What follows belongs to an exercise in optimizing a design on an open flow for small area; a production flow would make more cautious choices.
Where RTL was checked, it was by simulation tests only, not by an equivalence proof against the original.
The series may have gaps, and a smaller design here may also do less where the tests do not look.
Function not checked in runs 3 and 4: the RTL went through the layout flow alone.

===== flow/run.sh =====
#!/bin/bash
# synth_recipe.tcl (not shown) runs the flow's synth.tcl, then flattens the netlist and writes it again
# the make line also repeats each setting of config.mk as NAME=value (left out here)
make -C /OpenROAD-flow-scripts/flow DESIGN_CONFIG=/design/flow/config.mk WORK_HOME=/design/flow/orfs CLKGATE_MAP_FILE= SYNTH_SCRIPT=/design/flow/synth_recipe.tcl finish

===== flow/config.mk =====
export PLATFORM = sky130hd
export DESIGN_NAME = fft_core
export DESIGN_NICKNAME = fft_core
export VERILOG_FILES = /design/flow/design.v
export SDC_FILE = /design/flow/constraint.sdc
export NUM_CORES = 4
export LEC_CHECK = 0
export CAP_MARGIN = 20
export CORE_MARGIN = 2
export CORE_UTILIZATION = 40
export SLEW_MARGIN = 20
export SYNTH_MEMORY_MAX_BITS = 65536

===== flow/design.v =====
typedef struct packed {
   logic signed  [16 - 1 : 0] data_r;
   logic signed  [16 - 1 : 0] data_i;
} DATA_SAMPLE;
typedef struct packed {
   DATA_SAMPLE                  data;
   logic                        valid;
} DATA_BUS;
typedef struct packed {
   logic                        valid;
} RX_TO_CONT;
typedef struct packed {
   logic                        valid;
} TX_TO_CONT;
typedef struct packed {
   logic  [3:0]                 point;
   logic  [17:0]                scaling;
   logic                        ifft;
} CONT_TO_COMP;
typedef struct packed {
   logic  [3:0]                 point;
   logic  [4:0]                final_shift;
   logic                        ifft;
} CONT_TO_TX;
module sat_16(
   input         [16     : 0]  result_pre,
   output logic  [16 - 1 : 0]  result
);
  logic trigger;
   assign trigger = result_pre[16] ^ result_pre[16 - 1];
   always_comb begin
      if (trigger == 1) begin
         if (result_pre[16] == 0) begin
            result = 16'h7fff;
         end
         else begin
            result = 16'h8000;
         end
      end
      else begin
         result = result_pre;
      end
   end
endmodule
module sat_32 (
   input [32   : 0] in,
   output logic [16 - 1 : 0] out
);
   logic trig_0;
   assign trig_0 = (in[32 - 1 : 16 - 1] == 0) || (in[32 - 1 : 16 - 1] == 17'h1ffff);
   always_comb begin
      if (in == 33'h100000000) begin
         out = 16'h7fff;
      end
      else begin
      if (trig_0 == 1) begin
         out = in[15:0];
      end
      else begin
         if (in[31] == 0) begin
            out = 16'h7fff;
         end
         else begin
            out = 16'h8000;
         end
      end
      end
   end
endmodule
module cadd(
    input  DATA_SAMPLE              opa,
    input  DATA_SAMPLE              opb,
    output DATA_SAMPLE              out
    );
    logic signed [16  - 1  : 0] aR, bR, aI, bI;
    logic signed [16     : 0] result_pre_R, result_pre_I;
    assign  aR = opa.data_r;
    assign  aI = opa.data_i;
    assign  bR = opb.data_r;
    assign  bI = opb.data_i;
    assign  result_pre_R = aR + bR;
    assign  result_pre_I = aI + bI;
   sat_16 sr(
      .result_pre(result_pre_R),
      .result(out.data_r)
   );
   sat_16 si(
      .result_pre(result_pre_I),
      .result(out.data_i)
   );
endmodule
module csub (
    input  DATA_SAMPLE              opa,
    input  DATA_SAMPLE              opb,
    output DATA_SAMPLE              out
    );
    logic signed [16  - 1  : 0] aR, bR, aI, bI;
    logic signed [16     : 0] result_pre_R, result_pre_I;
    assign  aR = opa.data_r;
    assign  aI = opa.data_i;
    assign  bR = opb.data_r;
    assign  bI = opb.data_i;
    assign  result_pre_R = aR - bR;
    assign  result_pre_I = aI - bI;
   sat_16 sr(
      .result_pre(result_pre_R),
      .result(out.data_r)
   );
   sat_16 si(
      .result_pre(result_pre_I),
      .result(out.data_i)
   );
endmodule
module cmult(
    input  DATA_SAMPLE              opa,
    input  DATA_SAMPLE              opb,
    output DATA_SAMPLE              out
    );
    logic signed [16  - 1  : 0] aR, bR, aI, bI;
    logic signed [2*16 - 1 : 0] aRbR, aRbI, aIbR, aIbI;
    logic signed [2*16     : 0] result_pre_R, result_pre_I;
    logic signed [2*16     : 0] result_pre_R_t, result_pre_I_t;
    assign  aR = opa.data_r;
    assign  aI = opa.data_i;
    assign  bR = opb.data_r;
    assign  bI = opb.data_i;
    assign  result_pre_R_t = result_pre_R >>> 14;
    assign  result_pre_I_t = result_pre_I >>> 14;
    assign  aRbR = aR * bR;
    assign  aRbI = aR * bI;
    assign  aIbR = aI * bR;
    assign  aIbI = aI * bI;
    assign  result_pre_R = aRbR - aIbI;
    assign  result_pre_I = aIbR + aRbI;
   sat_32 sr(
      .in(result_pre_R_t),
      .out(out.data_r)
   );
   sat_32 si(
      .in(result_pre_I_t),
      .out(out.data_i)
   );
endmodule
module butterfly (
   input   DATA_BUS      add_up,
   input   DATA_BUS      add_down,
   input   DATA_BUS      sub_up,
   input   DATA_BUS      sub_down,
   input   DATA_BUS      twiddle,
   input                 clk,
   input                 rst_n,
   output  DATA_BUS   add_out,
   output  DATA_BUS   mult_out
);
   DATA_SAMPLE add_opa, add_opb, sub_opa, sub_opb, mult_opa, mult_opb;
   DATA_SAMPLE add_out_pre, sub_out_pre, mult_out_pre, sub_out;
   logic mult_valid;
   assign add_opa = (add_up.valid == 1) ? add_up.data   : 0;
   assign add_opb = (add_down.valid == 1) ? add_down.data : 0;
   assign sub_opa = (sub_up.valid == 1) ? sub_up.data   : 0;
   assign sub_opb = (sub_down.valid == 1) ? sub_down.data : 0;
   assign mult_opa = (mult_valid == 1)? sub_out : 0;
   assign mult_opb = (twiddle.valid == 1)? twiddle.data : 0;
   cmult m1 (
      .opa(mult_opa),
      .opb(mult_opb),
      .out(mult_out_pre)
   ); 
   cadd a1 (
      .opa(add_opa),
      .opb(add_opb),
      .out(add_out_pre)
   ); 
   csub s1 (
      .opa(sub_opa),
      .opb(sub_opb),
      .out(sub_out_pre)
   ); 
   always_ff @(posedge clk) begin
      if (rst_n == 0) begin
         mult_out.data <= 0;
         sub_out  <= 0;
         add_out.data  <= 0;
         add_out.valid <= 0;
         mult_out.valid <= 0;
         mult_valid <= 0;
      end
      else begin
         mult_out.data <= mult_out_pre;
         sub_out  <= sub_out_pre;
         add_out.data  <= add_out_pre;
         add_out.valid <= (add_up.valid && add_down.valid);
         mult_out.valid <= (mult_valid && twiddle.valid);
         mult_valid <= (sub_up.valid && sub_down.valid);
      end
   end 
endmodule
module lut (
   input       clk,
   input       rst_n,
   input  [$clog2(512) - 1 - 1 : 0] index,
   input               valid,
   output  DATA_BUS twiddle
);
   logic [7:0] idx;
   assign idx = index;
   logic [15:0] twidI, twidQ;
   logic  [31:0] twiddle_w;
   assign  twiddle_w = (valid == 0) ? {1'b0,1'b1, 14'b0, 16'b0} : {twidI, twidQ};
	always_comb begin
		case (idx)
			8'd0: begin
				twidI = 16'd16384;
				twidQ = 16'd0;
			end
			8'd1: begin
				twidI = 16'd16382;
				twidQ = -16'd202;
			end
			8'd2: begin
				twidI = 16'd16379;
				twidQ = -16'd403;
			end
			8'd3: begin
				twidI = 16'd16372;
				twidQ = -16'd604;
			end
			8'd4: begin
				twidI = 16'd16364;
				twidQ = -16'd804;
			end
			8'd5: begin
				twidI = 16'd16353;
				twidQ = -16'd1005;
			end
			8'd6: begin
				twidI = 16'd16339;
				twidQ = -16'd1206;
			end
			8'd7: begin
				twidI = 16'd16323;
				twidQ = -16'd1406;
			end
			8'd8: begin
				twidI = 16'd16305;
				twidQ = -16'd1606;
			end
			8'd9: begin
				twidI = 16'd16284;
				twidQ = -16'd1806;
			end
			8'd10: begin
				twidI = 16'd16260;
				twidQ = -16'd2006;
			end
			8'd11: begin
				twidI = 16'd16234;
				twidQ = -16'd2205;
			end
			8'd12: begin
				twidI = 16'd16206;
				twidQ = -16'd2405;
			end
			8'd13: begin
				twidI = 16'd16175;
				twidQ = -16'd2603;
			end
			8'd14: begin
				twidI = 16'd16142;
				twidQ = -16'd2802;
			end
			8'd15: begin
				twidI = 16'd16107;
				twidQ = -16'd2999;
			end
			8'd16: begin
				twidI = 16'd16069;
				twidQ = -16'd3197;
			end
			8'd17: begin
				twidI = 16'd16028;
				twidQ = -16'd3394;
			end
			8'd18: begin
				twidI = 16'd15985;
				twidQ = -16'd3590;
			end
			8'd19: begin
				twidI = 16'd15940;
				twidQ = -16'd3786;
			end
			8'd20: begin
				twidI = 16'd15892;
				twidQ = -16'd3981;
			end
			8'd21: begin
				twidI = 16'd15842;
				twidQ = -16'd4176;
			end
			8'd22: begin
				twidI = 16'd15790;
				twidQ = -16'd4370;
			end
			8'd23: begin
				twidI = 16'd15735;
				twidQ = -16'd4564;
			end
			8'd24: begin
				twidI = 16'd15678;
				twidQ = -16'd4757;
			end
			8'd25: begin
				twidI = 16'd15618;
				twidQ = -16'd4949;
			end
			8'd26: begin
				twidI = 16'd15557;
				twidQ = -16'd5140;
			end
			8'd27: begin
				twidI = 16'd15492;
				twidQ = -16'd5330;
			end
			8'd28: begin
				twidI = 16'd15426;
				twidQ = -16'd5520;
			end
			8'd29: begin
				twidI = 16'd15357;
				twidQ = -16'd5709;
			end
			8'd30: begin
				twidI = 16'd15286;
				twidQ = -16'd5897;
			end
			8'd31: begin
				twidI = 16'd15212;
				twidQ = -16'd6084;
			end
			8'd32: begin
				twidI = 16'd15136;
				twidQ = -16'd6270;
			end
			8'd33: begin
				twidI = 16'd15058;
				twidQ = -16'd6456;
			end
			8'd34: begin
				twidI = 16'd14978;
				twidQ = -16'd6640;
			end
			8'd35: begin
				twidI = 16'd14895;
				twidQ = -16'd6823;
			end
			8'd36: begin
				twidI = 16'd14810;
				twidQ = -16'd7006;
			end
			8'd37: begin
				twidI = 16'd14723;
				twidQ = -16'd7187;
			end
			8'd38: begin
				twidI = 16'd14634;
				twidQ = -16'd7367;
			end
			8'd39: begin
				twidI = 16'd14543;
				twidQ = -16'd7546;
			end
			8'd40: begin
				twidI = 16'd14449;
				twidQ = -16'd7724;
			end
			8'd41: begin
				twidI = 16'd14353;
				twidQ = -16'd7901;
			end
			8'd42: begin
				twidI = 16'd14255;
				twidQ = -16'd8076;
			end
			8'd43: begin
				twidI = 16'd14155;
				twidQ = -16'd8250;
			end
			8'd44: begin
				twidI = 16'd14053;
				twidQ = -16'd8424;
			end
			8'd45: begin
				twidI = 16'd13948;
				twidQ = -16'd8595;
			end
			8'd46: begin
				twidI = 16'd13842;
				twidQ = -16'd8766;
			end
			8'd47: begin
				twidI = 16'd13733;
				twidQ = -16'd8935;
			end
			8'd48: begin
				twidI = 16'd13622;
				twidQ = -16'd9103;
			end
			8'd49: begin
				twidI = 16'd13510;
				twidQ = -16'd9269;
			end
			8'd50: begin
				twidI = 16'd13395;
				twidQ = -16'd9435;
			end
			8'd51: begin
				twidI = 16'd13278;
				twidQ = -16'd9598;
			end
			8'd52: begin
				twidI = 16'd13159;
				twidQ = -16'd9760;
			end
			8'd53: begin
				twidI = 16'd13038;
				twidQ = -16'd9921;
			end
			8'd54: begin
				twidI = 16'd12916;
				twidQ = -16'd10080;
			end
			8'd55: begin
				twidI = 16'd12791;
				twidQ = -16'd10238;
			end
			8'd56: begin
				twidI = 16'd12665;
				twidQ = -16'd10394;
			end
			8'd57: begin
				twidI = 16'd12536;
				twidQ = -16'd10549;
			end
			8'd58: begin
				twidI = 16'd12406;
				twidQ = -16'd10702;
			end
			8'd59: begin
				twidI = 16'd12273;
				twidQ = -16'd10854;
			end
			8'd60: begin
				twidI = 16'd12139;
				twidQ = -16'd11003;
			end
			8'd61: begin
				twidI = 16'd12003;
				twidQ = -16'd11151;
			end
			8'd62: begin
				twidI = 16'd11866;
				twidQ = -16'd11298;
			end
			8'd63: begin
				twidI = 16'd11726;
				twidQ = -16'd11443;
			end
			8'd64: begin
				twidI = 16'd11585;
				twidQ = -16'd11586;
			end
			8'd65: begin
				twidI = 16'd11442;
				twidQ = -16'd11727;
			end
			8'd66: begin
				twidI = 16'd11297;
				twidQ = -16'd11867;
			end
			8'd67: begin
				twidI = 16'd11150;
				twidQ = -16'd12004;
			end
			8'd68: begin
				twidI = 16'd11002;
				twidQ = -16'd12140;
			end
			8'd69: begin
				twidI = 16'd10853;
				twidQ = -16'd12274;
			end
			8'd70: begin
				twidI = 16'd10701;
				twidQ = -16'd12407;
			end
			8'd71: begin
				twidI = 16'd10548;
				twidQ = -16'd12537;
			end
			8'd72: begin
				twidI = 16'd10393;
				twidQ = -16'd12666;
			end
			8'd73: begin
				twidI = 16'd10237;
				twidQ = -16'd12792;
			end
			8'd74: begin
				twidI = 16'd10079;
				twidQ = -16'd12917;
			end
			8'd75: begin
				twidI = 16'd9920;
				twidQ = -16'd13039;
			end
			8'd76: begin
				twidI = 16'd9759;
				twidQ = -16'd13160;
			end
			8'd77: begin
				twidI = 16'd9597;
				twidQ = -16'd13279;
			end
			8'd78: begin
				twidI = 16'd9434;
				twidQ = -16'd13396;
			end
			8'd79: begin
				twidI = 16'd9268;
				twidQ = -16'd13511;
			end
			8'd80: begin
				twidI = 16'd9102;
				twidQ = -16'd13623;
			end
			8'd81: begin
				twidI = 16'd8934;
				twidQ = -16'd13734;
			end
			8'd82: begin
				twidI = 16'd8765;
				twidQ = -16'd13843;
			end
			8'd83: begin
				twidI = 16'd8594;
				twidQ = -16'd13949;
			end
			8'd84: begin
				twidI = 16'd8423;
				twidQ = -16'd14054;
			end
			8'd85: begin
				twidI = 16'd8249;
				twidQ = -16'd14156;
			end
			8'd86: begin
				twidI = 16'd8075;
				twidQ = -16'd14256;
			end
			8'd87: begin
				twidI = 16'd7900;
				twidQ = -16'd14354;
			end
			8'd88: begin
				twidI = 16'd7723;
				twidQ = -16'd14450;
			end
			8'd89: begin
				twidI = 16'd7545;
				twidQ = -16'd14544;
			end
			8'd90: begin
				twidI = 16'd7366;
				twidQ = -16'd14635;
			end
			8'd91: begin
				twidI = 16'd7186;
				twidQ = -16'd14724;
			end
			8'd92: begin
				twidI = 16'd7005;
				twidQ = -16'd14811;
			end
			8'd93: begin
				twidI = 16'd6822;
				twidQ = -16'd14896;
			end
			8'd94: begin
				twidI = 16'd6639;
				twidQ = -16'd14979;
			end
			8'd95: begin
				twidI = 16'd6455;
				twidQ = -16'd15059;
			end
			8'd96: begin
				twidI = 16'd6269;
				twidQ = -16'd15137;
			end
			8'd97: begin
				twidI = 16'd6083;
				twidQ = -16'd15213;
			end
			8'd98: begin
				twidI = 16'd5896;
				twidQ = -16'd15287;
			end
			8'd99: begin
				twidI = 16'd5708;
				twidQ = -16'd15358;
			end
			8'd100: begin
				twidI = 16'd5519;
				twidQ = -16'd15427;
			end
			8'd101: begin
				twidI = 16'd5329;
				twidQ = -16'd15493;
			end
			8'd102: begin
				twidI = 16'd5139;
				twidQ = -16'd15558;
			end
			8'd103: begin
				twidI = 16'd4948;
				twidQ = -16'd15619;
			end
			8'd104: begin
				twidI = 16'd4756;
				twidQ = -16'd15679;
			end
			8'd105: begin
				twidI = 16'd4563;
				twidQ = -16'd15736;
			end
			8'd106: begin
				twidI = 16'd4369;
				twidQ = -16'd15791;
			end
			8'd107: begin
				twidI = 16'd4175;
				twidQ = -16'd15843;
			end
			8'd108: begin
				twidI = 16'd3980;
				twidQ = -16'd15893;
			end
			8'd109: begin
				twidI = 16'd3785;
				twidQ = -16'd15941;
			end
			8'd110: begin
				twidI = 16'd3589;
				twidQ = -16'd15986;
			end
			8'd111: begin
				twidI = 16'd3393;
				twidQ = -16'd16029;
			end
			8'd112: begin
				twidI = 16'd3196;
				twidQ = -16'd16070;
			end
			8'd113: begin
				twidI = 16'd2998;
				twidQ = -16'd16108;
			end
			8'd114: begin
				twidI = 16'd2801;
				twidQ = -16'd16143;
			end
			8'd115: begin
				twidI = 16'd2602;
				twidQ = -16'd16176;
			end
			8'd116: begin
				twidI = 16'd2404;
				twidQ = -16'd16207;
			end
			8'd117: begin
				twidI = 16'd2204;
				twidQ = -16'd16235;
			end
			8'd118: begin
				twidI = 16'd2005;
				twidQ = -16'd16261;
			end
			8'd119: begin
				twidI = 16'd1805;
				twidQ = -16'd16285;
			end
			8'd120: begin
				twidI = 16'd1605;
				twidQ = -16'd16306;
			end
			8'd121: begin
				twidI = 16'd1405;
				twidQ = -16'd16324;
			end
			8'd122: begin
				twidI = 16'd1205;
				twidQ = -16'd16340;
			end
			8'd123: begin
				twidI = 16'd1004;
				twidQ = -16'd16354;
			end
			8'd124: begin
				twidI = 16'd803;
				twidQ = -16'd16365;
			end
			8'd125: begin
				twidI = 16'd603;
				twidQ = -16'd16373;
			end
			8'd126: begin
				twidI = 16'd402;
				twidQ = -16'd16380;
			end
			8'd127: begin
				twidI = 16'd201;
				twidQ = -16'd16383;
			end
			8'd128: begin
				twidI = 16'd0;
				twidQ = -16'd16384;
			end
			8'd129: begin
				twidI = -16'd202;
				twidQ = -16'd16383;
			end
			8'd130: begin
				twidI = -16'd403;
				twidQ = -16'd16380;
			end
			8'd131: begin
				twidI = -16'd604;
				twidQ = -16'd16373;
			end
			8'd132: begin
				twidI = -16'd804;
				twidQ = -16'd16365;
			end
			8'd133: begin
				twidI = -16'd1005;
				twidQ = -16'd16354;
			end
			8'd134: begin
				twidI = -16'd1206;
				twidQ = -16'd16340;
			end
			8'd135: begin
				twidI = -16'd1406;
				twidQ = -16'd16324;
			end
			8'd136: begin
				twidI = -16'd1606;
				twidQ = -16'd16306;
			end
			8'd137: begin
				twidI = -16'd1806;
				twidQ = -16'd16285;
			end
			8'd138: begin
				twidI = -16'd2006;
				twidQ = -16'd16261;
			end
			8'd139: begin
				twidI = -16'd2205;
				twidQ = -16'd16235;
			end
			8'd140: begin
				twidI = -16'd2405;
				twidQ = -16'd16207;
			end
			8'd141: begin
				twidI = -16'd2603;
				twidQ = -16'd16176;
			end
			8'd142: begin
				twidI = -16'd2802;
				twidQ = -16'd16143;
			end
			8'd143: begin
				twidI = -16'd2999;
				twidQ = -16'd16108;
			end
			8'd144: begin
				twidI = -16'd3197;
				twidQ = -16'd16070;
			end
			8'd145: begin
				twidI = -16'd3394;
				twidQ = -16'd16029;
			end
			8'd146: begin
				twidI = -16'd3590;
				twidQ = -16'd15986;
			end
			8'd147: begin
				twidI = -16'd3786;
				twidQ = -16'd15941;
			end
			8'd148: begin
				twidI = -16'd3981;
				twidQ = -16'd15893;
			end
			8'd149: begin
				twidI = -16'd4176;
				twidQ = -16'd15843;
			end
			8'd150: begin
				twidI = -16'd4370;
				twidQ = -16'd15791;
			end
			8'd151: begin
				twidI = -16'd4564;
				twidQ = -16'd15736;
			end
			8'd152: begin
				twidI = -16'd4757;
				twidQ = -16'd15679;
			end
			8'd153: begin
				twidI = -16'd4949;
				twidQ = -16'd15619;
			end
			8'd154: begin
				twidI = -16'd5140;
				twidQ = -16'd15558;
			end
			8'd155: begin
				twidI = -16'd5330;
				twidQ = -16'd15493;
			end
			8'd156: begin
				twidI = -16'd5520;
				twidQ = -16'd15427;
			end
			8'd157: begin
				twidI = -16'd5709;
				twidQ = -16'd15358;
			end
			8'd158: begin
				twidI = -16'd5897;
				twidQ = -16'd15287;
			end
			8'd159: begin
				twidI = -16'd6084;
				twidQ = -16'd15213;
			end
			8'd160: begin
				twidI = -16'd6270;
				twidQ = -16'd15137;
			end
			8'd161: begin
				twidI = -16'd6456;
				twidQ = -16'd15059;
			end
			8'd162: begin
				twidI = -16'd6640;
				twidQ = -16'd14979;
			end
			8'd163: begin
				twidI = -16'd6823;
				twidQ = -16'd14896;
			end
			8'd164: begin
				twidI = -16'd7006;
				twidQ = -16'd14811;
			end
			8'd165: begin
				twidI = -16'd7187;
				twidQ = -16'd14724;
			end
			8'd166: begin
				twidI = -16'd7367;
				twidQ = -16'd14635;
			end
			8'd167: begin
				twidI = -16'd7546;
				twidQ = -16'd14544;
			end
			8'd168: begin
				twidI = -16'd7724;
				twidQ = -16'd14450;
			end
			8'd169: begin
				twidI = -16'd7901;
				twidQ = -16'd14354;
			end
			8'd170: begin
				twidI = -16'd8076;
				twidQ = -16'd14256;
			end
			8'd171: begin
				twidI = -16'd8250;
				twidQ = -16'd14156;
			end
			8'd172: begin
				twidI = -16'd8424;
				twidQ = -16'd14054;
			end
			8'd173: begin
				twidI = -16'd8595;
				twidQ = -16'd13949;
			end
			8'd174: begin
				twidI = -16'd8766;
				twidQ = -16'd13843;
			end
			8'd175: begin
				twidI = -16'd8935;
				twidQ = -16'd13734;
			end
			8'd176: begin
				twidI = -16'd9103;
				twidQ = -16'd13623;
			end
			8'd177: begin
				twidI = -16'd9269;
				twidQ = -16'd13511;
			end
			8'd178: begin
				twidI = -16'd9435;
				twidQ = -16'd13396;
			end
			8'd179: begin
				twidI = -16'd9598;
				twidQ = -16'd13279;
			end
			8'd180: begin
				twidI = -16'd9760;
				twidQ = -16'd13160;
			end
			8'd181: begin
				twidI = -16'd9921;
				twidQ = -16'd13039;
			end
			8'd182: begin
				twidI = -16'd10080;
				twidQ = -16'd12917;
			end
			8'd183: begin
				twidI = -16'd10238;
				twidQ = -16'd12792;
			end
			8'd184: begin
				twidI = -16'd10394;
				twidQ = -16'd12666;
			end
			8'd185: begin
				twidI = -16'd10549;
				twidQ = -16'd12537;
			end
			8'd186: begin
				twidI = -16'd10702;
				twidQ = -16'd12407;
			end
			8'd187: begin
				twidI = -16'd10854;
				twidQ = -16'd12274;
			end
			8'd188: begin
				twidI = -16'd11003;
				twidQ = -16'd12140;
			end
			8'd189: begin
				twidI = -16'd11151;
				twidQ = -16'd12004;
			end
			8'd190: begin
				twidI = -16'd11298;
				twidQ = -16'd11867;
			end
			8'd191: begin
				twidI = -16'd11443;
				twidQ = -16'd11727;
			end
			8'd192: begin
				twidI = -16'd11586;
				twidQ = -16'd11586;
			end
			8'd193: begin
				twidI = -16'd11727;
				twidQ = -16'd11443;
			end
			8'd194: begin
				twidI = -16'd11867;
				twidQ = -16'd11298;
			end
			8'd195: begin
				twidI = -16'd12004;
				twidQ = -16'd11151;
			end
			8'd196: begin
				twidI = -16'd12140;
				twidQ = -16'd11003;
			end
			8'd197: begin
				twidI = -16'd12274;
				twidQ = -16'd10854;
			end
			8'd198: begin
				twidI = -16'd12407;
				twidQ = -16'd10702;
			end
			8'd199: begin
				twidI = -16'd12537;
				twidQ = -16'd10549;
			end
			8'd200: begin
				twidI = -16'd12666;
				twidQ = -16'd10394;
			end
			8'd201: begin
				twidI = -16'd12792;
				twidQ = -16'd10238;
			end
			8'd202: begin
				twidI = -16'd12917;
				twidQ = -16'd10080;
			end
			8'd203: begin
				twidI = -16'd13039;
				twidQ = -16'd9921;
			end
			8'd204: begin
				twidI = -16'd13160;
				twidQ = -16'd9760;
			end
			8'd205: begin
				twidI = -16'd13279;
				twidQ = -16'd9598;
			end
			8'd206: begin
				twidI = -16'd13396;
				twidQ = -16'd9435;
			end
			8'd207: begin
				twidI = -16'd13511;
				twidQ = -16'd9269;
			end
			8'd208: begin
				twidI = -16'd13623;
				twidQ = -16'd9103;
			end
			8'd209: begin
				twidI = -16'd13734;
				twidQ = -16'd8935;
			end
			8'd210: begin
				twidI = -16'd13843;
				twidQ = -16'd8766;
			end
			8'd211: begin
				twidI = -16'd13949;
				twidQ = -16'd8595;
			end
			8'd212: begin
				twidI = -16'd14054;
				twidQ = -16'd8424;
			end
			8'd213: begin
				twidI = -16'd14156;
				twidQ = -16'd8250;
			end
			8'd214: begin
				twidI = -16'd14256;
				twidQ = -16'd8076;
			end
			8'd215: begin
				twidI = -16'd14354;
				twidQ = -16'd7901;
			end
			8'd216: begin
				twidI = -16'd14450;
				twidQ = -16'd7724;
			end
			8'd217: begin
				twidI = -16'd14544;
				twidQ = -16'd7546;
			end
			8'd218: begin
				twidI = -16'd14635;
				twidQ = -16'd7367;
			end
			8'd219: begin
				twidI = -16'd14724;
				twidQ = -16'd7187;
			end
			8'd220: begin
				twidI = -16'd14811;
				twidQ = -16'd7006;
			end
			8'd221: begin
				twidI = -16'd14896;
				twidQ = -16'd6823;
			end
			8'd222: begin
				twidI = -16'd14979;
				twidQ = -16'd6640;
			end
			8'd223: begin
				twidI = -16'd15059;
				twidQ = -16'd6456;
			end
			8'd224: begin
				twidI = -16'd15137;
				twidQ = -16'd6270;
			end
			8'd225: begin
				twidI = -16'd15213;
				twidQ = -16'd6084;
			end
			8'd226: begin
				twidI = -16'd15287;
				twidQ = -16'd5897;
			end
			8'd227: begin
				twidI = -16'd15358;
				twidQ = -16'd5709;
			end
			8'd228: begin
				twidI = -16'd15427;
				twidQ = -16'd5520;
			end
			8'd229: begin
				twidI = -16'd15493;
				twidQ = -16'd5330;
			end
			8'd230: begin
				twidI = -16'd15558;
				twidQ = -16'd5140;
			end
			8'd231: begin
				twidI = -16'd15619;
				twidQ = -16'd4949;
			end
			8'd232: begin
				twidI = -16'd15679;
				twidQ = -16'd4757;
			end
			8'd233: begin
				twidI = -16'd15736;
				twidQ = -16'd4564;
			end
			8'd234: begin
				twidI = -16'd15791;
				twidQ = -16'd4370;
			end
			8'd235: begin
				twidI = -16'd15843;
				twidQ = -16'd4176;
			end
			8'd236: begin
				twidI = -16'd15893;
				twidQ = -16'd3981;
			end
			8'd237: begin
				twidI = -16'd15941;
				twidQ = -16'd3786;
			end
			8'd238: begin
				twidI = -16'd15986;
				twidQ = -16'd3590;
			end
			8'd239: begin
				twidI = -16'd16029;
				twidQ = -16'd3394;
			end
			8'd240: begin
				twidI = -16'd16070;
				twidQ = -16'd3197;
			end
			8'd241: begin
				twidI = -16'd16108;
				twidQ = -16'd2999;
			end
			8'd242: begin
				twidI = -16'd16143;
				twidQ = -16'd2802;
			end
			8'd243: begin
				twidI = -16'd16176;
				twidQ = -16'd2603;
			end
			8'd244: begin
				twidI = -16'd16207;
				twidQ = -16'd2405;
			end
			8'd245: begin
				twidI = -16'd16235;
				twidQ = -16'd2205;
			end
			8'd246: begin
				twidI = -16'd16261;
				twidQ = -16'd2006;
			end
			8'd247: begin
				twidI = -16'd16285;
				twidQ = -16'd1806;
			end
			8'd248: begin
				twidI = -16'd16306;
				twidQ = -16'd1606;
			end
			8'd249: begin
				twidI = -16'd16324;
				twidQ = -16'd1406;
			end
			8'd250: begin
				twidI = -16'd16340;
				twidQ = -16'd1206;
			end
			8'd251: begin
				twidI = -16'd16354;
				twidQ = -16'd1005;
			end
			8'd252: begin
				twidI = -16'd16365;
				twidQ = -16'd804;
			end
			8'd253: begin
				twidI = -16'd16373;
				twidQ = -16'd604;
			end
			8'd254: begin
				twidI = -16'd16380;
				twidQ = -16'd403;
			end
			8'd255: begin
				twidI = -16'd16383;
				twidQ = -16'd202;
			end
			default: begin
				twidI = 16'd0;
				twidQ = 16'd0;
			end
		endcase
	end
always_ff @(posedge clk) begin
   if (rst_n == 0) begin
      twiddle <= 0;
   end
   else begin
      twiddle.data <= twiddle_w;
      twiddle.valid <= valid;
   end
end
endmodule
module ram
#(
   parameter DATA_WIDTH  = 16, 
   parameter MEM_SIZE    = 1024,
   parameter ADDR_WIDTH = (MEM_SIZE==1)? 1 : $clog2(MEM_SIZE)
)
(
   input                                        clk,
   input                                        enable_write,
   input                                        enable_read,
   input                                        ctrl_write,
   input                  [ADDR_WIDTH - 1 : 0]  addr,
   input          [DATA_WIDTH - 1 : 0]  data_write,
   output logic   [DATA_WIDTH - 1 : 0]  data_read
);
   logic  [DATA_WIDTH - 1 : 0] mem [MEM_SIZE - 1 : 0];
   always @(posedge clk) begin
      if (enable_write && ctrl_write) begin
               mem[addr] <= data_write;
      end
      else begin
        mem[addr] <=  'd0;
      end
   end
   always @(posedge clk) begin
      if (enable_read) begin
         data_read <=   mem[addr];
      end
        else begin
           data_read <= 'd0; 
        end
   end
endmodule
module PE #(parameter POINT = 4) (
   input              clk,
   input              rst_n,
   input DATA_BUS  par,
   input DATA_BUS  in,
   output DATA_BUS out,
   input              select,  
   input  [1:0]       scaling
);
   localparam STEP = 512/POINT;
   DATA_BUS real_in, out_pre, out_w;
   assign real_in = (select == 1) ? par : in;
   DATA_BUS temp, temp_w;
   logic flag, flag_w;
   logic mem_flag, mem_flag_w;
   DATA_BUS add_up, add_down, sub_up, sub_down, twiddle, add_out, mult_out;
   logic ctrl_write_in, ctrl_read_in, ctrl_write_out, ctrl_read_out;
   DATA_SAMPLE data_write_in, data_write_out;
   logic [$clog2(POINT) - 2 : 0] addr_in, addr_in_w, addr_out, addr_out_w;
   logic [31:0] data_read_in, data_read_out; 
   logic [7:0] index, index_w, index_p;
   logic ctrl_read_in_p, ctrl_read_out_p;
   DATA_BUS in_p;
   logic lut_valid;
   butterfly b1 ( 
      .add_up(add_up),
      .add_down(add_down),
      .sub_up(sub_up),
      .sub_down(sub_down),
      .twiddle(twiddle),
      .clk(clk),
      .rst_n(rst_n),
      .add_out(add_out),
      .mult_out(mult_out)
   ); 
   lut l1 (
      .clk(clk),
      .rst_n(rst_n),
      .index(index_p),
      .valid(lut_valid),
      .twiddle(twiddle)
   );  
   ram #(.DATA_WIDTH(32), .MEM_SIZE(POINT/2)) input_buffer (
      .clk(clk),
      .enable_write(ctrl_write_in),
      .enable_read (ctrl_read_in),
      .ctrl_write(ctrl_write_in),
      .addr(addr_in),
      .data_write(data_write_in),
      .data_read(data_read_in)
    );
   ram #(.DATA_WIDTH(32), .MEM_SIZE(POINT/2)) output_buffer (
      .clk(clk),
      .enable_write(ctrl_write_out),
      .enable_read (ctrl_read_out),
      .ctrl_write(ctrl_write_out),
      .addr(addr_out),
      .data_write(data_write_out),
      .data_read(data_read_out)
    );
    DATA_BUS in_p_p, in_p_p_p;
    logic [31:0] data_read_in_p, data_read_in_p_p;
    logic ctrl_read_in_p_p, ctrl_read_in_p_p_p;
   always_comb begin
      temp_w = temp;
      flag_w = flag;
      data_write_out = mult_out.data;
      add_up.data = data_read_in_p_p;
      add_up.valid = ctrl_read_in_p_p_p;
      add_down = in_p_p_p;
      sub_up.valid = ctrl_read_in_p;
      sub_up.data = data_read_in;
      sub_down = in_p;
      lut_valid = ctrl_read_in_p;
      ctrl_write_in = 0;
      ctrl_read_in = 0;
      ctrl_read_out = 0;
      ctrl_write_out = 0;
      index_w = index; 
      addr_in_w = addr_in;
      addr_out_w = addr_out;
      mem_flag_w = mem_flag;
      data_write_in = real_in.data;
      if (real_in.valid == 1) begin
         if (flag == 0) begin
            ctrl_write_in = 1;
            if(addr_in == POINT/2 - 1) begin
               addr_in_w = 0;
               flag_w = 1;
            end
            else begin
               addr_in_w = addr_in + 1;
            end
         end
         else begin
            ctrl_read_in = 1;
            if(addr_in == POINT/2 - 1) begin
               addr_in_w = 0;
               flag_w = 0;
               index_w = 0;
            end
            else begin
               addr_in_w = addr_in + 1;
               index_w = index + STEP;
            end
         end
      end
      if (add_out.valid == 1) begin
         out_pre = add_out;
      end
      else if (ctrl_read_out_p == 1) begin
         out_pre.data = data_read_out;
         out_pre.valid = ctrl_read_out_p;
      end
      else begin
         out_pre = 0;
      end
      if (mem_flag == 0) begin
         if (mult_out.valid == 1) begin
            ctrl_write_out = 1;
            if (addr_out == POINT/2 - 1) begin
               addr_out_w = 0;
               mem_flag_w = 1;
            end
            else begin
               addr_out_w = addr_out + 1;
            end
         end
      end
      else begin
         ctrl_read_out = 1;
         if (addr_out == POINT/2 - 1) begin
            addr_out_w = 0;
            mem_flag_w = 0;
         end
         else begin
            addr_out_w = addr_out + 1;
         end
      end
   end
  assign    out_w.valid = out_pre.valid;
  assign    out_w.data.data_r = out_pre.data.data_r >>> scaling;    
  assign    out_w.data.data_i = out_pre.data.data_i >>> scaling;   
  always_ff @(posedge clk) begin
      if (rst_n == 0) begin
         out <= 0;
         temp <= 0;
         flag <= 0;
         ctrl_read_in_p <= 0;
         ctrl_read_in_p_p <= 0;
         ctrl_read_out_p <= 0;
         in_p <= 0;
         in_p_p <= 0;
         data_read_in_p <= 0;
         addr_in <= 0;
         addr_out <= 0;
         index <= 0;
         index_p <= 0;
         mem_flag <= 0;
         ctrl_read_in_p_p_p <= 0;
         in_p_p_p <= 0;
         data_read_in_p_p <= 0;
      end
      else begin
         out <= out_w;
         temp <= temp_w;
         flag <= flag_w;
         ctrl_read_in_p <= ctrl_read_in;
         ctrl_read_out_p <= ctrl_read_out;
         in_p <= real_in;
         addr_in <= addr_in_w;
         addr_out <= addr_out_w;
         index <= index_w;
         index_p <= index;
         mem_flag <= mem_flag_w;
         ctrl_read_in_p_p <= ctrl_read_in_p;
         in_p_p <= in_p;
         data_read_in_p <= data_read_in;
         ctrl_read_in_p_p_p <= ctrl_read_in_p_p;
         in_p_p_p <= in_p_p;
         data_read_in_p_p <= data_read_in_p;
      end
   end
endmodule 
module PE_2_point (
   input              clk,
   input              rst_n,
   input DATA_BUS  par,
   input DATA_BUS  in,
   output DATA_BUS out,
   input              select,  
   input  [1:0]       scaling
);
   DATA_BUS real_in, out_pre, out_w;
   assign real_in = (select == 1) ? par : in;
   DATA_BUS temp, temp_w;
   logic flag, flag_w;
   DATA_BUS add_up, add_down, sub_up, sub_down, twiddle, add_out, mult_out;
   butterfly b1 ( 
      .add_up(add_up),
      .add_down(add_down),
      .sub_up(sub_up),
      .sub_down(sub_down),
      .twiddle(twiddle),
      .clk(clk),
      .rst_n(rst_n),
      .add_out(add_out),
      .mult_out(mult_out)
   ); 
   always_comb begin
      temp_w = temp;
      flag_w = flag;
      twiddle.valid = 1;
      twiddle.data.data_r = {1'b0, 1'b1, 14'b0};
      twiddle.data.data_i = 0;
      add_up = 0;
      add_down = 0;
      sub_up = 0;
      sub_down = 0;
      if (real_in.valid == 1) begin
         if (flag == 0) begin
            temp_w = real_in;
            flag_w = 1;
         end
         else begin
            temp_w = 0;
            flag_w = 0;
            add_up = temp;
            add_down = real_in;    
            sub_up = temp;
            sub_down = real_in;
         end
      end
   end
   always_comb begin 
      if (add_out.valid == 1) begin
         out_pre = add_out;
      end
      else if (mult_out.valid == 1) begin
         out_pre = mult_out;
      end
      else begin
         out_pre = 0;
      end   
   end
  assign    out_w.valid = out_pre.valid;
  assign    out_w.data.data_r = out_pre.data.data_r >>> scaling;    
  assign    out_w.data.data_i = out_pre.data.data_i >>> scaling;   
  always_ff @(posedge clk) begin
      if (rst_n == 0) begin
         out <= 0;
         temp <= 0;
         flag <= 0;
      end
      else begin
         out <= out_w;
         temp <= temp_w;
         flag <= flag_w;
      end
   end
endmodule 
module FFT_compute #(parameter LOG_MAX = 9) (
   input  DATA_BUS   in,
   output DATA_BUS   out,
   input  CONT_TO_COMP cont_to_comp,
   input             clk,
   input             rst_n
);
   logic [10*33-1:0]  par;   
   localparam W = 33;
   DATA_BUS  real_in, real_in_w;
   assign  out = par[9*W +: W];
   assign  real_in_w.valid = in.valid;
   assign  real_in_w.data  = (cont_to_comp.ifft == 1) ? {in.data.data_i, in.data.data_r} : in.data;
   always_ff @ (posedge clk) begin
      if (rst_n == 0) begin
         real_in <= 0;
      end
      else begin
         real_in <= real_in_w;
      end
   end
   logic [8:0] select;
   always_comb begin
      case (cont_to_comp.point)
         1: select = 9'b011111111;
         2: select = 9'b101111111;
         3: select = 9'b110111111;
         4: select = 9'b111011111;
         5: select = 9'b111101111;
         6: select = 9'b111110111;
         7: select = 9'b111111011;
         8: select = 9'b111111101;
         9: select = 9'b111111110;
         default: select = 0;  
      endcase
   end
   genvar i;
   generate 
      PE_2_point PE_2 (
         .clk(clk),
         .rst_n(rst_n),
         .par(par[8*W +: W]),
         .in(real_in),
         .out(par[9*W +: W]),
         .select(select[8]),
         .scaling(cont_to_comp.scaling[17:16])
      );
      for (i = 0; i <= 9 - LOG_MAX; i = i + 1) begin : unused
         assign par[i*W +: W] = 0;
      end
      for (i = 9 - LOG_MAX; i < 8; i = i + 1) begin
      PE #(.POINT(512/(2**i)))  pp (
         .clk(clk),
         .rst_n(rst_n),
         .par(par[i*W +: W]),
         .in(real_in),
         .out(par[(i+1)*W +: W]),
         .select(select[i]),
         .scaling(cont_to_comp.scaling[2*i + 1: 2*i])
      );
      end 
   endgenerate
endmodule
module fft_core (
   input               clk,
   input               rst_n,
   input        [3:0]  cfg_point,
   input               cfg_ifft,
   input        [5:0]  cfg_scaling,
   input               in_valid,
   input        [31:0] in_data,
   output logic        out_valid,
   output logic [31:0] out_data
);
   DATA_BUS     in_bus, out_bus;
   CONT_TO_COMP cont_to_comp;
   assign in_bus.valid = in_valid;
   assign in_bus.data  = in_data;
   assign cont_to_comp.point   = cfg_point;
   assign cont_to_comp.ifft    = cfg_ifft;
   assign cont_to_comp.scaling = {cfg_scaling, 12'b0};
   FFT_compute #(.LOG_MAX(3)) Fcm (
      .in(in_bus),
      .out(out_bus),
      .cont_to_comp(cont_to_comp),
      .clk(clk),
      .rst_n(rst_n)
   );
   assign out_valid = out_bus.valid;
   assign out_data  = out_bus.data;
endmodule

===== flow/constraint.sdc =====
create_clock -name core_clock -period 20.0 [get_ports {clk}]
set_input_delay 4.0000 -clock core_clock [delete_from_list [all_inputs] [get_ports {clk}]]
set_output_delay 4.0000 -clock core_clock [all_outputs]
set_load 0.01 [all_outputs]

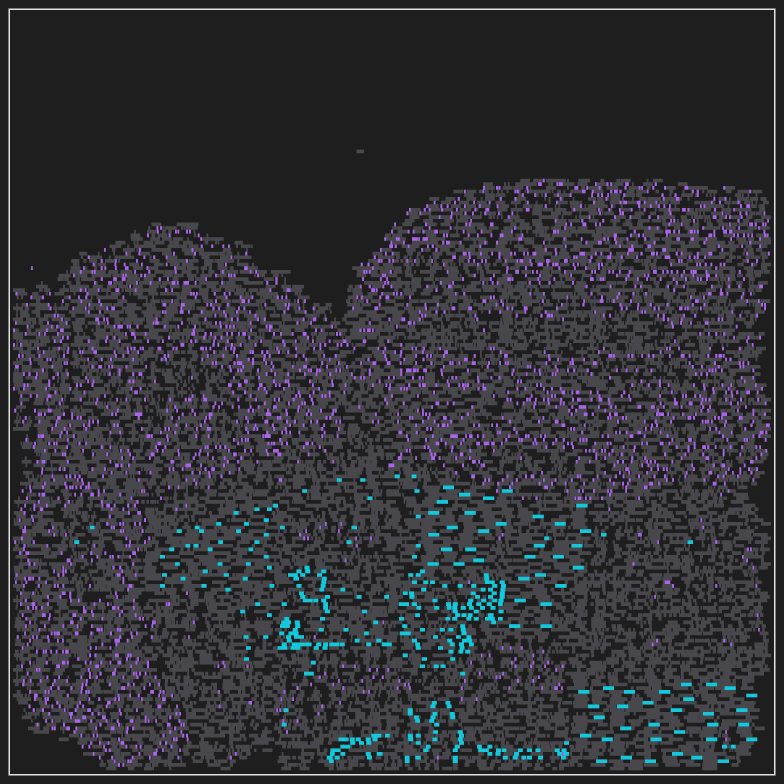
Run 1: logic cells by family
family	color	cells
multiplexers	cyan	380
inverters	purple	2816

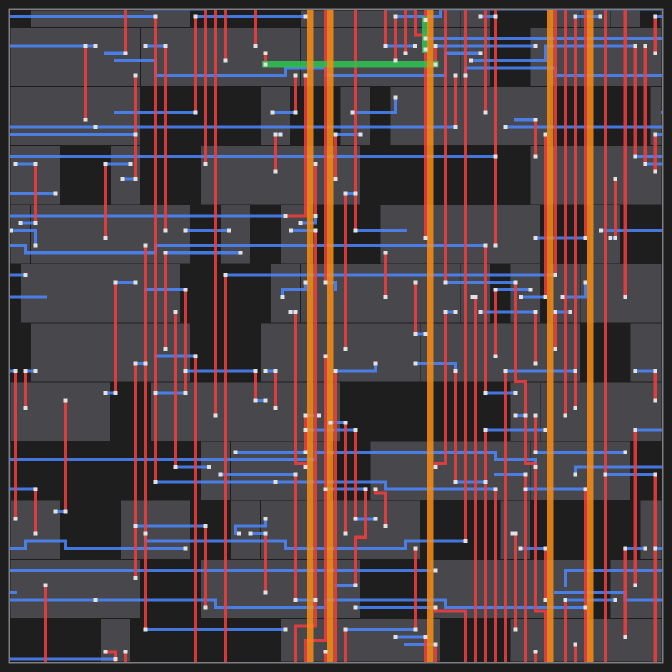
Run 1: a small window of the routed layout
Window x 270 to 300, y 270 to 300 microns. Cells in gray, sequential cells in the stronger gray; small squares are vias.
layer	color
metal 3	green
metal 4	orange
metal 1	blue
metal 2	red
cells with their middle in the window	47
most frequent	fa_1 (26), inv_1 (16)
sequential cells in the window	0

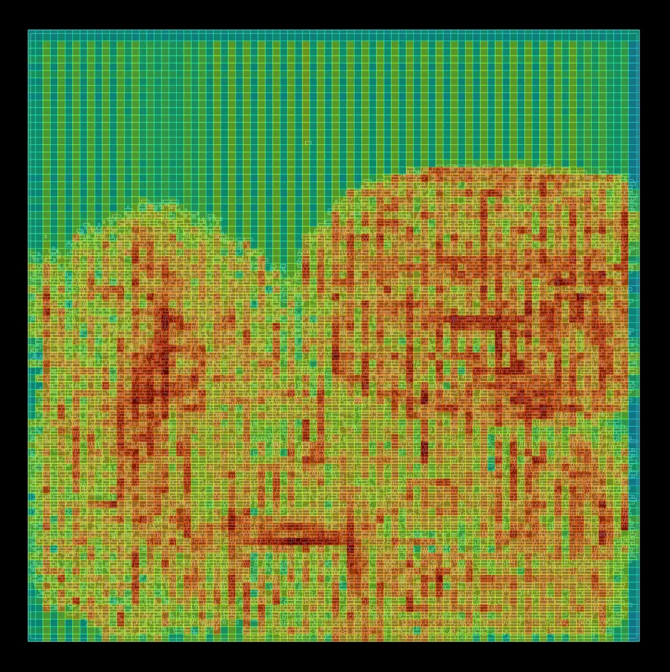
Run 1: track usage over the die
All-Layer GR Usage: 21.3%
grt met2 use: 34.3%
wire length per cell: 19.4 microns
GR peak layer: met2

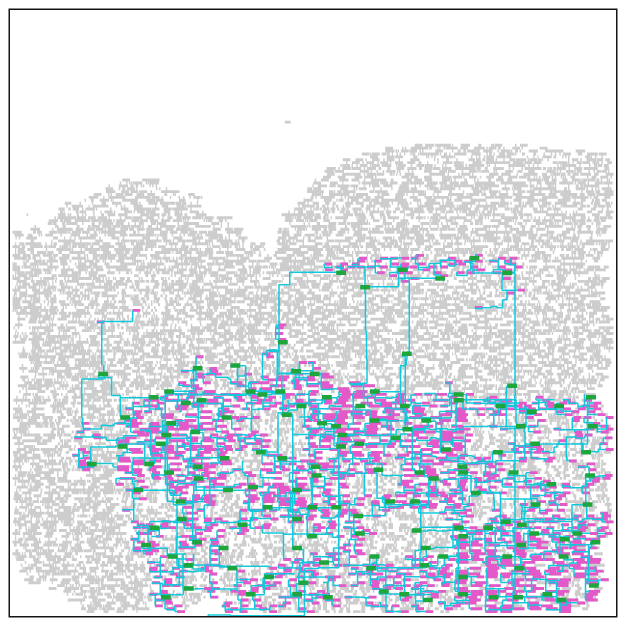
Run 1: clock wires, drivers and flops
[flip-flops] magenta | count: 1370
[clock wires] cyan | length: 17200 microns
[clock drivers] green | count: 137
routed clock nets	138

==> key figures, run 1 <==
STA
  • Setup Skew: ~44 ps
  • Setup_tns: 0 ps
  • Fin worst setup slack: 9890 ps
  • Max-slew headroom: between 10% and 20%
  • Setup violations, final: 0

Min path
  • Min-Delay Startpoint: Fcm.genblk2[6].pp.data_read_in_p[31]
  • Worst Hold Class: reg -> reg

Drt
  • Drt pass-1 iters: 8
  • Final ANT Viol Nets: 0

Worst setup path
  • CP required: between 20000 and 25000 ps
  • Max incr delay on CP: roughly 800 ps
  • WS Path Type: reg -> reg
  • Critical Path Fanout Max: between 60 and 70

Yosys
  • Synth Area per Inst: between 10 and 15 sq um
  • Post-synth top cells: 2811 x inv_1, 2269 x fa_1, 986 x dfxtp_1
  • Ys flop type: dfxtp_1

Layout
  • Commonest non-fill, non-tap cell in the layout: inv_1

Global routing
  • Global route overflow: 0
  • Initial antenna violation count: 21
  • Global-route wire length before repair: 520000 microns

Run status
  • Status: finished clean

Clock network
  • CTS Root Cell: clkbuf_16
## run 1: logic make-up (layout without fill, tap and decap cells)
group / after synthesis / after routing / share of synthesized area, %
buffers and inverters: 3280 / 3270 / 9.67
adder cells (fa/ha/maj): 3138 / 3138 / 44.1
AND/OR/NAND/NOR: 2898 / 2898 / 10.9
flip-flops: 1370 / 1370 / 24.5
AO/OA/AOI/OAI: 1055 / 1055 / 5.31
multiplexers: 380 / 380 / 3.61
XOR/XNOR: 279 / 279 / 1.94
other: 2 / 808 / 0.00588
## run 1: critical path, delay by kind of cell, from the launching register on
kind                       cells  cell delay (ps)
buffers and inverters          8             1690
xor gates and xnor gates       1              190
adders and majority gates      9             4310
AOI/OAI and AO/OA              8             2160
DFF                            1              310
and+or+nand+nor                2             1240
## run 1: area by class of cell
cell class	instances	area share, %
clock inverters	61	0.629
inverters	2816	7.51
flip-flops and latches	1370	22.2
multi-input cells	8549	61.9
clock buffers	193	2.78
well taps	4180	3.71
diodes	9	0.0160
repair buffers	200	1.21
## run 1: registers in the layout, indices dropped and copies added (netlist names), 66 cells and up
signal	cells
Fcm.genblk2.pp.input_buffer.mem	192
Fcm.genblk2.pp.output_buffer.mem	192
Fcm.genblk2.pp.b1.add_out	66
Fcm.genblk2.pp.b1.mult_out	66
Fcm.genblk2.pp.in_p	66
Fcm.genblk2.pp.in_p_p	66
Fcm.genblk2.pp.in_p_p_p	66
Fcm.genblk2.pp.out	66
## run 1: per-layer routing
metal	vias to the layer above	track usage, %	share of wire, %
met5	-	0.134	0.054
met3	456	3.79	6.7
li1	38422	-	-
met1	41754	29.2	43
met4	18	6.66	3.4
met2	2201	34.3	47
## run 1: worst max path at each step
stage	to	slack [ps]
6_report	Fcm.genblk2[6].pp.b1.mult_out[21]	9890
5_1_grt	Fcm.genblk2[6].pp.b1.mult_out[21]	9430
4_1_cts	Fcm.genblk2[6].pp.b1.mult_out[21]	9780
3_5_place_dp	Fcm.genblk2[6].pp.b1.mult_out[18]	9800
3_3_place_gp	Fcm.PE_2.b1.sub_out[8]	9970
2_1_floorplan	Fcm.genblk2[7].pp.b1.mult_out[19]	11230
## run 1: through the flow
stage                     util (%)  cell area, sq um
after floorplan                  -            131000
after global placement        42.8            136000
after detailed placement      42.8            136000
after CTS                     44.3            141000
after global routing          44.3            141000
final                         44.3            141000
==> run 2: a larger rewrite; changed files in full <==
==> flow/design.v <==
module sdf_stage #(parameter L = 4, parameter TW = 0) (
   input               clk,
   input               rst_n,
   input               act,       
   input        [1:0]  shift,
   input               iv,
   input        [31:0] id,
   output              ov,
   output       [31:0] od
);
   localparam CW = $clog2(2*L);
   function automatic [15:0] sat17(input [16:0] x);
      sat17 = (x[16] ^ x[15]) ? (x[16] ? 16'h8000 : 16'h7fff) : x[15:0];
   endfunction
   function automatic [15:0] satp(input signed [32:0] p);
      logic signed [18:0] q;
      q = p[32:14];
      satp = (q[18:15] == 4'b0000 || q[18:15] == 4'b1111) ? q[15:0]
           : (q[18] ? 16'h8000 : 16'h7fff);
   endfunction
   logic [CW-1:0] cnt;
   logic [31:0]   dl [0:L-1];
   logic [L-1:0]  tag;
   wire second = act & cnt[CW-1];
   wire bf     = iv & second;
   wire signed [15:0] ar = dl[L-1][31:16], ai = dl[L-1][15:0];
   wire signed [15:0] br = id[31:16],      bi = id[15:0];
   wire [15:0] sr = sat17({ar[15], ar} + {br[15], br});
   wire [15:0] si = sat17({ai[15], ai} + {bi[15], bi});
   wire signed [15:0] dr = sat17({ar[15], ar} - {br[15], br});
   wire signed [15:0] di = sat17({ai[15], ai} - {bi[15], bi});
   logic [31:0] tw;
   generate
      if (TW == 0) begin : g_none
         always_comb tw = {dr, di};
      end else begin : g_tw
         wire [1:0] n = (TW == 1) ? {cnt[0], 1'b0} : cnt[1:0];
         wire [15:0] ndr = (dr == 16'sh8000) ? 16'h7fff : -dr;
         wire signed [32:0] p1r = 33'sd11585 * dr + 33'sd11586 * di;
         wire signed [32:0] p1i = 33'sd11585 * di - 33'sd11586 * dr;
         wire signed [32:0] p3r = 33'sd11586 * di - 33'sd11586 * dr;
         wire signed [32:0] p3i = -(33'sd11586 * di) - 33'sd11586 * dr;
         always_comb begin
            case (n)
               2'd0: tw = {dr, di};
               2'd1: tw = {satp(p1r), satp(p1i)};
               2'd2: tw = {di, ndr};
               default: tw = {satp(p3r), satp(p3i)};
            endcase
         end
      end
   endgenerate
   wire [31:0] dl_in = bf ? tw : id;
   always_ff @(posedge clk) begin
      dl[0] <= dl_in;
      for (int k = 1; k < L; k++) dl[k] <= dl[k-1];
   end
   always_ff @(posedge clk) begin
      if (!rst_n) begin
         cnt <= 0;
         tag <= 0;
      end else begin
         if (iv) cnt <= cnt + 1'b1;
         tag <= {tag, act ? bf : iv} ;
      end
   end
   wire [31:0] o  = bf ? {sr, si} : dl[L-1];
   wire [1:0]  sh = act ? shift : 2'd0;
   assign ov = bf | tag[L-1];
   wire signed [15:0] o_r = o[31:16], o_i = o[15:0];
   wire signed [15:0] sh_r = o_r >>> sh, sh_i = o_i >>> sh;
   assign od = {sh_r, sh_i};
endmodule
module fft_core (
   input               clk,
   input               rst_n,
   input        [3:0]  cfg_point,
   input               cfg_ifft,
   input        [5:0]  cfg_scaling,
   input               in_valid,
   input        [31:0] in_data,
   output logic        out_valid,
   output logic [31:0] out_data
);
   wire ok  = (cfg_point[3:2] == 2'b00);
   wire a8  = (cfg_point == 4'd3);
   wire a4  = (cfg_point == 4'd3) || (cfg_point == 4'd2);
   wire [31:0] x = cfg_ifft ? {in_data[15:0], in_data[31:16]} : in_data;
   wire        v1, v2, v3;
   wire [31:0] d1, d2, d3;
   sdf_stage #(.L(4), .TW(2)) s8 (.clk(clk), .rst_n(rst_n), .act(a8), .shift(cfg_scaling[1:0]),
      .iv(in_valid & ok), .id(x), .ov(v1), .od(d1));
   sdf_stage #(.L(2), .TW(1)) s4 (.clk(clk), .rst_n(rst_n), .act(a4), .shift(cfg_scaling[3:2]),
      .iv(v1), .id(d1), .ov(v2), .od(d2));
   sdf_stage #(.L(1), .TW(0)) s2 (.clk(clk), .rst_n(rst_n), .act(1'b1), .shift(cfg_scaling[5:4]),
      .iv(v2), .id(d2), .ov(v3), .od(d3));
   always_ff @(posedge clk) begin
      if (!rst_n) out_valid <= 1'b0;
      else        out_valid <= v3;
      out_data <= d3;
   end
endmodule
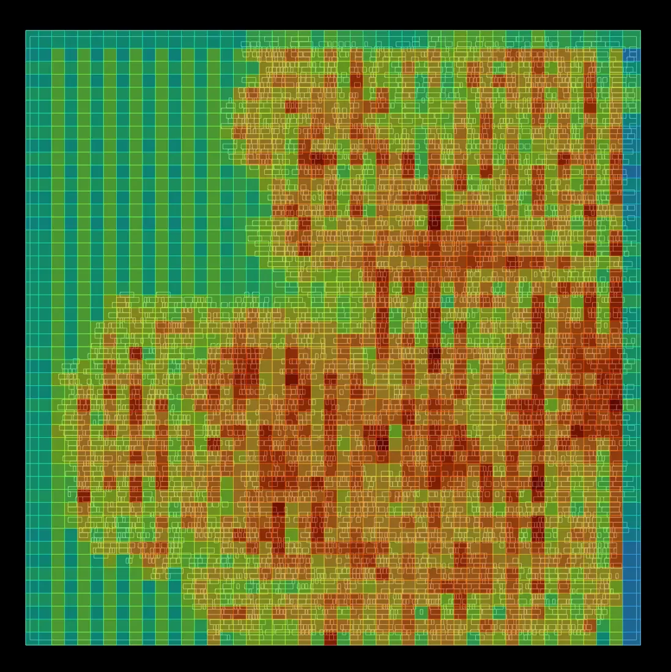
Run 2: track usage over the die
GRT met1 Usage: 39.2%
grt met2 use: 37.2%

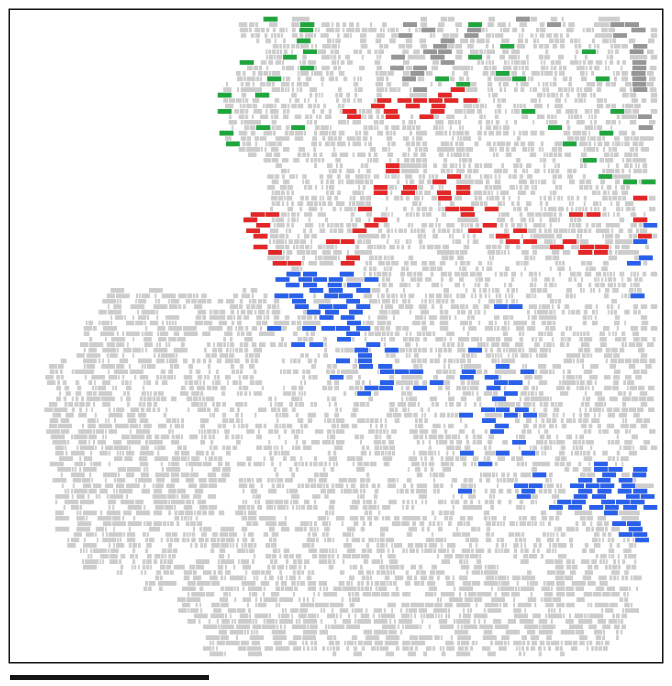
Run 2: sequential cells colored by instance or generate block
The bar under the picture is 100 microns long.
scope	color	flops
s4	red	68
s8	blue	135
s2	green	34

==> run 2 against run 1 <==
Still clean. Non-clock buffer count fell by 73. Fmax shrank 45%. Setup slack lost 8100 ps. Worst hold slack got worse by 120 ps. Utilization is 0.74 points lower. Synthesized area shrank 67%. Cell area shrank 68%. Final cell count fell by 62%. Die area is 67% lower. Global-route usage up 4.1 points. Synthesized cell count decreased by 58%.
==> key figures, run 2 <==
Worst setup path
  • Max incr delay on CP: 630 ps (-160 ps)
  • Worst path bufs/invs: 5 (-3)
  • CP required: 20480 ps (-130 ps)
  • Crit path max-delay family: compound AO/OA/AOI/OAI gates
  • WS Path Type: in -> reg
  • Critical Path Fanout Max: 32 (-52%)

Global routing
  • Met3 usage: 4.13% (+0.34 points)
  • All-Layer GR Usage: 25.5% (+4.1 points)
  • Global-route wire length before repair: 215000 microns (-59%)

Run status
  • Status: finished clean

Layout
  • Commonest non-fill, non-tap cell in the layout: ha_1
  • Biggest register: s8.dl
  • Biggest regs: s8.dl: 128 flops, s4.dl: 64 flops
  • Max FFs per register: 128
  • # diodes: 0 (-9)

STA
  • Max-slew headroom: 19.5% (+0.43 points)
  • Setup violations, final: 0 (unchanged)
  • Setup_tns: 0 ps (unchanged)
  • Setup Skew: 52.5 ps (+8.52 ps)

Drt
  • Final ANT Viol Nets: 0 (unchanged)
  • Wire length per cell: 21.3 microns (+9.7%)
  • Drt pass-1 iters: 6 (-2)

Yosys
  • Synth Area per Inst: 8.02 sq um (-22%)
  • Post-synth top cells: 717 x ha_1, 680 x inv_1, 375 x a21oi_1
  • Ys flop type: dfxtp_1

Clock network
  • CTS Root Cell: clkbuf_16
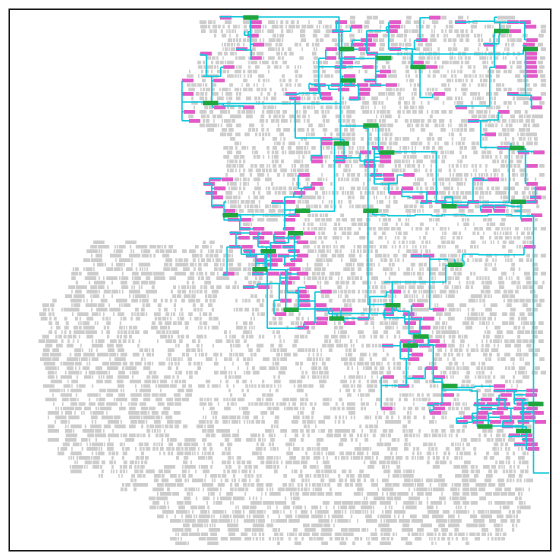
Run 2: clock wires, drivers and flops
[clock wires] cyan | length: 4080 microns
[flip-flops] magenta | count: 270
[clock drivers] green | count: 30
routed clock nets	31

[run 2: cell families (layout without fill, tap and decap cells)]
family	after synthesis	in the layout	synth area share, %
fa+ha+maj	921	921	31.2
compound gates	1510	1510	24.3
buf+inv	872	866	7.93
xor+xnor	287	287	6.16
mux	131	131	3.35
simple gates	1207	1207	14.1
flops	270	270	13.0
[run 2: path summary, 6_finish.rpt]
check,depth (start not counted),startpoint,to,slack (ps)
max reg2reg,53,s8.dl[3][1],out_data[9],5800
max,56,cfg_ifft,out_data[9],1790
min reg2reg,0,s8.dl[2][26],s8.dl[3][26],300
min,0,s8.dl[2][26],s8.dl[3][26],300
[run 2: worst reg2reg max path, delay by kind of cell (launching register included)]
kind	cells	cell delay (ps)
buffers and inverters	3	740
AND/OR/NAND/NOR	7	1470
adder cells (fa/ha/maj)	6	2580
XOR/XNOR	2	250
flip-flops	1	440
AO/OA/AOI/OAI	32	7890
multiplexers	3	740
[run 2: per-layer routing]
layer / routed length (microns) / part of all wire, %
met5: 13 / 0.0093
met4: 2280 / 1.6
met3: 11500 / 8.2
met2: 56800 / 41
met1: 69100 / 49
[run 2: metrics by stage]
step / cell area, sq um / utilization [%] / setup WS, ps
floorplan: 41700 / - / 2080
global placement: 43900 / 42.4 / 1350
detailed placement: 43900 / 42.4 / 1270
finish: 45100 / 43.6 / 1790
global route: 45100 / 43.6 / 530
CTS: 45100 / 43.5 / 1820
[run 2: layout make-up]
| cell class | instances | share of cell area, % |
|---|---|---|
| timing repair buffer | 127 | 2.54 |
| clock buffer | 33 | 1.71 |
| inverter | 683 | 5.69 |
| clock inverter | 23 | 0.899 |
| sequential | 270 | 12.0 |
| multi-input combinational | 4056 | 73.3 |
| tap | 1380 | 3.83 |
Run 2, a small window of the routed layout:
Window x 148 to 178, y 148 to 178 microns. Cells in gray, sequential cells in the stronger gray; small squares are vias.
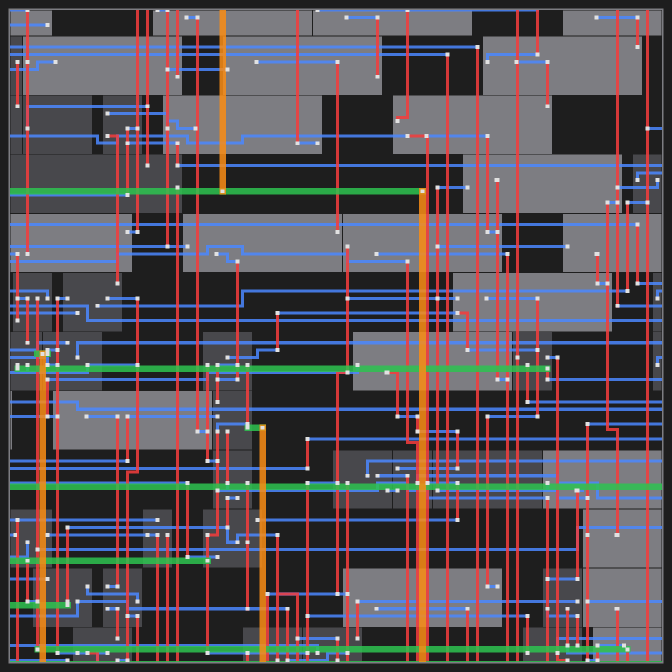

==> run 3: a larger rewrite; changed files in full <==
==> flow/design.v <==
module fft_core (
   input               clk,
   input               rst_n,
   input        [3:0]  cfg_point,
   input               cfg_ifft,
   input        [5:0]  cfg_scaling,
   input               in_valid,
   input        [31:0] in_data,
   output logic        out_valid,
   output logic [31:0] out_data
);
   wire ok  = (cfg_point[3:2] == 2'b00);
   wire a8  = (cfg_point == 4'd3);
   wire a4  = (cfg_point == 4'd3) || (cfg_point == 4'd2);
   wire        iv8 = in_valid & ok;
   wire [31:0] x8  = cfg_ifft ? {in_data[15:0], in_data[31:16]} : in_data;
   logic [2:0]  cnt8;
   logic [32:0] dl8 [0:3];
   logic [3:0]  tag8;
   logic [1:0]  j8;           
   logic        mB, nB3;      
   logic [15:0] uh;           
   wire         mA  = a8 & tag8[2] & j8[0];
   wire         nA3 = j8[1];
   wire         bf8 = iv8 & a8 & cnt8[2];
   wire [15:0]  a8r = dl8[3][31:16], a8i = dl8[3][15:0];
   wire [15:0]  b8r = x8[31:16],     b8i = x8[15:0];
   wire         cin8 = ~(cnt8[1:0] == 2'd2);
   wire hs_1;
   wire hc_2;
   assign hs_1 = a8r[0] ^ b8r[0];
   assign hc_2 = a8r[0] & b8r[0];
   wire fs_3;
   wire fc_4;
   assign fs_3 = a8r[1] ^ b8r[1] ^ hc_2;
   assign fc_4 = (a8r[1] & b8r[1]) | (hc_2 & (a8r[1] ^ b8r[1]));
   wire fs_5;
   wire fc_6;
   assign fs_5 = a8r[2] ^ b8r[2] ^ fc_4;
   assign fc_6 = (a8r[2] & b8r[2]) | (fc_4 & (a8r[2] ^ b8r[2]));
   wire fs_7;
   wire fc_8;
   assign fs_7 = a8r[3] ^ b8r[3] ^ fc_6;
   assign fc_8 = (a8r[3] & b8r[3]) | (fc_6 & (a8r[3] ^ b8r[3]));
   wire fs_9;
   wire fc_10;
   assign fs_9 = a8r[4] ^ b8r[4] ^ fc_8;
   assign fc_10 = (a8r[4] & b8r[4]) | (fc_8 & (a8r[4] ^ b8r[4]));
   wire fs_11;
   wire fc_12;
   assign fs_11 = a8r[5] ^ b8r[5] ^ fc_10;
   assign fc_12 = (a8r[5] & b8r[5]) | (fc_10 & (a8r[5] ^ b8r[5]));
   wire fs_13;
   wire fc_14;
   assign fs_13 = a8r[6] ^ b8r[6] ^ fc_12;
   assign fc_14 = (a8r[6] & b8r[6]) | (fc_12 & (a8r[6] ^ b8r[6]));
   wire fs_15;
   wire fc_16;
   assign fs_15 = a8r[7] ^ b8r[7] ^ fc_14;
   assign fc_16 = (a8r[7] & b8r[7]) | (fc_14 & (a8r[7] ^ b8r[7]));
   wire fs_17;
   wire fc_18;
   assign fs_17 = a8r[8] ^ b8r[8] ^ fc_16;
   assign fc_18 = (a8r[8] & b8r[8]) | (fc_16 & (a8r[8] ^ b8r[8]));
   wire fs_19;
   wire fc_20;
   assign fs_19 = a8r[9] ^ b8r[9] ^ fc_18;
   assign fc_20 = (a8r[9] & b8r[9]) | (fc_18 & (a8r[9] ^ b8r[9]));
   wire fs_21;
   wire fc_22;
   assign fs_21 = a8r[10] ^ b8r[10] ^ fc_20;
   assign fc_22 = (a8r[10] & b8r[10]) | (fc_20 & (a8r[10] ^ b8r[10]));
   wire fs_23;
   wire fc_24;
   assign fs_23 = a8r[11] ^ b8r[11] ^ fc_22;
   assign fc_24 = (a8r[11] & b8r[11]) | (fc_22 & (a8r[11] ^ b8r[11]));
   wire fs_25;
   wire fc_26;
   assign fs_25 = a8r[12] ^ b8r[12] ^ fc_24;
   assign fc_26 = (a8r[12] & b8r[12]) | (fc_24 & (a8r[12] ^ b8r[12]));
   wire fs_27;
   wire fc_28;
   assign fs_27 = a8r[13] ^ b8r[13] ^ fc_26;
   assign fc_28 = (a8r[13] & b8r[13]) | (fc_26 & (a8r[13] ^ b8r[13]));
   wire fs_29;
   wire fc_30;
   assign fs_29 = a8r[14] ^ b8r[14] ^ fc_28;
   assign fc_30 = (a8r[14] & b8r[14]) | (fc_28 & (a8r[14] ^ b8r[14]));
   wire fs_31;
   wire fc_32;
   assign fs_31 = a8r[15] ^ b8r[15] ^ fc_30;
   assign fc_32 = (a8r[15] & b8r[15]) | (fc_30 & (a8r[15] ^ b8r[15]));
   wire [15:0] sr8;
   wire sr8_ov = fc_32 ^ fc_30;
   assign sr8 = sr8_ov ? {a8r[15], {15{~a8r[15]}}} : {fs_31, fs_29, fs_27, fs_25, fs_23, fs_21, fs_19, fs_17, fs_15, fs_13, fs_11, fs_9, fs_7, fs_5, fs_3, hs_1};
   wire hs_33;
   wire hc_34;
   assign hs_33 = a8i[0] ^ b8i[0];
   assign hc_34 = a8i[0] & b8i[0];
   wire fs_35;
   wire fc_36;
   assign fs_35 = a8i[1] ^ b8i[1] ^ hc_34;
   assign fc_36 = (a8i[1] & b8i[1]) | (hc_34 & (a8i[1] ^ b8i[1]));
   wire fs_37;
   wire fc_38;
   assign fs_37 = a8i[2] ^ b8i[2] ^ fc_36;
   assign fc_38 = (a8i[2] & b8i[2]) | (fc_36 & (a8i[2] ^ b8i[2]));
   wire fs_39;
   wire fc_40;
   assign fs_39 = a8i[3] ^ b8i[3] ^ fc_38;
   assign fc_40 = (a8i[3] & b8i[3]) | (fc_38 & (a8i[3] ^ b8i[3]));
   wire fs_41;
   wire fc_42;
   assign fs_41 = a8i[4] ^ b8i[4] ^ fc_40;
   assign fc_42 = (a8i[4] & b8i[4]) | (fc_40 & (a8i[4] ^ b8i[4]));
   wire fs_43;
   wire fc_44;
   assign fs_43 = a8i[5] ^ b8i[5] ^ fc_42;
   assign fc_44 = (a8i[5] & b8i[5]) | (fc_42 & (a8i[5] ^ b8i[5]));
   wire fs_45;
   wire fc_46;
   assign fs_45 = a8i[6] ^ b8i[6] ^ fc_44;
   assign fc_46 = (a8i[6] & b8i[6]) | (fc_44 & (a8i[6] ^ b8i[6]));
   wire fs_47;
   wire fc_48;
   assign fs_47 = a8i[7] ^ b8i[7] ^ fc_46;
   assign fc_48 = (a8i[7] & b8i[7]) | (fc_46 & (a8i[7] ^ b8i[7]));
   wire fs_49;
   wire fc_50;
   assign fs_49 = a8i[8] ^ b8i[8] ^ fc_48;
   assign fc_50 = (a8i[8] & b8i[8]) | (fc_48 & (a8i[8] ^ b8i[8]));
   wire fs_51;
   wire fc_52;
   assign fs_51 = a8i[9] ^ b8i[9] ^ fc_50;
   assign fc_52 = (a8i[9] & b8i[9]) | (fc_50 & (a8i[9] ^ b8i[9]));
   wire fs_53;
   wire fc_54;
   assign fs_53 = a8i[10] ^ b8i[10] ^ fc_52;
   assign fc_54 = (a8i[10] & b8i[10]) | (fc_52 & (a8i[10] ^ b8i[10]));
   wire fs_55;
   wire fc_56;
   assign fs_55 = a8i[11] ^ b8i[11] ^ fc_54;
   assign fc_56 = (a8i[11] & b8i[11]) | (fc_54 & (a8i[11] ^ b8i[11]));
   wire fs_57;
   wire fc_58;
   assign fs_57 = a8i[12] ^ b8i[12] ^ fc_56;
   assign fc_58 = (a8i[12] & b8i[12]) | (fc_56 & (a8i[12] ^ b8i[12]));
   wire fs_59;
   wire fc_60;
   assign fs_59 = a8i[13] ^ b8i[13] ^ fc_58;
   assign fc_60 = (a8i[13] & b8i[13]) | (fc_58 & (a8i[13] ^ b8i[13]));
   wire fs_61;
   wire fc_62;
   assign fs_61 = a8i[14] ^ b8i[14] ^ fc_60;
   assign fc_62 = (a8i[14] & b8i[14]) | (fc_60 & (a8i[14] ^ b8i[14]));
   wire fs_63;
   wire fc_64;
   assign fs_63 = a8i[15] ^ b8i[15] ^ fc_62;
   assign fc_64 = (a8i[15] & b8i[15]) | (fc_62 & (a8i[15] ^ b8i[15]));
   wire [15:0] si8;
   wire si8_ov = fc_64 ^ fc_62;
   assign si8 = si8_ov ? {a8i[15], {15{~a8i[15]}}} : {fs_63, fs_61, fs_59, fs_57, fs_55, fs_53, fs_51, fs_49, fs_47, fs_45, fs_43, fs_41, fs_39, fs_37, fs_35, hs_33};
   wire fs_65;
   wire fc_66;
   assign fs_65 = a8r[0] ^ ~b8r[0] ^ cin8;
   assign fc_66 = (a8r[0] & ~b8r[0]) | (cin8 & (a8r[0] ^ ~b8r[0]));
   wire fs_67;
   wire fc_68;
   assign fs_67 = a8r[1] ^ ~b8r[1] ^ fc_66;
   assign fc_68 = (a8r[1] & ~b8r[1]) | (fc_66 & (a8r[1] ^ ~b8r[1]));
   wire fs_69;
   wire fc_70;
   assign fs_69 = a8r[2] ^ ~b8r[2] ^ fc_68;
   assign fc_70 = (a8r[2] & ~b8r[2]) | (fc_68 & (a8r[2] ^ ~b8r[2]));
   wire fs_71;
   wire fc_72;
   assign fs_71 = a8r[3] ^ ~b8r[3] ^ fc_70;
   assign fc_72 = (a8r[3] & ~b8r[3]) | (fc_70 & (a8r[3] ^ ~b8r[3]));
   wire fs_73;
   wire fc_74;
   assign fs_73 = a8r[4] ^ ~b8r[4] ^ fc_72;
   assign fc_74 = (a8r[4] & ~b8r[4]) | (fc_72 & (a8r[4] ^ ~b8r[4]));
   wire fs_75;
   wire fc_76;
   assign fs_75 = a8r[5] ^ ~b8r[5] ^ fc_74;
   assign fc_76 = (a8r[5] & ~b8r[5]) | (fc_74 & (a8r[5] ^ ~b8r[5]));
   wire fs_77;
   wire fc_78;
   assign fs_77 = a8r[6] ^ ~b8r[6] ^ fc_76;
   assign fc_78 = (a8r[6] & ~b8r[6]) | (fc_76 & (a8r[6] ^ ~b8r[6]));
   wire fs_79;
   wire fc_80;
   assign fs_79 = a8r[7] ^ ~b8r[7] ^ fc_78;
   assign fc_80 = (a8r[7] & ~b8r[7]) | (fc_78 & (a8r[7] ^ ~b8r[7]));
   wire fs_81;
   wire fc_82;
   assign fs_81 = a8r[8] ^ ~b8r[8] ^ fc_80;
   assign fc_82 = (a8r[8] & ~b8r[8]) | (fc_80 & (a8r[8] ^ ~b8r[8]));
   wire fs_83;
   wire fc_84;
   assign fs_83 = a8r[9] ^ ~b8r[9] ^ fc_82;
   assign fc_84 = (a8r[9] & ~b8r[9]) | (fc_82 & (a8r[9] ^ ~b8r[9]));
   wire fs_85;
   wire fc_86;
   assign fs_85 = a8r[10] ^ ~b8r[10] ^ fc_84;
   assign fc_86 = (a8r[10] & ~b8r[10]) | (fc_84 & (a8r[10] ^ ~b8r[10]));
   wire fs_87;
   wire fc_88;
   assign fs_87 = a8r[11] ^ ~b8r[11] ^ fc_86;
   assign fc_88 = (a8r[11] & ~b8r[11]) | (fc_86 & (a8r[11] ^ ~b8r[11]));
   wire fs_89;
   wire fc_90;
   assign fs_89 = a8r[12] ^ ~b8r[12] ^ fc_88;
   assign fc_90 = (a8r[12] & ~b8r[12]) | (fc_88 & (a8r[12] ^ ~b8r[12]));
   wire fs_91;
   wire fc_92;
   assign fs_91 = a8r[13] ^ ~b8r[13] ^ fc_90;
   assign fc_92 = (a8r[13] & ~b8r[13]) | (fc_90 & (a8r[13] ^ ~b8r[13]));
   wire fs_93;
   wire fc_94;
   assign fs_93 = a8r[14] ^ ~b8r[14] ^ fc_92;
   assign fc_94 = (a8r[14] & ~b8r[14]) | (fc_92 & (a8r[14] ^ ~b8r[14]));
   wire fs_95;
   wire fc_96;
   assign fs_95 = a8r[15] ^ ~b8r[15] ^ fc_94;
   assign fc_96 = (a8r[15] & ~b8r[15]) | (fc_94 & (a8r[15] ^ ~b8r[15]));
   wire [15:0] dr8;
   wire dr8_ov = fc_96 ^ fc_94;
   assign dr8 = dr8_ov ? {a8r[15], {15{~a8r[15]}}} : {fs_95, fs_93, fs_91, fs_89, fs_87, fs_85, fs_83, fs_81, fs_79, fs_77, fs_75, fs_73, fs_71, fs_69, fs_67, fs_65};
   wire fs_97;
   wire fc_98;
   assign fs_97 = ~(a8i[0] ^ ~b8i[0]);
   assign fc_98 = a8i[0] | ~b8i[0];
   wire fs_99;
   wire fc_100;
   assign fs_99 = a8i[1] ^ ~b8i[1] ^ fc_98;
   assign fc_100 = (a8i[1] & ~b8i[1]) | (fc_98 & (a8i[1] ^ ~b8i[1]));
   wire fs_101;
   wire fc_102;
   assign fs_101 = a8i[2] ^ ~b8i[2] ^ fc_100;
   assign fc_102 = (a8i[2] & ~b8i[2]) | (fc_100 & (a8i[2] ^ ~b8i[2]));
   wire fs_103;
   wire fc_104;
   assign fs_103 = a8i[3] ^ ~b8i[3] ^ fc_102;
   assign fc_104 = (a8i[3] & ~b8i[3]) | (fc_102 & (a8i[3] ^ ~b8i[3]));
   wire fs_105;
   wire fc_106;
   assign fs_105 = a8i[4] ^ ~b8i[4] ^ fc_104;
   assign fc_106 = (a8i[4] & ~b8i[4]) | (fc_104 & (a8i[4] ^ ~b8i[4]));
   wire fs_107;
   wire fc_108;
   assign fs_107 = a8i[5] ^ ~b8i[5] ^ fc_106;
   assign fc_108 = (a8i[5] & ~b8i[5]) | (fc_106 & (a8i[5] ^ ~b8i[5]));
   wire fs_109;
   wire fc_110;
   assign fs_109 = a8i[6] ^ ~b8i[6] ^ fc_108;
   assign fc_110 = (a8i[6] & ~b8i[6]) | (fc_108 & (a8i[6] ^ ~b8i[6]));
   wire fs_111;
   wire fc_112;
   assign fs_111 = a8i[7] ^ ~b8i[7] ^ fc_110;
   assign fc_112 = (a8i[7] & ~b8i[7]) | (fc_110 & (a8i[7] ^ ~b8i[7]));
   wire fs_113;
   wire fc_114;
   assign fs_113 = a8i[8] ^ ~b8i[8] ^ fc_112;
   assign fc_114 = (a8i[8] & ~b8i[8]) | (fc_112 & (a8i[8] ^ ~b8i[8]));
   wire fs_115;
   wire fc_116;
   assign fs_115 = a8i[9] ^ ~b8i[9] ^ fc_114;
   assign fc_116 = (a8i[9] & ~b8i[9]) | (fc_114 & (a8i[9] ^ ~b8i[9]));
   wire fs_117;
   wire fc_118;
   assign fs_117 = a8i[10] ^ ~b8i[10] ^ fc_116;
   assign fc_118 = (a8i[10] & ~b8i[10]) | (fc_116 & (a8i[10] ^ ~b8i[10]));
   wire fs_119;
   wire fc_120;
   assign fs_119 = a8i[11] ^ ~b8i[11] ^ fc_118;
   assign fc_120 = (a8i[11] & ~b8i[11]) | (fc_118 & (a8i[11] ^ ~b8i[11]));
   wire fs_121;
   wire fc_122;
   assign fs_121 = a8i[12] ^ ~b8i[12] ^ fc_120;
   assign fc_122 = (a8i[12] & ~b8i[12]) | (fc_120 & (a8i[12] ^ ~b8i[12]));
   wire fs_123;
   wire fc_124;
   assign fs_123 = a8i[13] ^ ~b8i[13] ^ fc_122;
   assign fc_124 = (a8i[13] & ~b8i[13]) | (fc_122 & (a8i[13] ^ ~b8i[13]));
   wire fs_125;
   wire fc_126;
   assign fs_125 = a8i[14] ^ ~b8i[14] ^ fc_124;
   assign fc_126 = (a8i[14] & ~b8i[14]) | (fc_124 & (a8i[14] ^ ~b8i[14]));
   wire fs_127;
   wire fc_128;
   assign fs_127 = a8i[15] ^ ~b8i[15] ^ fc_126;
   assign fc_128 = (a8i[15] & ~b8i[15]) | (fc_126 & (a8i[15] ^ ~b8i[15]));
   wire [15:0] di8;
   wire di8_ov = fc_128 ^ fc_126;
   assign di8 = di8_ov ? {a8i[15], {15{~a8i[15]}}} : {fs_127, fs_125, fs_123, fs_121, fs_119, fs_117, fs_115, fs_113, fs_111, fs_109, fs_107, fs_105, fs_103, fs_101, fs_99, fs_97};
   wire hs_129;
   wire hc_130;
   assign hs_129 = dr8[0] ^ di8[0];
   assign hc_130 = dr8[0] & di8[0];
   wire fs_131;
   wire fc_132;
   assign fs_131 = dr8[1] ^ di8[1] ^ hc_130;
   assign fc_132 = (dr8[1] & di8[1]) | (hc_130 & (dr8[1] ^ di8[1]));
   wire fs_133;
   wire fc_134;
   assign fs_133 = dr8[2] ^ di8[2] ^ fc_132;
   assign fc_134 = (dr8[2] & di8[2]) | (fc_132 & (dr8[2] ^ di8[2]));
   wire fs_135;
   wire fc_136;
   assign fs_135 = dr8[3] ^ di8[3] ^ fc_134;
   assign fc_136 = (dr8[3] & di8[3]) | (fc_134 & (dr8[3] ^ di8[3]));
   wire fs_137;
   wire fc_138;
   assign fs_137 = dr8[4] ^ di8[4] ^ fc_136;
   assign fc_138 = (dr8[4] & di8[4]) | (fc_136 & (dr8[4] ^ di8[4]));
   wire fs_139;
   wire fc_140;
   assign fs_139 = dr8[5] ^ di8[5] ^ fc_138;
   assign fc_140 = (dr8[5] & di8[5]) | (fc_138 & (dr8[5] ^ di8[5]));
   wire fs_141;
   wire fc_142;
   assign fs_141 = dr8[6] ^ di8[6] ^ fc_140;
   assign fc_142 = (dr8[6] & di8[6]) | (fc_140 & (dr8[6] ^ di8[6]));
   wire fs_143;
   wire fc_144;
   assign fs_143 = dr8[7] ^ di8[7] ^ fc_142;
   assign fc_144 = (dr8[7] & di8[7]) | (fc_142 & (dr8[7] ^ di8[7]));
   wire fs_145;
   wire fc_146;
   assign fs_145 = dr8[8] ^ di8[8] ^ fc_144;
   assign fc_146 = (dr8[8] & di8[8]) | (fc_144 & (dr8[8] ^ di8[8]));
   wire fs_147;
   wire fc_148;
   assign fs_147 = dr8[9] ^ di8[9] ^ fc_146;
   assign fc_148 = (dr8[9] & di8[9]) | (fc_146 & (dr8[9] ^ di8[9]));
   wire fs_149;
   wire fc_150;
   assign fs_149 = dr8[10] ^ di8[10] ^ fc_148;
   assign fc_150 = (dr8[10] & di8[10]) | (fc_148 & (dr8[10] ^ di8[10]));
   wire fs_151;
   wire fc_152;
   assign fs_151 = dr8[11] ^ di8[11] ^ fc_150;
   assign fc_152 = (dr8[11] & di8[11]) | (fc_150 & (dr8[11] ^ di8[11]));
   wire fs_153;
   wire fc_154;
   assign fs_153 = dr8[12] ^ di8[12] ^ fc_152;
   assign fc_154 = (dr8[12] & di8[12]) | (fc_152 & (dr8[12] ^ di8[12]));
   wire fs_155;
   wire fc_156;
   assign fs_155 = dr8[13] ^ di8[13] ^ fc_154;
   assign fc_156 = (dr8[13] & di8[13]) | (fc_154 & (dr8[13] ^ di8[13]));
   wire fs_157;
   wire fc_158;
   assign fs_157 = dr8[14] ^ di8[14] ^ fc_156;
   assign fc_158 = (dr8[14] & di8[14]) | (fc_156 & (dr8[14] ^ di8[14]));
   wire fs_159;
   wire fc_160;
   assign fs_159 = dr8[15] ^ di8[15] ^ fc_158;
   assign fc_160 = (dr8[15] & di8[15]) | (fc_158 & (dr8[15] ^ di8[15]));
   wire fs_161;
   wire fc_162;
   assign fs_161 = dr8[15] ^ di8[15] ^ fc_160;
   assign fc_162 = (dr8[15] & di8[15]) | (fc_160 & (dr8[15] ^ di8[15]));
   wire [16:0] s8 = {fs_161, fs_159, fs_157, fs_155, fs_153, fs_151, fs_149, fs_147, fs_145, fs_143, fs_141, fs_139, fs_137, fs_135, fs_133, fs_131, hs_129};
   wire fs_163;
   wire fc_164;
   assign fs_163 = ~(di8[0] ^ ~dr8[0]);
   assign fc_164 = di8[0] | ~dr8[0];
   wire fs_165;
   wire fc_166;
   assign fs_165 = di8[1] ^ ~dr8[1] ^ fc_164;
   assign fc_166 = (di8[1] & ~dr8[1]) | (fc_164 & (di8[1] ^ ~dr8[1]));
   wire fs_167;
   wire fc_168;
   assign fs_167 = di8[2] ^ ~dr8[2] ^ fc_166;
   assign fc_168 = (di8[2] & ~dr8[2]) | (fc_166 & (di8[2] ^ ~dr8[2]));
   wire fs_169;
   wire fc_170;
   assign fs_169 = di8[3] ^ ~dr8[3] ^ fc_168;
   assign fc_170 = (di8[3] & ~dr8[3]) | (fc_168 & (di8[3] ^ ~dr8[3]));
   wire fs_171;
   wire fc_172;
   assign fs_171 = di8[4] ^ ~dr8[4] ^ fc_170;
   assign fc_172 = (di8[4] & ~dr8[4]) | (fc_170 & (di8[4] ^ ~dr8[4]));
   wire fs_173;
   wire fc_174;
   assign fs_173 = di8[5] ^ ~dr8[5] ^ fc_172;
   assign fc_174 = (di8[5] & ~dr8[5]) | (fc_172 & (di8[5] ^ ~dr8[5]));
   wire fs_175;
   wire fc_176;
   assign fs_175 = di8[6] ^ ~dr8[6] ^ fc_174;
   assign fc_176 = (di8[6] & ~dr8[6]) | (fc_174 & (di8[6] ^ ~dr8[6]));
   wire fs_177;
   wire fc_178;
   assign fs_177 = di8[7] ^ ~dr8[7] ^ fc_176;
   assign fc_178 = (di8[7] & ~dr8[7]) | (fc_176 & (di8[7] ^ ~dr8[7]));
   wire fs_179;
   wire fc_180;
   assign fs_179 = di8[8] ^ ~dr8[8] ^ fc_178;
   assign fc_180 = (di8[8] & ~dr8[8]) | (fc_178 & (di8[8] ^ ~dr8[8]));
   wire fs_181;
   wire fc_182;
   assign fs_181 = di8[9] ^ ~dr8[9] ^ fc_180;
   assign fc_182 = (di8[9] & ~dr8[9]) | (fc_180 & (di8[9] ^ ~dr8[9]));
   wire fs_183;
   wire fc_184;
   assign fs_183 = di8[10] ^ ~dr8[10] ^ fc_182;
   assign fc_184 = (di8[10] & ~dr8[10]) | (fc_182 & (di8[10] ^ ~dr8[10]));
   wire fs_185;
   wire fc_186;
   assign fs_185 = di8[11] ^ ~dr8[11] ^ fc_184;
   assign fc_186 = (di8[11] & ~dr8[11]) | (fc_184 & (di8[11] ^ ~dr8[11]));
   wire fs_187;
   wire fc_188;
   assign fs_187 = di8[12] ^ ~dr8[12] ^ fc_186;
   assign fc_188 = (di8[12] & ~dr8[12]) | (fc_186 & (di8[12] ^ ~dr8[12]));
   wire fs_189;
   wire fc_190;
   assign fs_189 = di8[13] ^ ~dr8[13] ^ fc_188;
   assign fc_190 = (di8[13] & ~dr8[13]) | (fc_188 & (di8[13] ^ ~dr8[13]));
   wire fs_191;
   wire fc_192;
   assign fs_191 = di8[14] ^ ~dr8[14] ^ fc_190;
   assign fc_192 = (di8[14] & ~dr8[14]) | (fc_190 & (di8[14] ^ ~dr8[14]));
   wire fs_193;
   wire fc_194;
   assign fs_193 = di8[15] ^ ~dr8[15] ^ fc_192;
   assign fc_194 = (di8[15] & ~dr8[15]) | (fc_192 & (di8[15] ^ ~dr8[15]));
   wire fs_195;
   wire fc_196;
   assign fs_195 = di8[15] ^ ~dr8[15] ^ fc_194;
   assign fc_196 = (di8[15] & ~dr8[15]) | (fc_194 & (di8[15] ^ ~dr8[15]));
   wire [16:0] t8 = {fs_195, fs_193, fs_191, fs_189, fs_187, fs_185, fs_183, fs_181, fs_179, fs_177, fs_175, fs_173, fs_171, fs_169, fs_167, fs_165, fs_163};
   wire [15:0] nd8 = (dr8 == 16'h7fff) ? 16'h8001 : ~dr8;
   wire [16:0] s2 = dl8[2][32:16], t2 = {dl8[2][15:0], dl8[2][16]};
   wire [16:0] s3 = dl8[3][32:16], t3 = {dl8[3][15:0], dl8[3][16]};
   wire [16:0] ux = mB ? t3 : s2;
   wire [16:0] uw = mB ? (nB3 ? t3 : ~s3) : (nA3 ? s2 : t2);
   wire ue = mB & ~nB3;
   wire uz = ~mB & nA3 & (s2[12:0] == 13'd0);
   logic [16:0] ucorr;
   always_comb begin
      case ({ux[16], uw[16], uz})
         3'd0: ucorr = 17'd0;
         3'd1: ucorr = 17'd131071;
         3'd2: ucorr = 17'd131070;
         3'd3: ucorr = 17'd131069;
         3'd4: ucorr = 17'd84730;
         3'd5: ucorr = 17'd84729;
         3'd6: ucorr = 17'd84728;
         3'd7: ucorr = 17'd84727;
         default: ucorr = 17'd0;
      endcase
   end
   wire hs_197;
   wire hc_198;
   assign hs_197 = ux[12] ^ ux[11];
   assign hc_198 = ux[12] & ux[11];
   wire fs_199;
   wire fc_200;
   assign fs_199 = ux[13] ^ ux[12] ^ ux[6];
   assign fc_200 = (ux[13] & ux[12]) | (ux[6] & (ux[13] ^ ux[12]));
   wire fs_201;
   wire fc_202;
   assign fs_201 = ux[14] ^ ux[13] ^ ux[7];
   assign fc_202 = (ux[14] & ux[13]) | (ux[7] & (ux[14] ^ ux[13]));
   wire hs_203;
   wire hc_204;
   assign hs_203 = ux[5] ^ ux[3];
   assign hc_204 = ux[5] & ux[3];
   wire fs_205;
   wire fc_206;
   assign fs_205 = ux[15] ^ ux[14] ^ ux[8];
   assign fc_206 = (ux[15] & ux[14]) | (ux[8] & (ux[15] ^ ux[14]));
   wire fs_207;
   wire fc_208;
   assign fs_207 = ux[6] ^ ux[4] ^ ux[3];
   assign fc_208 = (ux[6] & ux[4]) | (ux[3] & (ux[6] ^ ux[4]));
   wire hs_209;
   wire hc_210;
   assign hs_209 = ux[1] ^ uw[15];
   assign hc_210 = ux[1] & uw[15];
   wire fs_211;
   wire fc_212;
   assign fs_211 = ux[15] ^ ux[9] ^ ux[7];
   assign fc_212 = (ux[15] & ux[9]) | (ux[7] & (ux[15] ^ ux[9]));
   wire fs_213;
   wire fc_214;
   assign fs_213 = ux[5] ^ ux[4] ^ ux[2];
   assign fc_214 = (ux[5] & ux[4]) | (ux[2] & (ux[5] ^ ux[4]));
   wire fs_215;
   wire fc_216;
   assign fs_215 = ux[10] ^ ux[8] ^ ux[6];
   assign fc_216 = (ux[10] & ux[8]) | (ux[6] & (ux[10] ^ ux[8]));
   wire hs_217;
   wire hc_218;
   assign hs_217 = ux[11] ^ ux[9];
   assign hc_218 = ux[11] & ux[9];
   wire hs_219;
   wire hc_220;
   assign hs_219 = ux[12] ^ ux[10];
   assign hc_220 = ux[12] & ux[10];
   wire hs_221;
   wire hc_222;
   assign hs_221 = ux[13] ^ ux[11];
   assign hc_222 = ux[13] & ux[11];
   wire hs_223;
   wire hc_224;
   assign hs_223 = ux[14] ^ ux[12];
   assign hc_224 = ux[14] & ux[12];
   wire hs_225;
   wire hc_226;
   assign hs_225 = ux[15] ^ ux[13];
   assign hc_226 = ux[15] & ux[13];
   wire hs_227;
   wire hc_228;
   assign hs_227 = ux[9] ^ ux[8];
   assign hc_228 = ux[9] & ux[8];
   wire fs_229;
   wire fc_230;
   assign fs_229 = ux[10] ^ ux[9] ^ ux[3];
   assign fc_230 = (ux[10] & ux[9]) | (ux[3] & (ux[10] ^ ux[9]));
   wire fs_231;
   wire fc_232;
   assign fs_231 = ux[11] ^ ux[10] ^ ux[4];
   assign fc_232 = (ux[11] & ux[10]) | (ux[4] & (ux[11] ^ ux[10]));
   wire hs_233;
   wire hc_234;
   assign hs_233 = ux[2] ^ ux[0];
   assign hc_234 = ux[2] & ux[0];
   wire fs_235;
   wire fc_236;
   assign fs_235 = hs_197 ^ ux[5] ^ ux[3];
   assign fc_236 = (hs_197 & ux[5]) | (ux[3] & (hs_197 ^ ux[5]));
   wire fs_237;
   wire fc_238;
   assign fs_237 = ux[1] ^ ux[0] ^ uw[12];
   assign fc_238 = (ux[1] & ux[0]) | (uw[12] & (ux[1] ^ ux[0]));
   wire fs_239;
   wire fc_240;
   assign fs_239 = hc_198 ^ fs_199 ^ ux[4];
   assign fc_240 = (hc_198 & fs_199) | (ux[4] & (hc_198 ^ fs_199));
   wire fs_241;
   wire fc_242;
   assign fs_241 = ux[2] ^ ux[1] ^ uw[13];
   assign fc_242 = (ux[2] & ux[1]) | (uw[13] & (ux[2] ^ ux[1]));
   wire fs_243;
   wire fc_244;
   assign fs_243 = fc_200 ^ fs_201 ^ hs_203;
   assign fc_244 = (fc_200 & fs_201) | (hs_203 & (fc_200 ^ fs_201));
   wire fs_245;
   wire fc_246;
   assign fs_245 = ux[2] ^ ux[0] ^ uw[14];
   assign fc_246 = (ux[2] & ux[0]) | (uw[14] & (ux[2] ^ ux[0]));
   wire fs_247;
   wire fc_248;
   assign fs_247 = fc_202 ^ hc_204 ^ fs_205;
   assign fc_248 = (fc_202 & hc_204) | (fs_205 & (fc_202 ^ hc_204));
   wire fs_249;
   wire fc_250;
   assign fs_249 = fs_207 ^ hs_209 ^ ucorr[0];
   assign fc_250 = (fs_207 & hs_209) | (ucorr[0] & (fs_207 ^ hs_209));
   wire fs_251;
   wire fc_252;
   assign fs_251 = fc_206 ^ fc_208 ^ hc_210;
   assign fc_252 = (fc_206 & fc_208) | (hc_210 & (fc_206 ^ fc_208));
   wire fs_253;
   wire fc_254;
   assign fs_253 = fs_211 ^ fs_213 ^ ucorr[1];
   assign fc_254 = (fs_211 & fs_213) | (ucorr[1] & (fs_211 ^ fs_213));
   wire fs_255;
   wire fc_256;
   assign fs_255 = fc_212 ^ fc_214 ^ fs_215;
   assign fc_256 = (fc_212 & fc_214) | (fs_215 & (fc_212 ^ fc_214));
   wire fs_257;
   wire fc_258;
   assign fs_257 = ux[5] ^ ux[3] ^ ucorr[2];
   assign fc_258 = (ux[5] & ux[3]) | (ucorr[2] & (ux[5] ^ ux[3]));
   wire fs_259;
   wire fc_260;
   assign fs_259 = fc_216 ^ hs_217 ^ ux[7];
   assign fc_260 = (fc_216 & hs_217) | (ux[7] & (fc_216 ^ hs_217));
   wire fs_261;
   wire fc_262;
   assign fs_261 = ux[6] ^ ux[4] ^ ucorr[3];
   assign fc_262 = (ux[6] & ux[4]) | (ucorr[3] & (ux[6] ^ ux[4]));
   wire fs_263;
   wire fc_264;
   assign fs_263 = hc_218 ^ hs_219 ^ ux[8];
   assign fc_264 = (hc_218 & hs_219) | (ux[8] & (hc_218 ^ hs_219));
   wire fs_265;
   wire fc_266;
   assign fs_265 = ux[7] ^ ux[5] ^ ucorr[4];
   assign fc_266 = (ux[7] & ux[5]) | (ucorr[4] & (ux[7] ^ ux[5]));
   wire fs_267;
   wire fc_268;
   assign fs_267 = hc_220 ^ hs_221 ^ ux[9];
   assign fc_268 = (hc_220 & hs_221) | (ux[9] & (hc_220 ^ hs_221));
   wire fs_269;
   wire fc_270;
   assign fs_269 = ux[8] ^ ux[6] ^ ucorr[5];
   assign fc_270 = (ux[8] & ux[6]) | (ucorr[5] & (ux[8] ^ ux[6]));
   wire fs_271;
   wire fc_272;
   assign fs_271 = hc_222 ^ hs_223 ^ ux[10];
   assign fc_272 = (hc_222 & hs_223) | (ux[10] & (hc_222 ^ hs_223));
   wire fs_273;
   wire fc_274;
   assign fs_273 = ux[9] ^ ux[7] ^ ucorr[6];
   assign fc_274 = (ux[9] & ux[7]) | (ucorr[6] & (ux[9] ^ ux[7]));
   wire fs_275;
   wire fc_276;
   assign fs_275 = hc_224 ^ hs_225 ^ ux[11];
   assign fc_276 = (hc_224 & hs_225) | (ux[11] & (hc_224 ^ hs_225));
   wire fs_277;
   wire fc_278;
   assign fs_277 = ux[10] ^ ux[8] ^ ucorr[7];
   assign fc_278 = (ux[10] & ux[8]) | (ucorr[7] & (ux[10] ^ ux[8]));
   wire fs_279;
   wire fc_280;
   assign fs_279 = hc_226 ^ ux[14] ^ ux[12];
   assign fc_280 = (hc_226 & ux[14]) | (ux[12] & (hc_226 ^ ux[14]));
   wire fs_281;
   wire fc_282;
   assign fs_281 = ux[11] ^ ux[9] ^ ucorr[8];
   assign fc_282 = (ux[11] & ux[9]) | (ucorr[8] & (ux[11] ^ ux[9]));
   wire fs_283;
   wire fc_284;
   assign fs_283 = ux[15] ^ ux[13] ^ ux[12];
   assign fc_284 = (ux[15] & ux[13]) | (ux[12] & (ux[15] ^ ux[13]));
   wire hs_285;
   wire hc_286;
   assign hs_285 = ux[10] ^ ucorr[9];
   assign hc_286 = ux[10] & ucorr[9];
   wire fs_287;
   wire fc_288;
   assign fs_287 = ux[14] ^ ux[13] ^ ux[11];
   assign fc_288 = (ux[14] & ux[13]) | (ux[11] & (ux[14] ^ ux[13]));
   wire hs_289;
   wire hc_290;
   assign hs_289 = ux[15] ^ ux[14];
   assign hc_290 = ux[15] & ux[14];
   wire hs_291;
   wire hc_292;
   assign hs_291 = ux[7] ^ ux[6];
   assign hc_292 = ux[7] & ux[6];
   wire fs_293;
   wire fc_294;
   assign fs_293 = ux[8] ^ ux[7] ^ ux[1];
   assign fc_294 = (ux[8] & ux[7]) | (ux[1] & (ux[8] ^ ux[7]));
   wire fs_295;
   wire fc_296;
   assign fs_295 = hs_227 ^ ux[2] ^ ux[0];
   assign fc_296 = (hs_227 & ux[2]) | (ux[0] & (hs_227 ^ ux[2]));
   wire fs_297;
   wire fc_298;
   assign fs_297 = hc_228 ^ fs_229 ^ ux[1];
   assign fc_298 = (hc_228 & fs_229) | (ux[1] & (hc_228 ^ fs_229));
   wire fs_299;
   wire fc_300;
   assign fs_299 = fc_230 ^ fs_231 ^ hs_233;
   assign fc_300 = (fc_230 & fs_231) | (hs_233 & (fc_230 ^ fs_231));
   wire fs_301;
   wire fc_302;
   assign fs_301 = fc_232 ^ hc_234 ^ fs_235;
   assign fc_302 = (fc_232 & hc_234) | (fs_235 & (fc_232 ^ hc_234));
   wire fs_303;
   wire fc_304;
   assign fs_303 = fc_236 ^ fc_238 ^ fs_239;
   assign fc_304 = (fc_236 & fc_238) | (fs_239 & (fc_236 ^ fc_238));
   wire fs_305;
   wire fc_306;
   assign fs_305 = fc_240 ^ fc_242 ^ fs_243;
   assign fc_306 = (fc_240 & fc_242) | (fs_243 & (fc_240 ^ fc_242));
   wire fs_307;
   wire fc_308;
   assign fs_307 = fc_244 ^ fc_246 ^ fs_247;
   assign fc_308 = (fc_244 & fc_246) | (fs_247 & (fc_244 ^ fc_246));
   wire fs_309;
   wire fc_310;
   assign fs_309 = fc_248 ^ fc_250 ^ fs_251;
   assign fc_310 = (fc_248 & fc_250) | (fs_251 & (fc_248 ^ fc_250));
   wire fs_311;
   wire fc_312;
   assign fs_311 = fc_252 ^ fc_254 ^ fs_255;
   assign fc_312 = (fc_252 & fc_254) | (fs_255 & (fc_252 ^ fc_254));
   wire fs_313;
   wire fc_314;
   assign fs_313 = fc_256 ^ fc_258 ^ fs_259;
   assign fc_314 = (fc_256 & fc_258) | (fs_259 & (fc_256 ^ fc_258));
   wire fs_315;
   wire fc_316;
   assign fs_315 = fc_260 ^ fc_262 ^ fs_263;
   assign fc_316 = (fc_260 & fc_262) | (fs_263 & (fc_260 ^ fc_262));
   wire fs_317;
   wire fc_318;
   assign fs_317 = fc_264 ^ fc_266 ^ fs_267;
   assign fc_318 = (fc_264 & fc_266) | (fs_267 & (fc_264 ^ fc_266));
   wire fs_319;
   wire fc_320;
   assign fs_319 = fc_268 ^ fc_270 ^ fs_271;
   assign fc_320 = (fc_268 & fc_270) | (fs_271 & (fc_268 ^ fc_270));
   wire fs_321;
   wire fc_322;
   assign fs_321 = fc_272 ^ fc_274 ^ fs_275;
   assign fc_322 = (fc_272 & fc_274) | (fs_275 & (fc_272 ^ fc_274));
   wire fs_323;
   wire fc_324;
   assign fs_323 = fc_276 ^ fc_278 ^ fs_279;
   assign fc_324 = (fc_276 & fc_278) | (fs_279 & (fc_276 ^ fc_278));
   wire fs_325;
   wire fc_326;
   assign fs_325 = fc_280 ^ fc_282 ^ fs_283;
   assign fc_326 = (fc_280 & fc_282) | (fs_283 & (fc_280 ^ fc_282));
   wire fs_327;
   wire fc_328;
   assign fs_327 = fc_284 ^ hc_286 ^ fs_287;
   assign fc_328 = (fc_284 & hc_286) | (fs_287 & (fc_284 ^ hc_286));
   wire fs_329;
   wire fc_330;
   assign fs_329 = fc_288 ^ hs_289 ^ ux[12];
   assign fc_330 = (fc_288 & hs_289) | (ux[12] & (fc_288 ^ hs_289));
   wire fs_331;
   wire fc_332;
   assign fs_331 = hc_290 ^ ux[15] ^ ux[13];
   assign fc_332 = (hc_290 & ux[15]) | (ux[13] & (hc_290 ^ ux[15]));
   wire hs_333;
   wire hc_334;
   assign hs_333 = ux[0] ^ uw[0];
   assign hc_334 = ux[0] & uw[0];
   wire fs_335;
   wire fc_336;
   assign fs_335 = ux[1] ^ ux[0] ^ uw[1];
   assign fc_336 = (ux[1] & ux[0]) | (uw[1] & (ux[1] ^ ux[0]));
   wire fs_337;
   wire fc_338;
   assign fs_337 = ux[2] ^ ux[1] ^ uw[2];
   assign fc_338 = (ux[2] & ux[1]) | (uw[2] & (ux[2] ^ ux[1]));
   wire fs_339;
   wire fc_340;
   assign fs_339 = ux[3] ^ ux[2] ^ uw[3];
   assign fc_340 = (ux[3] & ux[2]) | (uw[3] & (ux[3] ^ ux[2]));
   wire fs_341;
   wire fc_342;
   assign fs_341 = ux[4] ^ ux[3] ^ uw[4];
   assign fc_342 = (ux[4] & ux[3]) | (uw[4] & (ux[4] ^ ux[3]));
   wire fs_343;
   wire fc_344;
   assign fs_343 = ux[5] ^ ux[4] ^ uw[5];
   assign fc_344 = (ux[5] & ux[4]) | (uw[5] & (ux[5] ^ ux[4]));
   wire fs_345;
   wire fc_346;
   assign fs_345 = ux[6] ^ ux[5] ^ uw[6];
   assign fc_346 = (ux[6] & ux[5]) | (uw[6] & (ux[6] ^ ux[5]));
   wire fs_347;
   wire fc_348;
   assign fs_347 = hs_291 ^ ux[0] ^ uw[7];
   assign fc_348 = (hs_291 & ux[0]) | (uw[7] & (hs_291 ^ ux[0]));
   wire fs_349;
   wire fc_350;
   assign fs_349 = hc_292 ^ fs_293 ^ uw[8];
   assign fc_350 = (hc_292 & fs_293) | (uw[8] & (hc_292 ^ fs_293));
   wire fs_351;
   wire fc_352;
   assign fs_351 = fc_294 ^ fs_295 ^ uw[9];
   assign fc_352 = (fc_294 & fs_295) | (uw[9] & (fc_294 ^ fs_295));
   wire fs_353;
   wire fc_354;
   assign fs_353 = fc_296 ^ fs_297 ^ uw[10];
   assign fc_354 = (fc_296 & fs_297) | (uw[10] & (fc_296 ^ fs_297));
   wire fs_355;
   wire fc_356;
   assign fs_355 = fc_298 ^ fs_299 ^ uw[11];
   assign fc_356 = (fc_298 & fs_299) | (uw[11] & (fc_298 ^ fs_299));
   wire fs_357;
   wire fc_358;
   assign fs_357 = fc_300 ^ fs_301 ^ fs_237;
   assign fc_358 = (fc_300 & fs_301) | (fs_237 & (fc_300 ^ fs_301));
   wire fs_359;
   wire fc_360;
   assign fs_359 = fc_302 ^ fs_303 ^ fs_241;
   assign fc_360 = (fc_302 & fs_303) | (fs_241 & (fc_302 ^ fs_303));
   wire fs_361;
   wire fc_362;
   assign fs_361 = fc_304 ^ fs_305 ^ fs_245;
   assign fc_362 = (fc_304 & fs_305) | (fs_245 & (fc_304 ^ fs_305));
   wire fs_363;
   wire fc_364;
   assign fs_363 = fc_306 ^ fs_307 ^ fs_249;
   assign fc_364 = (fc_306 & fs_307) | (fs_249 & (fc_306 ^ fs_307));
   wire fs_365;
   wire fc_366;
   assign fs_365 = fc_308 ^ fs_309 ^ fs_253;
   assign fc_366 = (fc_308 & fs_309) | (fs_253 & (fc_308 ^ fs_309));
   wire fs_367;
   wire fc_368;
   assign fs_367 = fc_310 ^ fs_311 ^ fs_257;
   assign fc_368 = (fc_310 & fs_311) | (fs_257 & (fc_310 ^ fs_311));
   wire fs_369;
   wire fc_370;
   assign fs_369 = fc_312 ^ fs_313 ^ fs_261;
   assign fc_370 = (fc_312 & fs_313) | (fs_261 & (fc_312 ^ fs_313));
   wire fs_371;
   wire fc_372;
   assign fs_371 = fc_314 ^ fs_315 ^ fs_265;
   assign fc_372 = (fc_314 & fs_315) | (fs_265 & (fc_314 ^ fs_315));
   wire fs_373;
   wire fc_374;
   assign fs_373 = fc_316 ^ fs_317 ^ fs_269;
   assign fc_374 = (fc_316 & fs_317) | (fs_269 & (fc_316 ^ fs_317));
   wire fs_375;
   wire fc_376;
   assign fs_375 = fc_318 ^ fs_319 ^ fs_273;
   assign fc_376 = (fc_318 & fs_319) | (fs_273 & (fc_318 ^ fs_319));
   wire fs_377;
   wire fc_378;
   assign fs_377 = fc_320 ^ fs_321 ^ fs_277;
   assign fc_378 = (fc_320 & fs_321) | (fs_277 & (fc_320 ^ fs_321));
   wire fs_379;
   wire fc_380;
   assign fs_379 = fc_322 ^ fs_323 ^ fs_281;
   assign fc_380 = (fc_322 & fs_323) | (fs_281 & (fc_322 ^ fs_323));
   wire fs_381;
   wire fc_382;
   assign fs_381 = fc_324 ^ fs_325 ^ hs_285;
   assign fc_382 = (fc_324 & fs_325) | (hs_285 & (fc_324 ^ fs_325));
   wire fs_383;
   wire fc_384;
   assign fs_383 = fc_326 ^ fs_327 ^ ucorr[10];
   assign fc_384 = (fc_326 & fs_327) | (ucorr[10] & (fc_326 ^ fs_327));
   wire fs_385;
   wire fc_386;
   assign fs_385 = fc_328 ^ fs_329 ^ ucorr[11];
   assign fc_386 = (fc_328 & fs_329) | (ucorr[11] & (fc_328 ^ fs_329));
   wire fs_387;
   wire fc_388;
   assign fs_387 = fc_330 ^ fs_331 ^ ucorr[12];
   assign fc_388 = (fc_330 & fs_331) | (ucorr[12] & (fc_330 ^ fs_331));
   wire fs_389;
   wire fc_390;
   assign fs_389 = fc_332 ^ ux[14] ^ ucorr[13];
   assign fc_390 = (fc_332 & ux[14]) | (ucorr[13] & (fc_332 ^ ux[14]));
   wire hs_391;
   wire hc_392;
   assign hs_391 = ux[15] ^ ucorr[14];
   assign hc_392 = ux[15] & ucorr[14];
   wire lc_393;
   assign lc_393 = hs_333 & ue;
   wire lc_394;
   assign lc_394 = (hc_334 & fs_335) | (lc_393 & (hc_334 | fs_335));
   wire lc_395;
   assign lc_395 = (fc_336 & fs_337) | (lc_394 & (fc_336 | fs_337));
   wire lc_396;
   assign lc_396 = (fc_338 & fs_339) | (lc_395 & (fc_338 | fs_339));
   wire lc_397;
   assign lc_397 = (fc_340 & fs_341) | (lc_396 & (fc_340 | fs_341));
   wire lc_398;
   assign lc_398 = (fc_342 & fs_343) | (lc_397 & (fc_342 | fs_343));
   wire lc_399;
   assign lc_399 = (fc_344 & fs_345) | (lc_398 & (fc_344 | fs_345));
   wire lc_400;
   assign lc_400 = (fc_346 & fs_347) | (lc_399 & (fc_346 | fs_347));
   wire lc_401;
   assign lc_401 = (fc_348 & fs_349) | (lc_400 & (fc_348 | fs_349));
   wire lc_402;
   assign lc_402 = (fc_350 & fs_351) | (lc_401 & (fc_350 | fs_351));
   wire lc_403;
   assign lc_403 = (fc_352 & fs_353) | (lc_402 & (fc_352 | fs_353));
   wire lc_404;
   assign lc_404 = (fc_354 & fs_355) | (lc_403 & (fc_354 | fs_355));
   wire lc_405;
   assign lc_405 = (fc_356 & fs_357) | (lc_404 & (fc_356 | fs_357));
   wire lc_406;
   assign lc_406 = (fc_358 & fs_359) | (lc_405 & (fc_358 | fs_359));
   wire lc_407;
   assign lc_407 = (fc_360 & fs_361) | (lc_406 & (fc_360 | fs_361));
   wire fs_408;
   wire fc_409;
   assign fs_408 = fc_362 ^ fs_363 ^ lc_407;
   assign fc_409 = (fc_362 & fs_363) | (lc_407 & (fc_362 ^ fs_363));
   wire fs_410;
   wire fc_411;
   assign fs_410 = fc_364 ^ fs_365 ^ fc_409;
   assign fc_411 = (fc_364 & fs_365) | (fc_409 & (fc_364 ^ fs_365));
   wire fs_412;
   wire fc_413;
   assign fs_412 = fc_366 ^ fs_367 ^ fc_411;
   assign fc_413 = (fc_366 & fs_367) | (fc_411 & (fc_366 ^ fs_367));
   wire fs_414;
   wire fc_415;
   assign fs_414 = fc_368 ^ fs_369 ^ fc_413;
   assign fc_415 = (fc_368 & fs_369) | (fc_413 & (fc_368 ^ fs_369));
   wire fs_416;
   wire fc_417;
   assign fs_416 = fc_370 ^ fs_371 ^ fc_415;
   assign fc_417 = (fc_370 & fs_371) | (fc_415 & (fc_370 ^ fs_371));
   wire fs_418;
   wire fc_419;
   assign fs_418 = fc_372 ^ fs_373 ^ fc_417;
   assign fc_419 = (fc_372 & fs_373) | (fc_417 & (fc_372 ^ fs_373));
   wire fs_420;
   wire fc_421;
   assign fs_420 = fc_374 ^ fs_375 ^ fc_419;
   assign fc_421 = (fc_374 & fs_375) | (fc_419 & (fc_374 ^ fs_375));
   wire fs_422;
   wire fc_423;
   assign fs_422 = fc_376 ^ fs_377 ^ fc_421;
   assign fc_423 = (fc_376 & fs_377) | (fc_421 & (fc_376 ^ fs_377));
   wire fs_424;
   wire fc_425;
   assign fs_424 = fc_378 ^ fs_379 ^ fc_423;
   assign fc_425 = (fc_378 & fs_379) | (fc_423 & (fc_378 ^ fs_379));
   wire fs_426;
   wire fc_427;
   assign fs_426 = fc_380 ^ fs_381 ^ fc_425;
   assign fc_427 = (fc_380 & fs_381) | (fc_425 & (fc_380 ^ fs_381));
   wire fs_428;
   wire fc_429;
   assign fs_428 = fc_382 ^ fs_383 ^ fc_427;
   assign fc_429 = (fc_382 & fs_383) | (fc_427 & (fc_382 ^ fs_383));
   wire fs_430;
   wire fc_431;
   assign fs_430 = fc_384 ^ fs_385 ^ fc_429;
   assign fc_431 = (fc_384 & fs_385) | (fc_429 & (fc_384 ^ fs_385));
   wire fs_432;
   wire fc_433;
   assign fs_432 = fc_386 ^ fs_387 ^ fc_431;
   assign fc_433 = (fc_386 & fs_387) | (fc_431 & (fc_386 ^ fs_387));
   wire fs_434;
   wire fc_435;
   assign fs_434 = fc_388 ^ fs_389 ^ fc_433;
   assign fc_435 = (fc_388 & fs_389) | (fc_433 & (fc_388 ^ fs_389));
   wire fs_436;
   wire fc_437;
   assign fs_436 = fc_390 ^ hs_391 ^ fc_435;
   assign fc_437 = (fc_390 & hs_391) | (fc_435 & (fc_390 ^ hs_391));
   wire fs_438;
   wire fc_439;
   assign fs_438 = hc_392 ^ ucorr[15] ^ fc_437;
   assign fc_439 = (hc_392 & ucorr[15]) | (fc_437 & (hc_392 ^ ucorr[15]));
   wire hs_440;
   wire hc_441;
   assign hs_440 = ucorr[16] ^ fc_439;
   assign hc_441 = ucorr[16] & fc_439;
   wire [16:0] uq_q = {hs_440, fs_438, fs_436, fs_434, fs_432, fs_430, fs_428, fs_426, fs_424, fs_422, fs_420, fs_418, fs_416, fs_414, fs_412, fs_410, fs_408};
   wire [15:0] uq = (uq_q[16] ^ uq_q[15]) ? {uq_q[16], {15{~uq_q[16]}}} : uq_q[15:0];
   logic [32:0] dl8_in;
   always_comb begin
      if (bf8) begin
         case (cnt8[1:0])
            2'd0: dl8_in = {1'b0, dr8, di8};
            2'd2: dl8_in = {1'b0, di8, nd8};
            default: dl8_in = {s8, t8[16:1]};
         endcase
      end else begin
         dl8_in = {1'b0, x8};
      end
   end
   always_ff @(posedge clk) begin
      dl8[0] <= dl8_in;
      dl8[1] <= dl8[0];
      dl8[2] <= dl8[1];
      dl8[3] <= dl8[2];
   end
   always_ff @(posedge clk) begin
      if (!rst_n) begin
         cnt8 <= 3'd0;
         tag8 <= 4'd0;
         j8   <= 2'd0;
         mB   <= 1'b0;
      end else begin
         if (iv8) cnt8 <= cnt8 + 3'd1;
         tag8 <= {tag8[2:0], a8 ? bf8 : iv8};
         if (a8 & tag8[2]) j8 <= j8 + 2'd1;
         mB <= mA;
      end
   end
   always_ff @(posedge clk) begin
      nB3 <= nA3;
      uh  <= uq;
   end
   logic [31:0] o8;
   always_comb begin
      if (bf8)                 o8 = {sr8, si8};
      else if (mB)             o8 = nB3 ? {uq, ~uh} : {uh, uq};
      else                     o8 = dl8[3][31:0];
   end
   wire        v8  = bf8 | tag8[3];
   wire [1:0]  sh8 = a8 ? cfg_scaling[1:0] : 2'd0;
   wire signed [15:0] o8r = o8[31:16], o8i = o8[15:0];
   wire signed [15:0] q8r = o8r >>> sh8, q8i = o8i >>> sh8;
   logic        cv;
   logic [31:0] cd;
   always_ff @(posedge clk) begin
      if (!rst_n) cv <= 1'b0;
      else        cv <= v8;
      cd <= {q8r, q8i};
   end
   logic [1:0]  cnt4;
   logic [31:0] dl4 [0:1];
   logic [1:0]  tag4;
   wire         bf4 = cv & a4 & cnt4[1];
   wire [15:0]  a4r = dl4[1][31:16], a4i = dl4[1][15:0];
   wire [15:0]  b4r = cd[31:16],     b4i = cd[15:0];
   wire         cin4 = ~cnt4[0];
   wire hs_442;
   wire hc_443;
   assign hs_442 = a4r[0] ^ b4r[0];
   assign hc_443 = a4r[0] & b4r[0];
   wire fs_444;
   wire fc_445;
   assign fs_444 = a4r[1] ^ b4r[1] ^ hc_443;
   assign fc_445 = (a4r[1] & b4r[1]) | (hc_443 & (a4r[1] ^ b4r[1]));
   wire fs_446;
   wire fc_447;
   assign fs_446 = a4r[2] ^ b4r[2] ^ fc_445;
   assign fc_447 = (a4r[2] & b4r[2]) | (fc_445 & (a4r[2] ^ b4r[2]));
   wire fs_448;
   wire fc_449;
   assign fs_448 = a4r[3] ^ b4r[3] ^ fc_447;
   assign fc_449 = (a4r[3] & b4r[3]) | (fc_447 & (a4r[3] ^ b4r[3]));
   wire fs_450;
   wire fc_451;
   assign fs_450 = a4r[4] ^ b4r[4] ^ fc_449;
   assign fc_451 = (a4r[4] & b4r[4]) | (fc_449 & (a4r[4] ^ b4r[4]));
   wire fs_452;
   wire fc_453;
   assign fs_452 = a4r[5] ^ b4r[5] ^ fc_451;
   assign fc_453 = (a4r[5] & b4r[5]) | (fc_451 & (a4r[5] ^ b4r[5]));
   wire fs_454;
   wire fc_455;
   assign fs_454 = a4r[6] ^ b4r[6] ^ fc_453;
   assign fc_455 = (a4r[6] & b4r[6]) | (fc_453 & (a4r[6] ^ b4r[6]));
   wire fs_456;
   wire fc_457;
   assign fs_456 = a4r[7] ^ b4r[7] ^ fc_455;
   assign fc_457 = (a4r[7] & b4r[7]) | (fc_455 & (a4r[7] ^ b4r[7]));
   wire fs_458;
   wire fc_459;
   assign fs_458 = a4r[8] ^ b4r[8] ^ fc_457;
   assign fc_459 = (a4r[8] & b4r[8]) | (fc_457 & (a4r[8] ^ b4r[8]));
   wire fs_460;
   wire fc_461;
   assign fs_460 = a4r[9] ^ b4r[9] ^ fc_459;
   assign fc_461 = (a4r[9] & b4r[9]) | (fc_459 & (a4r[9] ^ b4r[9]));
   wire fs_462;
   wire fc_463;
   assign fs_462 = a4r[10] ^ b4r[10] ^ fc_461;
   assign fc_463 = (a4r[10] & b4r[10]) | (fc_461 & (a4r[10] ^ b4r[10]));
   wire fs_464;
   wire fc_465;
   assign fs_464 = a4r[11] ^ b4r[11] ^ fc_463;
   assign fc_465 = (a4r[11] & b4r[11]) | (fc_463 & (a4r[11] ^ b4r[11]));
   wire fs_466;
   wire fc_467;
   assign fs_466 = a4r[12] ^ b4r[12] ^ fc_465;
   assign fc_467 = (a4r[12] & b4r[12]) | (fc_465 & (a4r[12] ^ b4r[12]));
   wire fs_468;
   wire fc_469;
   assign fs_468 = a4r[13] ^ b4r[13] ^ fc_467;
   assign fc_469 = (a4r[13] & b4r[13]) | (fc_467 & (a4r[13] ^ b4r[13]));
   wire fs_470;
   wire fc_471;
   assign fs_470 = a4r[14] ^ b4r[14] ^ fc_469;
   assign fc_471 = (a4r[14] & b4r[14]) | (fc_469 & (a4r[14] ^ b4r[14]));
   wire fs_472;
   wire fc_473;
   assign fs_472 = a4r[15] ^ b4r[15] ^ fc_471;
   assign fc_473 = (a4r[15] & b4r[15]) | (fc_471 & (a4r[15] ^ b4r[15]));
   wire [15:0] sr4;
   wire sr4_ov = fc_473 ^ fc_471;
   assign sr4 = sr4_ov ? {a4r[15], {15{~a4r[15]}}} : {fs_472, fs_470, fs_468, fs_466, fs_464, fs_462, fs_460, fs_458, fs_456, fs_454, fs_452, fs_450, fs_448, fs_446, fs_444, hs_442};
   wire hs_474;
   wire hc_475;
   assign hs_474 = a4i[0] ^ b4i[0];
   assign hc_475 = a4i[0] & b4i[0];
   wire fs_476;
   wire fc_477;
   assign fs_476 = a4i[1] ^ b4i[1] ^ hc_475;
   assign fc_477 = (a4i[1] & b4i[1]) | (hc_475 & (a4i[1] ^ b4i[1]));
   wire fs_478;
   wire fc_479;
   assign fs_478 = a4i[2] ^ b4i[2] ^ fc_477;
   assign fc_479 = (a4i[2] & b4i[2]) | (fc_477 & (a4i[2] ^ b4i[2]));
   wire fs_480;
   wire fc_481;
   assign fs_480 = a4i[3] ^ b4i[3] ^ fc_479;
   assign fc_481 = (a4i[3] & b4i[3]) | (fc_479 & (a4i[3] ^ b4i[3]));
   wire fs_482;
   wire fc_483;
   assign fs_482 = a4i[4] ^ b4i[4] ^ fc_481;
   assign fc_483 = (a4i[4] & b4i[4]) | (fc_481 & (a4i[4] ^ b4i[4]));
   wire fs_484;
   wire fc_485;
   assign fs_484 = a4i[5] ^ b4i[5] ^ fc_483;
   assign fc_485 = (a4i[5] & b4i[5]) | (fc_483 & (a4i[5] ^ b4i[5]));
   wire fs_486;
   wire fc_487;
   assign fs_486 = a4i[6] ^ b4i[6] ^ fc_485;
   assign fc_487 = (a4i[6] & b4i[6]) | (fc_485 & (a4i[6] ^ b4i[6]));
   wire fs_488;
   wire fc_489;
   assign fs_488 = a4i[7] ^ b4i[7] ^ fc_487;
   assign fc_489 = (a4i[7] & b4i[7]) | (fc_487 & (a4i[7] ^ b4i[7]));
   wire fs_490;
   wire fc_491;
   assign fs_490 = a4i[8] ^ b4i[8] ^ fc_489;
   assign fc_491 = (a4i[8] & b4i[8]) | (fc_489 & (a4i[8] ^ b4i[8]));
   wire fs_492;
   wire fc_493;
   assign fs_492 = a4i[9] ^ b4i[9] ^ fc_491;
   assign fc_493 = (a4i[9] & b4i[9]) | (fc_491 & (a4i[9] ^ b4i[9]));
   wire fs_494;
   wire fc_495;
   assign fs_494 = a4i[10] ^ b4i[10] ^ fc_493;
   assign fc_495 = (a4i[10] & b4i[10]) | (fc_493 & (a4i[10] ^ b4i[10]));
   wire fs_496;
   wire fc_497;
   assign fs_496 = a4i[11] ^ b4i[11] ^ fc_495;
   assign fc_497 = (a4i[11] & b4i[11]) | (fc_495 & (a4i[11] ^ b4i[11]));
   wire fs_498;
   wire fc_499;
   assign fs_498 = a4i[12] ^ b4i[12] ^ fc_497;
   assign fc_499 = (a4i[12] & b4i[12]) | (fc_497 & (a4i[12] ^ b4i[12]));
   wire fs_500;
   wire fc_501;
   assign fs_500 = a4i[13] ^ b4i[13] ^ fc_499;
   assign fc_501 = (a4i[13] & b4i[13]) | (fc_499 & (a4i[13] ^ b4i[13]));
   wire fs_502;
   wire fc_503;
   assign fs_502 = a4i[14] ^ b4i[14] ^ fc_501;
   assign fc_503 = (a4i[14] & b4i[14]) | (fc_501 & (a4i[14] ^ b4i[14]));
   wire fs_504;
   wire fc_505;
   assign fs_504 = a4i[15] ^ b4i[15] ^ fc_503;
   assign fc_505 = (a4i[15] & b4i[15]) | (fc_503 & (a4i[15] ^ b4i[15]));
   wire [15:0] si4;
   wire si4_ov = fc_505 ^ fc_503;
   assign si4 = si4_ov ? {a4i[15], {15{~a4i[15]}}} : {fs_504, fs_502, fs_500, fs_498, fs_496, fs_494, fs_492, fs_490, fs_488, fs_486, fs_484, fs_482, fs_480, fs_478, fs_476, hs_474};
   wire fs_506;
   wire fc_507;
   assign fs_506 = a4r[0] ^ ~b4r[0] ^ cin4;
   assign fc_507 = (a4r[0] & ~b4r[0]) | (cin4 & (a4r[0] ^ ~b4r[0]));
   wire fs_508;
   wire fc_509;
   assign fs_508 = a4r[1] ^ ~b4r[1] ^ fc_507;
   assign fc_509 = (a4r[1] & ~b4r[1]) | (fc_507 & (a4r[1] ^ ~b4r[1]));
   wire fs_510;
   wire fc_511;
   assign fs_510 = a4r[2] ^ ~b4r[2] ^ fc_509;
   assign fc_511 = (a4r[2] & ~b4r[2]) | (fc_509 & (a4r[2] ^ ~b4r[2]));
   wire fs_512;
   wire fc_513;
   assign fs_512 = a4r[3] ^ ~b4r[3] ^ fc_511;
   assign fc_513 = (a4r[3] & ~b4r[3]) | (fc_511 & (a4r[3] ^ ~b4r[3]));
   wire fs_514;
   wire fc_515;
   assign fs_514 = a4r[4] ^ ~b4r[4] ^ fc_513;
   assign fc_515 = (a4r[4] & ~b4r[4]) | (fc_513 & (a4r[4] ^ ~b4r[4]));
   wire fs_516;
   wire fc_517;
   assign fs_516 = a4r[5] ^ ~b4r[5] ^ fc_515;
   assign fc_517 = (a4r[5] & ~b4r[5]) | (fc_515 & (a4r[5] ^ ~b4r[5]));
   wire fs_518;
   wire fc_519;
   assign fs_518 = a4r[6] ^ ~b4r[6] ^ fc_517;
   assign fc_519 = (a4r[6] & ~b4r[6]) | (fc_517 & (a4r[6] ^ ~b4r[6]));
   wire fs_520;
   wire fc_521;
   assign fs_520 = a4r[7] ^ ~b4r[7] ^ fc_519;
   assign fc_521 = (a4r[7] & ~b4r[7]) | (fc_519 & (a4r[7] ^ ~b4r[7]));
   wire fs_522;
   wire fc_523;
   assign fs_522 = a4r[8] ^ ~b4r[8] ^ fc_521;
   assign fc_523 = (a4r[8] & ~b4r[8]) | (fc_521 & (a4r[8] ^ ~b4r[8]));
   wire fs_524;
   wire fc_525;
   assign fs_524 = a4r[9] ^ ~b4r[9] ^ fc_523;
   assign fc_525 = (a4r[9] & ~b4r[9]) | (fc_523 & (a4r[9] ^ ~b4r[9]));
   wire fs_526;
   wire fc_527;
   assign fs_526 = a4r[10] ^ ~b4r[10] ^ fc_525;
   assign fc_527 = (a4r[10] & ~b4r[10]) | (fc_525 & (a4r[10] ^ ~b4r[10]));
   wire fs_528;
   wire fc_529;
   assign fs_528 = a4r[11] ^ ~b4r[11] ^ fc_527;
   assign fc_529 = (a4r[11] & ~b4r[11]) | (fc_527 & (a4r[11] ^ ~b4r[11]));
   wire fs_530;
   wire fc_531;
   assign fs_530 = a4r[12] ^ ~b4r[12] ^ fc_529;
   assign fc_531 = (a4r[12] & ~b4r[12]) | (fc_529 & (a4r[12] ^ ~b4r[12]));
   wire fs_532;
   wire fc_533;
   assign fs_532 = a4r[13] ^ ~b4r[13] ^ fc_531;
   assign fc_533 = (a4r[13] & ~b4r[13]) | (fc_531 & (a4r[13] ^ ~b4r[13]));
   wire fs_534;
   wire fc_535;
   assign fs_534 = a4r[14] ^ ~b4r[14] ^ fc_533;
   assign fc_535 = (a4r[14] & ~b4r[14]) | (fc_533 & (a4r[14] ^ ~b4r[14]));
   wire fs_536;
   wire fc_537;
   assign fs_536 = a4r[15] ^ ~b4r[15] ^ fc_535;
   assign fc_537 = (a4r[15] & ~b4r[15]) | (fc_535 & (a4r[15] ^ ~b4r[15]));
   wire [15:0] dr4;
   wire dr4_ov = fc_537 ^ fc_535;
   assign dr4 = dr4_ov ? {a4r[15], {15{~a4r[15]}}} : {fs_536, fs_534, fs_532, fs_530, fs_528, fs_526, fs_524, fs_522, fs_520, fs_518, fs_516, fs_514, fs_512, fs_510, fs_508, fs_506};
   wire fs_538;
   wire fc_539;
   assign fs_538 = ~(a4i[0] ^ ~b4i[0]);
   assign fc_539 = a4i[0] | ~b4i[0];
   wire fs_540;
   wire fc_541;
   assign fs_540 = a4i[1] ^ ~b4i[1] ^ fc_539;
   assign fc_541 = (a4i[1] & ~b4i[1]) | (fc_539 & (a4i[1] ^ ~b4i[1]));
   wire fs_542;
   wire fc_543;
   assign fs_542 = a4i[2] ^ ~b4i[2] ^ fc_541;
   assign fc_543 = (a4i[2] & ~b4i[2]) | (fc_541 & (a4i[2] ^ ~b4i[2]));
   wire fs_544;
   wire fc_545;
   assign fs_544 = a4i[3] ^ ~b4i[3] ^ fc_543;
   assign fc_545 = (a4i[3] & ~b4i[3]) | (fc_543 & (a4i[3] ^ ~b4i[3]));
   wire fs_546;
   wire fc_547;
   assign fs_546 = a4i[4] ^ ~b4i[4] ^ fc_545;
   assign fc_547 = (a4i[4] & ~b4i[4]) | (fc_545 & (a4i[4] ^ ~b4i[4]));
   wire fs_548;
   wire fc_549;
   assign fs_548 = a4i[5] ^ ~b4i[5] ^ fc_547;
   assign fc_549 = (a4i[5] & ~b4i[5]) | (fc_547 & (a4i[5] ^ ~b4i[5]));
   wire fs_550;
   wire fc_551;
   assign fs_550 = a4i[6] ^ ~b4i[6] ^ fc_549;
   assign fc_551 = (a4i[6] & ~b4i[6]) | (fc_549 & (a4i[6] ^ ~b4i[6]));
   wire fs_552;
   wire fc_553;
   assign fs_552 = a4i[7] ^ ~b4i[7] ^ fc_551;
   assign fc_553 = (a4i[7] & ~b4i[7]) | (fc_551 & (a4i[7] ^ ~b4i[7]));
   wire fs_554;
   wire fc_555;
   assign fs_554 = a4i[8] ^ ~b4i[8] ^ fc_553;
   assign fc_555 = (a4i[8] & ~b4i[8]) | (fc_553 & (a4i[8] ^ ~b4i[8]));
   wire fs_556;
   wire fc_557;
   assign fs_556 = a4i[9] ^ ~b4i[9] ^ fc_555;
   assign fc_557 = (a4i[9] & ~b4i[9]) | (fc_555 & (a4i[9] ^ ~b4i[9]));
   wire fs_558;
   wire fc_559;
   assign fs_558 = a4i[10] ^ ~b4i[10] ^ fc_557;
   assign fc_559 = (a4i[10] & ~b4i[10]) | (fc_557 & (a4i[10] ^ ~b4i[10]));
   wire fs_560;
   wire fc_561;
   assign fs_560 = a4i[11] ^ ~b4i[11] ^ fc_559;
   assign fc_561 = (a4i[11] & ~b4i[11]) | (fc_559 & (a4i[11] ^ ~b4i[11]));
   wire fs_562;
   wire fc_563;
   assign fs_562 = a4i[12] ^ ~b4i[12] ^ fc_561;
   assign fc_563 = (a4i[12] & ~b4i[12]) | (fc_561 & (a4i[12] ^ ~b4i[12]));
   wire fs_564;
   wire fc_565;
   assign fs_564 = a4i[13] ^ ~b4i[13] ^ fc_563;
   assign fc_565 = (a4i[13] & ~b4i[13]) | (fc_563 & (a4i[13] ^ ~b4i[13]));
   wire fs_566;
   wire fc_567;
   assign fs_566 = a4i[14] ^ ~b4i[14] ^ fc_565;
   assign fc_567 = (a4i[14] & ~b4i[14]) | (fc_565 & (a4i[14] ^ ~b4i[14]));
   wire fs_568;
   wire fc_569;
   assign fs_568 = a4i[15] ^ ~b4i[15] ^ fc_567;
   assign fc_569 = (a4i[15] & ~b4i[15]) | (fc_567 & (a4i[15] ^ ~b4i[15]));
   wire [15:0] di4;
   wire di4_ov = fc_569 ^ fc_567;
   assign di4 = di4_ov ? {a4i[15], {15{~a4i[15]}}} : {fs_568, fs_566, fs_564, fs_562, fs_560, fs_558, fs_556, fs_554, fs_552, fs_550, fs_548, fs_546, fs_544, fs_542, fs_540, fs_538};
   wire [15:0] nd4 = (dr4 == 16'h7fff) ? 16'h8001 : ~dr4;
   wire [31:0] dl4_in = bf4 ? (cnt4[0] ? {di4, nd4} : {dr4, di4}) : cd;
   always_ff @(posedge clk) begin
      dl4[0] <= dl4_in;
      dl4[1] <= dl4[0];
   end
   always_ff @(posedge clk) begin
      if (!rst_n) begin
         cnt4 <= 2'd0;
         tag4 <= 2'd0;
      end else begin
         if (cv) cnt4 <= cnt4 + 2'd1;
         tag4 <= {tag4[0], a4 ? bf4 : cv};
      end
   end
   wire [31:0] o4  = bf4 ? {sr4, si4} : dl4[1];
   wire        v4  = bf4 | tag4[1];
   wire [1:0]  sh4 = a4 ? cfg_scaling[3:2] : 2'd0;
   wire signed [15:0] o4r = o4[31:16], o4i = o4[15:0];
   wire signed [15:0] q4r = o4r >>> sh4, q4i = o4i >>> sh4;
   wire [31:0] d4 = {q4r, q4i};
   logic        cnt2;
   logic [31:0] dl2;
   logic        tag2;
   wire         bf2 = v4 & cnt2;
   wire [15:0]  a2r = dl2[31:16], a2i = dl2[15:0];
   wire [15:0]  b2r = d4[31:16],  b2i = d4[15:0];
   wire hs_570;
   wire hc_571;
   assign hs_570 = a2r[0] ^ b2r[0];
   assign hc_571 = a2r[0] & b2r[0];
   wire fs_572;
   wire fc_573;
   assign fs_572 = a2r[1] ^ b2r[1] ^ hc_571;
   assign fc_573 = (a2r[1] & b2r[1]) | (hc_571 & (a2r[1] ^ b2r[1]));
   wire fs_574;
   wire fc_575;
   assign fs_574 = a2r[2] ^ b2r[2] ^ fc_573;
   assign fc_575 = (a2r[2] & b2r[2]) | (fc_573 & (a2r[2] ^ b2r[2]));
   wire fs_576;
   wire fc_577;
   assign fs_576 = a2r[3] ^ b2r[3] ^ fc_575;
   assign fc_577 = (a2r[3] & b2r[3]) | (fc_575 & (a2r[3] ^ b2r[3]));
   wire fs_578;
   wire fc_579;
   assign fs_578 = a2r[4] ^ b2r[4] ^ fc_577;
   assign fc_579 = (a2r[4] & b2r[4]) | (fc_577 & (a2r[4] ^ b2r[4]));
   wire fs_580;
   wire fc_581;
   assign fs_580 = a2r[5] ^ b2r[5] ^ fc_579;
   assign fc_581 = (a2r[5] & b2r[5]) | (fc_579 & (a2r[5] ^ b2r[5]));
   wire fs_582;
   wire fc_583;
   assign fs_582 = a2r[6] ^ b2r[6] ^ fc_581;
   assign fc_583 = (a2r[6] & b2r[6]) | (fc_581 & (a2r[6] ^ b2r[6]));
   wire fs_584;
   wire fc_585;
   assign fs_584 = a2r[7] ^ b2r[7] ^ fc_583;
   assign fc_585 = (a2r[7] & b2r[7]) | (fc_583 & (a2r[7] ^ b2r[7]));
   wire fs_586;
   wire fc_587;
   assign fs_586 = a2r[8] ^ b2r[8] ^ fc_585;
   assign fc_587 = (a2r[8] & b2r[8]) | (fc_585 & (a2r[8] ^ b2r[8]));
   wire fs_588;
   wire fc_589;
   assign fs_588 = a2r[9] ^ b2r[9] ^ fc_587;
   assign fc_589 = (a2r[9] & b2r[9]) | (fc_587 & (a2r[9] ^ b2r[9]));
   wire fs_590;
   wire fc_591;
   assign fs_590 = a2r[10] ^ b2r[10] ^ fc_589;
   assign fc_591 = (a2r[10] & b2r[10]) | (fc_589 & (a2r[10] ^ b2r[10]));
   wire fs_592;
   wire fc_593;
   assign fs_592 = a2r[11] ^ b2r[11] ^ fc_591;
   assign fc_593 = (a2r[11] & b2r[11]) | (fc_591 & (a2r[11] ^ b2r[11]));
   wire fs_594;
   wire fc_595;
   assign fs_594 = a2r[12] ^ b2r[12] ^ fc_593;
   assign fc_595 = (a2r[12] & b2r[12]) | (fc_593 & (a2r[12] ^ b2r[12]));
   wire fs_596;
   wire fc_597;
   assign fs_596 = a2r[13] ^ b2r[13] ^ fc_595;
   assign fc_597 = (a2r[13] & b2r[13]) | (fc_595 & (a2r[13] ^ b2r[13]));
   wire fs_598;
   wire fc_599;
   assign fs_598 = a2r[14] ^ b2r[14] ^ fc_597;
   assign fc_599 = (a2r[14] & b2r[14]) | (fc_597 & (a2r[14] ^ b2r[14]));
   wire fs_600;
   wire fc_601;
   assign fs_600 = a2r[15] ^ b2r[15] ^ fc_599;
   assign fc_601 = (a2r[15] & b2r[15]) | (fc_599 & (a2r[15] ^ b2r[15]));
   wire [15:0] sr2;
   wire sr2_ov = fc_601 ^ fc_599;
   assign sr2 = sr2_ov ? {a2r[15], {15{~a2r[15]}}} : {fs_600, fs_598, fs_596, fs_594, fs_592, fs_590, fs_588, fs_586, fs_584, fs_582, fs_580, fs_578, fs_576, fs_574, fs_572, hs_570};
   wire hs_602;
   wire hc_603;
   assign hs_602 = a2i[0] ^ b2i[0];
   assign hc_603 = a2i[0] & b2i[0];
   wire fs_604;
   wire fc_605;
   assign fs_604 = a2i[1] ^ b2i[1] ^ hc_603;
   assign fc_605 = (a2i[1] & b2i[1]) | (hc_603 & (a2i[1] ^ b2i[1]));
   wire fs_606;
   wire fc_607;
   assign fs_606 = a2i[2] ^ b2i[2] ^ fc_605;
   assign fc_607 = (a2i[2] & b2i[2]) | (fc_605 & (a2i[2] ^ b2i[2]));
   wire fs_608;
   wire fc_609;
   assign fs_608 = a2i[3] ^ b2i[3] ^ fc_607;
   assign fc_609 = (a2i[3] & b2i[3]) | (fc_607 & (a2i[3] ^ b2i[3]));
   wire fs_610;
   wire fc_611;
   assign fs_610 = a2i[4] ^ b2i[4] ^ fc_609;
   assign fc_611 = (a2i[4] & b2i[4]) | (fc_609 & (a2i[4] ^ b2i[4]));
   wire fs_612;
   wire fc_613;
   assign fs_612 = a2i[5] ^ b2i[5] ^ fc_611;
   assign fc_613 = (a2i[5] & b2i[5]) | (fc_611 & (a2i[5] ^ b2i[5]));
   wire fs_614;
   wire fc_615;
   assign fs_614 = a2i[6] ^ b2i[6] ^ fc_613;
   assign fc_615 = (a2i[6] & b2i[6]) | (fc_613 & (a2i[6] ^ b2i[6]));
   wire fs_616;
   wire fc_617;
   assign fs_616 = a2i[7] ^ b2i[7] ^ fc_615;
   assign fc_617 = (a2i[7] & b2i[7]) | (fc_615 & (a2i[7] ^ b2i[7]));
   wire fs_618;
   wire fc_619;
   assign fs_618 = a2i[8] ^ b2i[8] ^ fc_617;
   assign fc_619 = (a2i[8] & b2i[8]) | (fc_617 & (a2i[8] ^ b2i[8]));
   wire fs_620;
   wire fc_621;
   assign fs_620 = a2i[9] ^ b2i[9] ^ fc_619;
   assign fc_621 = (a2i[9] & b2i[9]) | (fc_619 & (a2i[9] ^ b2i[9]));
   wire fs_622;
   wire fc_623;
   assign fs_622 = a2i[10] ^ b2i[10] ^ fc_621;
   assign fc_623 = (a2i[10] & b2i[10]) | (fc_621 & (a2i[10] ^ b2i[10]));
   wire fs_624;
   wire fc_625;
   assign fs_624 = a2i[11] ^ b2i[11] ^ fc_623;
   assign fc_625 = (a2i[11] & b2i[11]) | (fc_623 & (a2i[11] ^ b2i[11]));
   wire fs_626;
   wire fc_627;
   assign fs_626 = a2i[12] ^ b2i[12] ^ fc_625;
   assign fc_627 = (a2i[12] & b2i[12]) | (fc_625 & (a2i[12] ^ b2i[12]));
   wire fs_628;
   wire fc_629;
   assign fs_628 = a2i[13] ^ b2i[13] ^ fc_627;
   assign fc_629 = (a2i[13] & b2i[13]) | (fc_627 & (a2i[13] ^ b2i[13]));
   wire fs_630;
   wire fc_631;
   assign fs_630 = a2i[14] ^ b2i[14] ^ fc_629;
   assign fc_631 = (a2i[14] & b2i[14]) | (fc_629 & (a2i[14] ^ b2i[14]));
   wire fs_632;
   wire fc_633;
   assign fs_632 = a2i[15] ^ b2i[15] ^ fc_631;
   assign fc_633 = (a2i[15] & b2i[15]) | (fc_631 & (a2i[15] ^ b2i[15]));
   wire [15:0] si2;
   wire si2_ov = fc_633 ^ fc_631;
   assign si2 = si2_ov ? {a2i[15], {15{~a2i[15]}}} : {fs_632, fs_630, fs_628, fs_626, fs_624, fs_622, fs_620, fs_618, fs_616, fs_614, fs_612, fs_610, fs_608, fs_606, fs_604, hs_602};
   wire fs_634;
   wire fc_635;
   assign fs_634 = ~(a2r[0] ^ ~b2r[0]);
   assign fc_635 = a2r[0] | ~b2r[0];
   wire fs_636;
   wire fc_637;
   assign fs_636 = a2r[1] ^ ~b2r[1] ^ fc_635;
   assign fc_637 = (a2r[1] & ~b2r[1]) | (fc_635 & (a2r[1] ^ ~b2r[1]));
   wire fs_638;
   wire fc_639;
   assign fs_638 = a2r[2] ^ ~b2r[2] ^ fc_637;
   assign fc_639 = (a2r[2] & ~b2r[2]) | (fc_637 & (a2r[2] ^ ~b2r[2]));
   wire fs_640;
   wire fc_641;
   assign fs_640 = a2r[3] ^ ~b2r[3] ^ fc_639;
   assign fc_641 = (a2r[3] & ~b2r[3]) | (fc_639 & (a2r[3] ^ ~b2r[3]));
   wire fs_642;
   wire fc_643;
   assign fs_642 = a2r[4] ^ ~b2r[4] ^ fc_641;
   assign fc_643 = (a2r[4] & ~b2r[4]) | (fc_641 & (a2r[4] ^ ~b2r[4]));
   wire fs_644;
   wire fc_645;
   assign fs_644 = a2r[5] ^ ~b2r[5] ^ fc_643;
   assign fc_645 = (a2r[5] & ~b2r[5]) | (fc_643 & (a2r[5] ^ ~b2r[5]));
   wire fs_646;
   wire fc_647;
   assign fs_646 = a2r[6] ^ ~b2r[6] ^ fc_645;
   assign fc_647 = (a2r[6] & ~b2r[6]) | (fc_645 & (a2r[6] ^ ~b2r[6]));
   wire fs_648;
   wire fc_649;
   assign fs_648 = a2r[7] ^ ~b2r[7] ^ fc_647;
   assign fc_649 = (a2r[7] & ~b2r[7]) | (fc_647 & (a2r[7] ^ ~b2r[7]));
   wire fs_650;
   wire fc_651;
   assign fs_650 = a2r[8] ^ ~b2r[8] ^ fc_649;
   assign fc_651 = (a2r[8] & ~b2r[8]) | (fc_649 & (a2r[8] ^ ~b2r[8]));
   wire fs_652;
   wire fc_653;
   assign fs_652 = a2r[9] ^ ~b2r[9] ^ fc_651;
   assign fc_653 = (a2r[9] & ~b2r[9]) | (fc_651 & (a2r[9] ^ ~b2r[9]));
   wire fs_654;
   wire fc_655;
   assign fs_654 = a2r[10] ^ ~b2r[10] ^ fc_653;
   assign fc_655 = (a2r[10] & ~b2r[10]) | (fc_653 & (a2r[10] ^ ~b2r[10]));
   wire fs_656;
   wire fc_657;
   assign fs_656 = a2r[11] ^ ~b2r[11] ^ fc_655;
   assign fc_657 = (a2r[11] & ~b2r[11]) | (fc_655 & (a2r[11] ^ ~b2r[11]));
   wire fs_658;
   wire fc_659;
   assign fs_658 = a2r[12] ^ ~b2r[12] ^ fc_657;
   assign fc_659 = (a2r[12] & ~b2r[12]) | (fc_657 & (a2r[12] ^ ~b2r[12]));
   wire fs_660;
   wire fc_661;
   assign fs_660 = a2r[13] ^ ~b2r[13] ^ fc_659;
   assign fc_661 = (a2r[13] & ~b2r[13]) | (fc_659 & (a2r[13] ^ ~b2r[13]));
   wire fs_662;
   wire fc_663;
   assign fs_662 = a2r[14] ^ ~b2r[14] ^ fc_661;
   assign fc_663 = (a2r[14] & ~b2r[14]) | (fc_661 & (a2r[14] ^ ~b2r[14]));
   wire fs_664;
   wire fc_665;
   assign fs_664 = a2r[15] ^ ~b2r[15] ^ fc_663;
   assign fc_665 = (a2r[15] & ~b2r[15]) | (fc_663 & (a2r[15] ^ ~b2r[15]));
   wire [15:0] dr2;
   wire dr2_ov = fc_665 ^ fc_663;
   assign dr2 = dr2_ov ? {a2r[15], {15{~a2r[15]}}} : {fs_664, fs_662, fs_660, fs_658, fs_656, fs_654, fs_652, fs_650, fs_648, fs_646, fs_644, fs_642, fs_640, fs_638, fs_636, fs_634};
   wire fs_666;
   wire fc_667;
   assign fs_666 = ~(a2i[0] ^ ~b2i[0]);
   assign fc_667 = a2i[0] | ~b2i[0];
   wire fs_668;
   wire fc_669;
   assign fs_668 = a2i[1] ^ ~b2i[1] ^ fc_667;
   assign fc_669 = (a2i[1] & ~b2i[1]) | (fc_667 & (a2i[1] ^ ~b2i[1]));
   wire fs_670;
   wire fc_671;
   assign fs_670 = a2i[2] ^ ~b2i[2] ^ fc_669;
   assign fc_671 = (a2i[2] & ~b2i[2]) | (fc_669 & (a2i[2] ^ ~b2i[2]));
   wire fs_672;
   wire fc_673;
   assign fs_672 = a2i[3] ^ ~b2i[3] ^ fc_671;
   assign fc_673 = (a2i[3] & ~b2i[3]) | (fc_671 & (a2i[3] ^ ~b2i[3]));
   wire fs_674;
   wire fc_675;
   assign fs_674 = a2i[4] ^ ~b2i[4] ^ fc_673;
   assign fc_675 = (a2i[4] & ~b2i[4]) | (fc_673 & (a2i[4] ^ ~b2i[4]));
   wire fs_676;
   wire fc_677;
   assign fs_676 = a2i[5] ^ ~b2i[5] ^ fc_675;
   assign fc_677 = (a2i[5] & ~b2i[5]) | (fc_675 & (a2i[5] ^ ~b2i[5]));
   wire fs_678;
   wire fc_679;
   assign fs_678 = a2i[6] ^ ~b2i[6] ^ fc_677;
   assign fc_679 = (a2i[6] & ~b2i[6]) | (fc_677 & (a2i[6] ^ ~b2i[6]));
   wire fs_680;
   wire fc_681;
   assign fs_680 = a2i[7] ^ ~b2i[7] ^ fc_679;
   assign fc_681 = (a2i[7] & ~b2i[7]) | (fc_679 & (a2i[7] ^ ~b2i[7]));
   wire fs_682;
   wire fc_683;
   assign fs_682 = a2i[8] ^ ~b2i[8] ^ fc_681;
   assign fc_683 = (a2i[8] & ~b2i[8]) | (fc_681 & (a2i[8] ^ ~b2i[8]));
   wire fs_684;
   wire fc_685;
   assign fs_684 = a2i[9] ^ ~b2i[9] ^ fc_683;
   assign fc_685 = (a2i[9] & ~b2i[9]) | (fc_683 & (a2i[9] ^ ~b2i[9]));
   wire fs_686;
   wire fc_687;
   assign fs_686 = a2i[10] ^ ~b2i[10] ^ fc_685;
   assign fc_687 = (a2i[10] & ~b2i[10]) | (fc_685 & (a2i[10] ^ ~b2i[10]));
   wire fs_688;
   wire fc_689;
   assign fs_688 = a2i[11] ^ ~b2i[11] ^ fc_687;
   assign fc_689 = (a2i[11] & ~b2i[11]) | (fc_687 & (a2i[11] ^ ~b2i[11]));
   wire fs_690;
   wire fc_691;
   assign fs_690 = a2i[12] ^ ~b2i[12] ^ fc_689;
   assign fc_691 = (a2i[12] & ~b2i[12]) | (fc_689 & (a2i[12] ^ ~b2i[12]));
   wire fs_692;
   wire fc_693;
   assign fs_692 = a2i[13] ^ ~b2i[13] ^ fc_691;
   assign fc_693 = (a2i[13] & ~b2i[13]) | (fc_691 & (a2i[13] ^ ~b2i[13]));
   wire fs_694;
   wire fc_695;
   assign fs_694 = a2i[14] ^ ~b2i[14] ^ fc_693;
   assign fc_695 = (a2i[14] & ~b2i[14]) | (fc_693 & (a2i[14] ^ ~b2i[14]));
   wire fs_696;
   wire fc_697;
   assign fs_696 = a2i[15] ^ ~b2i[15] ^ fc_695;
   assign fc_697 = (a2i[15] & ~b2i[15]) | (fc_695 & (a2i[15] ^ ~b2i[15]));
   wire [15:0] di2;
   wire di2_ov = fc_697 ^ fc_695;
   assign di2 = di2_ov ? {a2i[15], {15{~a2i[15]}}} : {fs_696, fs_694, fs_692, fs_690, fs_688, fs_686, fs_684, fs_682, fs_680, fs_678, fs_676, fs_674, fs_672, fs_670, fs_668, fs_666};
   always_ff @(posedge clk) begin
      dl2 <= bf2 ? {dr2, di2} : d4;
   end
   always_ff @(posedge clk) begin
      if (!rst_n) begin
         cnt2 <= 1'b0;
         tag2 <= 1'b0;
      end else begin
         if (v4) cnt2 <= ~cnt2;
         tag2 <= bf2;
      end
   end
   wire [31:0] o2 = bf2 ? {sr2, si2} : dl2;
   wire signed [15:0] o2r = o2[31:16], o2i = o2[15:0];
   wire signed [15:0] q2r = o2r >>> cfg_scaling[5:4], q2i = o2i >>> cfg_scaling[5:4];
   assign out_valid = bf2 | tag2;
   assign out_data  = {q2r, q2i};
endmodule
module fa (input a, input b, input c, output s, output co);
   assign s  = a ^ b ^ c;
   assign co = (a & b) | (c & (a ^ b));
endmodule
module ha (input a, input b, output s, output co);
   assign s  = a ^ b;
   assign co = a & b;
endmodule
==> flow/config.mk <==
export PLATFORM = sky130hd
export DESIGN_NAME = fft_core
export DESIGN_NICKNAME = fft_core
export VERILOG_FILES = /design/flow/design.v
export SDC_FILE = /design/flow/constraint.sdc
export NUM_CORES = 4
export LEC_CHECK = 0
export ABC_AREA = 1
export CAP_MARGIN = 0
export CORE_MARGIN = 2
export CORE_UTILIZATION = 60
export CTS_BUF_LIST = sky130_fd_sc_hd__clkbuf_2 sky130_fd_sc_hd__clkbuf_4 sky130_fd_sc_hd__clkbuf_8
export CTS_CLUSTER_DIAMETER = 60
export CTS_CLUSTER_SIZE = 20
export SLEW_MARGIN = 0
export SYNTH_MEMORY_MAX_BITS = 65536
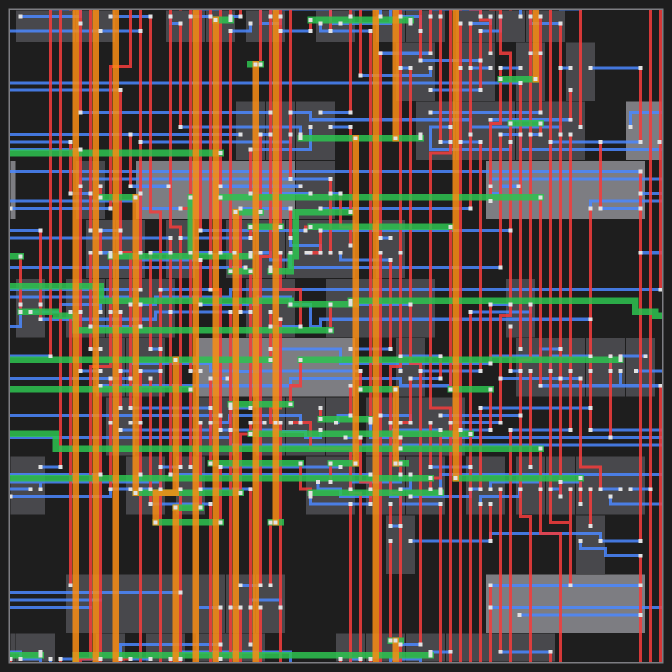
Run 3: a small window of the routed layout
Window x 83 to 113, y 83 to 113 microns. Cells in gray, sequential cells in the stronger gray; small squares are vias.
layer	color
metal 1	blue
metal 2	red
metal 4	orange
metal 3	green
cells with their middle in the window	68
netlist names of flops here include	dl8 (2), uh (2)
sequential cells in the window	4
most frequent	nand2_1 (13), nor2_1 (11), nand3_1 (9)

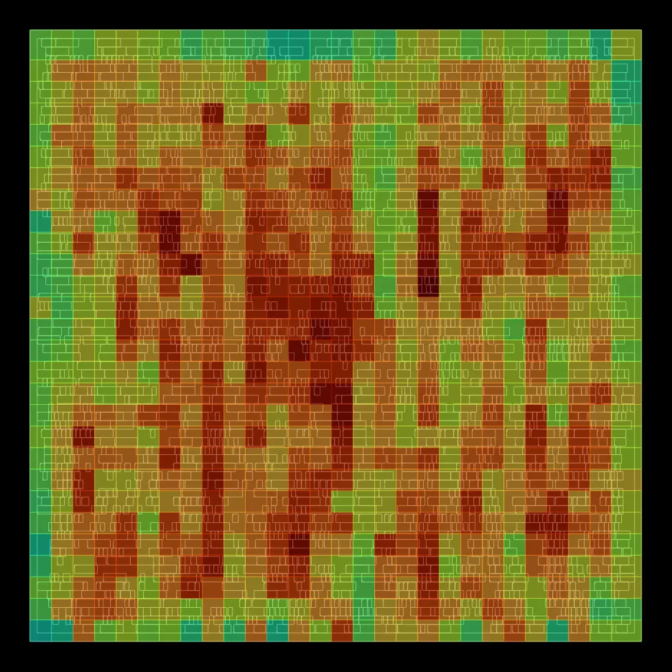
Run 3: track usage over the die
wire length per cell: 20.2 microns
All-Layer GR Usage: 34.4%
Util after Layout: 66.3%
GRT met1 Usage: 42.2%
grt met2 use: 60.7%

==> run 3 against run 2 <==
Fmax is 5.8% lower. Setup slack worse by 1100 ps. Utilization is 23 points higher. Critical endpoint is now out_data[17]. Largest cell class unchanged. Highest routed layer is now met4.
==> key figures, run 3 <==
Run status
  • Status: finished clean

Clock network
  • Num CTS Buffers: 30
  • CTS tree: done
  • Clock latency reported for the late side of the worst-skew pair: around 670 ps
  • H-Tree Depth: 1
  • Worst-path clk slew: approximately 120 ps
  • CTS Root Cell: clkbuf_8
  • Clock sinks: approximately 300

Placed design
  • DP Area: 0.0232 sq mm (-47%)
  • Dpl ws: 126 ps (-1150 ps)

Drt
  • DRC: 0
  • Drt pass-1 iters: 6 (unchanged)
  • Final ANT Viol Nets: 0 (unchanged)
  • Initial drt markers: about 1500

Yosys
  • Synth Area per Inst: 8.26 sq um (+2.9%)
  • Post-synth top cells: 518 x nand2_1, 464 x inv_1, 338 x o21ai_0
  • Ys flop type: dfxtp_1
  • Top post-synthesis cells by area: fa_1 29%, dfxtp_1 26%, nand2_1 8.8%
  • Mapped Cells: 2675
  • Count leader, synth: nand2_1

Worst setup path
  • Max incr delay on CP: 430 ps (-200 ps)
  • Startpoint types: flop
  • Critical Path AT: 15340 ps
  • Critical path endpoint category: output port
  • CP required: 16000 ps (-4480 ps)
  • Critical Path Fanout Max: 6 (-81%)
  • WS Path Type: reg -> out

Global routing
  • Global-route wire length before repair: 101000 microns (-53%)
  • Largest net degree at the start of global routing: 86
  • Global route overflow: 0

STA
  • Setup Skew: 39.8 ps (-12.7 ps)
  • Max-slew headroom: 14.2% (-5.2 points)
  • RSZ-0062 raised after global routing: true
  • Fin worst setup slack: 660 ps (-1130 ps)
  • Setup violations, final: 0 (unchanged)

Die
  • Die W: ~200 microns

Layout
  • # diodes: 0 (unchanged)
  • Biggest regs: dl8: 132 flops, dl4: 64 flops
  • Max FFs per register: 132 (+3.1%)
  • Cell area after layout: 0.0242 sq mm (-46%)
  • Commonest non-fill, non-tap cell in the layout: nand2_1
  • FF/Latch Area: a little under 0.006 sq mm
  • Biggest register: dl8

Job
  • Number of max-cap violations: 0
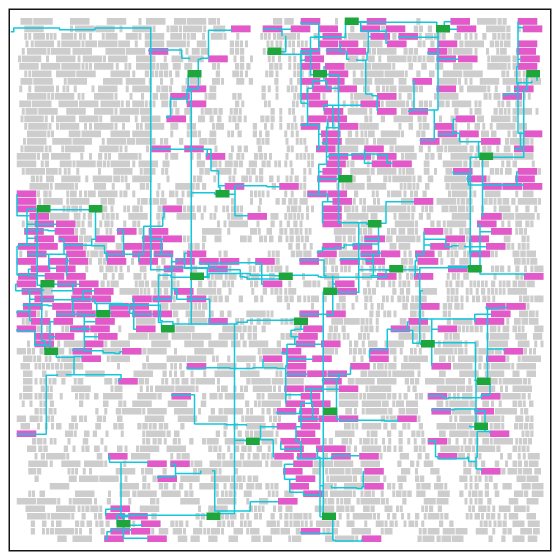
Run 3: clock wires, drivers and flops
[clock wires] cyan | length: 3730 microns
[flip-flops] magenta | count: 294
[clock drivers] green | count: 30
flops lie	all over the die

-- run 3: changes by cell type in the layout (fill, tap and decap cells not counted), moves of 85 or more --
cell     before  now
a21o_1      133    0
a21oi_1     374   95
fa_1        198  308
ha_1        717   40
inv_1       680  463
nand2_1     306  514
nor2_1      315   79
nor3_1      106    1
xnor2_1     193    2
xor2_1       88    3
-- run 3: critical path, delay by kind of cell, from the launching register on --
kind            cells  cell delay (ps)
fa+ha+maj          32            11210
flops               1              380
compound gates      6              720
simple gates        7              840
xor+xnor            2              380
buf+inv            12             1100
-- run 3: through the flow --
step,TNS (ps),utilization [%],hold WS [ps]
floorplan,0,-,310
global placement,0,63.6,310
detailed placement,0,63.6,312
CTS,0,65.8,294
global route,-72.5,66.3,307
finish,0,66.3,302
-- run 3: final timing paths --
| check | startpoint | slack [ps] | end | cells after the start |
|---|---|---|---|---|
| max | cd[16] | 660 | out_data[17] | 59 |
| min reg2reg | dl8[0][1] | 300 | dl8[1][1] | 0 |
| min | dl8[0][1] | 300 | dl8[1][1] | 0 |
| max reg2reg | cd[16] | 3660 | dl2[16] | 51 |
-- run 3: logic make-up (layout without fill, tap and decap cells) --
| kind of cell | after synthesis | in the layout | share of synthesized area (%) |
|---|---|---|---|
| mux | 19 | 19 | 0.861 |
| flops | 294 | 294 | 26.7 |
| simple gates | 735 | 736 | 13.5 |
| xor+xnor | 8 | 8 | 0.317 |
| fa+ha+maj | 360 | 360 | 31.3 |
| compound gates | 646 | 646 | 16.8 |
| buf+inv | 613 | 656 | 10.6 |
-- run 3: layout make-up --
cell class                 count  area share, %
tap                          468           2.42
multi-input combinational   1769           58.0
inverter                     478           7.42
sequential                   294           24.5
clock inverter                23           1.24
clock buffer                  32           1.80
timing repair buffer         123           4.68
-- run 3: per-layer routing --
layer  track usage, %  routed length [microns]
met5                0                        0
met4             15.9                     3470
met3             4.11                     3520
met2             60.7                    32700
met1             42.2                    24900
-- run 3: repair_timing --
item | in CTS | in global routing
hold buffers | 0 | 0
cloned | 1 | 0
buffers inserted | 5 | 7
gates resized for setup | 18 | 99
setup endpoints to repair | 30 | 31
pin swaps | 4 | 14
Run 3, sequential cells grouped by signal name:
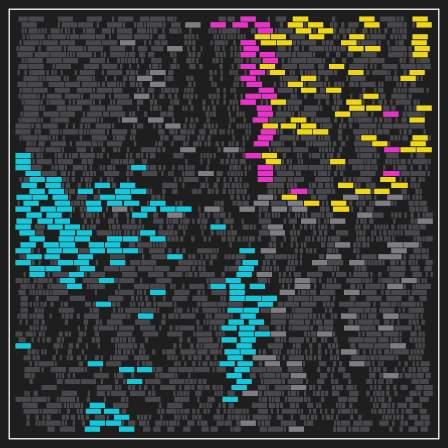

==> run 4: changes to the inputs <==
--- a/flow/config.mk
+++ b/flow/config.mk
@@ -8,9 +8,10 @@
 export ABC_AREA = 1
 export CAP_MARGIN = 0
 export CORE_MARGIN = 2
-export CORE_UTILIZATION = 60
+export CORE_UTILIZATION = 75
 export CTS_BUF_LIST = sky130_fd_sc_hd__clkbuf_2 sky130_fd_sc_hd__clkbuf_4 sky130_fd_sc_hd__clkbuf_8
 export CTS_CLUSTER_DIAMETER = 60
 export CTS_CLUSTER_SIZE = 20
+export PLACE_DENSITY = 0.85
 export SLEW_MARGIN = 0
 export SYNTH_MEMORY_MAX_BITS = 65536
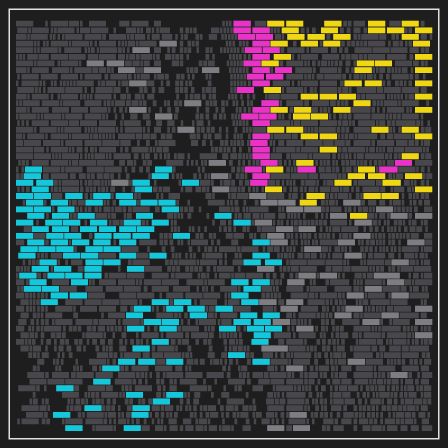
Run 4: sequential cells grouped by signal name
netlist name	color	flops
cd	magenta	32
dl4	yellow	64
dl8	cyan	132

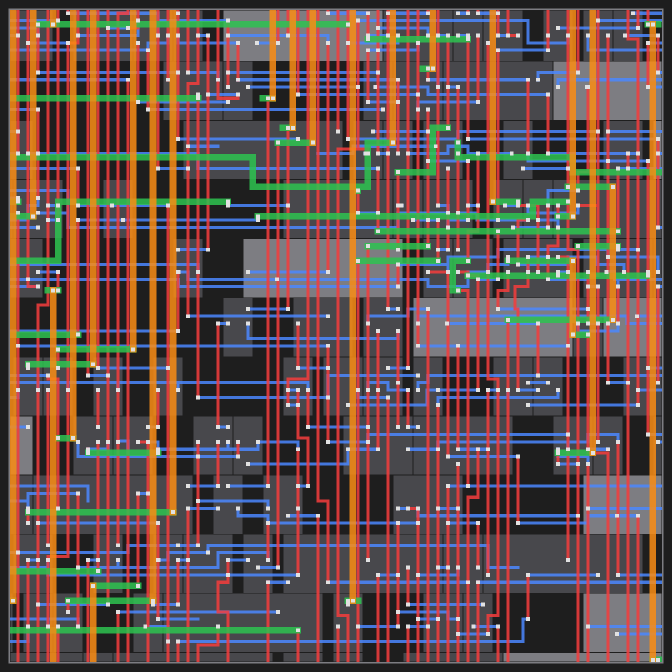
Run 4: a small window of the routed layout
Window x 73 to 103, y 73 to 103 microns. Cells in gray, sequential cells in the stronger gray; small squares are vias.
layer	color
metal 4	orange
metal 3	green
metal 1	blue
metal 2	red
most frequent	nand2_1 (22), inv_1 (9), nor2_1 (7)
netlist names of flops here include	dl8 (2), uh (2)
cells with their middle in the window	83
sequential cells in the window	4

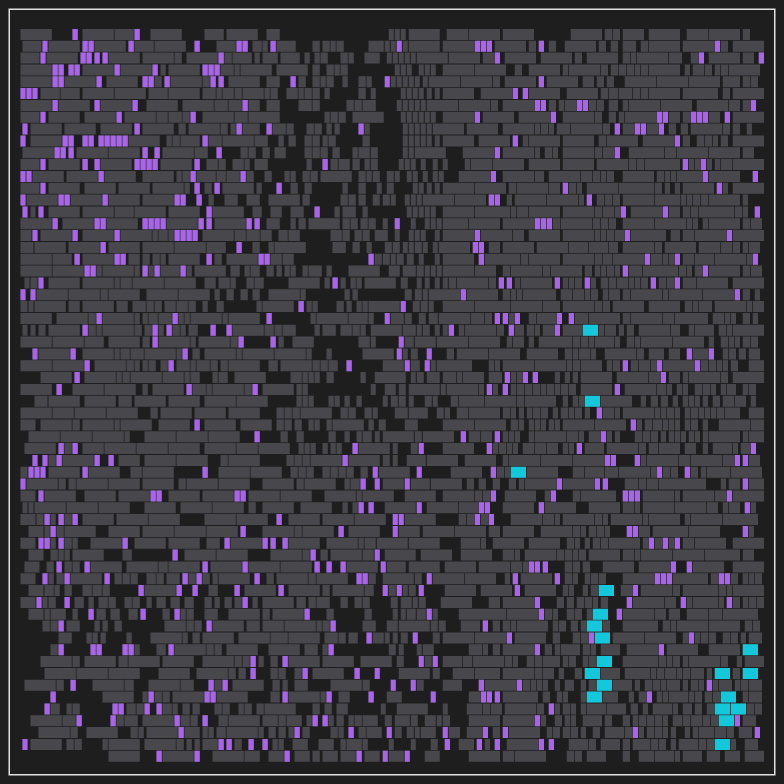
Run 4: logic cells by family
family	color	cells	where
multiplexers	cyan	19	bottom right
inverters	purple	478	all over the die

==> run 4 against run 3 <==
Critical path type unchanged. Register-to-register slack lost 130 ps. Wire length increased by 5.4%. Fmax decreased by 1.7%. Critical path depth fell by 3. Setup slack worse by 330 ps. Highest routed layer unchanged. Critical endpoint is now out_data[3]. Clock skew is essentially flat. Global-route usage grew 11 points.
==> key figures, run 4 <==
STA
  • Max-slew headroom: 15.0% (+0.74 points)
  • Fin worst setup slack: 330 ps (-330 ps)
  • Setup Skew: 40.1 ps (+0.301 ps)
  • Worst hold slack: 314 ps (+12.1 ps)

Clock network
  • Clock latency reported for the late side of the worst-skew pair: 620 ps (-50 ps)
  • CTS tree: done
  • Cts hold-fix bufs: 0 (unchanged)
  • H-Tree Depth: 1 (unchanged)
  • CTS Root Cell: clkbuf_8
  • Worst-path clk slew: 120 ps (about the same)
  • Clock sinks: 294 (unchanged)
  • Num CTS Buffers: 23 (-23%)

Worst setup path
  • WS Path Type: reg -> out
  • Max incr delay on CP: 510 ps (+80 ps)
  • Critical Path AT: 15670 ps (+330 ps)
  • CP required: 16000 ps (about the same)
  • Reg2Reg Setup Slack: 3530 ps (-130 ps)
  • Worst Reg-to-Reg Cells: 50 (-2.0%)
  • Worst r2r src: cd[16]
  • Startpoint types: flop

Yosys
  • Synth Area per Inst: 8.26 sq um (unchanged)
  • Count leader, synth: nand2_1
  • Top post-synthesis cells by area: fa_1 29%, dfxtp_1 26%, nand2_1 8.8%
  • Post-synth top cells: 518 x nand2_1, 464 x inv_1, 338 x o21ai_0
  • Ys flop type: dfxtp_1

Placed design
  • DP Area: 0.0231 sq mm (-0.39%)

Min path
  • Hold path cells: 0 (unchanged)
  • Hold Path Sink: dl8[2][0]

Drt
  • DRC: 0 (unchanged)
  • Initial drt markers: 2763 (+81%)
  • Wire length per cell: 22.0 microns (+8.9%)
  • Drt pass-1 iters: 9 (+3)

Layout
  • FF/Latch Area: 0.00591 sq mm (unchanged)
  • Commonest non-fill, non-tap cell in the layout: nand2_1
  • Biggest regs: dl8: 132 flops, dl4: 64 flops
  • # diodes: 0 (unchanged)
  • Max FFs per register: 132 (unchanged)

Global routing
  • Largest net degree at the start of global routing: 86 (unchanged)
  • All-Layer GR Usage: 45.0% (+11 points)
  • Global-route wire length before repair: 106000 microns (+4.9%)

Die
  • Die W: 176 microns (-10%)

Run status
  • Status: finished clean

Job
  • Number of max-cap violations: 0 (unchanged)
-- run 4: worst max-delay path by stage --
stage | endpoint | from | cells past startpoint | slack, ps
2_1_floorplan | dl8[0][14] | cfg_ifft | 51 | 1130
3_5_place_dp | out_data[2] | cd[0] | 58 | -20
6_report | out_data[3] | dl4[1][0] | 56 | 330
5_1_grt | out_data[1] | cd[0] | 58 | -70
4_1_cts | out_data[5] | dl4[1][0] | 58 | -10
3_3_place_gp | dl8[0][14] | in_data[0] | 49 | 360
-- run 4: what timing repair did --
item / CTS / global route
resized for setup: 29 / 78
pin swaps: 6 / 10
setup endpoints to repair: 30 / 30
cloned: 0 / 0
setup buffers: 7 / 1
hold endpoints to repair: 0 / 0
-- run 4: per-layer routing --
layer  part of all wire (%)  global-route usage [%]
met2                     47                    74.5
met4                     10                    34.2
met3                    9.8                    10.1
met5                      0                       0
met1                     33                    51.1
-- run 4: area by class of cell --
type / count / share of cell area (%)
Clock buffer: 26 / 1.45
Clock inverter: 15 / 0.584
Inverter: 478 / 7.54
Multi-Input combinational cell: 1768 / 58.9
Sequential cell: 294 / 24.8
Tap cell: 384 / 2.02
Timing Repair Buffer: 121 / 4.63
-- run 4: worst max-delay path, delay by kind of cell (launching register included) --
kind | cells | cell delay (ps)
AO/OA/AOI/OAI | 7 | 1360
XOR/XNOR | 2 | 330
adder cells (fa/ha/maj) | 31 | 11130
buffers and inverters | 12 | 1460
flip-flops | 1 | 360
multiplexers | 1 | 180
AND/OR/NAND/NOR | 3 | 230
-- run 4: cells by family (layout without fill, tap and decap cells) --
logic type	Yosys count	in the layout	synth area share [%]
compound gates	646	646	16.8
xor+xnor	8	8	0.317
fa+ha+maj	360	360	31.3
buf+inv	613	640	10.6
flops	294	294	26.7
mux	19	19	0.861
simple gates	735	735	13.5
-- run 4: per-stage QoR --
step / utilization, % / TNS, ps
2_1_floorplan: - / 0
3_3_place_gp: 80.0 / 0
3_5_place_dp: 80.0 / -53.4
4_1_cts: 82.0 / -10.9
5_1_grt: 82.5 / -241
6_report: 82.5 / 0
Run 4, clock wires, drivers and flops:
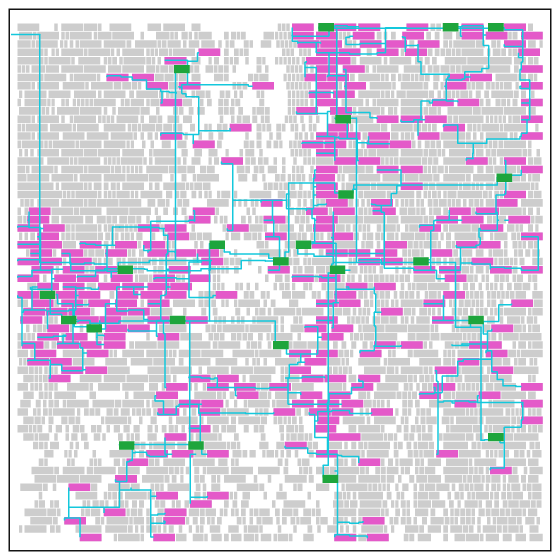

--- run 5: outline of the changes from run 4 ---
flow/design.v: 1595 -> 1743 lines; modules unchanged: 0
  fft_core: edited, 1587 -> 1743 lines
  removed: fa, ha
==> flow/config.mk (replaced) <==
export PLATFORM = sky130hd
export DESIGN_NAME = fft_core
export DESIGN_NICKNAME = fft_core
export VERILOG_FILES = /design/flow/design.v
export SDC_FILE = /design/flow/constraint.sdc
export NUM_CORES = 4
export LEC_CHECK = 0
export CAP_MARGIN = 20
export CORE_MARGIN = 2
export CORE_UTILIZATION = 40
export SLEW_MARGIN = 20
export SYNTH_MEMORY_MAX_BITS = 65536
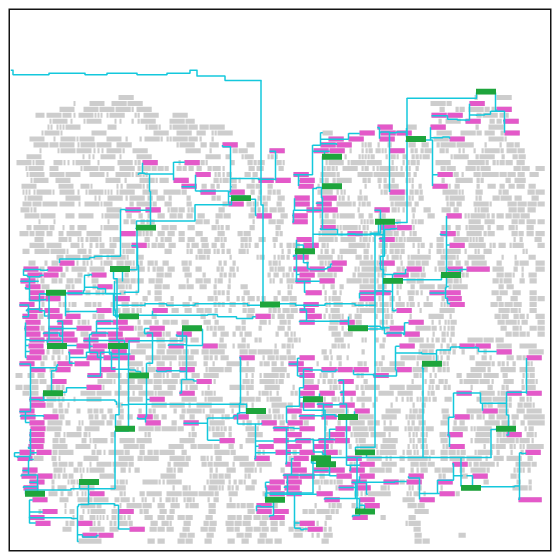
Run 5: clock wires, drivers and flops
[clock wires] cyan | length: 4280 microns
[flip-flops] magenta | count: 294
[clock drivers] green | count: 34
routed clock nets	35

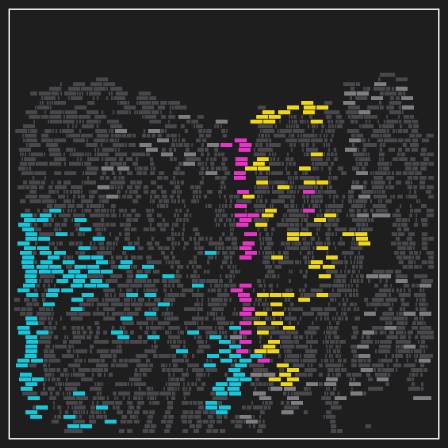
Run 5: sequential cells grouped by signal name
netlist name	color	flops
dl4	yellow	64
cd	magenta	32
dl8	cyan	132
not colored	66

==> run 5 against run 4 <==
Register-to-register slack better by 820 ps. Synthesized cell count decreased by 7.3%. Sequential share of layout area fell by 2.9 points.
==> key figures, run 5 <==
Yosys
  • Top post-synthesis cells by area: fa_1 27%, dfxtp_1 24%, mux2i_1 8.1%
  • Synth Warn #: 3
  • Post-synth top cells: 325 x inv_1, 318 x fa_1, 292 x dfxtp_1
  • Count leader, synth: inv_1
  • Ys flop type: dfxtp_1
  • Number of enable flip-flop cells after synthesis: 2
  • Synth Area per Inst: 9.63 sq um (+17%)

Placed design
  • DP Area: 0.0254 sq mm (+10%)
  • Placer congestion estimate: between 0.9 and 1

Global routing
  • All-Layer GR Usage: 23.7% (-21 points)
  • Vias in the first global route: around 19000
  • Largest net degree at the start of global routing: 85 (-1.2%)
  • Initial antenna violation count: 1

STA
  • Setup Skew: 17.9 ps (-22.2 ps)
  • Max-slew headroom: 22.7% (+7.8 points)

Clock network
  • Num CTS Buffers: 34 (+48%)
  • Cts hold-fix bufs: 0 (unchanged)
  • Clock latency reported for the late side of the worst-skew pair: 560 ps (-60 ps)
  • Clock sinks: 294 (unchanged)
  • H-Tree Depth: 2 (+1)
  • Worst-path clk slew: 60 ps (-60 ps)
  • CTS tree: done
  • CTS Root Cell: clkbuf_16

Layout
  • FF/Latch Area: 0.00591 sq mm (about the same)
  • Max FFs per register: 132 (unchanged)
  • Commonest non-fill, non-tap cell in the layout: inv_1
  • Biggest regs: dl8: 132 flops, dl4: 64 flops
  • # diodes: 0 (unchanged)

Worst setup path
  • CP required: 16000 ps (about the same)
  • Max incr delay on CP: 480 ps (-30 ps)
  • Startpoint types: flop
  • Worst path bufs/invs: 12 (unchanged)
  • Worst r2r src: dl8[3][0]
  • WS Path Type: reg -> out
  • Worst Reg-to-Reg Cells: 43 (-14%)
  • Critical path depth in cells: 55 (-1.8%)
  • Crit path max-delay family: adder cells

Drt
  • Initial drt markers: 1336 (-52%)
  • Wire length per cell: 21.6 microns (-1.9%)
  • DRC: 0 (unchanged)
  • Drt pass-1 iters: 6 (-3)

Run status
  • Status: finished clean

Min path
  • Hold path cells: 0 (unchanged)
  • Hold Path Sink: dl8[1][0]

Die
  • Die W: 248 microns (+41%)

Job
  • Number of max-cap violations: 0 (unchanged)
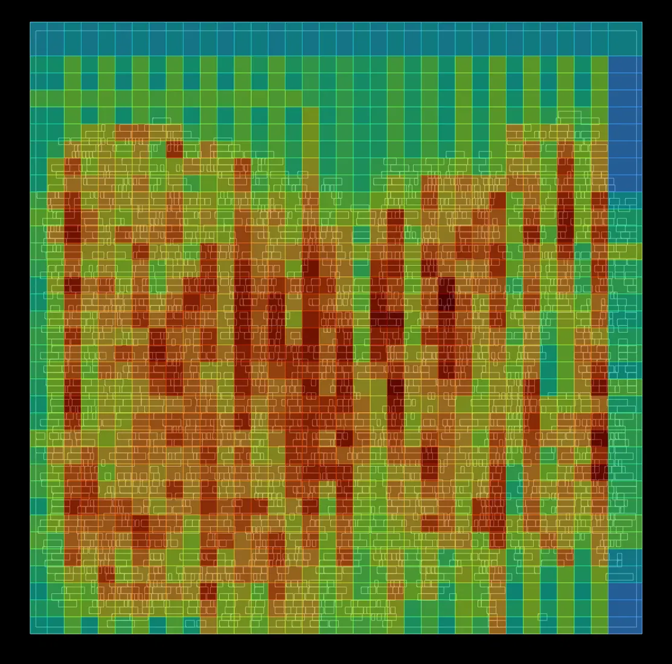
Run 5: track usage over the die
grt met2 use: 40.9%
Util after Layout: 45.7%

==> run 5: changes by cell type after synthesis, sizes merged, moves of 44 or more <==
cell    change
nand3      -63
mux2i     +177
nor2       +85
inv       -152
a21oi      +88
mux2       +59
a31oi      +44
o21ai     -327
nand2     -388
a211oi     +82
==> run 5: kinds of logic (layout without fill, tap and decap cells) <==
group / after synthesis / in the layout / share of synthesized area, %
AO/OA/AOI/OAI: 582 / 582 / 15.9
XOR/XNOR: 25 / 25 / 0.980
adder cells (fa/ha/maj): 400 / 400 / 31.0
buffers and inverters: 474 / 537 / 7.77
flip-flops: 294 / 294 / 24.7
multiplexers: 257 / 257 / 11.3
AND/OR/NAND/NOR: 447 / 447 / 8.44
==> run 5: worst max-delay path by stage <==
stage                     from           end
floorplan             cfg_ifft    dl8[0][14]
global placement    in_data[0]    dl8[0][14]
detailed placement       cd[0]   out_data[3]
CTS                      cd[0]   out_data[2]
global route        dl4[1][16]  out_data[21]
finish              dl4[1][16]  out_data[23]
==> run 5: layer usage <==
metal	part of all wire [%]	global-route usage, %	vias to the layer above	routed length [microns]
li1	-	-	8456	-
met1	41	29.3	9104	29300
met2	49	40.9	551	35300
met3	5.0	3.17	164	3560
met4	4.9	11.1	2	3520
met5	0.018	0	-	13
==> run 5: area by class of cell <==
class | count | area share (%)
inverter | 326 | 4.54
sequential | 294 | 21.9
multi-input combinational | 1711 | 60.6
clock buffer | 43 | 3.54
timing repair buffer | 149 | 5.02
tap | 773 | 3.59
clock inverter | 19 | 0.830
==> run 5: through the flow <==
stage                     hold WS [ps]  worst slack (ps)  util (%)  TNS (ps)
after global routing               312             -27.2      45.7      -109
final                              315               534      45.7         0
after CTS                          315              7.28      45.2         0
after global placement             310               447      43.1         0
after floorplan                    310               233         -         0
after detailed placement           312               235      43.1         0
==> run 5: repair_timing <==
item / 4_1_cts / 5_1_grt
pin swaps: 1 / 9
gates resized for setup: 7 / 47
setup endpoints to repair: 16 / 29
cloned: 0 / 2
setup buffers: 1 / 18
Run 5, a small window of the routed layout:
Window x 109 to 139, y 109 to 139 microns. Cells in gray, sequential cells in the stronger gray; small squares are vias.
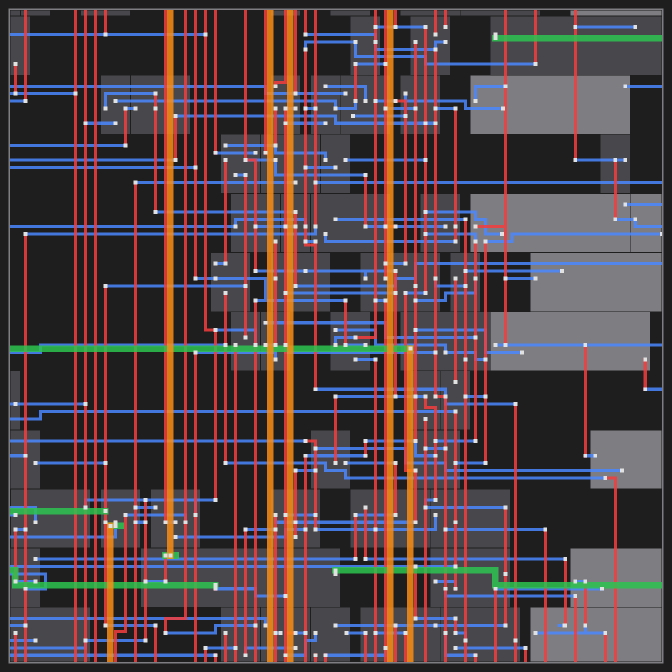

==> run 6: changes to the inputs <==
==> flow/config.mk (replaced) <==
export PLATFORM = sky130hd
export DESIGN_NAME = fft_core
export DESIGN_NICKNAME = fft_core
export VERILOG_FILES = /design/flow/design.v
export SDC_FILE = /design/flow/constraint.sdc
export NUM_CORES = 4
export LEC_CHECK = 0
export ABC_AREA = 1
export CAP_MARGIN = 0
export CORE_MARGIN = 2
export CORE_UTILIZATION = 60
export SLEW_MARGIN = 0
export SYNTH_MEMORY_MAX_BITS = 65536
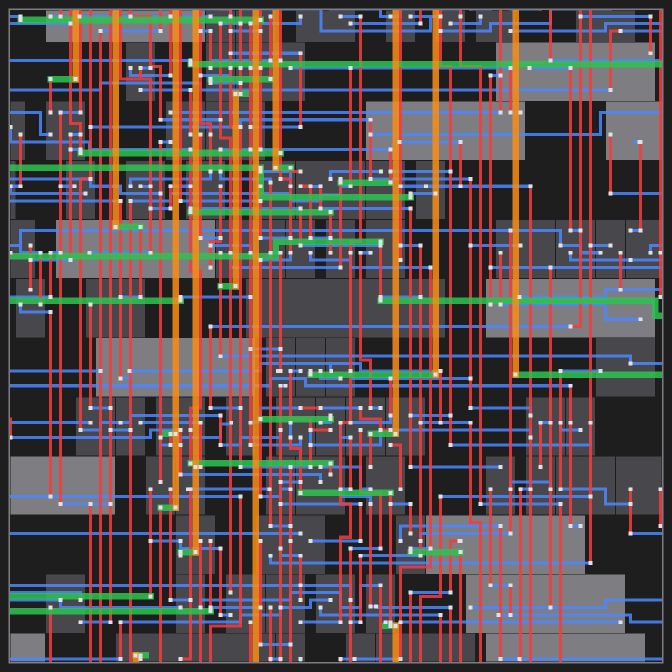
Run 6: a small window of the routed layout
Window x 83 to 113, y 83 to 113 microns. Cells in gray, sequential cells in the stronger gray; small squares are vias.
layer	color
metal 1	blue
metal 3	green
metal 4	orange
metal 2	red
cells with their middle in the window	73
netlist names of flops here include	dl8 (5), uh (2)
sequential cells in the window	9
most frequent	a21oi_1 (12), nand2_1 (12), o21ai_0 (11)

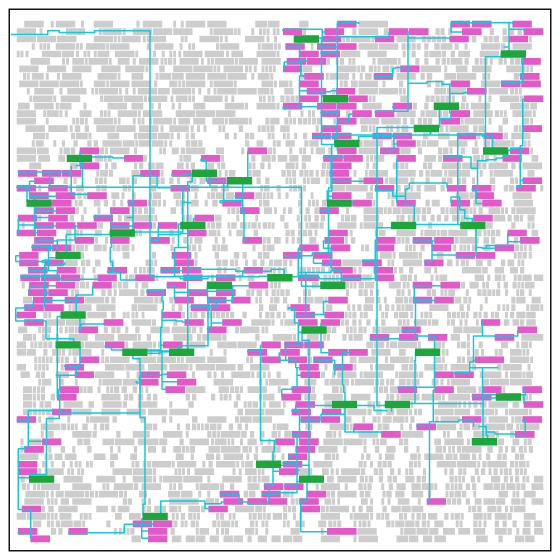
Run 6: clock wires, drivers and flops
[clock wires] cyan | length: 4030 microns
[flip-flops] magenta | count: 294
[clock drivers] green | count: 34
flops lie	all over the die

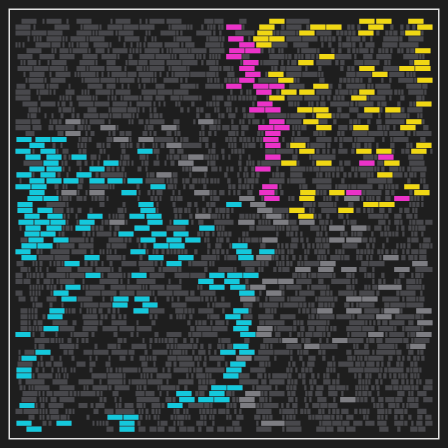
Run 6: sequential cells grouped by signal name
netlist name	color	flops
cd	magenta	32
dl8	cyan	132
dl4	yellow	64

==> run 6 against run 5 <==
Still clean on timing, DRC and antenna. Synthesized area down 6.5%. Sequential cell count unchanged. Clock-buffer cell count increased by 3. Die area shrank 37%. Critical path depth is 2 higher. Final cell count is 5.0% lower. First-iteration DRC count down 10%. Cell area fell by 7.8%. Critical endpoint is now out_data[22].
==> key figures, run 6 <==
Yosys
  • Cell area after synthesis: 0.0223 sq mm
  • Post-synth top cells: 473 x inv_1, 409 x nand2_1, 396 x o21ai_0
  • Ys flop type: dfxtp_1
  • Count leader, synth: inv_1
  • Yosys cell types: 44
  • Top post-synthesis cells by area: fa_1 29%, dfxtp_1 26%, o21ai_0 8.9%
  • Number of enable flip-flop cells after synthesis: 2 (unchanged)
  • Synth Area per Inst: 8.53 sq um (-11%)
  • Synth Warn #: 3 (unchanged)

Drt
  • Drt pass-1 iters: 8 (+2)
  • DRC: 0 (unchanged)
  • Final ANT Viol Nets: 0
  • Wire length per cell: 20.3 microns (-6.3%)
  • Initial drt markers: 1197 (-10%)

Worst setup path
  • CP required: 16000 ps (about the same)
  • Crit path max-delay family: adder cells
  • Max incr delay on CP: 580 ps (+100 ps)
  • WS Path Type: reg -> out
  • Startpoint types: flop
  • Worst path bufs/invs: 11 (-1)
  • Worst r2r src: cd[16]
  • Crit path launch: cd[16]

Clock network
  • CTS Root Cell: clkbuf_16
  • Num CTS Buffers: 34 (unchanged)
  • Clock latency reported for the late side of the worst-skew pair: 550 ps (about the same)
  • Cts hold-fix bufs: 0 (unchanged)
  • H-Tree Depth: 2 (unchanged)
  • CTS tree: done
  • Clock sinks: 294 (unchanged)
  • Worst-path clk slew: 60 ps (about the same)

Run status
  • Status: finished clean

Layout
  • Layout cells sized above 1: 6.01%
  • Biggest regs: dl8: 132 flops, dl4: 64 flops
  • # diodes: 0 (unchanged)
  • Commonest non-fill, non-tap cell in the layout: inv_1
  • Util after Layout: 67.9% (+22 points)
  • Filler Cells Inserted: a little over 3000
  • Max FFs per register: 132 (unchanged)
  • Most frequent cells in the layout: 472 x inv_1, 405 x nand2_1, 380 x o21ai_0, 309 x fa_1, 291 x dfxtp_1

Placed design
  • Dpl ws: 156 ps (-78.9 ps)
  • Detail Placement HPWL: ~50000 microns
  • Placer congestion estimate: 0.958 (-1.0%)

Job
  • Number of max-cap violations: 0 (unchanged)

Global routing
  • All-Layer GR Usage: 34.0% (+10 points)
  • Initial antenna violation count: 0 (-1)
  • Vias in the first global route: 18557 (-2.3%)
  • Largest net degree at the start of global routing: 57 (-33%)

STA
  • Setup Skew: 21.9 ps (+4.01 ps)
  • Fin worst setup slack: 573 ps (+38.6 ps)
  • Final min period: between 15000 and 20000 ps
  • Max-slew headroom: 16.8% (-5.9 points)

Die
  • Num ports: 79
  • Die W: 197 microns (-21%)

Min path
  • Min-Delay Startpoint: dl8[1][13]
run 6: changes by cell type in the layout (fill, tap and decap cells not counted), moves of 22 or more:
cell,before,now
nor2b_1,22,0
nor2_1,166,78
nand3_1,41,17
mux2i_1,181,43
mux2_2,58,0
nand2_1,130,405
a21o_1,40,0
o21ai_0,50,380
o21ai_1,2,33
a21oi_1,185,121
inv_1,325,472
a31oi_1,49,17
a211oi_1,96,1
run 6: logic make-up (layout without fill, tap and decap cells):
| group | count (synthesis) | in the layout | share of synthesized area, % |
|---|---|---|---|
| AND/OR/NAND/NOR | 548 | 550 | 9.94 |
| flip-flops | 294 | 294 | 26.4 |
| adder cells (fa/ha/maj) | 400 | 400 | 33.1 |
| AO/OA/AOI/OAI | 706 | 706 | 17.7 |
| XOR/XNOR | 10 | 10 | 0.426 |
| buffers and inverters | 617 | 677 | 10.5 |
| multiplexers | 43 | 43 | 1.93 |
run 6: final timing paths:
check,slack [ps],to,cells after the start
setup / recovery,570,out_data[22],57
setup reg to reg,3890,dl2[29],52
hold reg to reg,310,dl8[2][13],0
hold / removal,310,dl8[2][13],0
run 6: metal layers:
layer	up-vias	track usage, %	wire length, microns
li1	8441	-	-
met1	8802	40.0	24300
met2	589	61.0	32800
met3	187	3.71	2900
met4	0	18.7	3830
met5	-	0	0
run 6: what timing repair did:
item | 4_1_cts | 5_1_grt
gates resized for setup | 10 | 56
gates cloned | 1 | 1
pin swaps | 2 | 9
setup buffers | 3 | 13
setup endpoints to repair | 27 | 30
run 6: stage by stage:
step | TNS (ps) | hold WS [ps] | cell area (sq um)
3_5_place_dp | 0 | 312 | 23400
4_1_cts | 0 | 317 | 24700
2_1_floorplan | 0 | 310 | 22300
5_1_grt | -73.7 | 328 | 24900
6_report | 0 | 312 | 24900
3_3_place_gp | 0 | 310 | 23400
run 6: cell type report:
type / count / area [sq um] / share of cell area (%)
Sequential cell: 294 / 5910 / 23.8
Clock inverter: 16 / 210 / 0.846
Tap cell: 468 / 586 / 2.36
Inverter: 487 / 1830 / 7.37
Clock buffer: 46 / 966 / 3.89
Multi-Input combinational cell: 1709 / 14200 / 57.0
Timing Repair Buffer: 128 / 1200 / 4.81
Run 6, track usage over the die:
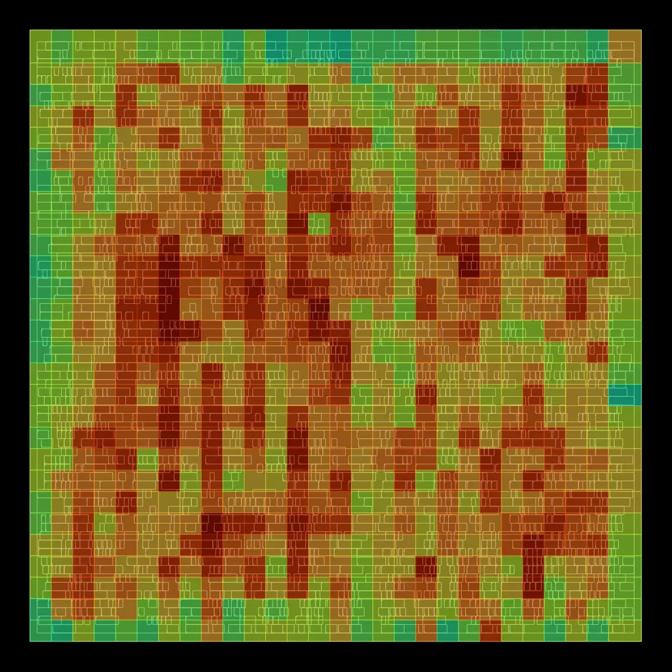

==> run 7: changes to the inputs <==
--- a/flow/config.mk
+++ b/flow/config.mk
@@ -9,5 +9,8 @@
 export CAP_MARGIN = 0
 export CORE_MARGIN = 2
 export CORE_UTILIZATION = 60
+export CTS_BUF_LIST = sky130_fd_sc_hd__clkbuf_2 sky130_fd_sc_hd__clkbuf_4 sky130_fd_sc_hd__clkbuf_8
+export CTS_CLUSTER_DIAMETER = 60
+export CTS_CLUSTER_SIZE = 20
 export SLEW_MARGIN = 0
 export SYNTH_MEMORY_MAX_BITS = 65536
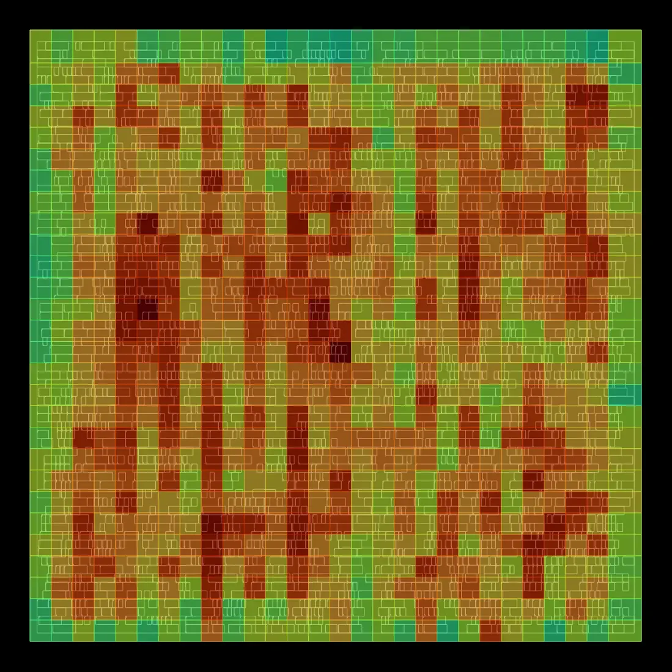
Run 7: track usage over the die
All-Layer GR Usage: 33.4%
grt met2 use: 60.8%
wire length per cell: 20.1 microns
Util after Layout: 66.3%
GRT met1 Usage: 39.8%

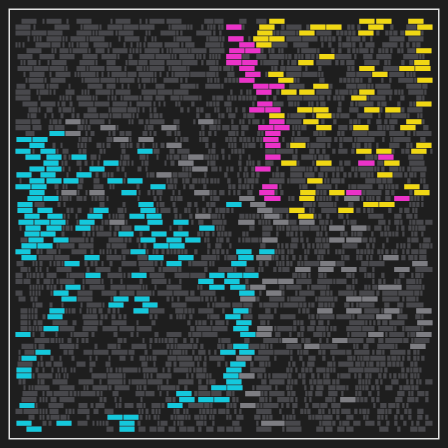
Run 7: sequential cells grouped by signal name
netlist name	color	flops
dl8	cyan	132
cd	magenta	32
dl4	yellow	64
not colored	66

==> run 7 against run 6 <==
Final cell count fell by 0.29%. Critical path depth fell by 1. Die area did not move. Non-clock buffer count rose by 3. Wire length fell by 1.2%. Clock skew rose by 7.0 ps. Clock-buffer cell count fell by 17.
==> key figures, run 7 <==
Worst setup path
  • Reg2Reg Setup Slack: 3970 ps (+80 ps)
  • Worst r2r src: cd[16]
  • CP required: 16000 ps (about the same)
  • Max incr delay on CP: 530 ps (-50 ps)
  • Crit path launch: cd[16]

Drt
  • Highest routed metal layer: met4
  • Routed length on met3: 2870 microns (-1.1%)
  • M1 WL: 24000 microns (-1.0%)
  • Met2 routed WL: 32600 microns (-0.55%)
  • Drt pass-1 iters: 6 (-2)

Run status
  • Status: finished clean

Yosys
  • Synth Area per Inst: 8.53 sq um (unchanged)
  • Cell area after synthesis: 0.0223 sq mm (unchanged)
  • Number of enable flip-flop cells after synthesis: 2 (unchanged)
  • Yosys cell types: 44 (unchanged)
  • Count leader, synth: inv_1

STA
  • Fin worst setup slack: 426 ps (-147 ps)
  • Worst hold slack: 307 ps (-5.53 ps)

Global routing
  • Vias in the first global route: 18348 (-1.1%)
  • Initial antenna violation count: 0 (unchanged)

Job
  • Number of max-cap violations: 0 (unchanged)

Layout
  • Max FFs per register: 132 (unchanged)
  • FF/Latch Area: 0.00591 sq mm (about the same)
  • Commonest non-fill, non-tap cell in the layout: inv_1
  • Most frequent cells in the layout: 472 x inv_1, 405 x nand2_1, 379 x o21ai_0, 307 x fa_1, 289 x dfxtp_1
  • Biggest regs: dl8: 132 flops, dl4: 64 flops

Placed design
  • Detail Placement HPWL: 50100 microns (unchanged)

Clock network
  • Cts hold-fix bufs: 0 (unchanged)
  • Clock sinks: 294 (unchanged)
  • H-Tree Depth: 1 (-1)
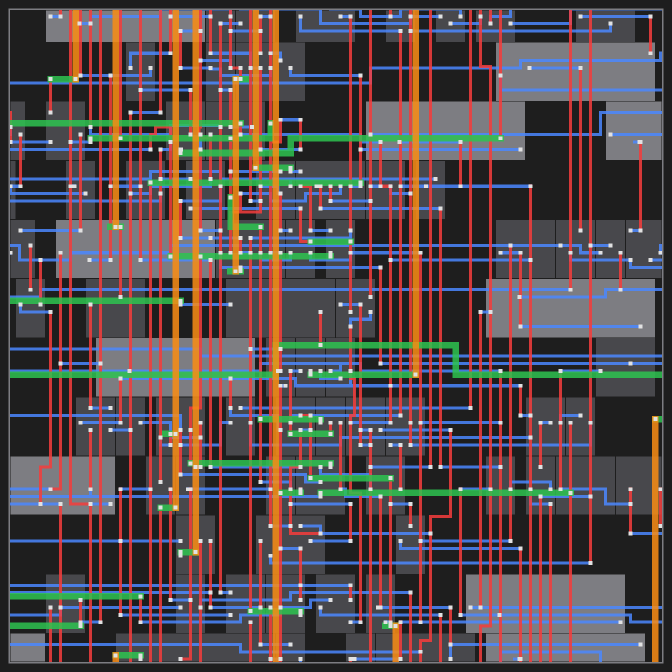
Run 7: a small window of the routed layout
Window x 83 to 113, y 83 to 113 microns. Cells in gray, sequential cells in the stronger gray; small squares are vias.
layer	color
metal 4	orange
metal 2	red
metal 3	green
metal 1	blue
netlist names of flops here include	dl8 (4), uh (2)
sequential cells in the window	8
most frequent	a21oi_1 (12), nand2_1 (12), o21ai_0 (11)
cells with their middle in the window	72

## run 7: changes by cell type in the layout (fill, tap and decap cells not counted), moves of 3 or more
cell            change
clkinv_2            -3
bufinv_16           -4
clkinv_4            -3
buf_4               +3
clkbuf_8           +22
dlymetal6s2s_1     -11
inv_8               +8
clkinv_8            +3
clkbuf_1            -5
clkbuf_16          -34
clkbuf_2            +9
## run 7: path summary, 6_finish.rpt
check | end | cells after the start
setup / recovery | out_data[16] | 56
hold / removal | dl8[1][2] | 0
setup reg to reg | dl2[29] | 52
hold reg to reg | dl8[1][2] | 0
## run 7: repair_timing
action	4_1_cts	5_1_grt
hold endpoints to repair	0	0
gates resized for setup	22	67
buffers inserted	3	15
pin swaps	3	8
cloned	1	2
setup endpoints to repair	28	30
## run 7: final cells by class
type | count | area share [%]
inverters | 487 | 7.55
clock buffers | 29 | 1.64
clock inverters | 21 | 0.990
repair buffers | 131 | 4.70
flip-flops and latches | 294 | 24.3
well taps | 468 | 2.41
multi-input cells | 1709 | 58.4
## run 7: worst max-delay path: cells and delay by family, from the launching register on
family / cells / cell delay, ps
fa+ha+maj: 32 / 11000
compound gates: 8 / 1240
simple gates: 4 / 600
buf+inv: 11 / 1430
flops: 1 / 360
xor+xnor: 1 / 290
## run 7: kinds of logic after synthesis
kind of cell	count (synthesis)	synth area share, %
xor gates and xnor gates	10	0.426
buffers and inverters	617	10.5
adders and majority gates	400	33.1
muxes	43	1.93
DFF	294	26.4
AOI/OAI and AO/OA	706	17.7
and+or+nand+nor	548	9.94
## run 7: per-layer routing
metal / global-route usage, % / vias up
met5: 0 / -
met1: 39.8 / 8702
met3: 3.52 / 172
met2: 60.8 / 589
li1: - / 8424
met4: 15.5 / 0
## run 7: stage by stage
stage          instance area [sq um]  std cells  setup TNS, ps
2_1_floorplan                  22300       2618              0
3_3_place_gp                   23400       3068              0
3_5_place_dp                   23400       3068              0
4_1_cts                        24100       3122              0
5_1_grt                        24300       3139          -1500
6_report                       24300       3139              0
Run 7, logic cells by family:
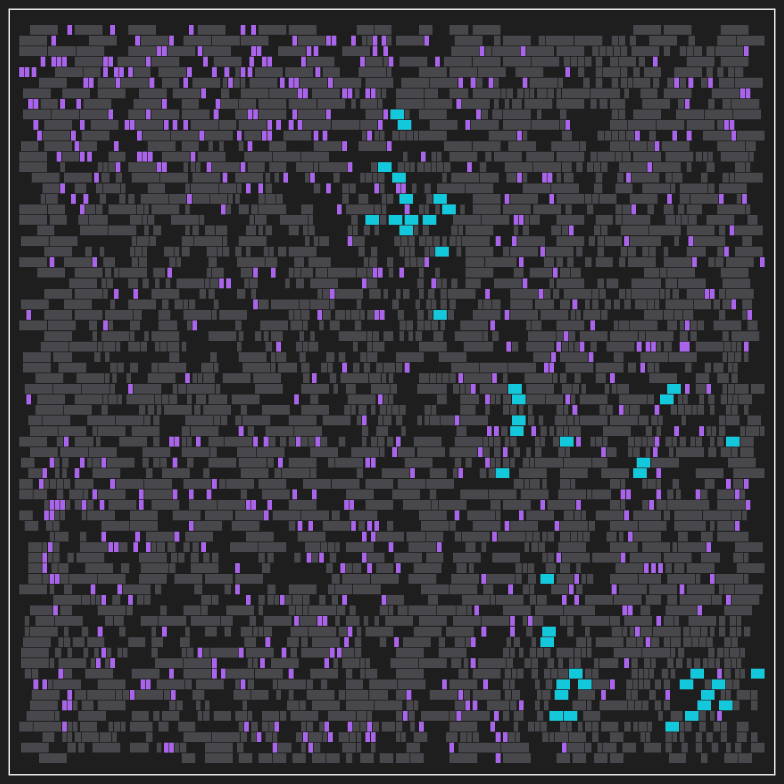

--- run 8: outline of the changes from run 7 ---
flow/design.v: 1743 -> 2304 lines; modules unchanged: 0
  fft_core: edited, 1743 -> 2304 lines
==> flow/config.mk (replaced) <==
export PLATFORM = sky130hd
export DESIGN_NAME = fft_core
export DESIGN_NICKNAME = fft_core
export VERILOG_FILES = /design/flow/design.v
export SDC_FILE = /design/flow/constraint.sdc
export NUM_CORES = 4
export LEC_CHECK = 0
export CAP_MARGIN = 20
export CORE_MARGIN = 2
export CORE_UTILIZATION = 40
export SLEW_MARGIN = 20
export SYNTH_MEMORY_MAX_BITS = 65536
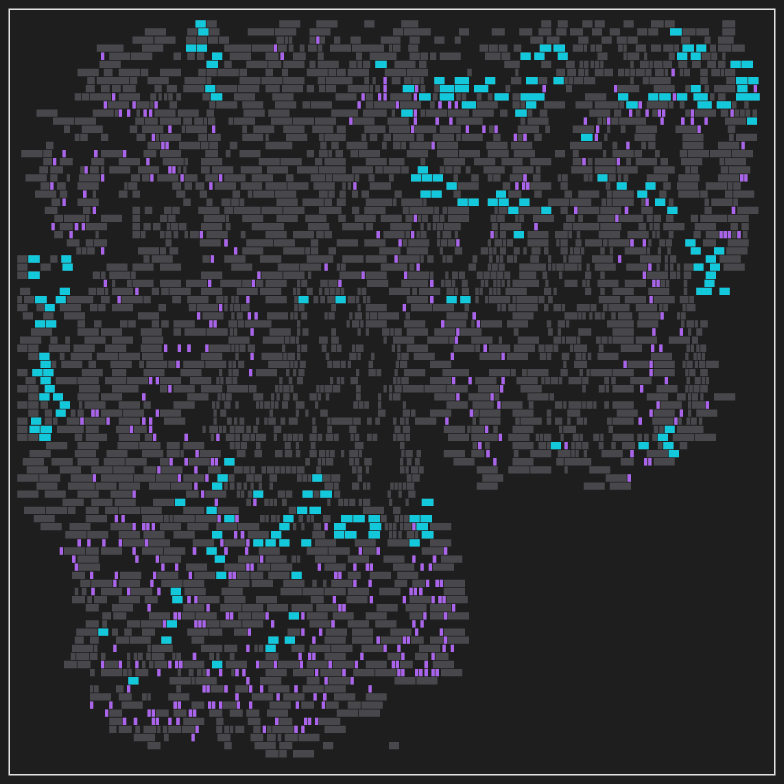
Run 8: logic cells by family
family	color	cells	where
multiplexers	cyan	168	all over the die
inverters	purple	418	all over the die

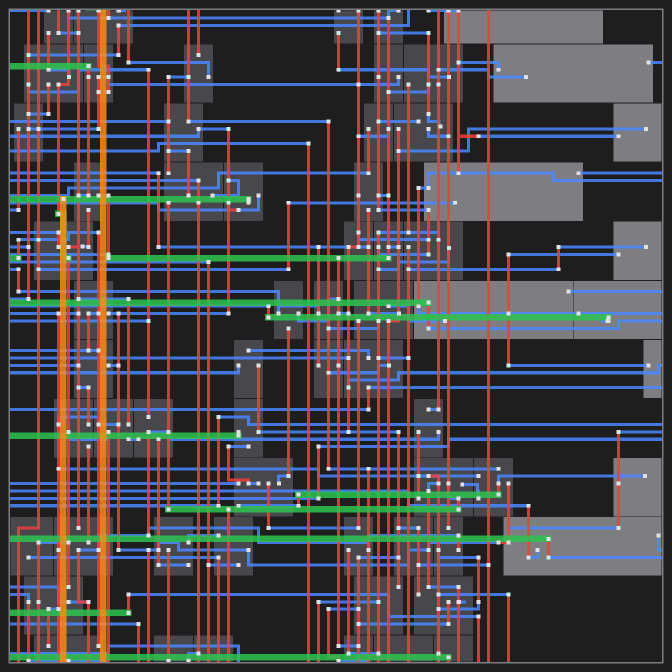
Run 8: a small window of the routed layout
Window x 113 to 143, y 113 to 143 microns. Cells in gray, sequential cells in the stronger gray; small squares are vias.
layer	color
metal 2	red
metal 4	orange
metal 3	green
metal 1	blue
netlist names of flops here include	cd (6)
most frequent	nor2_1 (16), a22oi_1 (12), a21oi_1 (7)
sequential cells in the window	6
cells with their middle in the window	52

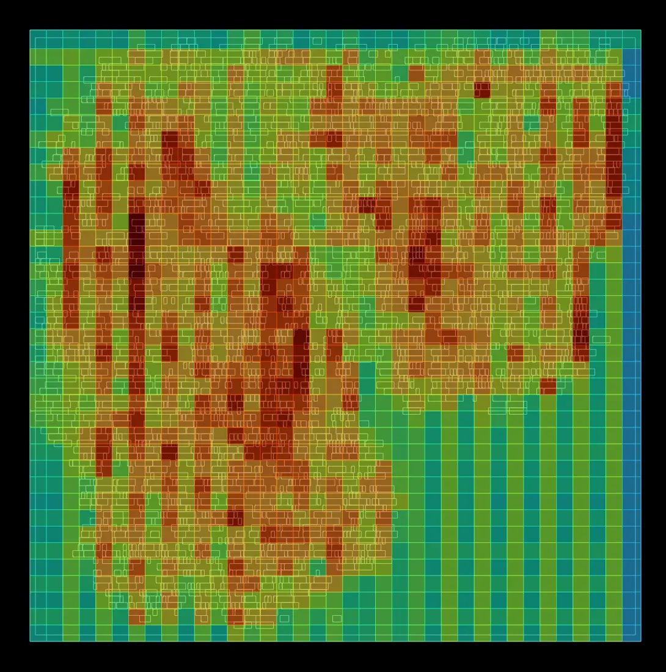
Run 8: track usage over the die
grt met2 use: 38.0%
Util after Layout: 45.1%
All-Layer GR Usage: 22.6%

==> run 8 against run 7 <==
Die area rose by 69%. Wire length is 16% higher. Global-route usage is 11 points lower. Still clean on timing, DRC and antenna. Utilization shrank 21 points. Via count is 7.0% higher. Clock-buffer cell count increased by 7.
==> key figures, run 8 <==
Layout
  • Commonest non-fill, non-tap cell in the layout: inv_1
  • Biggest regs: dl8: 132 flops, dl4: 64 flops
  • Max FFs per register: 132 (unchanged)

Run status
  • Status: finished clean

Yosys
  • Largest family of logic cells by synthesized area: adder cells
  • Post-synthesis mux area share: 6.90% (+5.0 points)
  • Synth Area in Simple Gates: 7.78% (-2.2 points)
  • Synth Area in Adders: 38.3% (+5.2 points)
  • Cell area after synthesis: 0.0254 sq mm (+14%)
  • Number of enable flip-flop cells after synthesis: 2 (unchanged)

Job
  • Number of max-cap violations: 0 (unchanged)

Global routing
  • Initial antenna violation count: 0 (unchanged)
  • Vias in the first global route: 19938 (+8.7%)

Worst setup path
  • Worst Reg-to-Reg Cells: 45 (-13%)
  • Worst R2R End: dl8[0][14]
  • Critical path depth in cells: 55 (-1.8%)
  • Worst r2r src: dl8[3][0]
  • Crit path max-delay family: adder cells
  • Worst path bufs/invs: 12 (+1)

Min path
  • Hold path cells: 0 (unchanged)

Clock network
  • Clock sinks: 276 (-6.1%)
  • H-Tree Depth: 1 (unchanged)
  • Cts hold-fix bufs: 0 (unchanged)

Placed design
  • Post-Place Cells: 3501 (+14%)
[run 8: cell count changes after synthesis, sizes merged, moves of 20 or more]
cell    before  now
a22o         0   28
a21o         0   32
o21ai      416   59
mux2         0   36
fa         318  407
nand2      411  217
nor2        79  178
inv        482  417
and2         0   20
ha          82  127
a21oi      122  202
a31oi       17   69
mux2i       43  130
a211oi       1   70
[run 8: layer usage]
layer	routed length (microns)	vias to the layer above	part of all wire [%]	global-route usage, %
li1	-	8892	-	-
met1	31500	9497	43	30.3
met2	34800	591	48	38.0
met3	3610	151	4.9	2.49
met4	3100	0	4.2	8.14
met5	0	-	0	0
[run 8: kinds of logic (layout without fill, tap and decap cells)]
logic type,Yosys count,count (layout)
compound gates,624,624
xor+xnor,24,24
fa+ha+maj,534,534
buf+inv,562,621
flops,276,276
mux,168,168
simple gates,473,473
[run 8: worst min path at each step]
| stage | to | slack, ps |
|---|---|---|
| 3_5_place_dp | dl8[1][19] | 310 |
| 2_1_floorplan | dl4[1][0] | 310 |
| 5_1_grt | dl8[3][21] | 330 |
| 6_report | dl8[3][12] | 320 |
| 3_3_place_gp | dl8[3][31] | 310 |
| 4_1_cts | dl8[3][17] | 320 |
[run 8: what timing repair did]
| item | in CTS | in global routing |
|---|---|---|
| setup endpoints to repair | 0 | 30 |
| buffers inserted | 0 | 11 |
| resized for setup | 0 | 33 |
[run 8: area by class of cell]
type / instances / area [sq um] / area share [%]
multi-input combinational: 1823 / 17900 / 63.0
timing repair buffer: 151 / 1370 / 4.82
inverter: 418 / 1570 / 5.52
tap: 846 / 1060 / 3.73
clock inverter: 16 / 181 / 0.639
sequential: 276 / 5550 / 19.5
clock buffer: 36 / 792 / 2.79
[run 8: metrics by stage]
step           hold WS, ps  area [sq um]  setup WS, ps  TNS, ps
3_5_place_dp           312         27200           543        0
5_1_grt                326         28400         -59.9     -222
3_3_place_gp           310         27200           711        0
2_1_floorplan          310         25400           650        0
4_1_cts                321         28200          15.5        0
6_report               322         28400           644        0
Run 8, clock wires, drivers and flops:
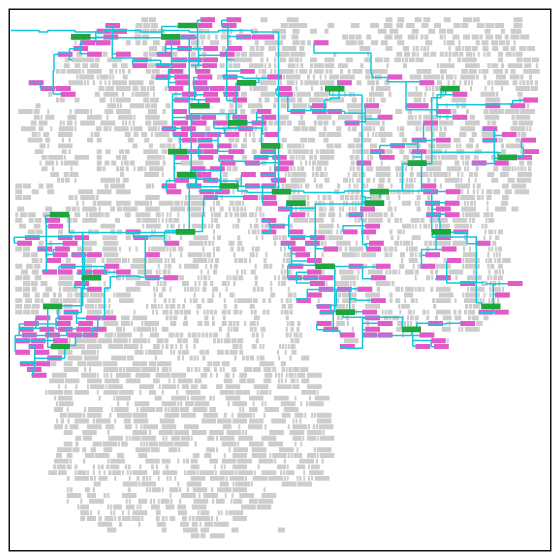

--- run 9: outline of the changes from run 8 ---
flow/design.v: 2304 -> 1259 lines; modules unchanged: 0
  fft_core: edited, 2304 -> 1251 lines
  fa: new, 4 lines
  ha: new, 4 lines
==> module fa as of run 9 <==
module fa (input a, input b, input c, output s, output co);
   assign s  = a ^ b ^ c;
   assign co = (a & b) | (c & (a ^ b));
endmodule
==> module ha as of run 9 <==
module ha (input a, input b, output s, output co);
   assign s  = a ^ b;
   assign co = a & b;
endmodule
--- a/flow/config.mk
+++ b/flow/config.mk
@@ -6,7 +6,11 @@
 export NUM_CORES = 4
 export LEC_CHECK = 0
-export CAP_MARGIN = 20
+export CAP_MARGIN = 0
 export CORE_MARGIN = 2
-export CORE_UTILIZATION = 40
-export SLEW_MARGIN = 20
+export CORE_UTILIZATION = 60
+export CTS_BUF_LIST = sky130_fd_sc_hd__clkbuf_2 sky130_fd_sc_hd__clkbuf_4 sky130_fd_sc_hd__clkbuf_8
+export CTS_CLUSTER_DIAMETER = 60
+export CTS_CLUSTER_SIZE = 20
+export SLEW_MARGIN = 0
+export SYNTH_HIERARCHICAL = 1
 export SYNTH_MEMORY_MAX_BITS = 65536
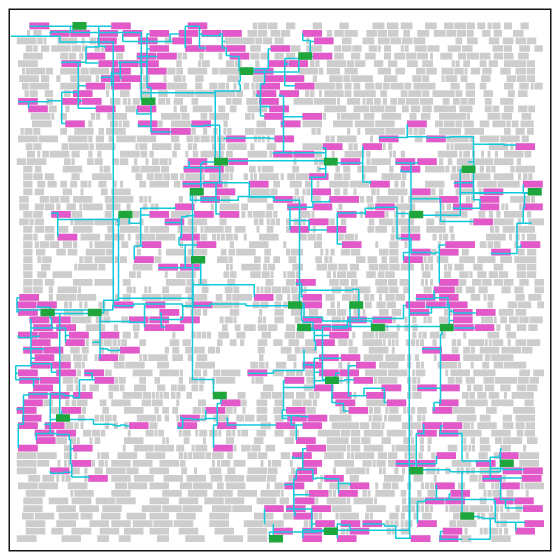
Run 9: clock wires, drivers and flops
[flip-flops] magenta | count: 294
[clock wires] cyan | length: 3560 microns
[clock drivers] green | count: 27
routed clock nets	28

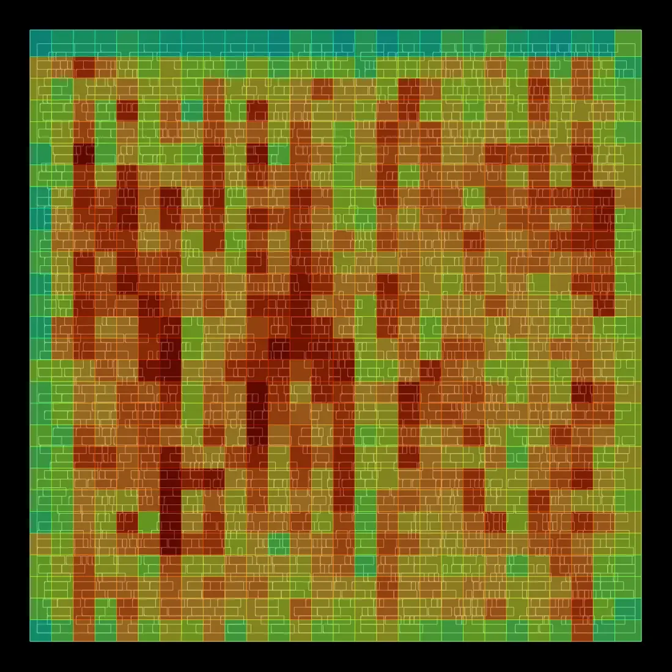
Run 9: track usage over the die
met3 usage: 3.59%
All-Layer GR Usage: 32.2%

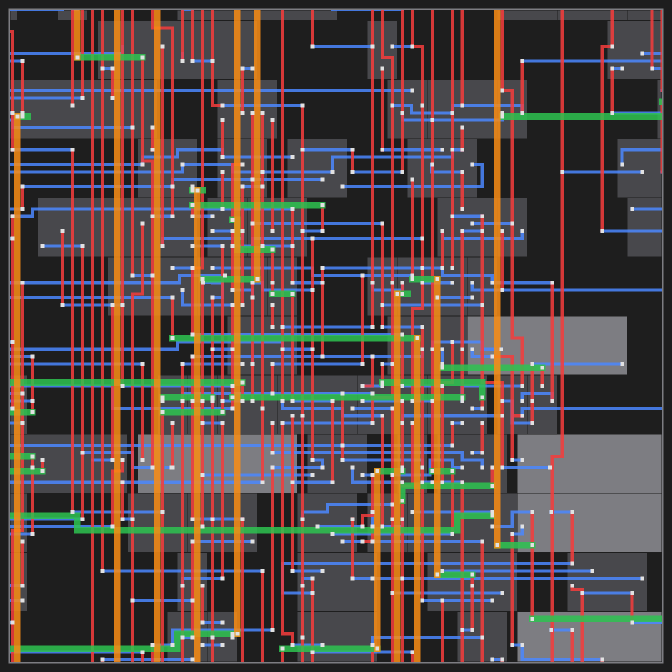
Run 9: a small window of the routed layout
Window x 82 to 112, y 82 to 112 microns. Cells in gray, sequential cells in the stronger gray; small squares are vias.
layer	color
metal 3	green
metal 1	blue
metal 2	red
metal 4	orange
netlist names of flops here include	uh (3), cd (2)
most frequent	nand2_1 (9), a211oi_1 (6), dfxtp_1 (5)
cells with their middle in the window	56
sequential cells in the window	5

==> run 9 against run 8 <==
Via count shrank 19%. Wire length shrank 19%. Largest cell class unchanged. Sequential share of layout area grew 5.1 points. Global-route usage grew 9.6 points. Still clean. Sequential cell count grew 18. Setup slack lost 150 ps. Die area shrank 42%. Fmax shrank 0.79%. Clock-buffer cell count shrank 8.
==> key figures, run 9 <==
Worst setup path
  • Crit path launch: dl4[1][0]
  • Worst path bufs/invs: 4 (-8)
  • Crit path max-delay family: adder cells
  • Startpoint types: flop
  • Worst r2r src: cnt8[0]

Drt
  • Initial drt markers: just under 1000
  • Met2 routed WL: 29700 microns (-15%)
  • Vias per cell: around 6.1
  • Vias: 15537
  • M1 WL: 23300 microns (-26%)
  • Routed length on met3: 2500 microns (-31%)
  • Highest routed metal layer: met4

Placed design
  • Buffers added on ports: around 80
  • Placer congestion estimate: between 0.9 and 1
  • Dpl ws: 226 ps (-317 ps)
  • Post-Place Cells: 2494 (-29%)

Clock network
  • Clock latency reported for the late side of the worst-skew pair: ~630 ps
  • Worst-path clk slew: between 100 and 150 ps
  • H-Tree Depth: 1 (unchanged)
  • Clock sinks: 294 (+6.5%)

Layout
  • Biggest register: dl8
  • Biggest regs: dl8: 132 flops, dl4: 64 flops
  • Area growth from synthesis to layout: 9.90%
  • Multi-input gate area: 0.0151 sq mm (-16%)
  • Commonest non-fill, non-tap cell in the layout: dfxtp_1
  • Max FFs per register: 132 (unchanged)
  • FF/Latch Area: 0.00591 sq mm (+6.5%)
  • Finished Layout Cells: between 2000 and 3000
  • Util after Layout: 67.1% (+22 points)

Job
  • Number of max-cap violations: 0 (unchanged)

Die
  • FP Rows: 69
  • Core box area: roughly 0.036 sq mm
  • Die Height: roughly 200 microns
  • Die W: 195 microns

Yosys
  • Number of enable flip-flop cells after synthesis: 2 (unchanged)
  • Count leader, synth: fa_1
  • Cell area after synthesis: 0.0218 sq mm (-14%)
  • Synth Area in Simple Gates: 5.43% (-2.3 points)
  • Synth Area in Adders: 30.8% (-7.5 points)
  • Xor and xnor fraction of the mapped netlist area: 0.871%
  • Post-synthesis mux area share: 15.8% (+8.9 points)
  • Seq/Total Area, Yosys: a little over a quarter
  • Ys flop type: dfxtp_1
  • Largest family of logic cells by synthesized area: adder cells
  • Mapped Cells: approximately 2000

Global routing
  • Vias in the first global route: 16489 (-17%)
  • Initial antenna violation count: 0 (unchanged)

STA
  • Fin worst setup slack: 490 ps (-155 ps)

Run status
  • Status: finished clean
## run 9: cell count changes after synthesis, moves of 19 or more
cell,delta
a22oi_1,-47
a311oi_1,+24
a21o_1,+25
fa_1,-94
ha_1,-92
mux2_2,+40
a31oi_1,-61
nor2_1,-104
nand2_1,-108
mux2i_1,+125
inv_1,-273
o22ai_1,-19
## run 9: path summary, 6_finish.rpt
kind / to / slack [ps] / depth (start not counted)
max: out_data[10] / 490 / 47
min: dl4[1][22] / 320 / 0
max reg2reg: dl8[0][15] / 4770 / 41
min reg2reg: dl4[1][22] / 320 / 0
## run 9: per-module statistics from Yosys, one instance, submodules excluded
module    copies in the design  cells inside  cell area (sq um)  flops+latches
fft_core                     1          1709              15300            294
fa                         313             1               20.0              0
ha                          23             1               12.5              0
## run 9: timing repair
item | 4_1_cts | 5_1_grt
gates resized for setup | 38 | 56
buffers inserted | 5 | 10
pin swaps | 6 | 5
hold buffers | 0 | 0
setup endpoints to repair | 31 | 32
gates cloned | 1 | 0
## run 9: logic make-up (layout without fill, tap and decap cells)
logic type	count (synthesis)	in the layout
flip-flops	294	294
buffers and inverters	274	324
AND/OR/NAND/NOR	260	260
multiplexers	332	332
XOR/XNOR	20	20
adder cells (fa/ha/maj)	350	350
AO/OA/AOI/OAI	515	515
## run 9: layout make-up
cell class / count / area share, %
clock buffer: 28 / 1.61
clock inverter: 18 / 1.13
inverter: 145 / 2.27
multi-input combinational: 1477 / 62.9
sequential: 294 / 24.6
tap: 461 / 2.40
timing repair buffer: 133 / 5.09
## run 9: stage by stage
step           setup TNS, ps  hold WS, ps  cell area (sq um)
3_5_place_dp               0          312              23000
5_1_grt                 -131          324              24000
4_1_cts                    0          327              23700
6_report                   0          325              24000
3_3_place_gp               0          310              23000
2_1_floorplan              0          310              21800
## run 9: per-layer routing
metal,track usage (%),vias to the layer above
met5,0,-
met4,17.0,0
met3,3.59,169
met2,56.6,451
met1,39.1,7758
li1,-,7159
Run 9, sequential cells grouped by signal name:
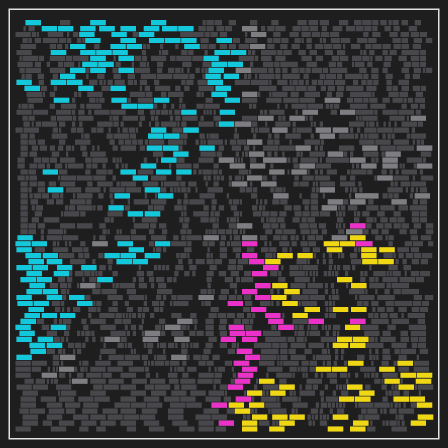

==> run 10: changes to the inputs <==
==> flow/flow/run.sh (new file) <==
#!/bin/bash
# Layout flow: the standard flow (standard.sh, all ORFS steps from the
# standard synthesis to finish) with two settings changed:
#  - the port buffers that global placement inserts are buf_2 cells;
#  - clock tree synthesis inserts no dummy loads.
# make's full output goes to flow_make.log in the work folder; ORFS keeps
# each step's log under orfs/logs/.
set -euo pipefail
bash standard.sh \
  "BUFFER_PORTS_ARGS=-buffer_cell sky130_fd_sc_hd__buf_1" \
  "CTS_ARGS=-sink_clustering_enable -repair_clock_nets -dont_use_dummy_load -buf_list {sky130_fd_sc_hd__clkbuf_2 sky130_fd_sc_hd__clkbuf_4 sky130_fd_sc_hd__clkbuf_8} -sink_clustering_size 20 -sink_clustering_max_diameter 60" \
  finish > flow_make.log 2>&1
==> flow/standard.sh (new file) <==
#!/bin/bash
# synth_recipe.tcl (not shown) runs the flow's synth.tcl, then flattens the netlist and writes it again
# the make line also repeats each setting of config.mk as NAME=value (left out here)
make -C /OpenROAD-flow-scripts/flow DESIGN_CONFIG=/design/flow/config.mk WORK_HOME=/design/flow/orfs CLKGATE_MAP_FILE= SYNTH_SCRIPT=/design/flow/synth_recipe.tcl "${@:-finish}"
--- a/flow/config.mk
+++ b/flow/config.mk
@@ -7,10 +7,11 @@
 export LEC_CHECK = 0
 export CAP_MARGIN = 0
 export CORE_MARGIN = 2
-export CORE_UTILIZATION = 60
+export CORE_UTILIZATION = 85
 export CTS_BUF_LIST = sky130_fd_sc_hd__clkbuf_2 sky130_fd_sc_hd__clkbuf_4 sky130_fd_sc_hd__clkbuf_8
 export CTS_CLUSTER_DIAMETER = 60
 export CTS_CLUSTER_SIZE = 20
+export PLACE_DENSITY = 0.92
 export SLEW_MARGIN = 0
 export SYNTH_HIERARCHICAL = 1
 export SYNTH_MEMORY_MAX_BITS = 65536
removed: flow/run.sh
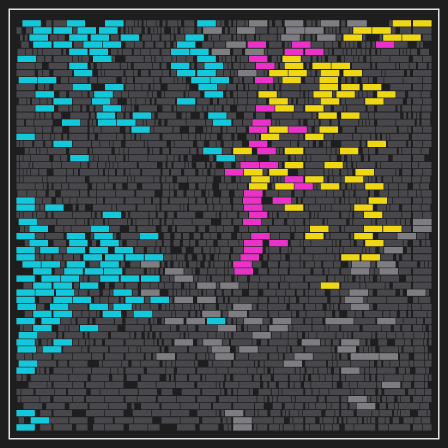
Run 10: sequential cells grouped by signal name
netlist name	color	flops
dl4	yellow	64
dl8	cyan	132
cd	magenta	32
not colored	66

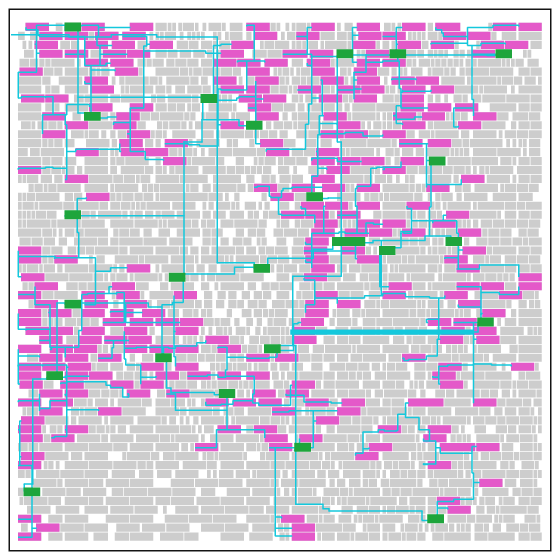
Run 10: clock wires, drivers and flops
[clock wires] cyan | length: 3300 microns
[clock drivers] green | count: 25
[flip-flops] magenta | count: 294
routed clock nets	26

==> run 10 against run 9 <==
Register-to-register slack worse by 940 ps. Clock-buffer cell count is 3 lower. Now fails the layout checks on setup timing. Die area is 29% lower. Via count is 18% higher. Utilization is 25 points higher. Worst hold slack worse by 52 ps. Largest cell class unchanged.
==> key figures, run 10 <==
Yosys
  • Count leader, synth: fa_1
  • Mapped Cells: 2045 (unchanged)
  • Post-synthesis mux area share: 15.8% (unchanged)
  • Ys flop type: dfxtp_1
  • Synth Area in Adders: 30.8% (unchanged)
  • Seq/Total Area, Yosys: 27.0% (unchanged)
  • Synth Area in Simple Gates: 5.43% (unchanged)

Job
  • Number of max-cap violations: 0 (unchanged)

Run status
  • Status: complete, but fails checks
  • SO Faults: setup timing

Global routing
  • All-Layer GR Usage: 49.5% (+17 points)
  • Vias in the first global route: 18233 (+11%)
  • GR peak layer: met2
  • Grt met2 use: 79.6% (+23 points)
  • GRT met1 Usage: 55.7% (+17 points)
  • Initial antenna violation count: 7 (+7)

Die
  • Die W: 164 microns (-16%)
  • Core box area: 0.0252 sq mm (-30%)
  • Die Height: 164 microns (-16%)
  • FP Rows: 58 (-16%)

Worst setup path
  • Reg2Reg Setup Slack: 3830 ps (-940 ps)

STA
  • Setup violations, final: 15
  • Setup_tns: -5690 ps (-5690 ps)
  • Fin worst setup slack: -454 ps (-944 ps)

Layout
  • Commonest non-fill, non-tap cell in the layout: dfxtp_1
  • Util after Layout: 91.7% (+25 points)

Clock network
  • Cts hold-fix bufs: 0 (unchanged)
  • Worst-path clk slew: 110 ps (about the same)
  • Clock sinks: 294 (unchanged)

Drt
  • M1 WL: 21800 microns (-6.5%)
  • Initial drt markers: 2751 (+180%)
  • Highest routed metal layer: met5
  • Met2 routed WL: 31700 microns (+6.5%)

Placed design
  • Buffers added on ports: 78 (unchanged)
  • Dpl ws: -107 ps (-333 ps)
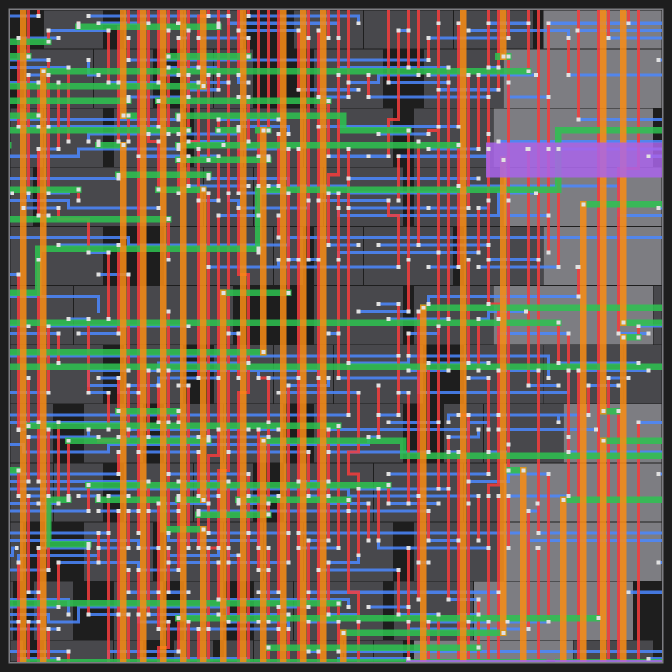
Run 10: a small window of the routed layout
Window x 67 to 97, y 67 to 97 microns. Cells in gray, sequential cells in the stronger gray; small squares are vias.
layer	color
metal 5	purple
metal 1	blue
metal 4	orange
metal 2	red
metal 3	green
netlist names of flops here include	cd (9), dl4 (1)
most frequent	mux2_2 (12), mux2i_1 (10), dfxtp_1 (10)
sequential cells in the window	10
cells with their middle in the window	76

==> run 10: cell types whose count changed in the layout (fill, tap and decap cells not counted), sizes merged <==
cell,delta
clkdlybuf4s50,-47
clkbuf,-1
diode,+5
inv,-10
dlymetal6s2s,-16
dlygate4sd2,-13
clkinv,-6
buf,+76
bufinv,-2
==> run 10: logic make-up (layout without fill, tap and decap cells) <==
kind of cell,count (synthesis),after routing
AO/OA/AOI/OAI,515,515
XOR/XNOR,20,20
adder cells (fa/ha/maj),350,350
buffers and inverters,274,305
flip-flops,294,294
multiplexers,332,332
other,0,5
AND/OR/NAND/NOR,260,260
==> run 10: what timing repair did <==
item / CTS / global route
gates cloned: 0 / 2
gates resized for setup: 20 / 52
pin swaps: 3 / 12
setup endpoints to repair: 27 / 32
buffers inserted: 10 / 7
==> run 10: cell type report <==
| cell class | count | area [sq um] |
|---|---|---|
| diodes | 5 | 12.5 |
| clock buffers | 25 | 344 |
| fillers | 940 | 2090 |
| inverters | 145 | 544 |
| multi-input cells | 1477 | 15100 |
| flip-flops and latches | 294 | 5910 |
| well taps | 330 | 413 |
| repair buffers | 135 | 736 |
==> run 10: final timing paths <==
| kind | start | end |
|---|---|---|
| worst min register to register | dl8[0][7] | dl8[1][7] |
| worst max-delay path | cd[0] | out_data[11] |
| worst min-delay path | dl8[0][7] | dl8[1][7] |
| worst max register to register | cd[0] | dl2[1] |
==> run 10: per-module statistics from Yosys (local to each module, per instance) <==
module,cells,times used
ha,1,23
fft_core,1709,1
fa,1,313
==> run 10: worst max-delay path, delay by kind of cell, from the launching register on <==
family | cells | cell delay (ps)
adder cells (fa/ha/maj) | 32 | 12340
flip-flops | 1 | 370
multiplexers | 7 | 1780
XOR/XNOR | 2 | 460
AND/OR/NAND/NOR | 1 | 50
buffers and inverters | 4 | 630
AO/OA/AOI/OAI | 1 | 160
==> run 10: through the flow <==
stage / instances / instance area, sq um / hold slack (ps)
floorplan: 2045 / 21800 / 310
global placement: 2362 / 22300 / 310
detailed placement: 2362 / 22300 / 312
CTS: 2397 / 22800 / 280
global route: 2407 / 23100 / 282
finish: 2411 / 23100 / 273
Run 10, logic cells by family:
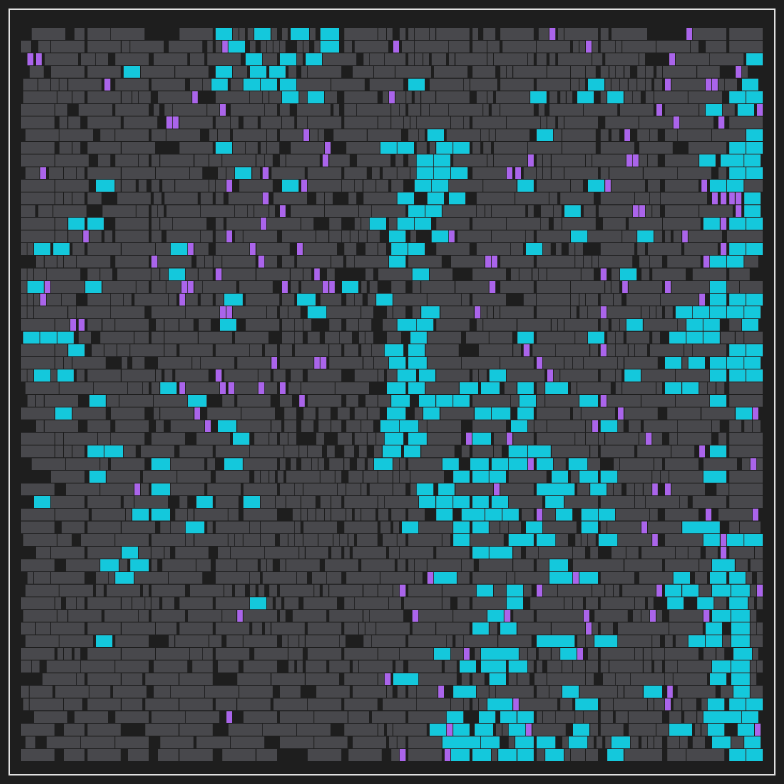

==> run 11: changes to the inputs <==
--- a/flow/flow/run.sh
+++ b/flow/flow/run.sh
@@ -7,6 +7,6 @@
 # each step's log under orfs/logs/.
 set -euo pipefail
 bash standard.sh \
-  "BUFFER_PORTS_ARGS=-buffer_cell sky130_fd_sc_hd__buf_1" \
+  "BUFFER_PORTS_ARGS=-buffer_cell sky130_fd_sc_hd__buf_2" \
   "CTS_ARGS=-sink_clustering_enable -repair_clock_nets -dont_use_dummy_load -buf_list {sky130_fd_sc_hd__clkbuf_2 sky130_fd_sc_hd__clkbuf_4 sky130_fd_sc_hd__clkbuf_8} -sink_clustering_size 20 -sink_clustering_max_diameter 60" \
   finish > flow_make.log 2>&1
--- a/flow/config.mk
+++ b/flow/config.mk
@@ -7,11 +7,11 @@
 export LEC_CHECK = 0
 export CAP_MARGIN = 0
 export CORE_MARGIN = 2
-export CORE_UTILIZATION = 85
+export CORE_UTILIZATION = 75
 export CTS_BUF_LIST = sky130_fd_sc_hd__clkbuf_2 sky130_fd_sc_hd__clkbuf_4 sky130_fd_sc_hd__clkbuf_8
 export CTS_CLUSTER_DIAMETER = 60
 export CTS_CLUSTER_SIZE = 20
-export PLACE_DENSITY = 0.92
+export PLACE_DENSITY = 0.85
 export SLEW_MARGIN = 0
 export SYNTH_HIERARCHICAL = 1
 export SYNTH_MEMORY_MAX_BITS = 65536
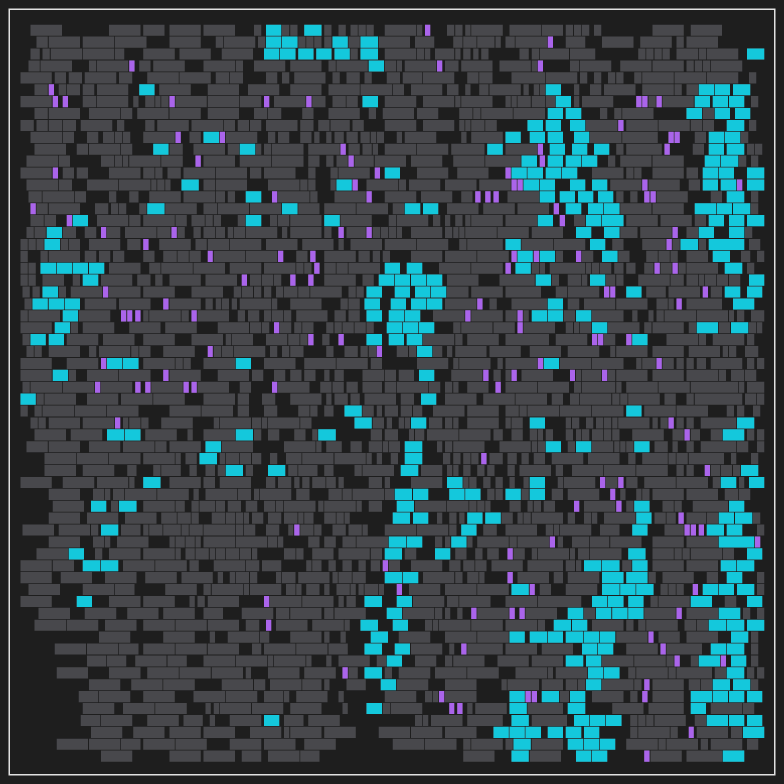
Run 11: logic cells by family
family	color	cells	where
multiplexers	cyan	332	all over the die
inverters	purple	145	all over the die

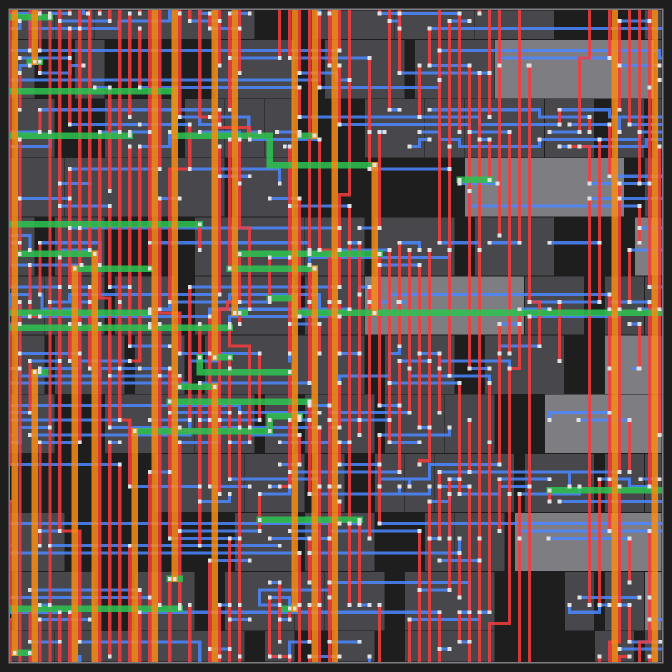
Run 11: a small window of the routed layout
Window x 72 to 102, y 72 to 102 microns. Cells in gray, sequential cells in the stronger gray; small squares are vias.
layer	color
metal 4	orange
metal 2	red
metal 3	green
metal 1	blue
sequential cells in the window	5
cells with their middle in the window	78
netlist names of flops here include	cd (2), dl4 (2)
most frequent	nand2_1 (10), a211oi_1 (9), mux2i_1 (7)

==> run 11 against run 10 <==
The run now finishes clean. Wire length is 22% lower. Die area is 13% higher. Setup slack better by 840 ps. First-iteration DRC count is 55% lower. Critical path type unchanged.
==> key figures, run 11 <==
Worst setup path
  • Crit-path most repeated cell: fa_1
  • Crit path max-delay family: adder cells
  • CP required: 16000 ps
  • Startpoint types: flop
  • Critical path's slowest cell: fa_2
  • Worst path bufs/invs: 3 (-1)

Yosys
  • Seq/Total Area, Yosys: 27.0% (unchanged)
  • Mapped Cells: 2045 (unchanged)
  • Post-synthesis async set-or-reset flop share: 0%
  • Synthesized flop and latch total: 294
  • Count leader, synth: fa_1
  • Ys flop type: dfxtp_1

Global routing
  • Initial antenna violation count: 0 (-7)
  • Largest net degree at the start of global routing: 63
  • Vias in the first global route: 16606 (-8.9%)

Clock network
  • CTS tree: done
  • Clock sinks: 294 (unchanged)
  • Worst-path clk slew: 110 ps (about the same)

Layout
  • Cell area after layout: 0.0230 sq mm (-0.33%)
  • Finished Layout Cells: 2445 (+1.4%)
  • Commonest non-fill, non-tap cell in the layout: fa_1
  • Max FFs per register: between 100 and 150
  • # diodes: 0 (-5)
  • Biggest register: dl8
  • Filler Cells Inserted: 1825 (+94%)

Die
  • Core box area: 0.0287 sq mm (+14%)
  • FP Rows: 62 (+6.9%)
  • Area of the die: 0.0305 sq mm
  • Die W: 175 microns (+6.3%)
  • Die Height: 175 microns (+6.3%)
  • Initial Util: between 70 and 80%

Placed design
  • Post-Place Cells: 2411 (+2.1%)
  • Dpl ws: 465 ps (+572 ps)
  • DP Area: 0.0224 sq mm (+0.56%)
  • Detail Placement HPWL: about 43000 microns
  • Buffers added on ports: 78 (unchanged)

Drt
  • Initial drt markers: 1245 (-55%)

Run status
  • Status: finished clean

STA
  • Setup violations, final: 0 (-15)
  • Fin worst setup slack: 391 ps (+845 ps)

Job
  • Number of max-cap violations: 0 (unchanged)
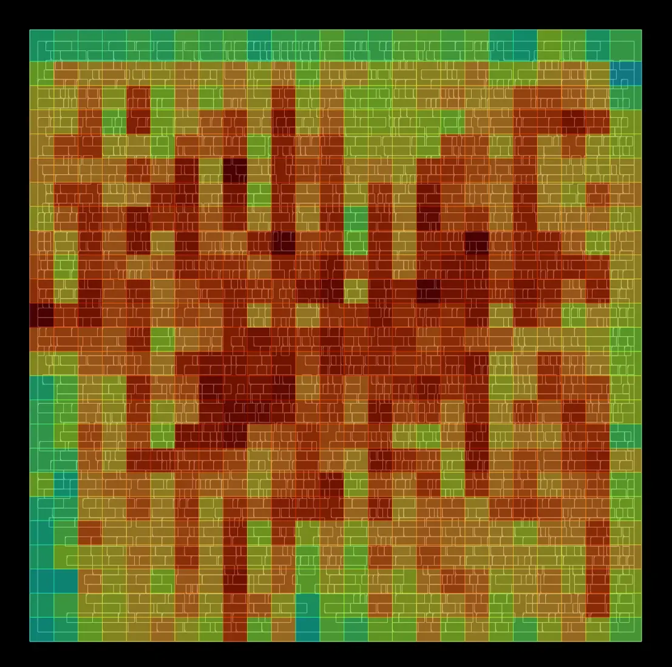
Run 11: track usage over the die
wire length per cell: 22.6 microns
All-Layer GR Usage: 37.1%

[run 11: what timing repair did]
| action | in CTS | in global routing |
|---|---|---|
| hold buffers | 0 | 0 |
| resized for setup | 10 | 36 |
| setup buffers | 4 | 4 |
| setup endpoints to repair | 28 | 32 |
| gates cloned | 0 | 1 |
| pin swaps | 2 | 11 |
[run 11: metrics by stage]
step	utilization [%]	hold slack (ps)	setup TNS, ps
after global placement	78.2	310	0
after global routing	80.2	260	-69.4
after CTS	79.7	262	0
after floorplan	-	310	0
after detailed placement	78.2	312	0
final	80.2	262	0
[run 11: modules after synthesis (local to each module, per instance)]
module | cells inside | flops+latches | area, sq um | copies in the design
fa | 1 | 0 | 20.0 | 313
fft_core | 1709 | 294 | 15300 | 1
ha | 1 | 0 | 12.5 | 23
[run 11: kinds of logic (layout without fill, tap and decap cells)]
family          after synthesis  after routing  share of synthesized area (%)
buf+inv                     274            290                           4.91
compound gates              515            515                           15.2
simple gates                260            260                           5.43
flops                       294            294                           27.0
mux                         332            332                           15.8
xor+xnor                     20             20                          0.871
fa+ha+maj                   350            350                           30.8
[run 11: final timing paths]
path / endpoint / slack [ps] / depth (start not counted) / start
setup / recovery: out_data[11] / 390 / 46 / dl4[1][0]
hold / removal: dl8[1][0] / 260 / 0 / dl8[0][0]
setup reg to reg: dl8[0][15] / 4630 / 41 / cnt8[0]
hold reg to reg: dl8[1][0] / 260 / 0 / dl8[0][0]
[run 11: final cells by class]
| cell class | count | area, sq um | area share (%) |
|---|---|---|---|
| inverter | 145 | 544 | 2.36 |
| clock buffer | 26 | 358 | 1.55 |
| multi-input combinational | 1477 | 15000 | 65.3 |
| timing repair buffer | 119 | 706 | 3.07 |
| sequential | 294 | 5910 | 25.7 |
| tap | 384 | 480 | 2.09 |
[run 11: per-layer routing]
layer / wire [microns] / part of all wire [%] / vias to the layer above / track usage, %
met2: 27600 / 50 / 734 / 65.1
met4: 4370 / 7.9 / 0 / 23.0
met5: 0 / 0 / - / 0
li1: - / - / 7104 / -
met3: 3020 / 5.5 / 233 / 3.44
met1: 20100 / 36 / 7871 / 44.3
Run 11, clock wires, drivers and flops:
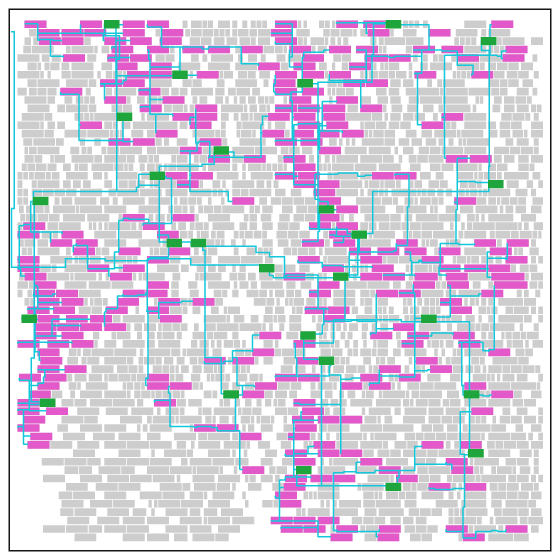

==> run 12: changes to the inputs <==
--- a/flow/design.v
+++ b/flow/design.v
@@ -9,7 +9,7 @@
    output logic        out_valid,
    output logic [31:0] out_data
 );
-   wire ok  = (cfg_point[3:2] == 2'b00);
+   wire ok  = ~((cfg_point >= 4'd4) && (cfg_point <= 4'd9));
    wire a8  = (cfg_point == 4'd3);
    wire a4  = (cfg_point == 4'd3) || (cfg_point == 4'd2);
    wire        iv8 = in_valid & ok;
==> flow/flow/run.sh (replaced) <==
#!/bin/bash
# Layout flow: the standard flow (standard.sh: ORFS from the standard
# synthesis script to finish) with these settings changed:
#  - ABC maps the logic between registers with an area-oriented script
#    (flow/abc_speed.script, used in place of ORFS's script of that name;
#    registers are mapped before ABC runs, so they are unchanged);
#  - the port buffers that global placement inserts are buf_2 cells;
#  - clock tree synthesis inserts no dummy loads.
# make's full output goes to flow_make.log in the work folder; ORFS keeps
# each step's log under orfs/logs/.
set -euo pipefail
rm -rf scripts_abc
cp -r "$FLOW_HOME/scripts" scripts_abc
cp flow/abc_speed.script scripts_abc/abc_speed.script
bash standard.sh \
  "SCRIPTS_DIR=$PWD/scripts_abc" \
  "BUFFER_PORTS_ARGS=-buffer_cell sky130_fd_sc_hd__buf_2" \
  "CTS_ARGS=-sink_clustering_enable -repair_clock_nets -dont_use_dummy_load -buf_list {sky130_fd_sc_hd__clkbuf_2 sky130_fd_sc_hd__clkbuf_4 sky130_fd_sc_hd__clkbuf_8} -sink_clustering_size 20 -sink_clustering_max_diameter 60" \
  finish > flow_make.log 2>&1
==> flow/flow/abc_speed.script (new file) <==
&get -n
&st
&dch
&nf -a -R 1000
&put
buffer -c
topo
stime -c
upsize -c
dnsize -c
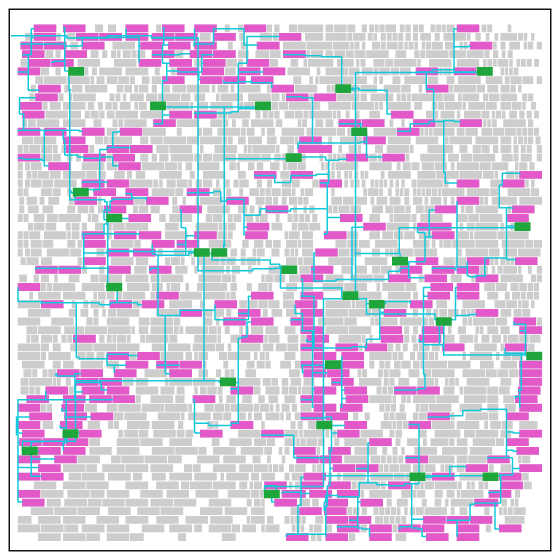
Run 12: clock wires, drivers and flops
[clock wires] cyan | length: 3350 microns
[clock drivers] green | count: 27
[flip-flops] magenta | count: 294
routed clock nets	28
flops lie	all over the die

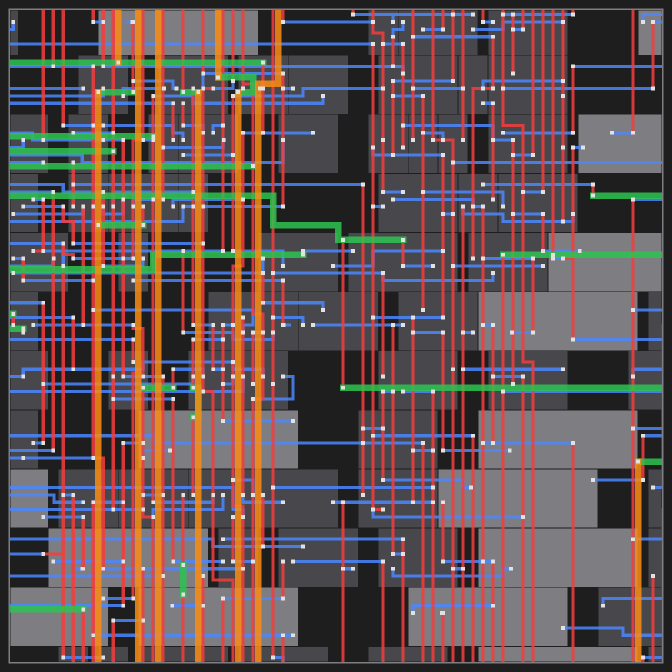
Run 12: a small window of the routed layout
Window x 70 to 100, y 70 to 100 microns. Cells in gray, sequential cells in the stronger gray; small squares are vias.
layer	color
metal 2	red
metal 4	orange
metal 3	green
metal 1	blue
netlist names of flops here include	cd (7), uh (3), dl8 (2)
sequential cells in the window	12
cells with their middle in the window	63
most frequent	mux2i_1 (18), dfxtp_1 (12), nand2_1 (10)

==> run 12 against run 11 <==
Cell area decreased by 4.8%. Worst hold slack improved by 34 ps. Fmax decreased by 0.18%. First-iteration DRC count increased by 23%. Final cell count decreased by 5.9%. Clock skew decreased by 34 ps. Wire length decreased by 1.1%. Utilization increased by 0.85 points. Sequential cell count unchanged. Synthesized area decreased by 5.0%. Critical endpoint is now out_data[28].
==> key figures, run 12 <==
Yosys
  • Ys flop type: dfxtp_1
  • Xor and xnor fraction of the mapped netlist area: 0.506% (-0.36 points)
  • Synth Area in Compound Gates: 18.3% (+3.1 points)
  • Mapped Cells: 1935 (-5.4%)
  • Largest family of logic cells by synthesized area: adder cells
  • Count leader, synth: fa_1
  • Synthesized flop and latch total: 294 (unchanged)
  • Post-synthesis async set-or-reset flop share: 0% (unchanged)
  • Synth Area in Simple Gates: 6.61% (+1.2 points)
  • Synth Area in Adders: 32.4% (+1.6 points)
  • Seq/Total Area, Yosys: 28.5% (+1.4 points)

Clock network
  • Clock sinks: 294 (unchanged)
  • Cts hold-fix bufs: 0 (unchanged)
  • Worst-path clk slew: 110 ps (about the same)
  • CTS tree: done

Worst setup path
  • Startpoint types: flop
  • Critical path's slowest cell: fa_1
  • Worst path bufs/invs: 1 (-2)
  • Reg2Reg Setup Slack: 4110 ps (-520 ps)
  • CP required: 16000 ps (about the same)
  • Crit path max-delay family: adder cells
  • Worst r2r src: dl4[1][16]
  • Crit-path most repeated cell: fa_1
  • Worst Reg-to-Reg Cells: 44 (+7.3%)

Global routing
  • Largest net degree at the start of global routing: 94 (+49%)
  • Initial antenna violation count: 0 (unchanged)
  • Vias in the first global route: 15965 (-3.9%)
  • All-Layer GR Usage: 38.5% (+1.5 points)

Job
  • Number of max-cap violations: 0 (unchanged)

Die
  • Area of the die: 0.0290 sq mm (-4.9%)
  • FP Rows: 60 (-3.2%)
  • Num ports: between 70 and 80
  • Core box area: 0.0270 sq mm (-5.8%)
  • Die Height: 170 microns (-2.5%)
  • Die W: 170 microns (-2.5%)

Placed design
  • Buffers added on ports: 78 (unchanged)
  • Dpl ws: 491 ps (+25.7 ps)
  • Detail Placement HPWL: 41800 microns (-3.2%)

STA
  • Final min period: 19650 ps
  • Final worst-path cycle share: 98.2%
  • Worst Tran Pin Value: around 1300 ps
  • Fin worst setup slack: 355 ps (-35.8 ps)
  • Setup violations, final: 0 (unchanged)

Layout
  • Commonest non-fill, non-tap cell in the layout: fa_1
  • Area growth from synthesis to layout: 5.55%
  • Max FFs per register: 132 (unchanged)
  • Layout cells sized above 1: 12.0%
  • # diodes: 0 (unchanged)
  • Util after Layout: 81.0% (+0.85 points)

Run status
  • Status: finished clean

Drt
  • Initial drt markers: 1529 (+23%)

Min path
  • Min-Delay Startpoint: dl8[1][16]
  • Hold Path Sink: dl8[2][16]
  • Worst Hold Class: reg -> reg
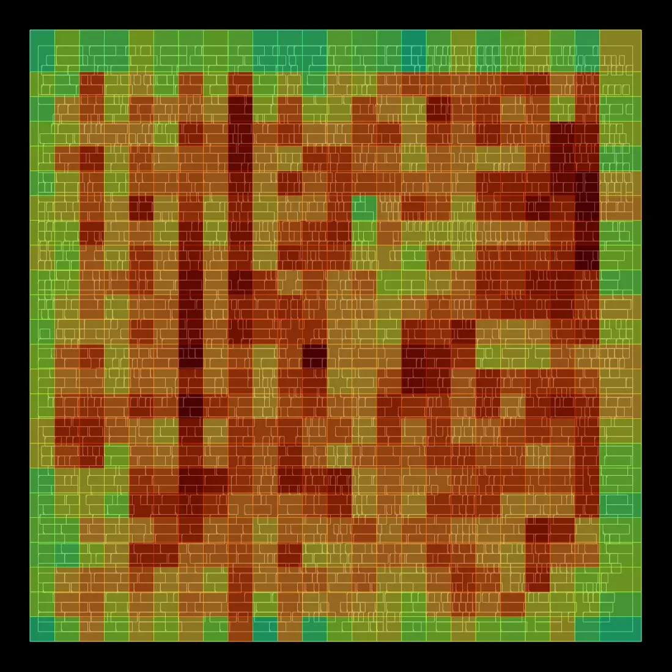
Run 12: track usage over the die
wire length per cell: 23.7 microns
GRT met1 Usage: 48.2%

[run 12: worst max path at each step]
stage          cells past startpoint       start      endpoint
3_5_place_dp                      47  dl4[1][16]  out_data[22]
6_report                          43  dl4[1][16]  out_data[28]
3_3_place_gp                      47  dl4[1][16]  out_data[22]
2_1_floorplan                     44    cfg_ifft    dl8[0][15]
5_1_grt                           47  dl4[1][16]  out_data[20]
4_1_cts                           47  dl4[1][16]  out_data[22]
[run 12: modules after synthesis (local to each module, per instance)]
module,flip-flops and latches,cells inside
fa,0,1
ha,0,1
fft_core,294,1599
[run 12: worst register-to-register path: cells and delay by family (launching register included)]
kind                       cells  cell delay, ps
xor gates and xnor gates       2             390
and+or+nand+nor                3            1480
DFF                            1             360
adders and majority gates     31           12170
AOI/OAI and AO/OA              5             740
buffers and inverters          3             570
[run 12: logic make-up after synthesis]
family | count (synthesis)
AO/OA/AOI/OAI | 549
flip-flops | 294
adder cells (fa/ha/maj) | 349
XOR/XNOR | 12
AND/OR/NAND/NOR | 294
multiplexers | 178
buffers and inverters | 259
[run 12: final cells by class]
type / count / area (sq um)
Tap cell: 341 / 427
Fill cell: 1692 / 5120
Multi-Input combinational cell: 1382 / 13900
Sequential cell: 294 / 5910
Clock buffer: 27 / 372
Timing Repair Buffer: 126 / 781
Inverter: 131 / 492
[run 12: routing by layer]
metal  GRT usage [%]  up-vias  wire length [microns]
li1                -     6814                      -
met1            48.2     7750                  20300
met2            66.8      818                  27100
met3            5.88      204                   3990
met4            17.1        0                   3110
met5               0        -                      0
[run 12: stage by stage]
stage               area (sq um)  instances  hold slack [ps]  TNS [ps]
floorplan                  20800       1935              310         0
global placement           21200       2251              310         0
detailed placement         21200       2251              312         0
CTS                        21600       2282              293         0
global route               21900       2301              295      -172
finish                     21900       2301              296         0
[run 12: what timing repair did]
| item | CTS | global route |
|---|---|---|
| buffers inserted | 4 | 18 |
| pin swaps | 0 | 11 |
| gates cloned | 0 | 1 |
| resized for setup | 0 | 33 |
| setup endpoints to repair | 23 | 32 |
Run 12, sequential cells grouped by signal name:
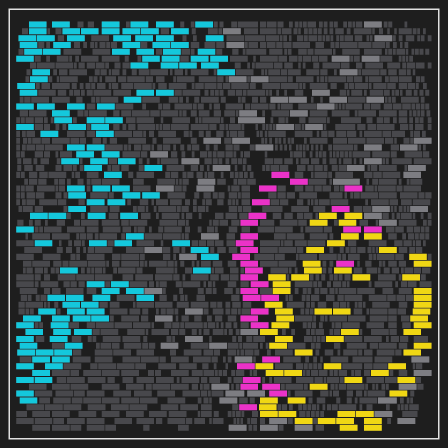

==> run 13: changes to the inputs <==
--- a/flow/flow/run.sh
+++ b/flow/flow/run.sh
@@ -15,5 +15,5 @@
 bash standard.sh \
   "SCRIPTS_DIR=$PWD/scripts_abc" \
   "BUFFER_PORTS_ARGS=-buffer_cell sky130_fd_sc_hd__buf_2" \
-  "CTS_ARGS=-sink_clustering_enable -repair_clock_nets -dont_use_dummy_load -buf_list {sky130_fd_sc_hd__clkbuf_2 sky130_fd_sc_hd__clkbuf_4 sky130_fd_sc_hd__clkbuf_8} -sink_clustering_size 20 -sink_clustering_max_diameter 60" \
+  "CTS_ARGS=-sink_clustering_enable -repair_clock_nets -dont_use_dummy_load -buf_list {sky130_fd_sc_hd__clkbuf_2 sky130_fd_sc_hd__clkbuf_4 sky130_fd_sc_hd__clkbuf_8} -sink_clustering_size 12 -sink_clustering_max_diameter 40" \
   finish > flow_make.log 2>&1
==> flow/flow/abc_speed.script (replaced) <==
&get -n
&st
&dch
&nf -a -R 1000 -E 100 -F 8 -A 6
&put
topo
stime -c
--- a/flow/config.mk
+++ b/flow/config.mk
@@ -9,8 +9,8 @@
 export CORE_MARGIN = 2
 export CORE_UTILIZATION = 75
 export CTS_BUF_LIST = sky130_fd_sc_hd__clkbuf_2 sky130_fd_sc_hd__clkbuf_4 sky130_fd_sc_hd__clkbuf_8
-export CTS_CLUSTER_DIAMETER = 60
-export CTS_CLUSTER_SIZE = 20
+export CTS_CLUSTER_DIAMETER = 40
+export CTS_CLUSTER_SIZE = 12
 export PLACE_DENSITY = 0.85
 export SLEW_MARGIN = 0
 export SYNTH_HIERARCHICAL = 1
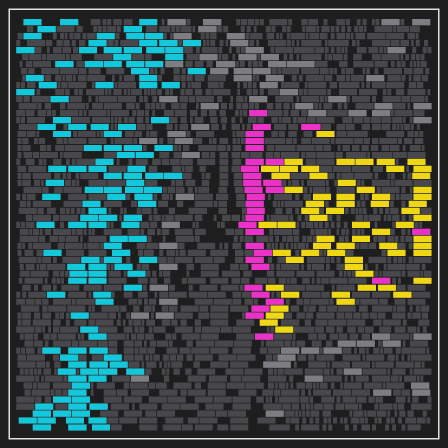
Run 13: sequential cells grouped by signal name
netlist name	color	flops	where
cd	magenta	32	middle
dl4	yellow	64	right middle
dl8	cyan	132	a column on the left
not colored	66

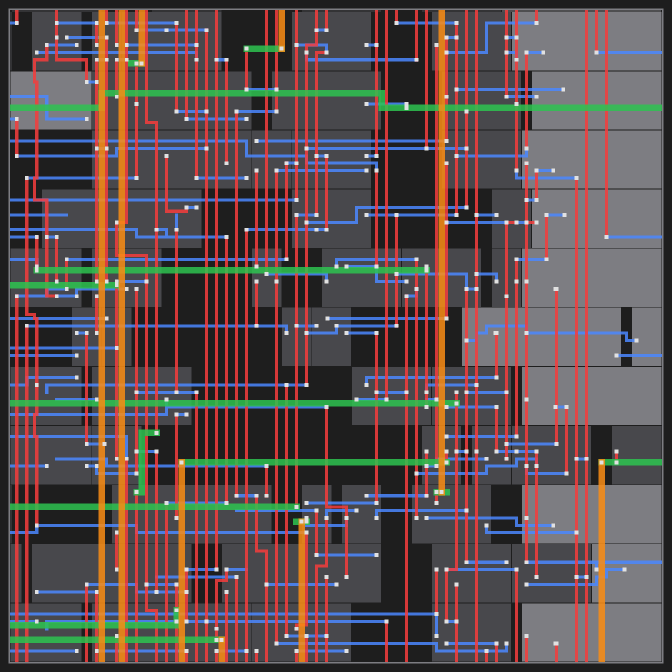
Run 13: a small window of the routed layout
Window x 68 to 98, y 68 to 98 microns. Cells in gray, sequential cells in the stronger gray; small squares are vias.
layer	color
metal 3	green
metal 2	red
metal 1	blue
metal 4	orange
most frequent	mux2i_1 (15), dfxtp_1 (10), fa_1 (8)
netlist names of flops here include	cd (9), uh (1)
sequential cells in the window	10
cells with their middle in the window	53

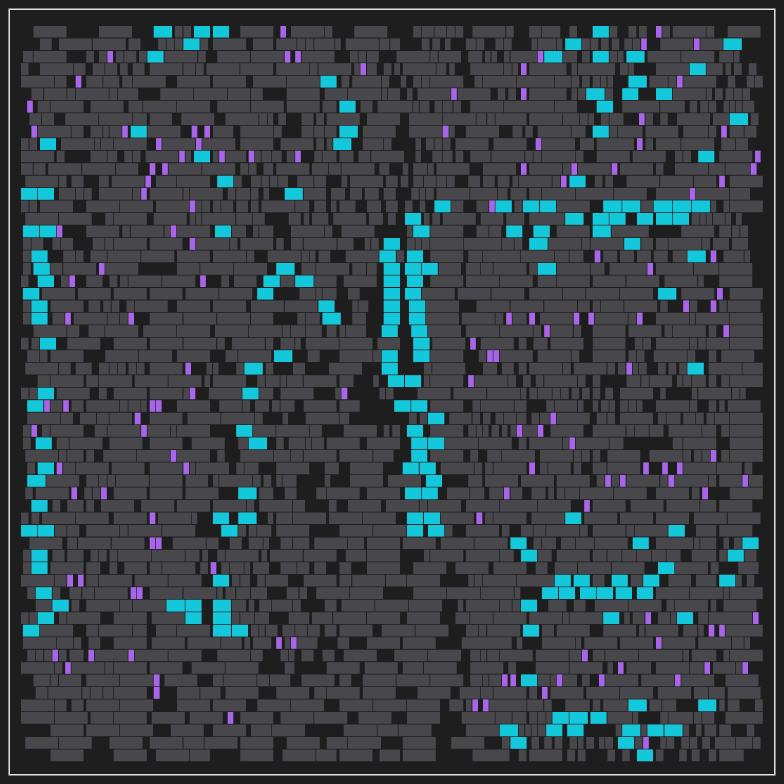
Run 13: logic cells by family
family	color	cells	where
inverters	purple	137	all over the die
multiplexers	cyan	181	all over the die

==> run 13 against run 12 <==
Still clean. Clock skew decreased by 16 ps. Global-route usage is 1.3 points lower. Utilization increased by 3.0 points. Wire length decreased by 6.0%. Setup slack improved by 15 ps. First-iteration DRC count shrank 3.9%. Die area is 4.3% lower. Non-clock buffer count up 1. Synthesized area down 4.5%. Worst hold slack better by 7.2 ps.
==> key figures, run 13 <==
Die
  • Die Height: 167 microns (-2.2%)
  • Area of the die: 0.0278 sq mm (-4.3%)
  • FP Rows: 59 (-1.7%)

Placed design
  • Post-Place Cells: 2209 (-1.9%)
  • Dpl ws: 595 ps (+104 ps)

Drt
  • Wire length per cell: 22.6 microns (-4.5%)
  • Initial drt markers: 1470 (-3.9%)
  • M1 WL: 19200 microns (-5.3%)

Yosys
  • Ys flop type: dfxtp_1
  • Synthesized flop and latch total: 294 (unchanged)
  • Seq/Total Area, Yosys: 29.8% (+1.3 points)

STA
  • Setup violations, final: 0 (unchanged)
  • Worst hold slack: 303 ps (+7.17 ps)
  • Final worst-path cycle share: 98.2% (about the same)
  • Final min period: 19630 ps (-14.6 ps)

Global routing
  • All-Layer GR Usage: 37.3% (-1.3 points)
  • Largest net degree at the start of global routing: 95 (+1.1%)
  • Initial antenna violation count: 0 (unchanged)

Worst setup path
  • CP required: 16000 ps (about the same)
  • Crit-path most repeated cell: fa_1

Clock network
  • CTS tree: done

Run status
  • Status: finished clean

Layout
  • Finished Layout Cells: 2264 (-1.6%)
  • # diodes: 0 (unchanged)
[run 13: cell count changes in the layout (fill, tap and decap cells not counted), sizes merged, moves of 18 or more]
| cell | delta |
|---|---|
| clkinv | +135 |
| inv | -129 |
| mux2 | +21 |
| mux2i | -18 |
| a221o | -30 |
| nand2 | -57 |
| a21oi | +38 |
[run 13: per-module statistics from Yosys (local to each module, per instance)]
module	flops+latches	times used	cells
fa	0	313	1
fft_core	294	1	1425
ha	0	23	1
[run 13: worst max-delay path: cells and delay by family (launching register included)]
kind / cells / cell delay [ps]
flops: 1 / 340
xor+xnor: 2 / 350
fa+ha+maj: 32 / 12000
mux: 1 / 310
simple gates: 4 / 540
compound gates: 5 / 940
buf+inv: 3 / 580
[run 13: final timing paths]
kind / start / end / slack [ps] / cells past startpoint
worst min register to register: dl8[0][27] / dl8[1][27] / 300 / 0
worst max register to register: dl4[1][16] / dl2[23] / 4260 / 44
worst max-delay path: dl4[1][16] / out_data[18] / 370 / 47
worst min-delay path: dl8[0][27] / dl8[1][27] / 300 / 0
[run 13: stage by stage]
step                      utilization (%)  TNS [ps]
after floorplan                         -         0
after CTS                            82.7         0
after detailed placement             80.6         0
after global routing                 84.1      -321
final                                84.1         0
after global placement               80.6         0
[run 13: final cells by class]
cell class                 count  area (sq um)
clock buffer                  41           564
fill                        1464          4140
timing repair buffer         127           774
sequential                   294          5910
inverter                     137           514
multi-input combinational   1330         13700
tap                          335           419
[run 13: logic make-up (layout without fill, tap and decap cells)]
family / count (synthesis) / count (layout) / synth area share, %
AOI/OAI and AO/OA: 565 / 565 / 18.9
adders and majority gates: 350 / 350 / 33.9
DFF: 294 / 294 / 29.8
and+or+nand+nor: 222 / 222 / 4.92
muxes: 181 / 181 / 9.39
buffers and inverters: 137 / 305 / 2.59
xor gates and xnor gates: 12 / 12 / 0.530
[run 13: timing repair]
item	in CTS	in global routing
pin swaps	0	6
setup endpoints to repair	3	32
gates resized for setup	1	63
setup buffers	0	10
gates cloned	0	4
[run 13: layer usage]
layer / vias up / GRT usage, %
li1: 6751 / -
met1: 7672 / 47.2
met2: 794 / 64.2
met3: 183 / 6.01
met4: 0 / 16.2
met5: - / 0
Run 13, clock wires, drivers and flops:
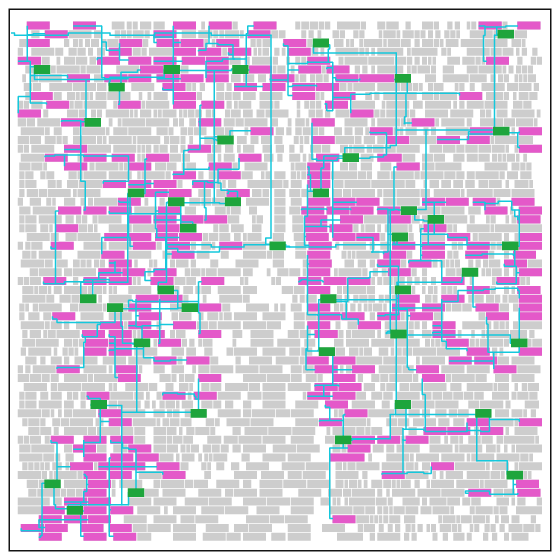

==> run 14: changes to the inputs <==
--- a/flow/flow/run.sh
+++ b/flow/flow/run.sh
@@ -15,5 +15,5 @@
 bash standard.sh \
   "SCRIPTS_DIR=$PWD/scripts_abc" \
   "BUFFER_PORTS_ARGS=-buffer_cell sky130_fd_sc_hd__buf_2" \
-  "CTS_ARGS=-sink_clustering_enable -repair_clock_nets -dont_use_dummy_load -buf_list {sky130_fd_sc_hd__clkbuf_2 sky130_fd_sc_hd__clkbuf_4 sky130_fd_sc_hd__clkbuf_8} -sink_clustering_size 12 -sink_clustering_max_diameter 40" \
+  "CTS_ARGS=-sink_clustering_enable -repair_clock_nets -dont_use_dummy_load -buf_list {sky130_fd_sc_hd__clkbuf_4 sky130_fd_sc_hd__clkbuf_8} -sink_clustering_size 20 -sink_clustering_max_diameter 60" \
   finish > flow_make.log 2>&1
--- a/flow/config.mk
+++ b/flow/config.mk
@@ -8,9 +8,9 @@
 export CAP_MARGIN = 0
 export CORE_MARGIN = 2
 export CORE_UTILIZATION = 75
-export CTS_BUF_LIST = sky130_fd_sc_hd__clkbuf_2 sky130_fd_sc_hd__clkbuf_4 sky130_fd_sc_hd__clkbuf_8
-export CTS_CLUSTER_DIAMETER = 40
-export CTS_CLUSTER_SIZE = 12
+export CTS_BUF_LIST = sky130_fd_sc_hd__clkbuf_4 sky130_fd_sc_hd__clkbuf_8
+export CTS_CLUSTER_DIAMETER = 60
+export CTS_CLUSTER_SIZE = 20
 export PLACE_DENSITY = 0.85
 export SLEW_MARGIN = 0
 export SYNTH_HIERARCHICAL = 1
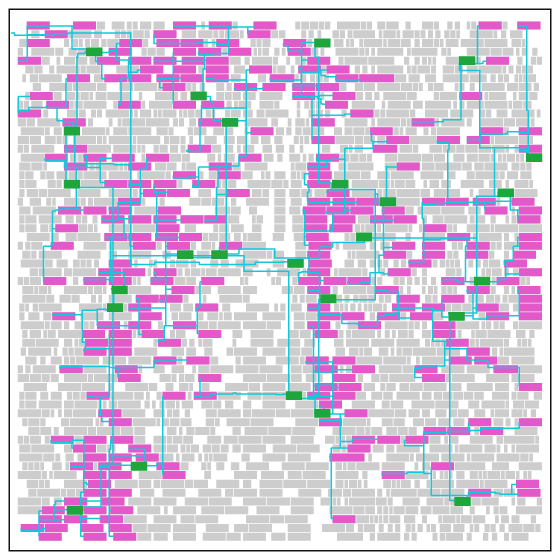
Run 14: clock wires, drivers and flops
[clock drivers] green | count: 25
[clock wires] cyan | length: 3230 microns
[flip-flops] magenta | count: 294
flops lie	all over the die

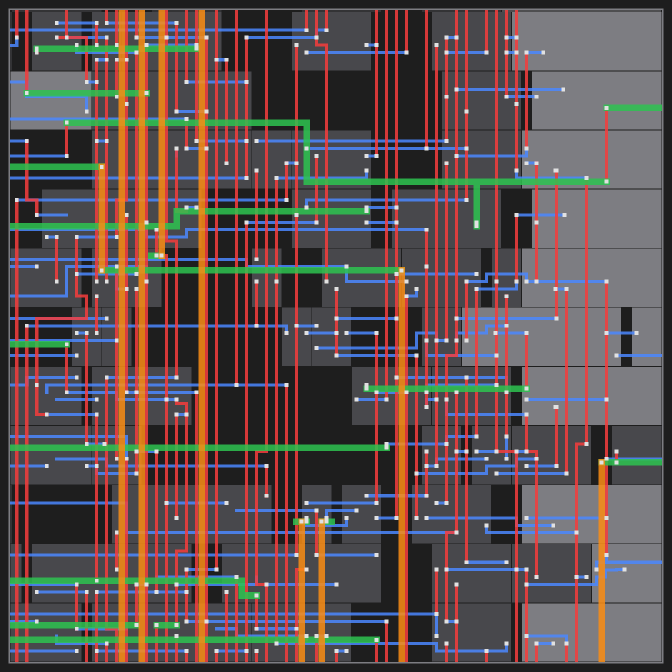
Run 14: a small window of the routed layout
Window x 68 to 98, y 68 to 98 microns. Cells in gray, sequential cells in the stronger gray; small squares are vias.
layer	color
metal 2	red
metal 3	green
metal 4	orange
metal 1	blue
cells with their middle in the window	53
most frequent	mux2i_1 (15), dfxtp_1 (10), fa_1 (8)
sequential cells in the window	10
netlist names of flops here include	cd (9), uh (1)

==> run 14 against run 13 <==
Fmax is 0.11% lower. Clock skew is 0.57 ps higher. Critical path depth stayed put. Worst hold slack better by 3.6 ps. Clock-buffer cell count is 16 lower. Global-route usage is 0.70 points lower. Still clean.
==> key figures, run 14 <==
Run status
  • Status: finished clean

Worst setup path
  • Crit-path most repeated cell: fa_1
  • Worst Reg-to-Reg Cells: 45 (+2.3%)
  • CP required: 16000 ps (about the same)
  • Worst path bufs/invs: 3 (unchanged)

Die
  • FP Rows: 59 (unchanged)
  • Area of the die: 0.0278 sq mm (unchanged)

Global routing
  • Largest net degree at the start of global routing: 95 (unchanged)
  • GRT met1 Usage: 47.1% (about the same)

Min path
  • Hold Path Sink: dl4[1][27]
  • Hold path cells: 0 (unchanged)
  • Min-Delay Startpoint: dl4[0][27]

Drt
  • Wire length per cell: 22.5 microns (-0.71%)
  • Initial drt markers: 1432 (-2.6%)

Clock network
  • CTS tree: done

Layout
  • # diodes: 0 (unchanged)
  • Finished Layout Cells: 2248 (-0.71%)

Yosys
  • Ys flop type: dfxtp_1
  • Seq/Total Area, Yosys: 29.8% (unchanged)
  • Synthesized flop and latch total: 294 (unchanged)

STA
  • Final worst-path cycle share: 98.3% (+0.11 points)
  • Setup violations, final: 0 (unchanged)
  • Setup_tns: 0 ps (unchanged)

Placed design
  • Post-Place Cells: 2209 (unchanged)
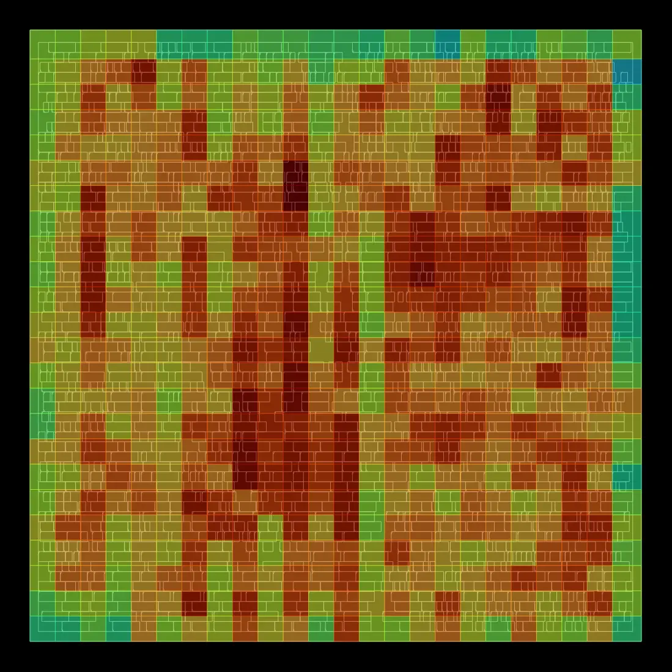
Run 14: track usage over the die
met3 usage: 4.66%
All-Layer GR Usage: 36.6%

-- run 14: worst max-delay path by stage --
| stage | cells after the start | from | slack [ps] | endpoint |
|---|---|---|---|---|
| after detailed placement | 45 | dl4[1][16] | 590 | out_data[22] |
| final | 47 | dl4[1][16] | 350 | out_data[18] |
| after CTS | 45 | cd[0] | 6 | out_data[6] |
| after global placement | 47 | dl4[1][16] | 1070 | out_data[18] |
| after floorplan | 43 | dl4[1][16] | 540 | out_data[23] |
| after global routing | 47 | dl4[1][16] | -40 | out_data[18] |
-- run 14: cells by family (layout without fill, tap and decap cells) --
kind of cell	count (synthesis)	after routing	synth area share, %
multiplexers	181	181	9.39
adder cells (fa/ha/maj)	350	350	33.9
buffers and inverters	137	289	2.59
AND/OR/NAND/NOR	222	222	4.92
AO/OA/AOI/OAI	565	565	18.9
XOR/XNOR	12	12	0.530
flip-flops	294	294	29.8
-- run 14: final cells by class --
type	instances	area [sq um]	share of cell area, %
Multi-Input combinational cell	1330	13700	63.2
Sequential cell	294	5910	27.3
Timing Repair Buffer	127	771	3.56
Inverter	137	514	2.38
Tap cell	335	419	1.94
Clock buffer	25	344	1.59
-- run 14: per-module statistics from Yosys (local to each module, per instance) --
| module | flip-flops and latches | cells | cell area (sq um) |
|---|---|---|---|
| fa | 0 | 1 | 20.0 |
| fft_core | 294 | 1425 | 13300 |
| ha | 0 | 1 | 12.5 |
-- run 14: metrics by stage --
step | utilization [%] | area (sq um) | hold WS, ps
2_1_floorplan | - | 19800 | 310
3_3_place_gp | 80.6 | 20900 | 310
3_5_place_dp | 80.6 | 20900 | 312
4_1_cts | 82.0 | 21300 | 305
5_1_grt | 83.2 | 21600 | 308
6_report | 83.2 | 21600 | 307
-- run 14: timing repair --
action	4_1_cts	5_1_grt
pin swaps	0	6
setup buffers	0	10
gates cloned	0	4
setup endpoints to repair	4	32
resized for setup	6	56
-- run 14: per-layer routing --
metal | part of all wire (%) | wire length, microns
met1 | 38 | 19100
met2 | 51 | 25500
met3 | 6.3 | 3170
met4 | 5.4 | 2740
met5 | 0 | 0

[afterwards: timing with drivers on the ports]
In the flow no input, the clock included, has a driving cell. The finished layouts below were timed again as built, in two steps. Step 1, drivers: a clkbuf_16 drives clk and a buf_2 each remaining input, both assumed. Step 2 adds t to the input delays and takes it off the output delays; t is the mean of the earliest and latest rising clock arrival at the registers after step 1. Input paths then give back, and output paths get back, about the clock's delay inside the block. a / b / c = ideal ports / drivers / drivers and shift; a / b = the first two.
| run | t, ns | slack for setup (ns) | worst data-port slew with drivers (ns) |
|---|---|---|---|
| run 1 | 0.846 | 9.895 / 9.895 / 9.891 | 0.10 |
| run 2 | 0.665 | 1.786 / 1.832 / 1.167 | 0.05 |
| run 3 | 0.706 | 0.660 / 0.605 / 0.212 | 0.06 |
| run 4 | 0.651 | 0.330 / 0.278 / 0.227 | 0.04 |
| run 5 | 0.611 | 0.534 / 0.478 / 0.304 | 0.07 |
| run 6 | 0.594 | 0.573 / 0.518 / 0.164 | 0.05 |
| run 7 | 0.684 | 0.426 / 0.373 / 0.183 | 0.05 |
| run 8 | 0.617 | 0.644 / 0.588 / 0.517 | 0.05 |
| run 9 | 0.666 | 0.490 / 0.432 / 1.069 | 0.04 |
| run 10 | 0.637 | -0.454 / -0.501 / 0.136 | 0.04 |
| run 11 | 0.625 | 0.391 / 0.343 / 0.967 | 0.04 |
| run 12 | 0.633 | 0.355 / 0.305 / 0.937 | 0.04 |
| run 13 | 0.568 | 0.369 / 0.324 / 0.892 | 0.03 |
| run 14 | 0.615 | 0.347 / 0.297 / 0.912 | 0.04 |
For run 2, which loses most, drivers alone change the setup slack by +0.046 ns; drivers and shift together by -0.619 ns.
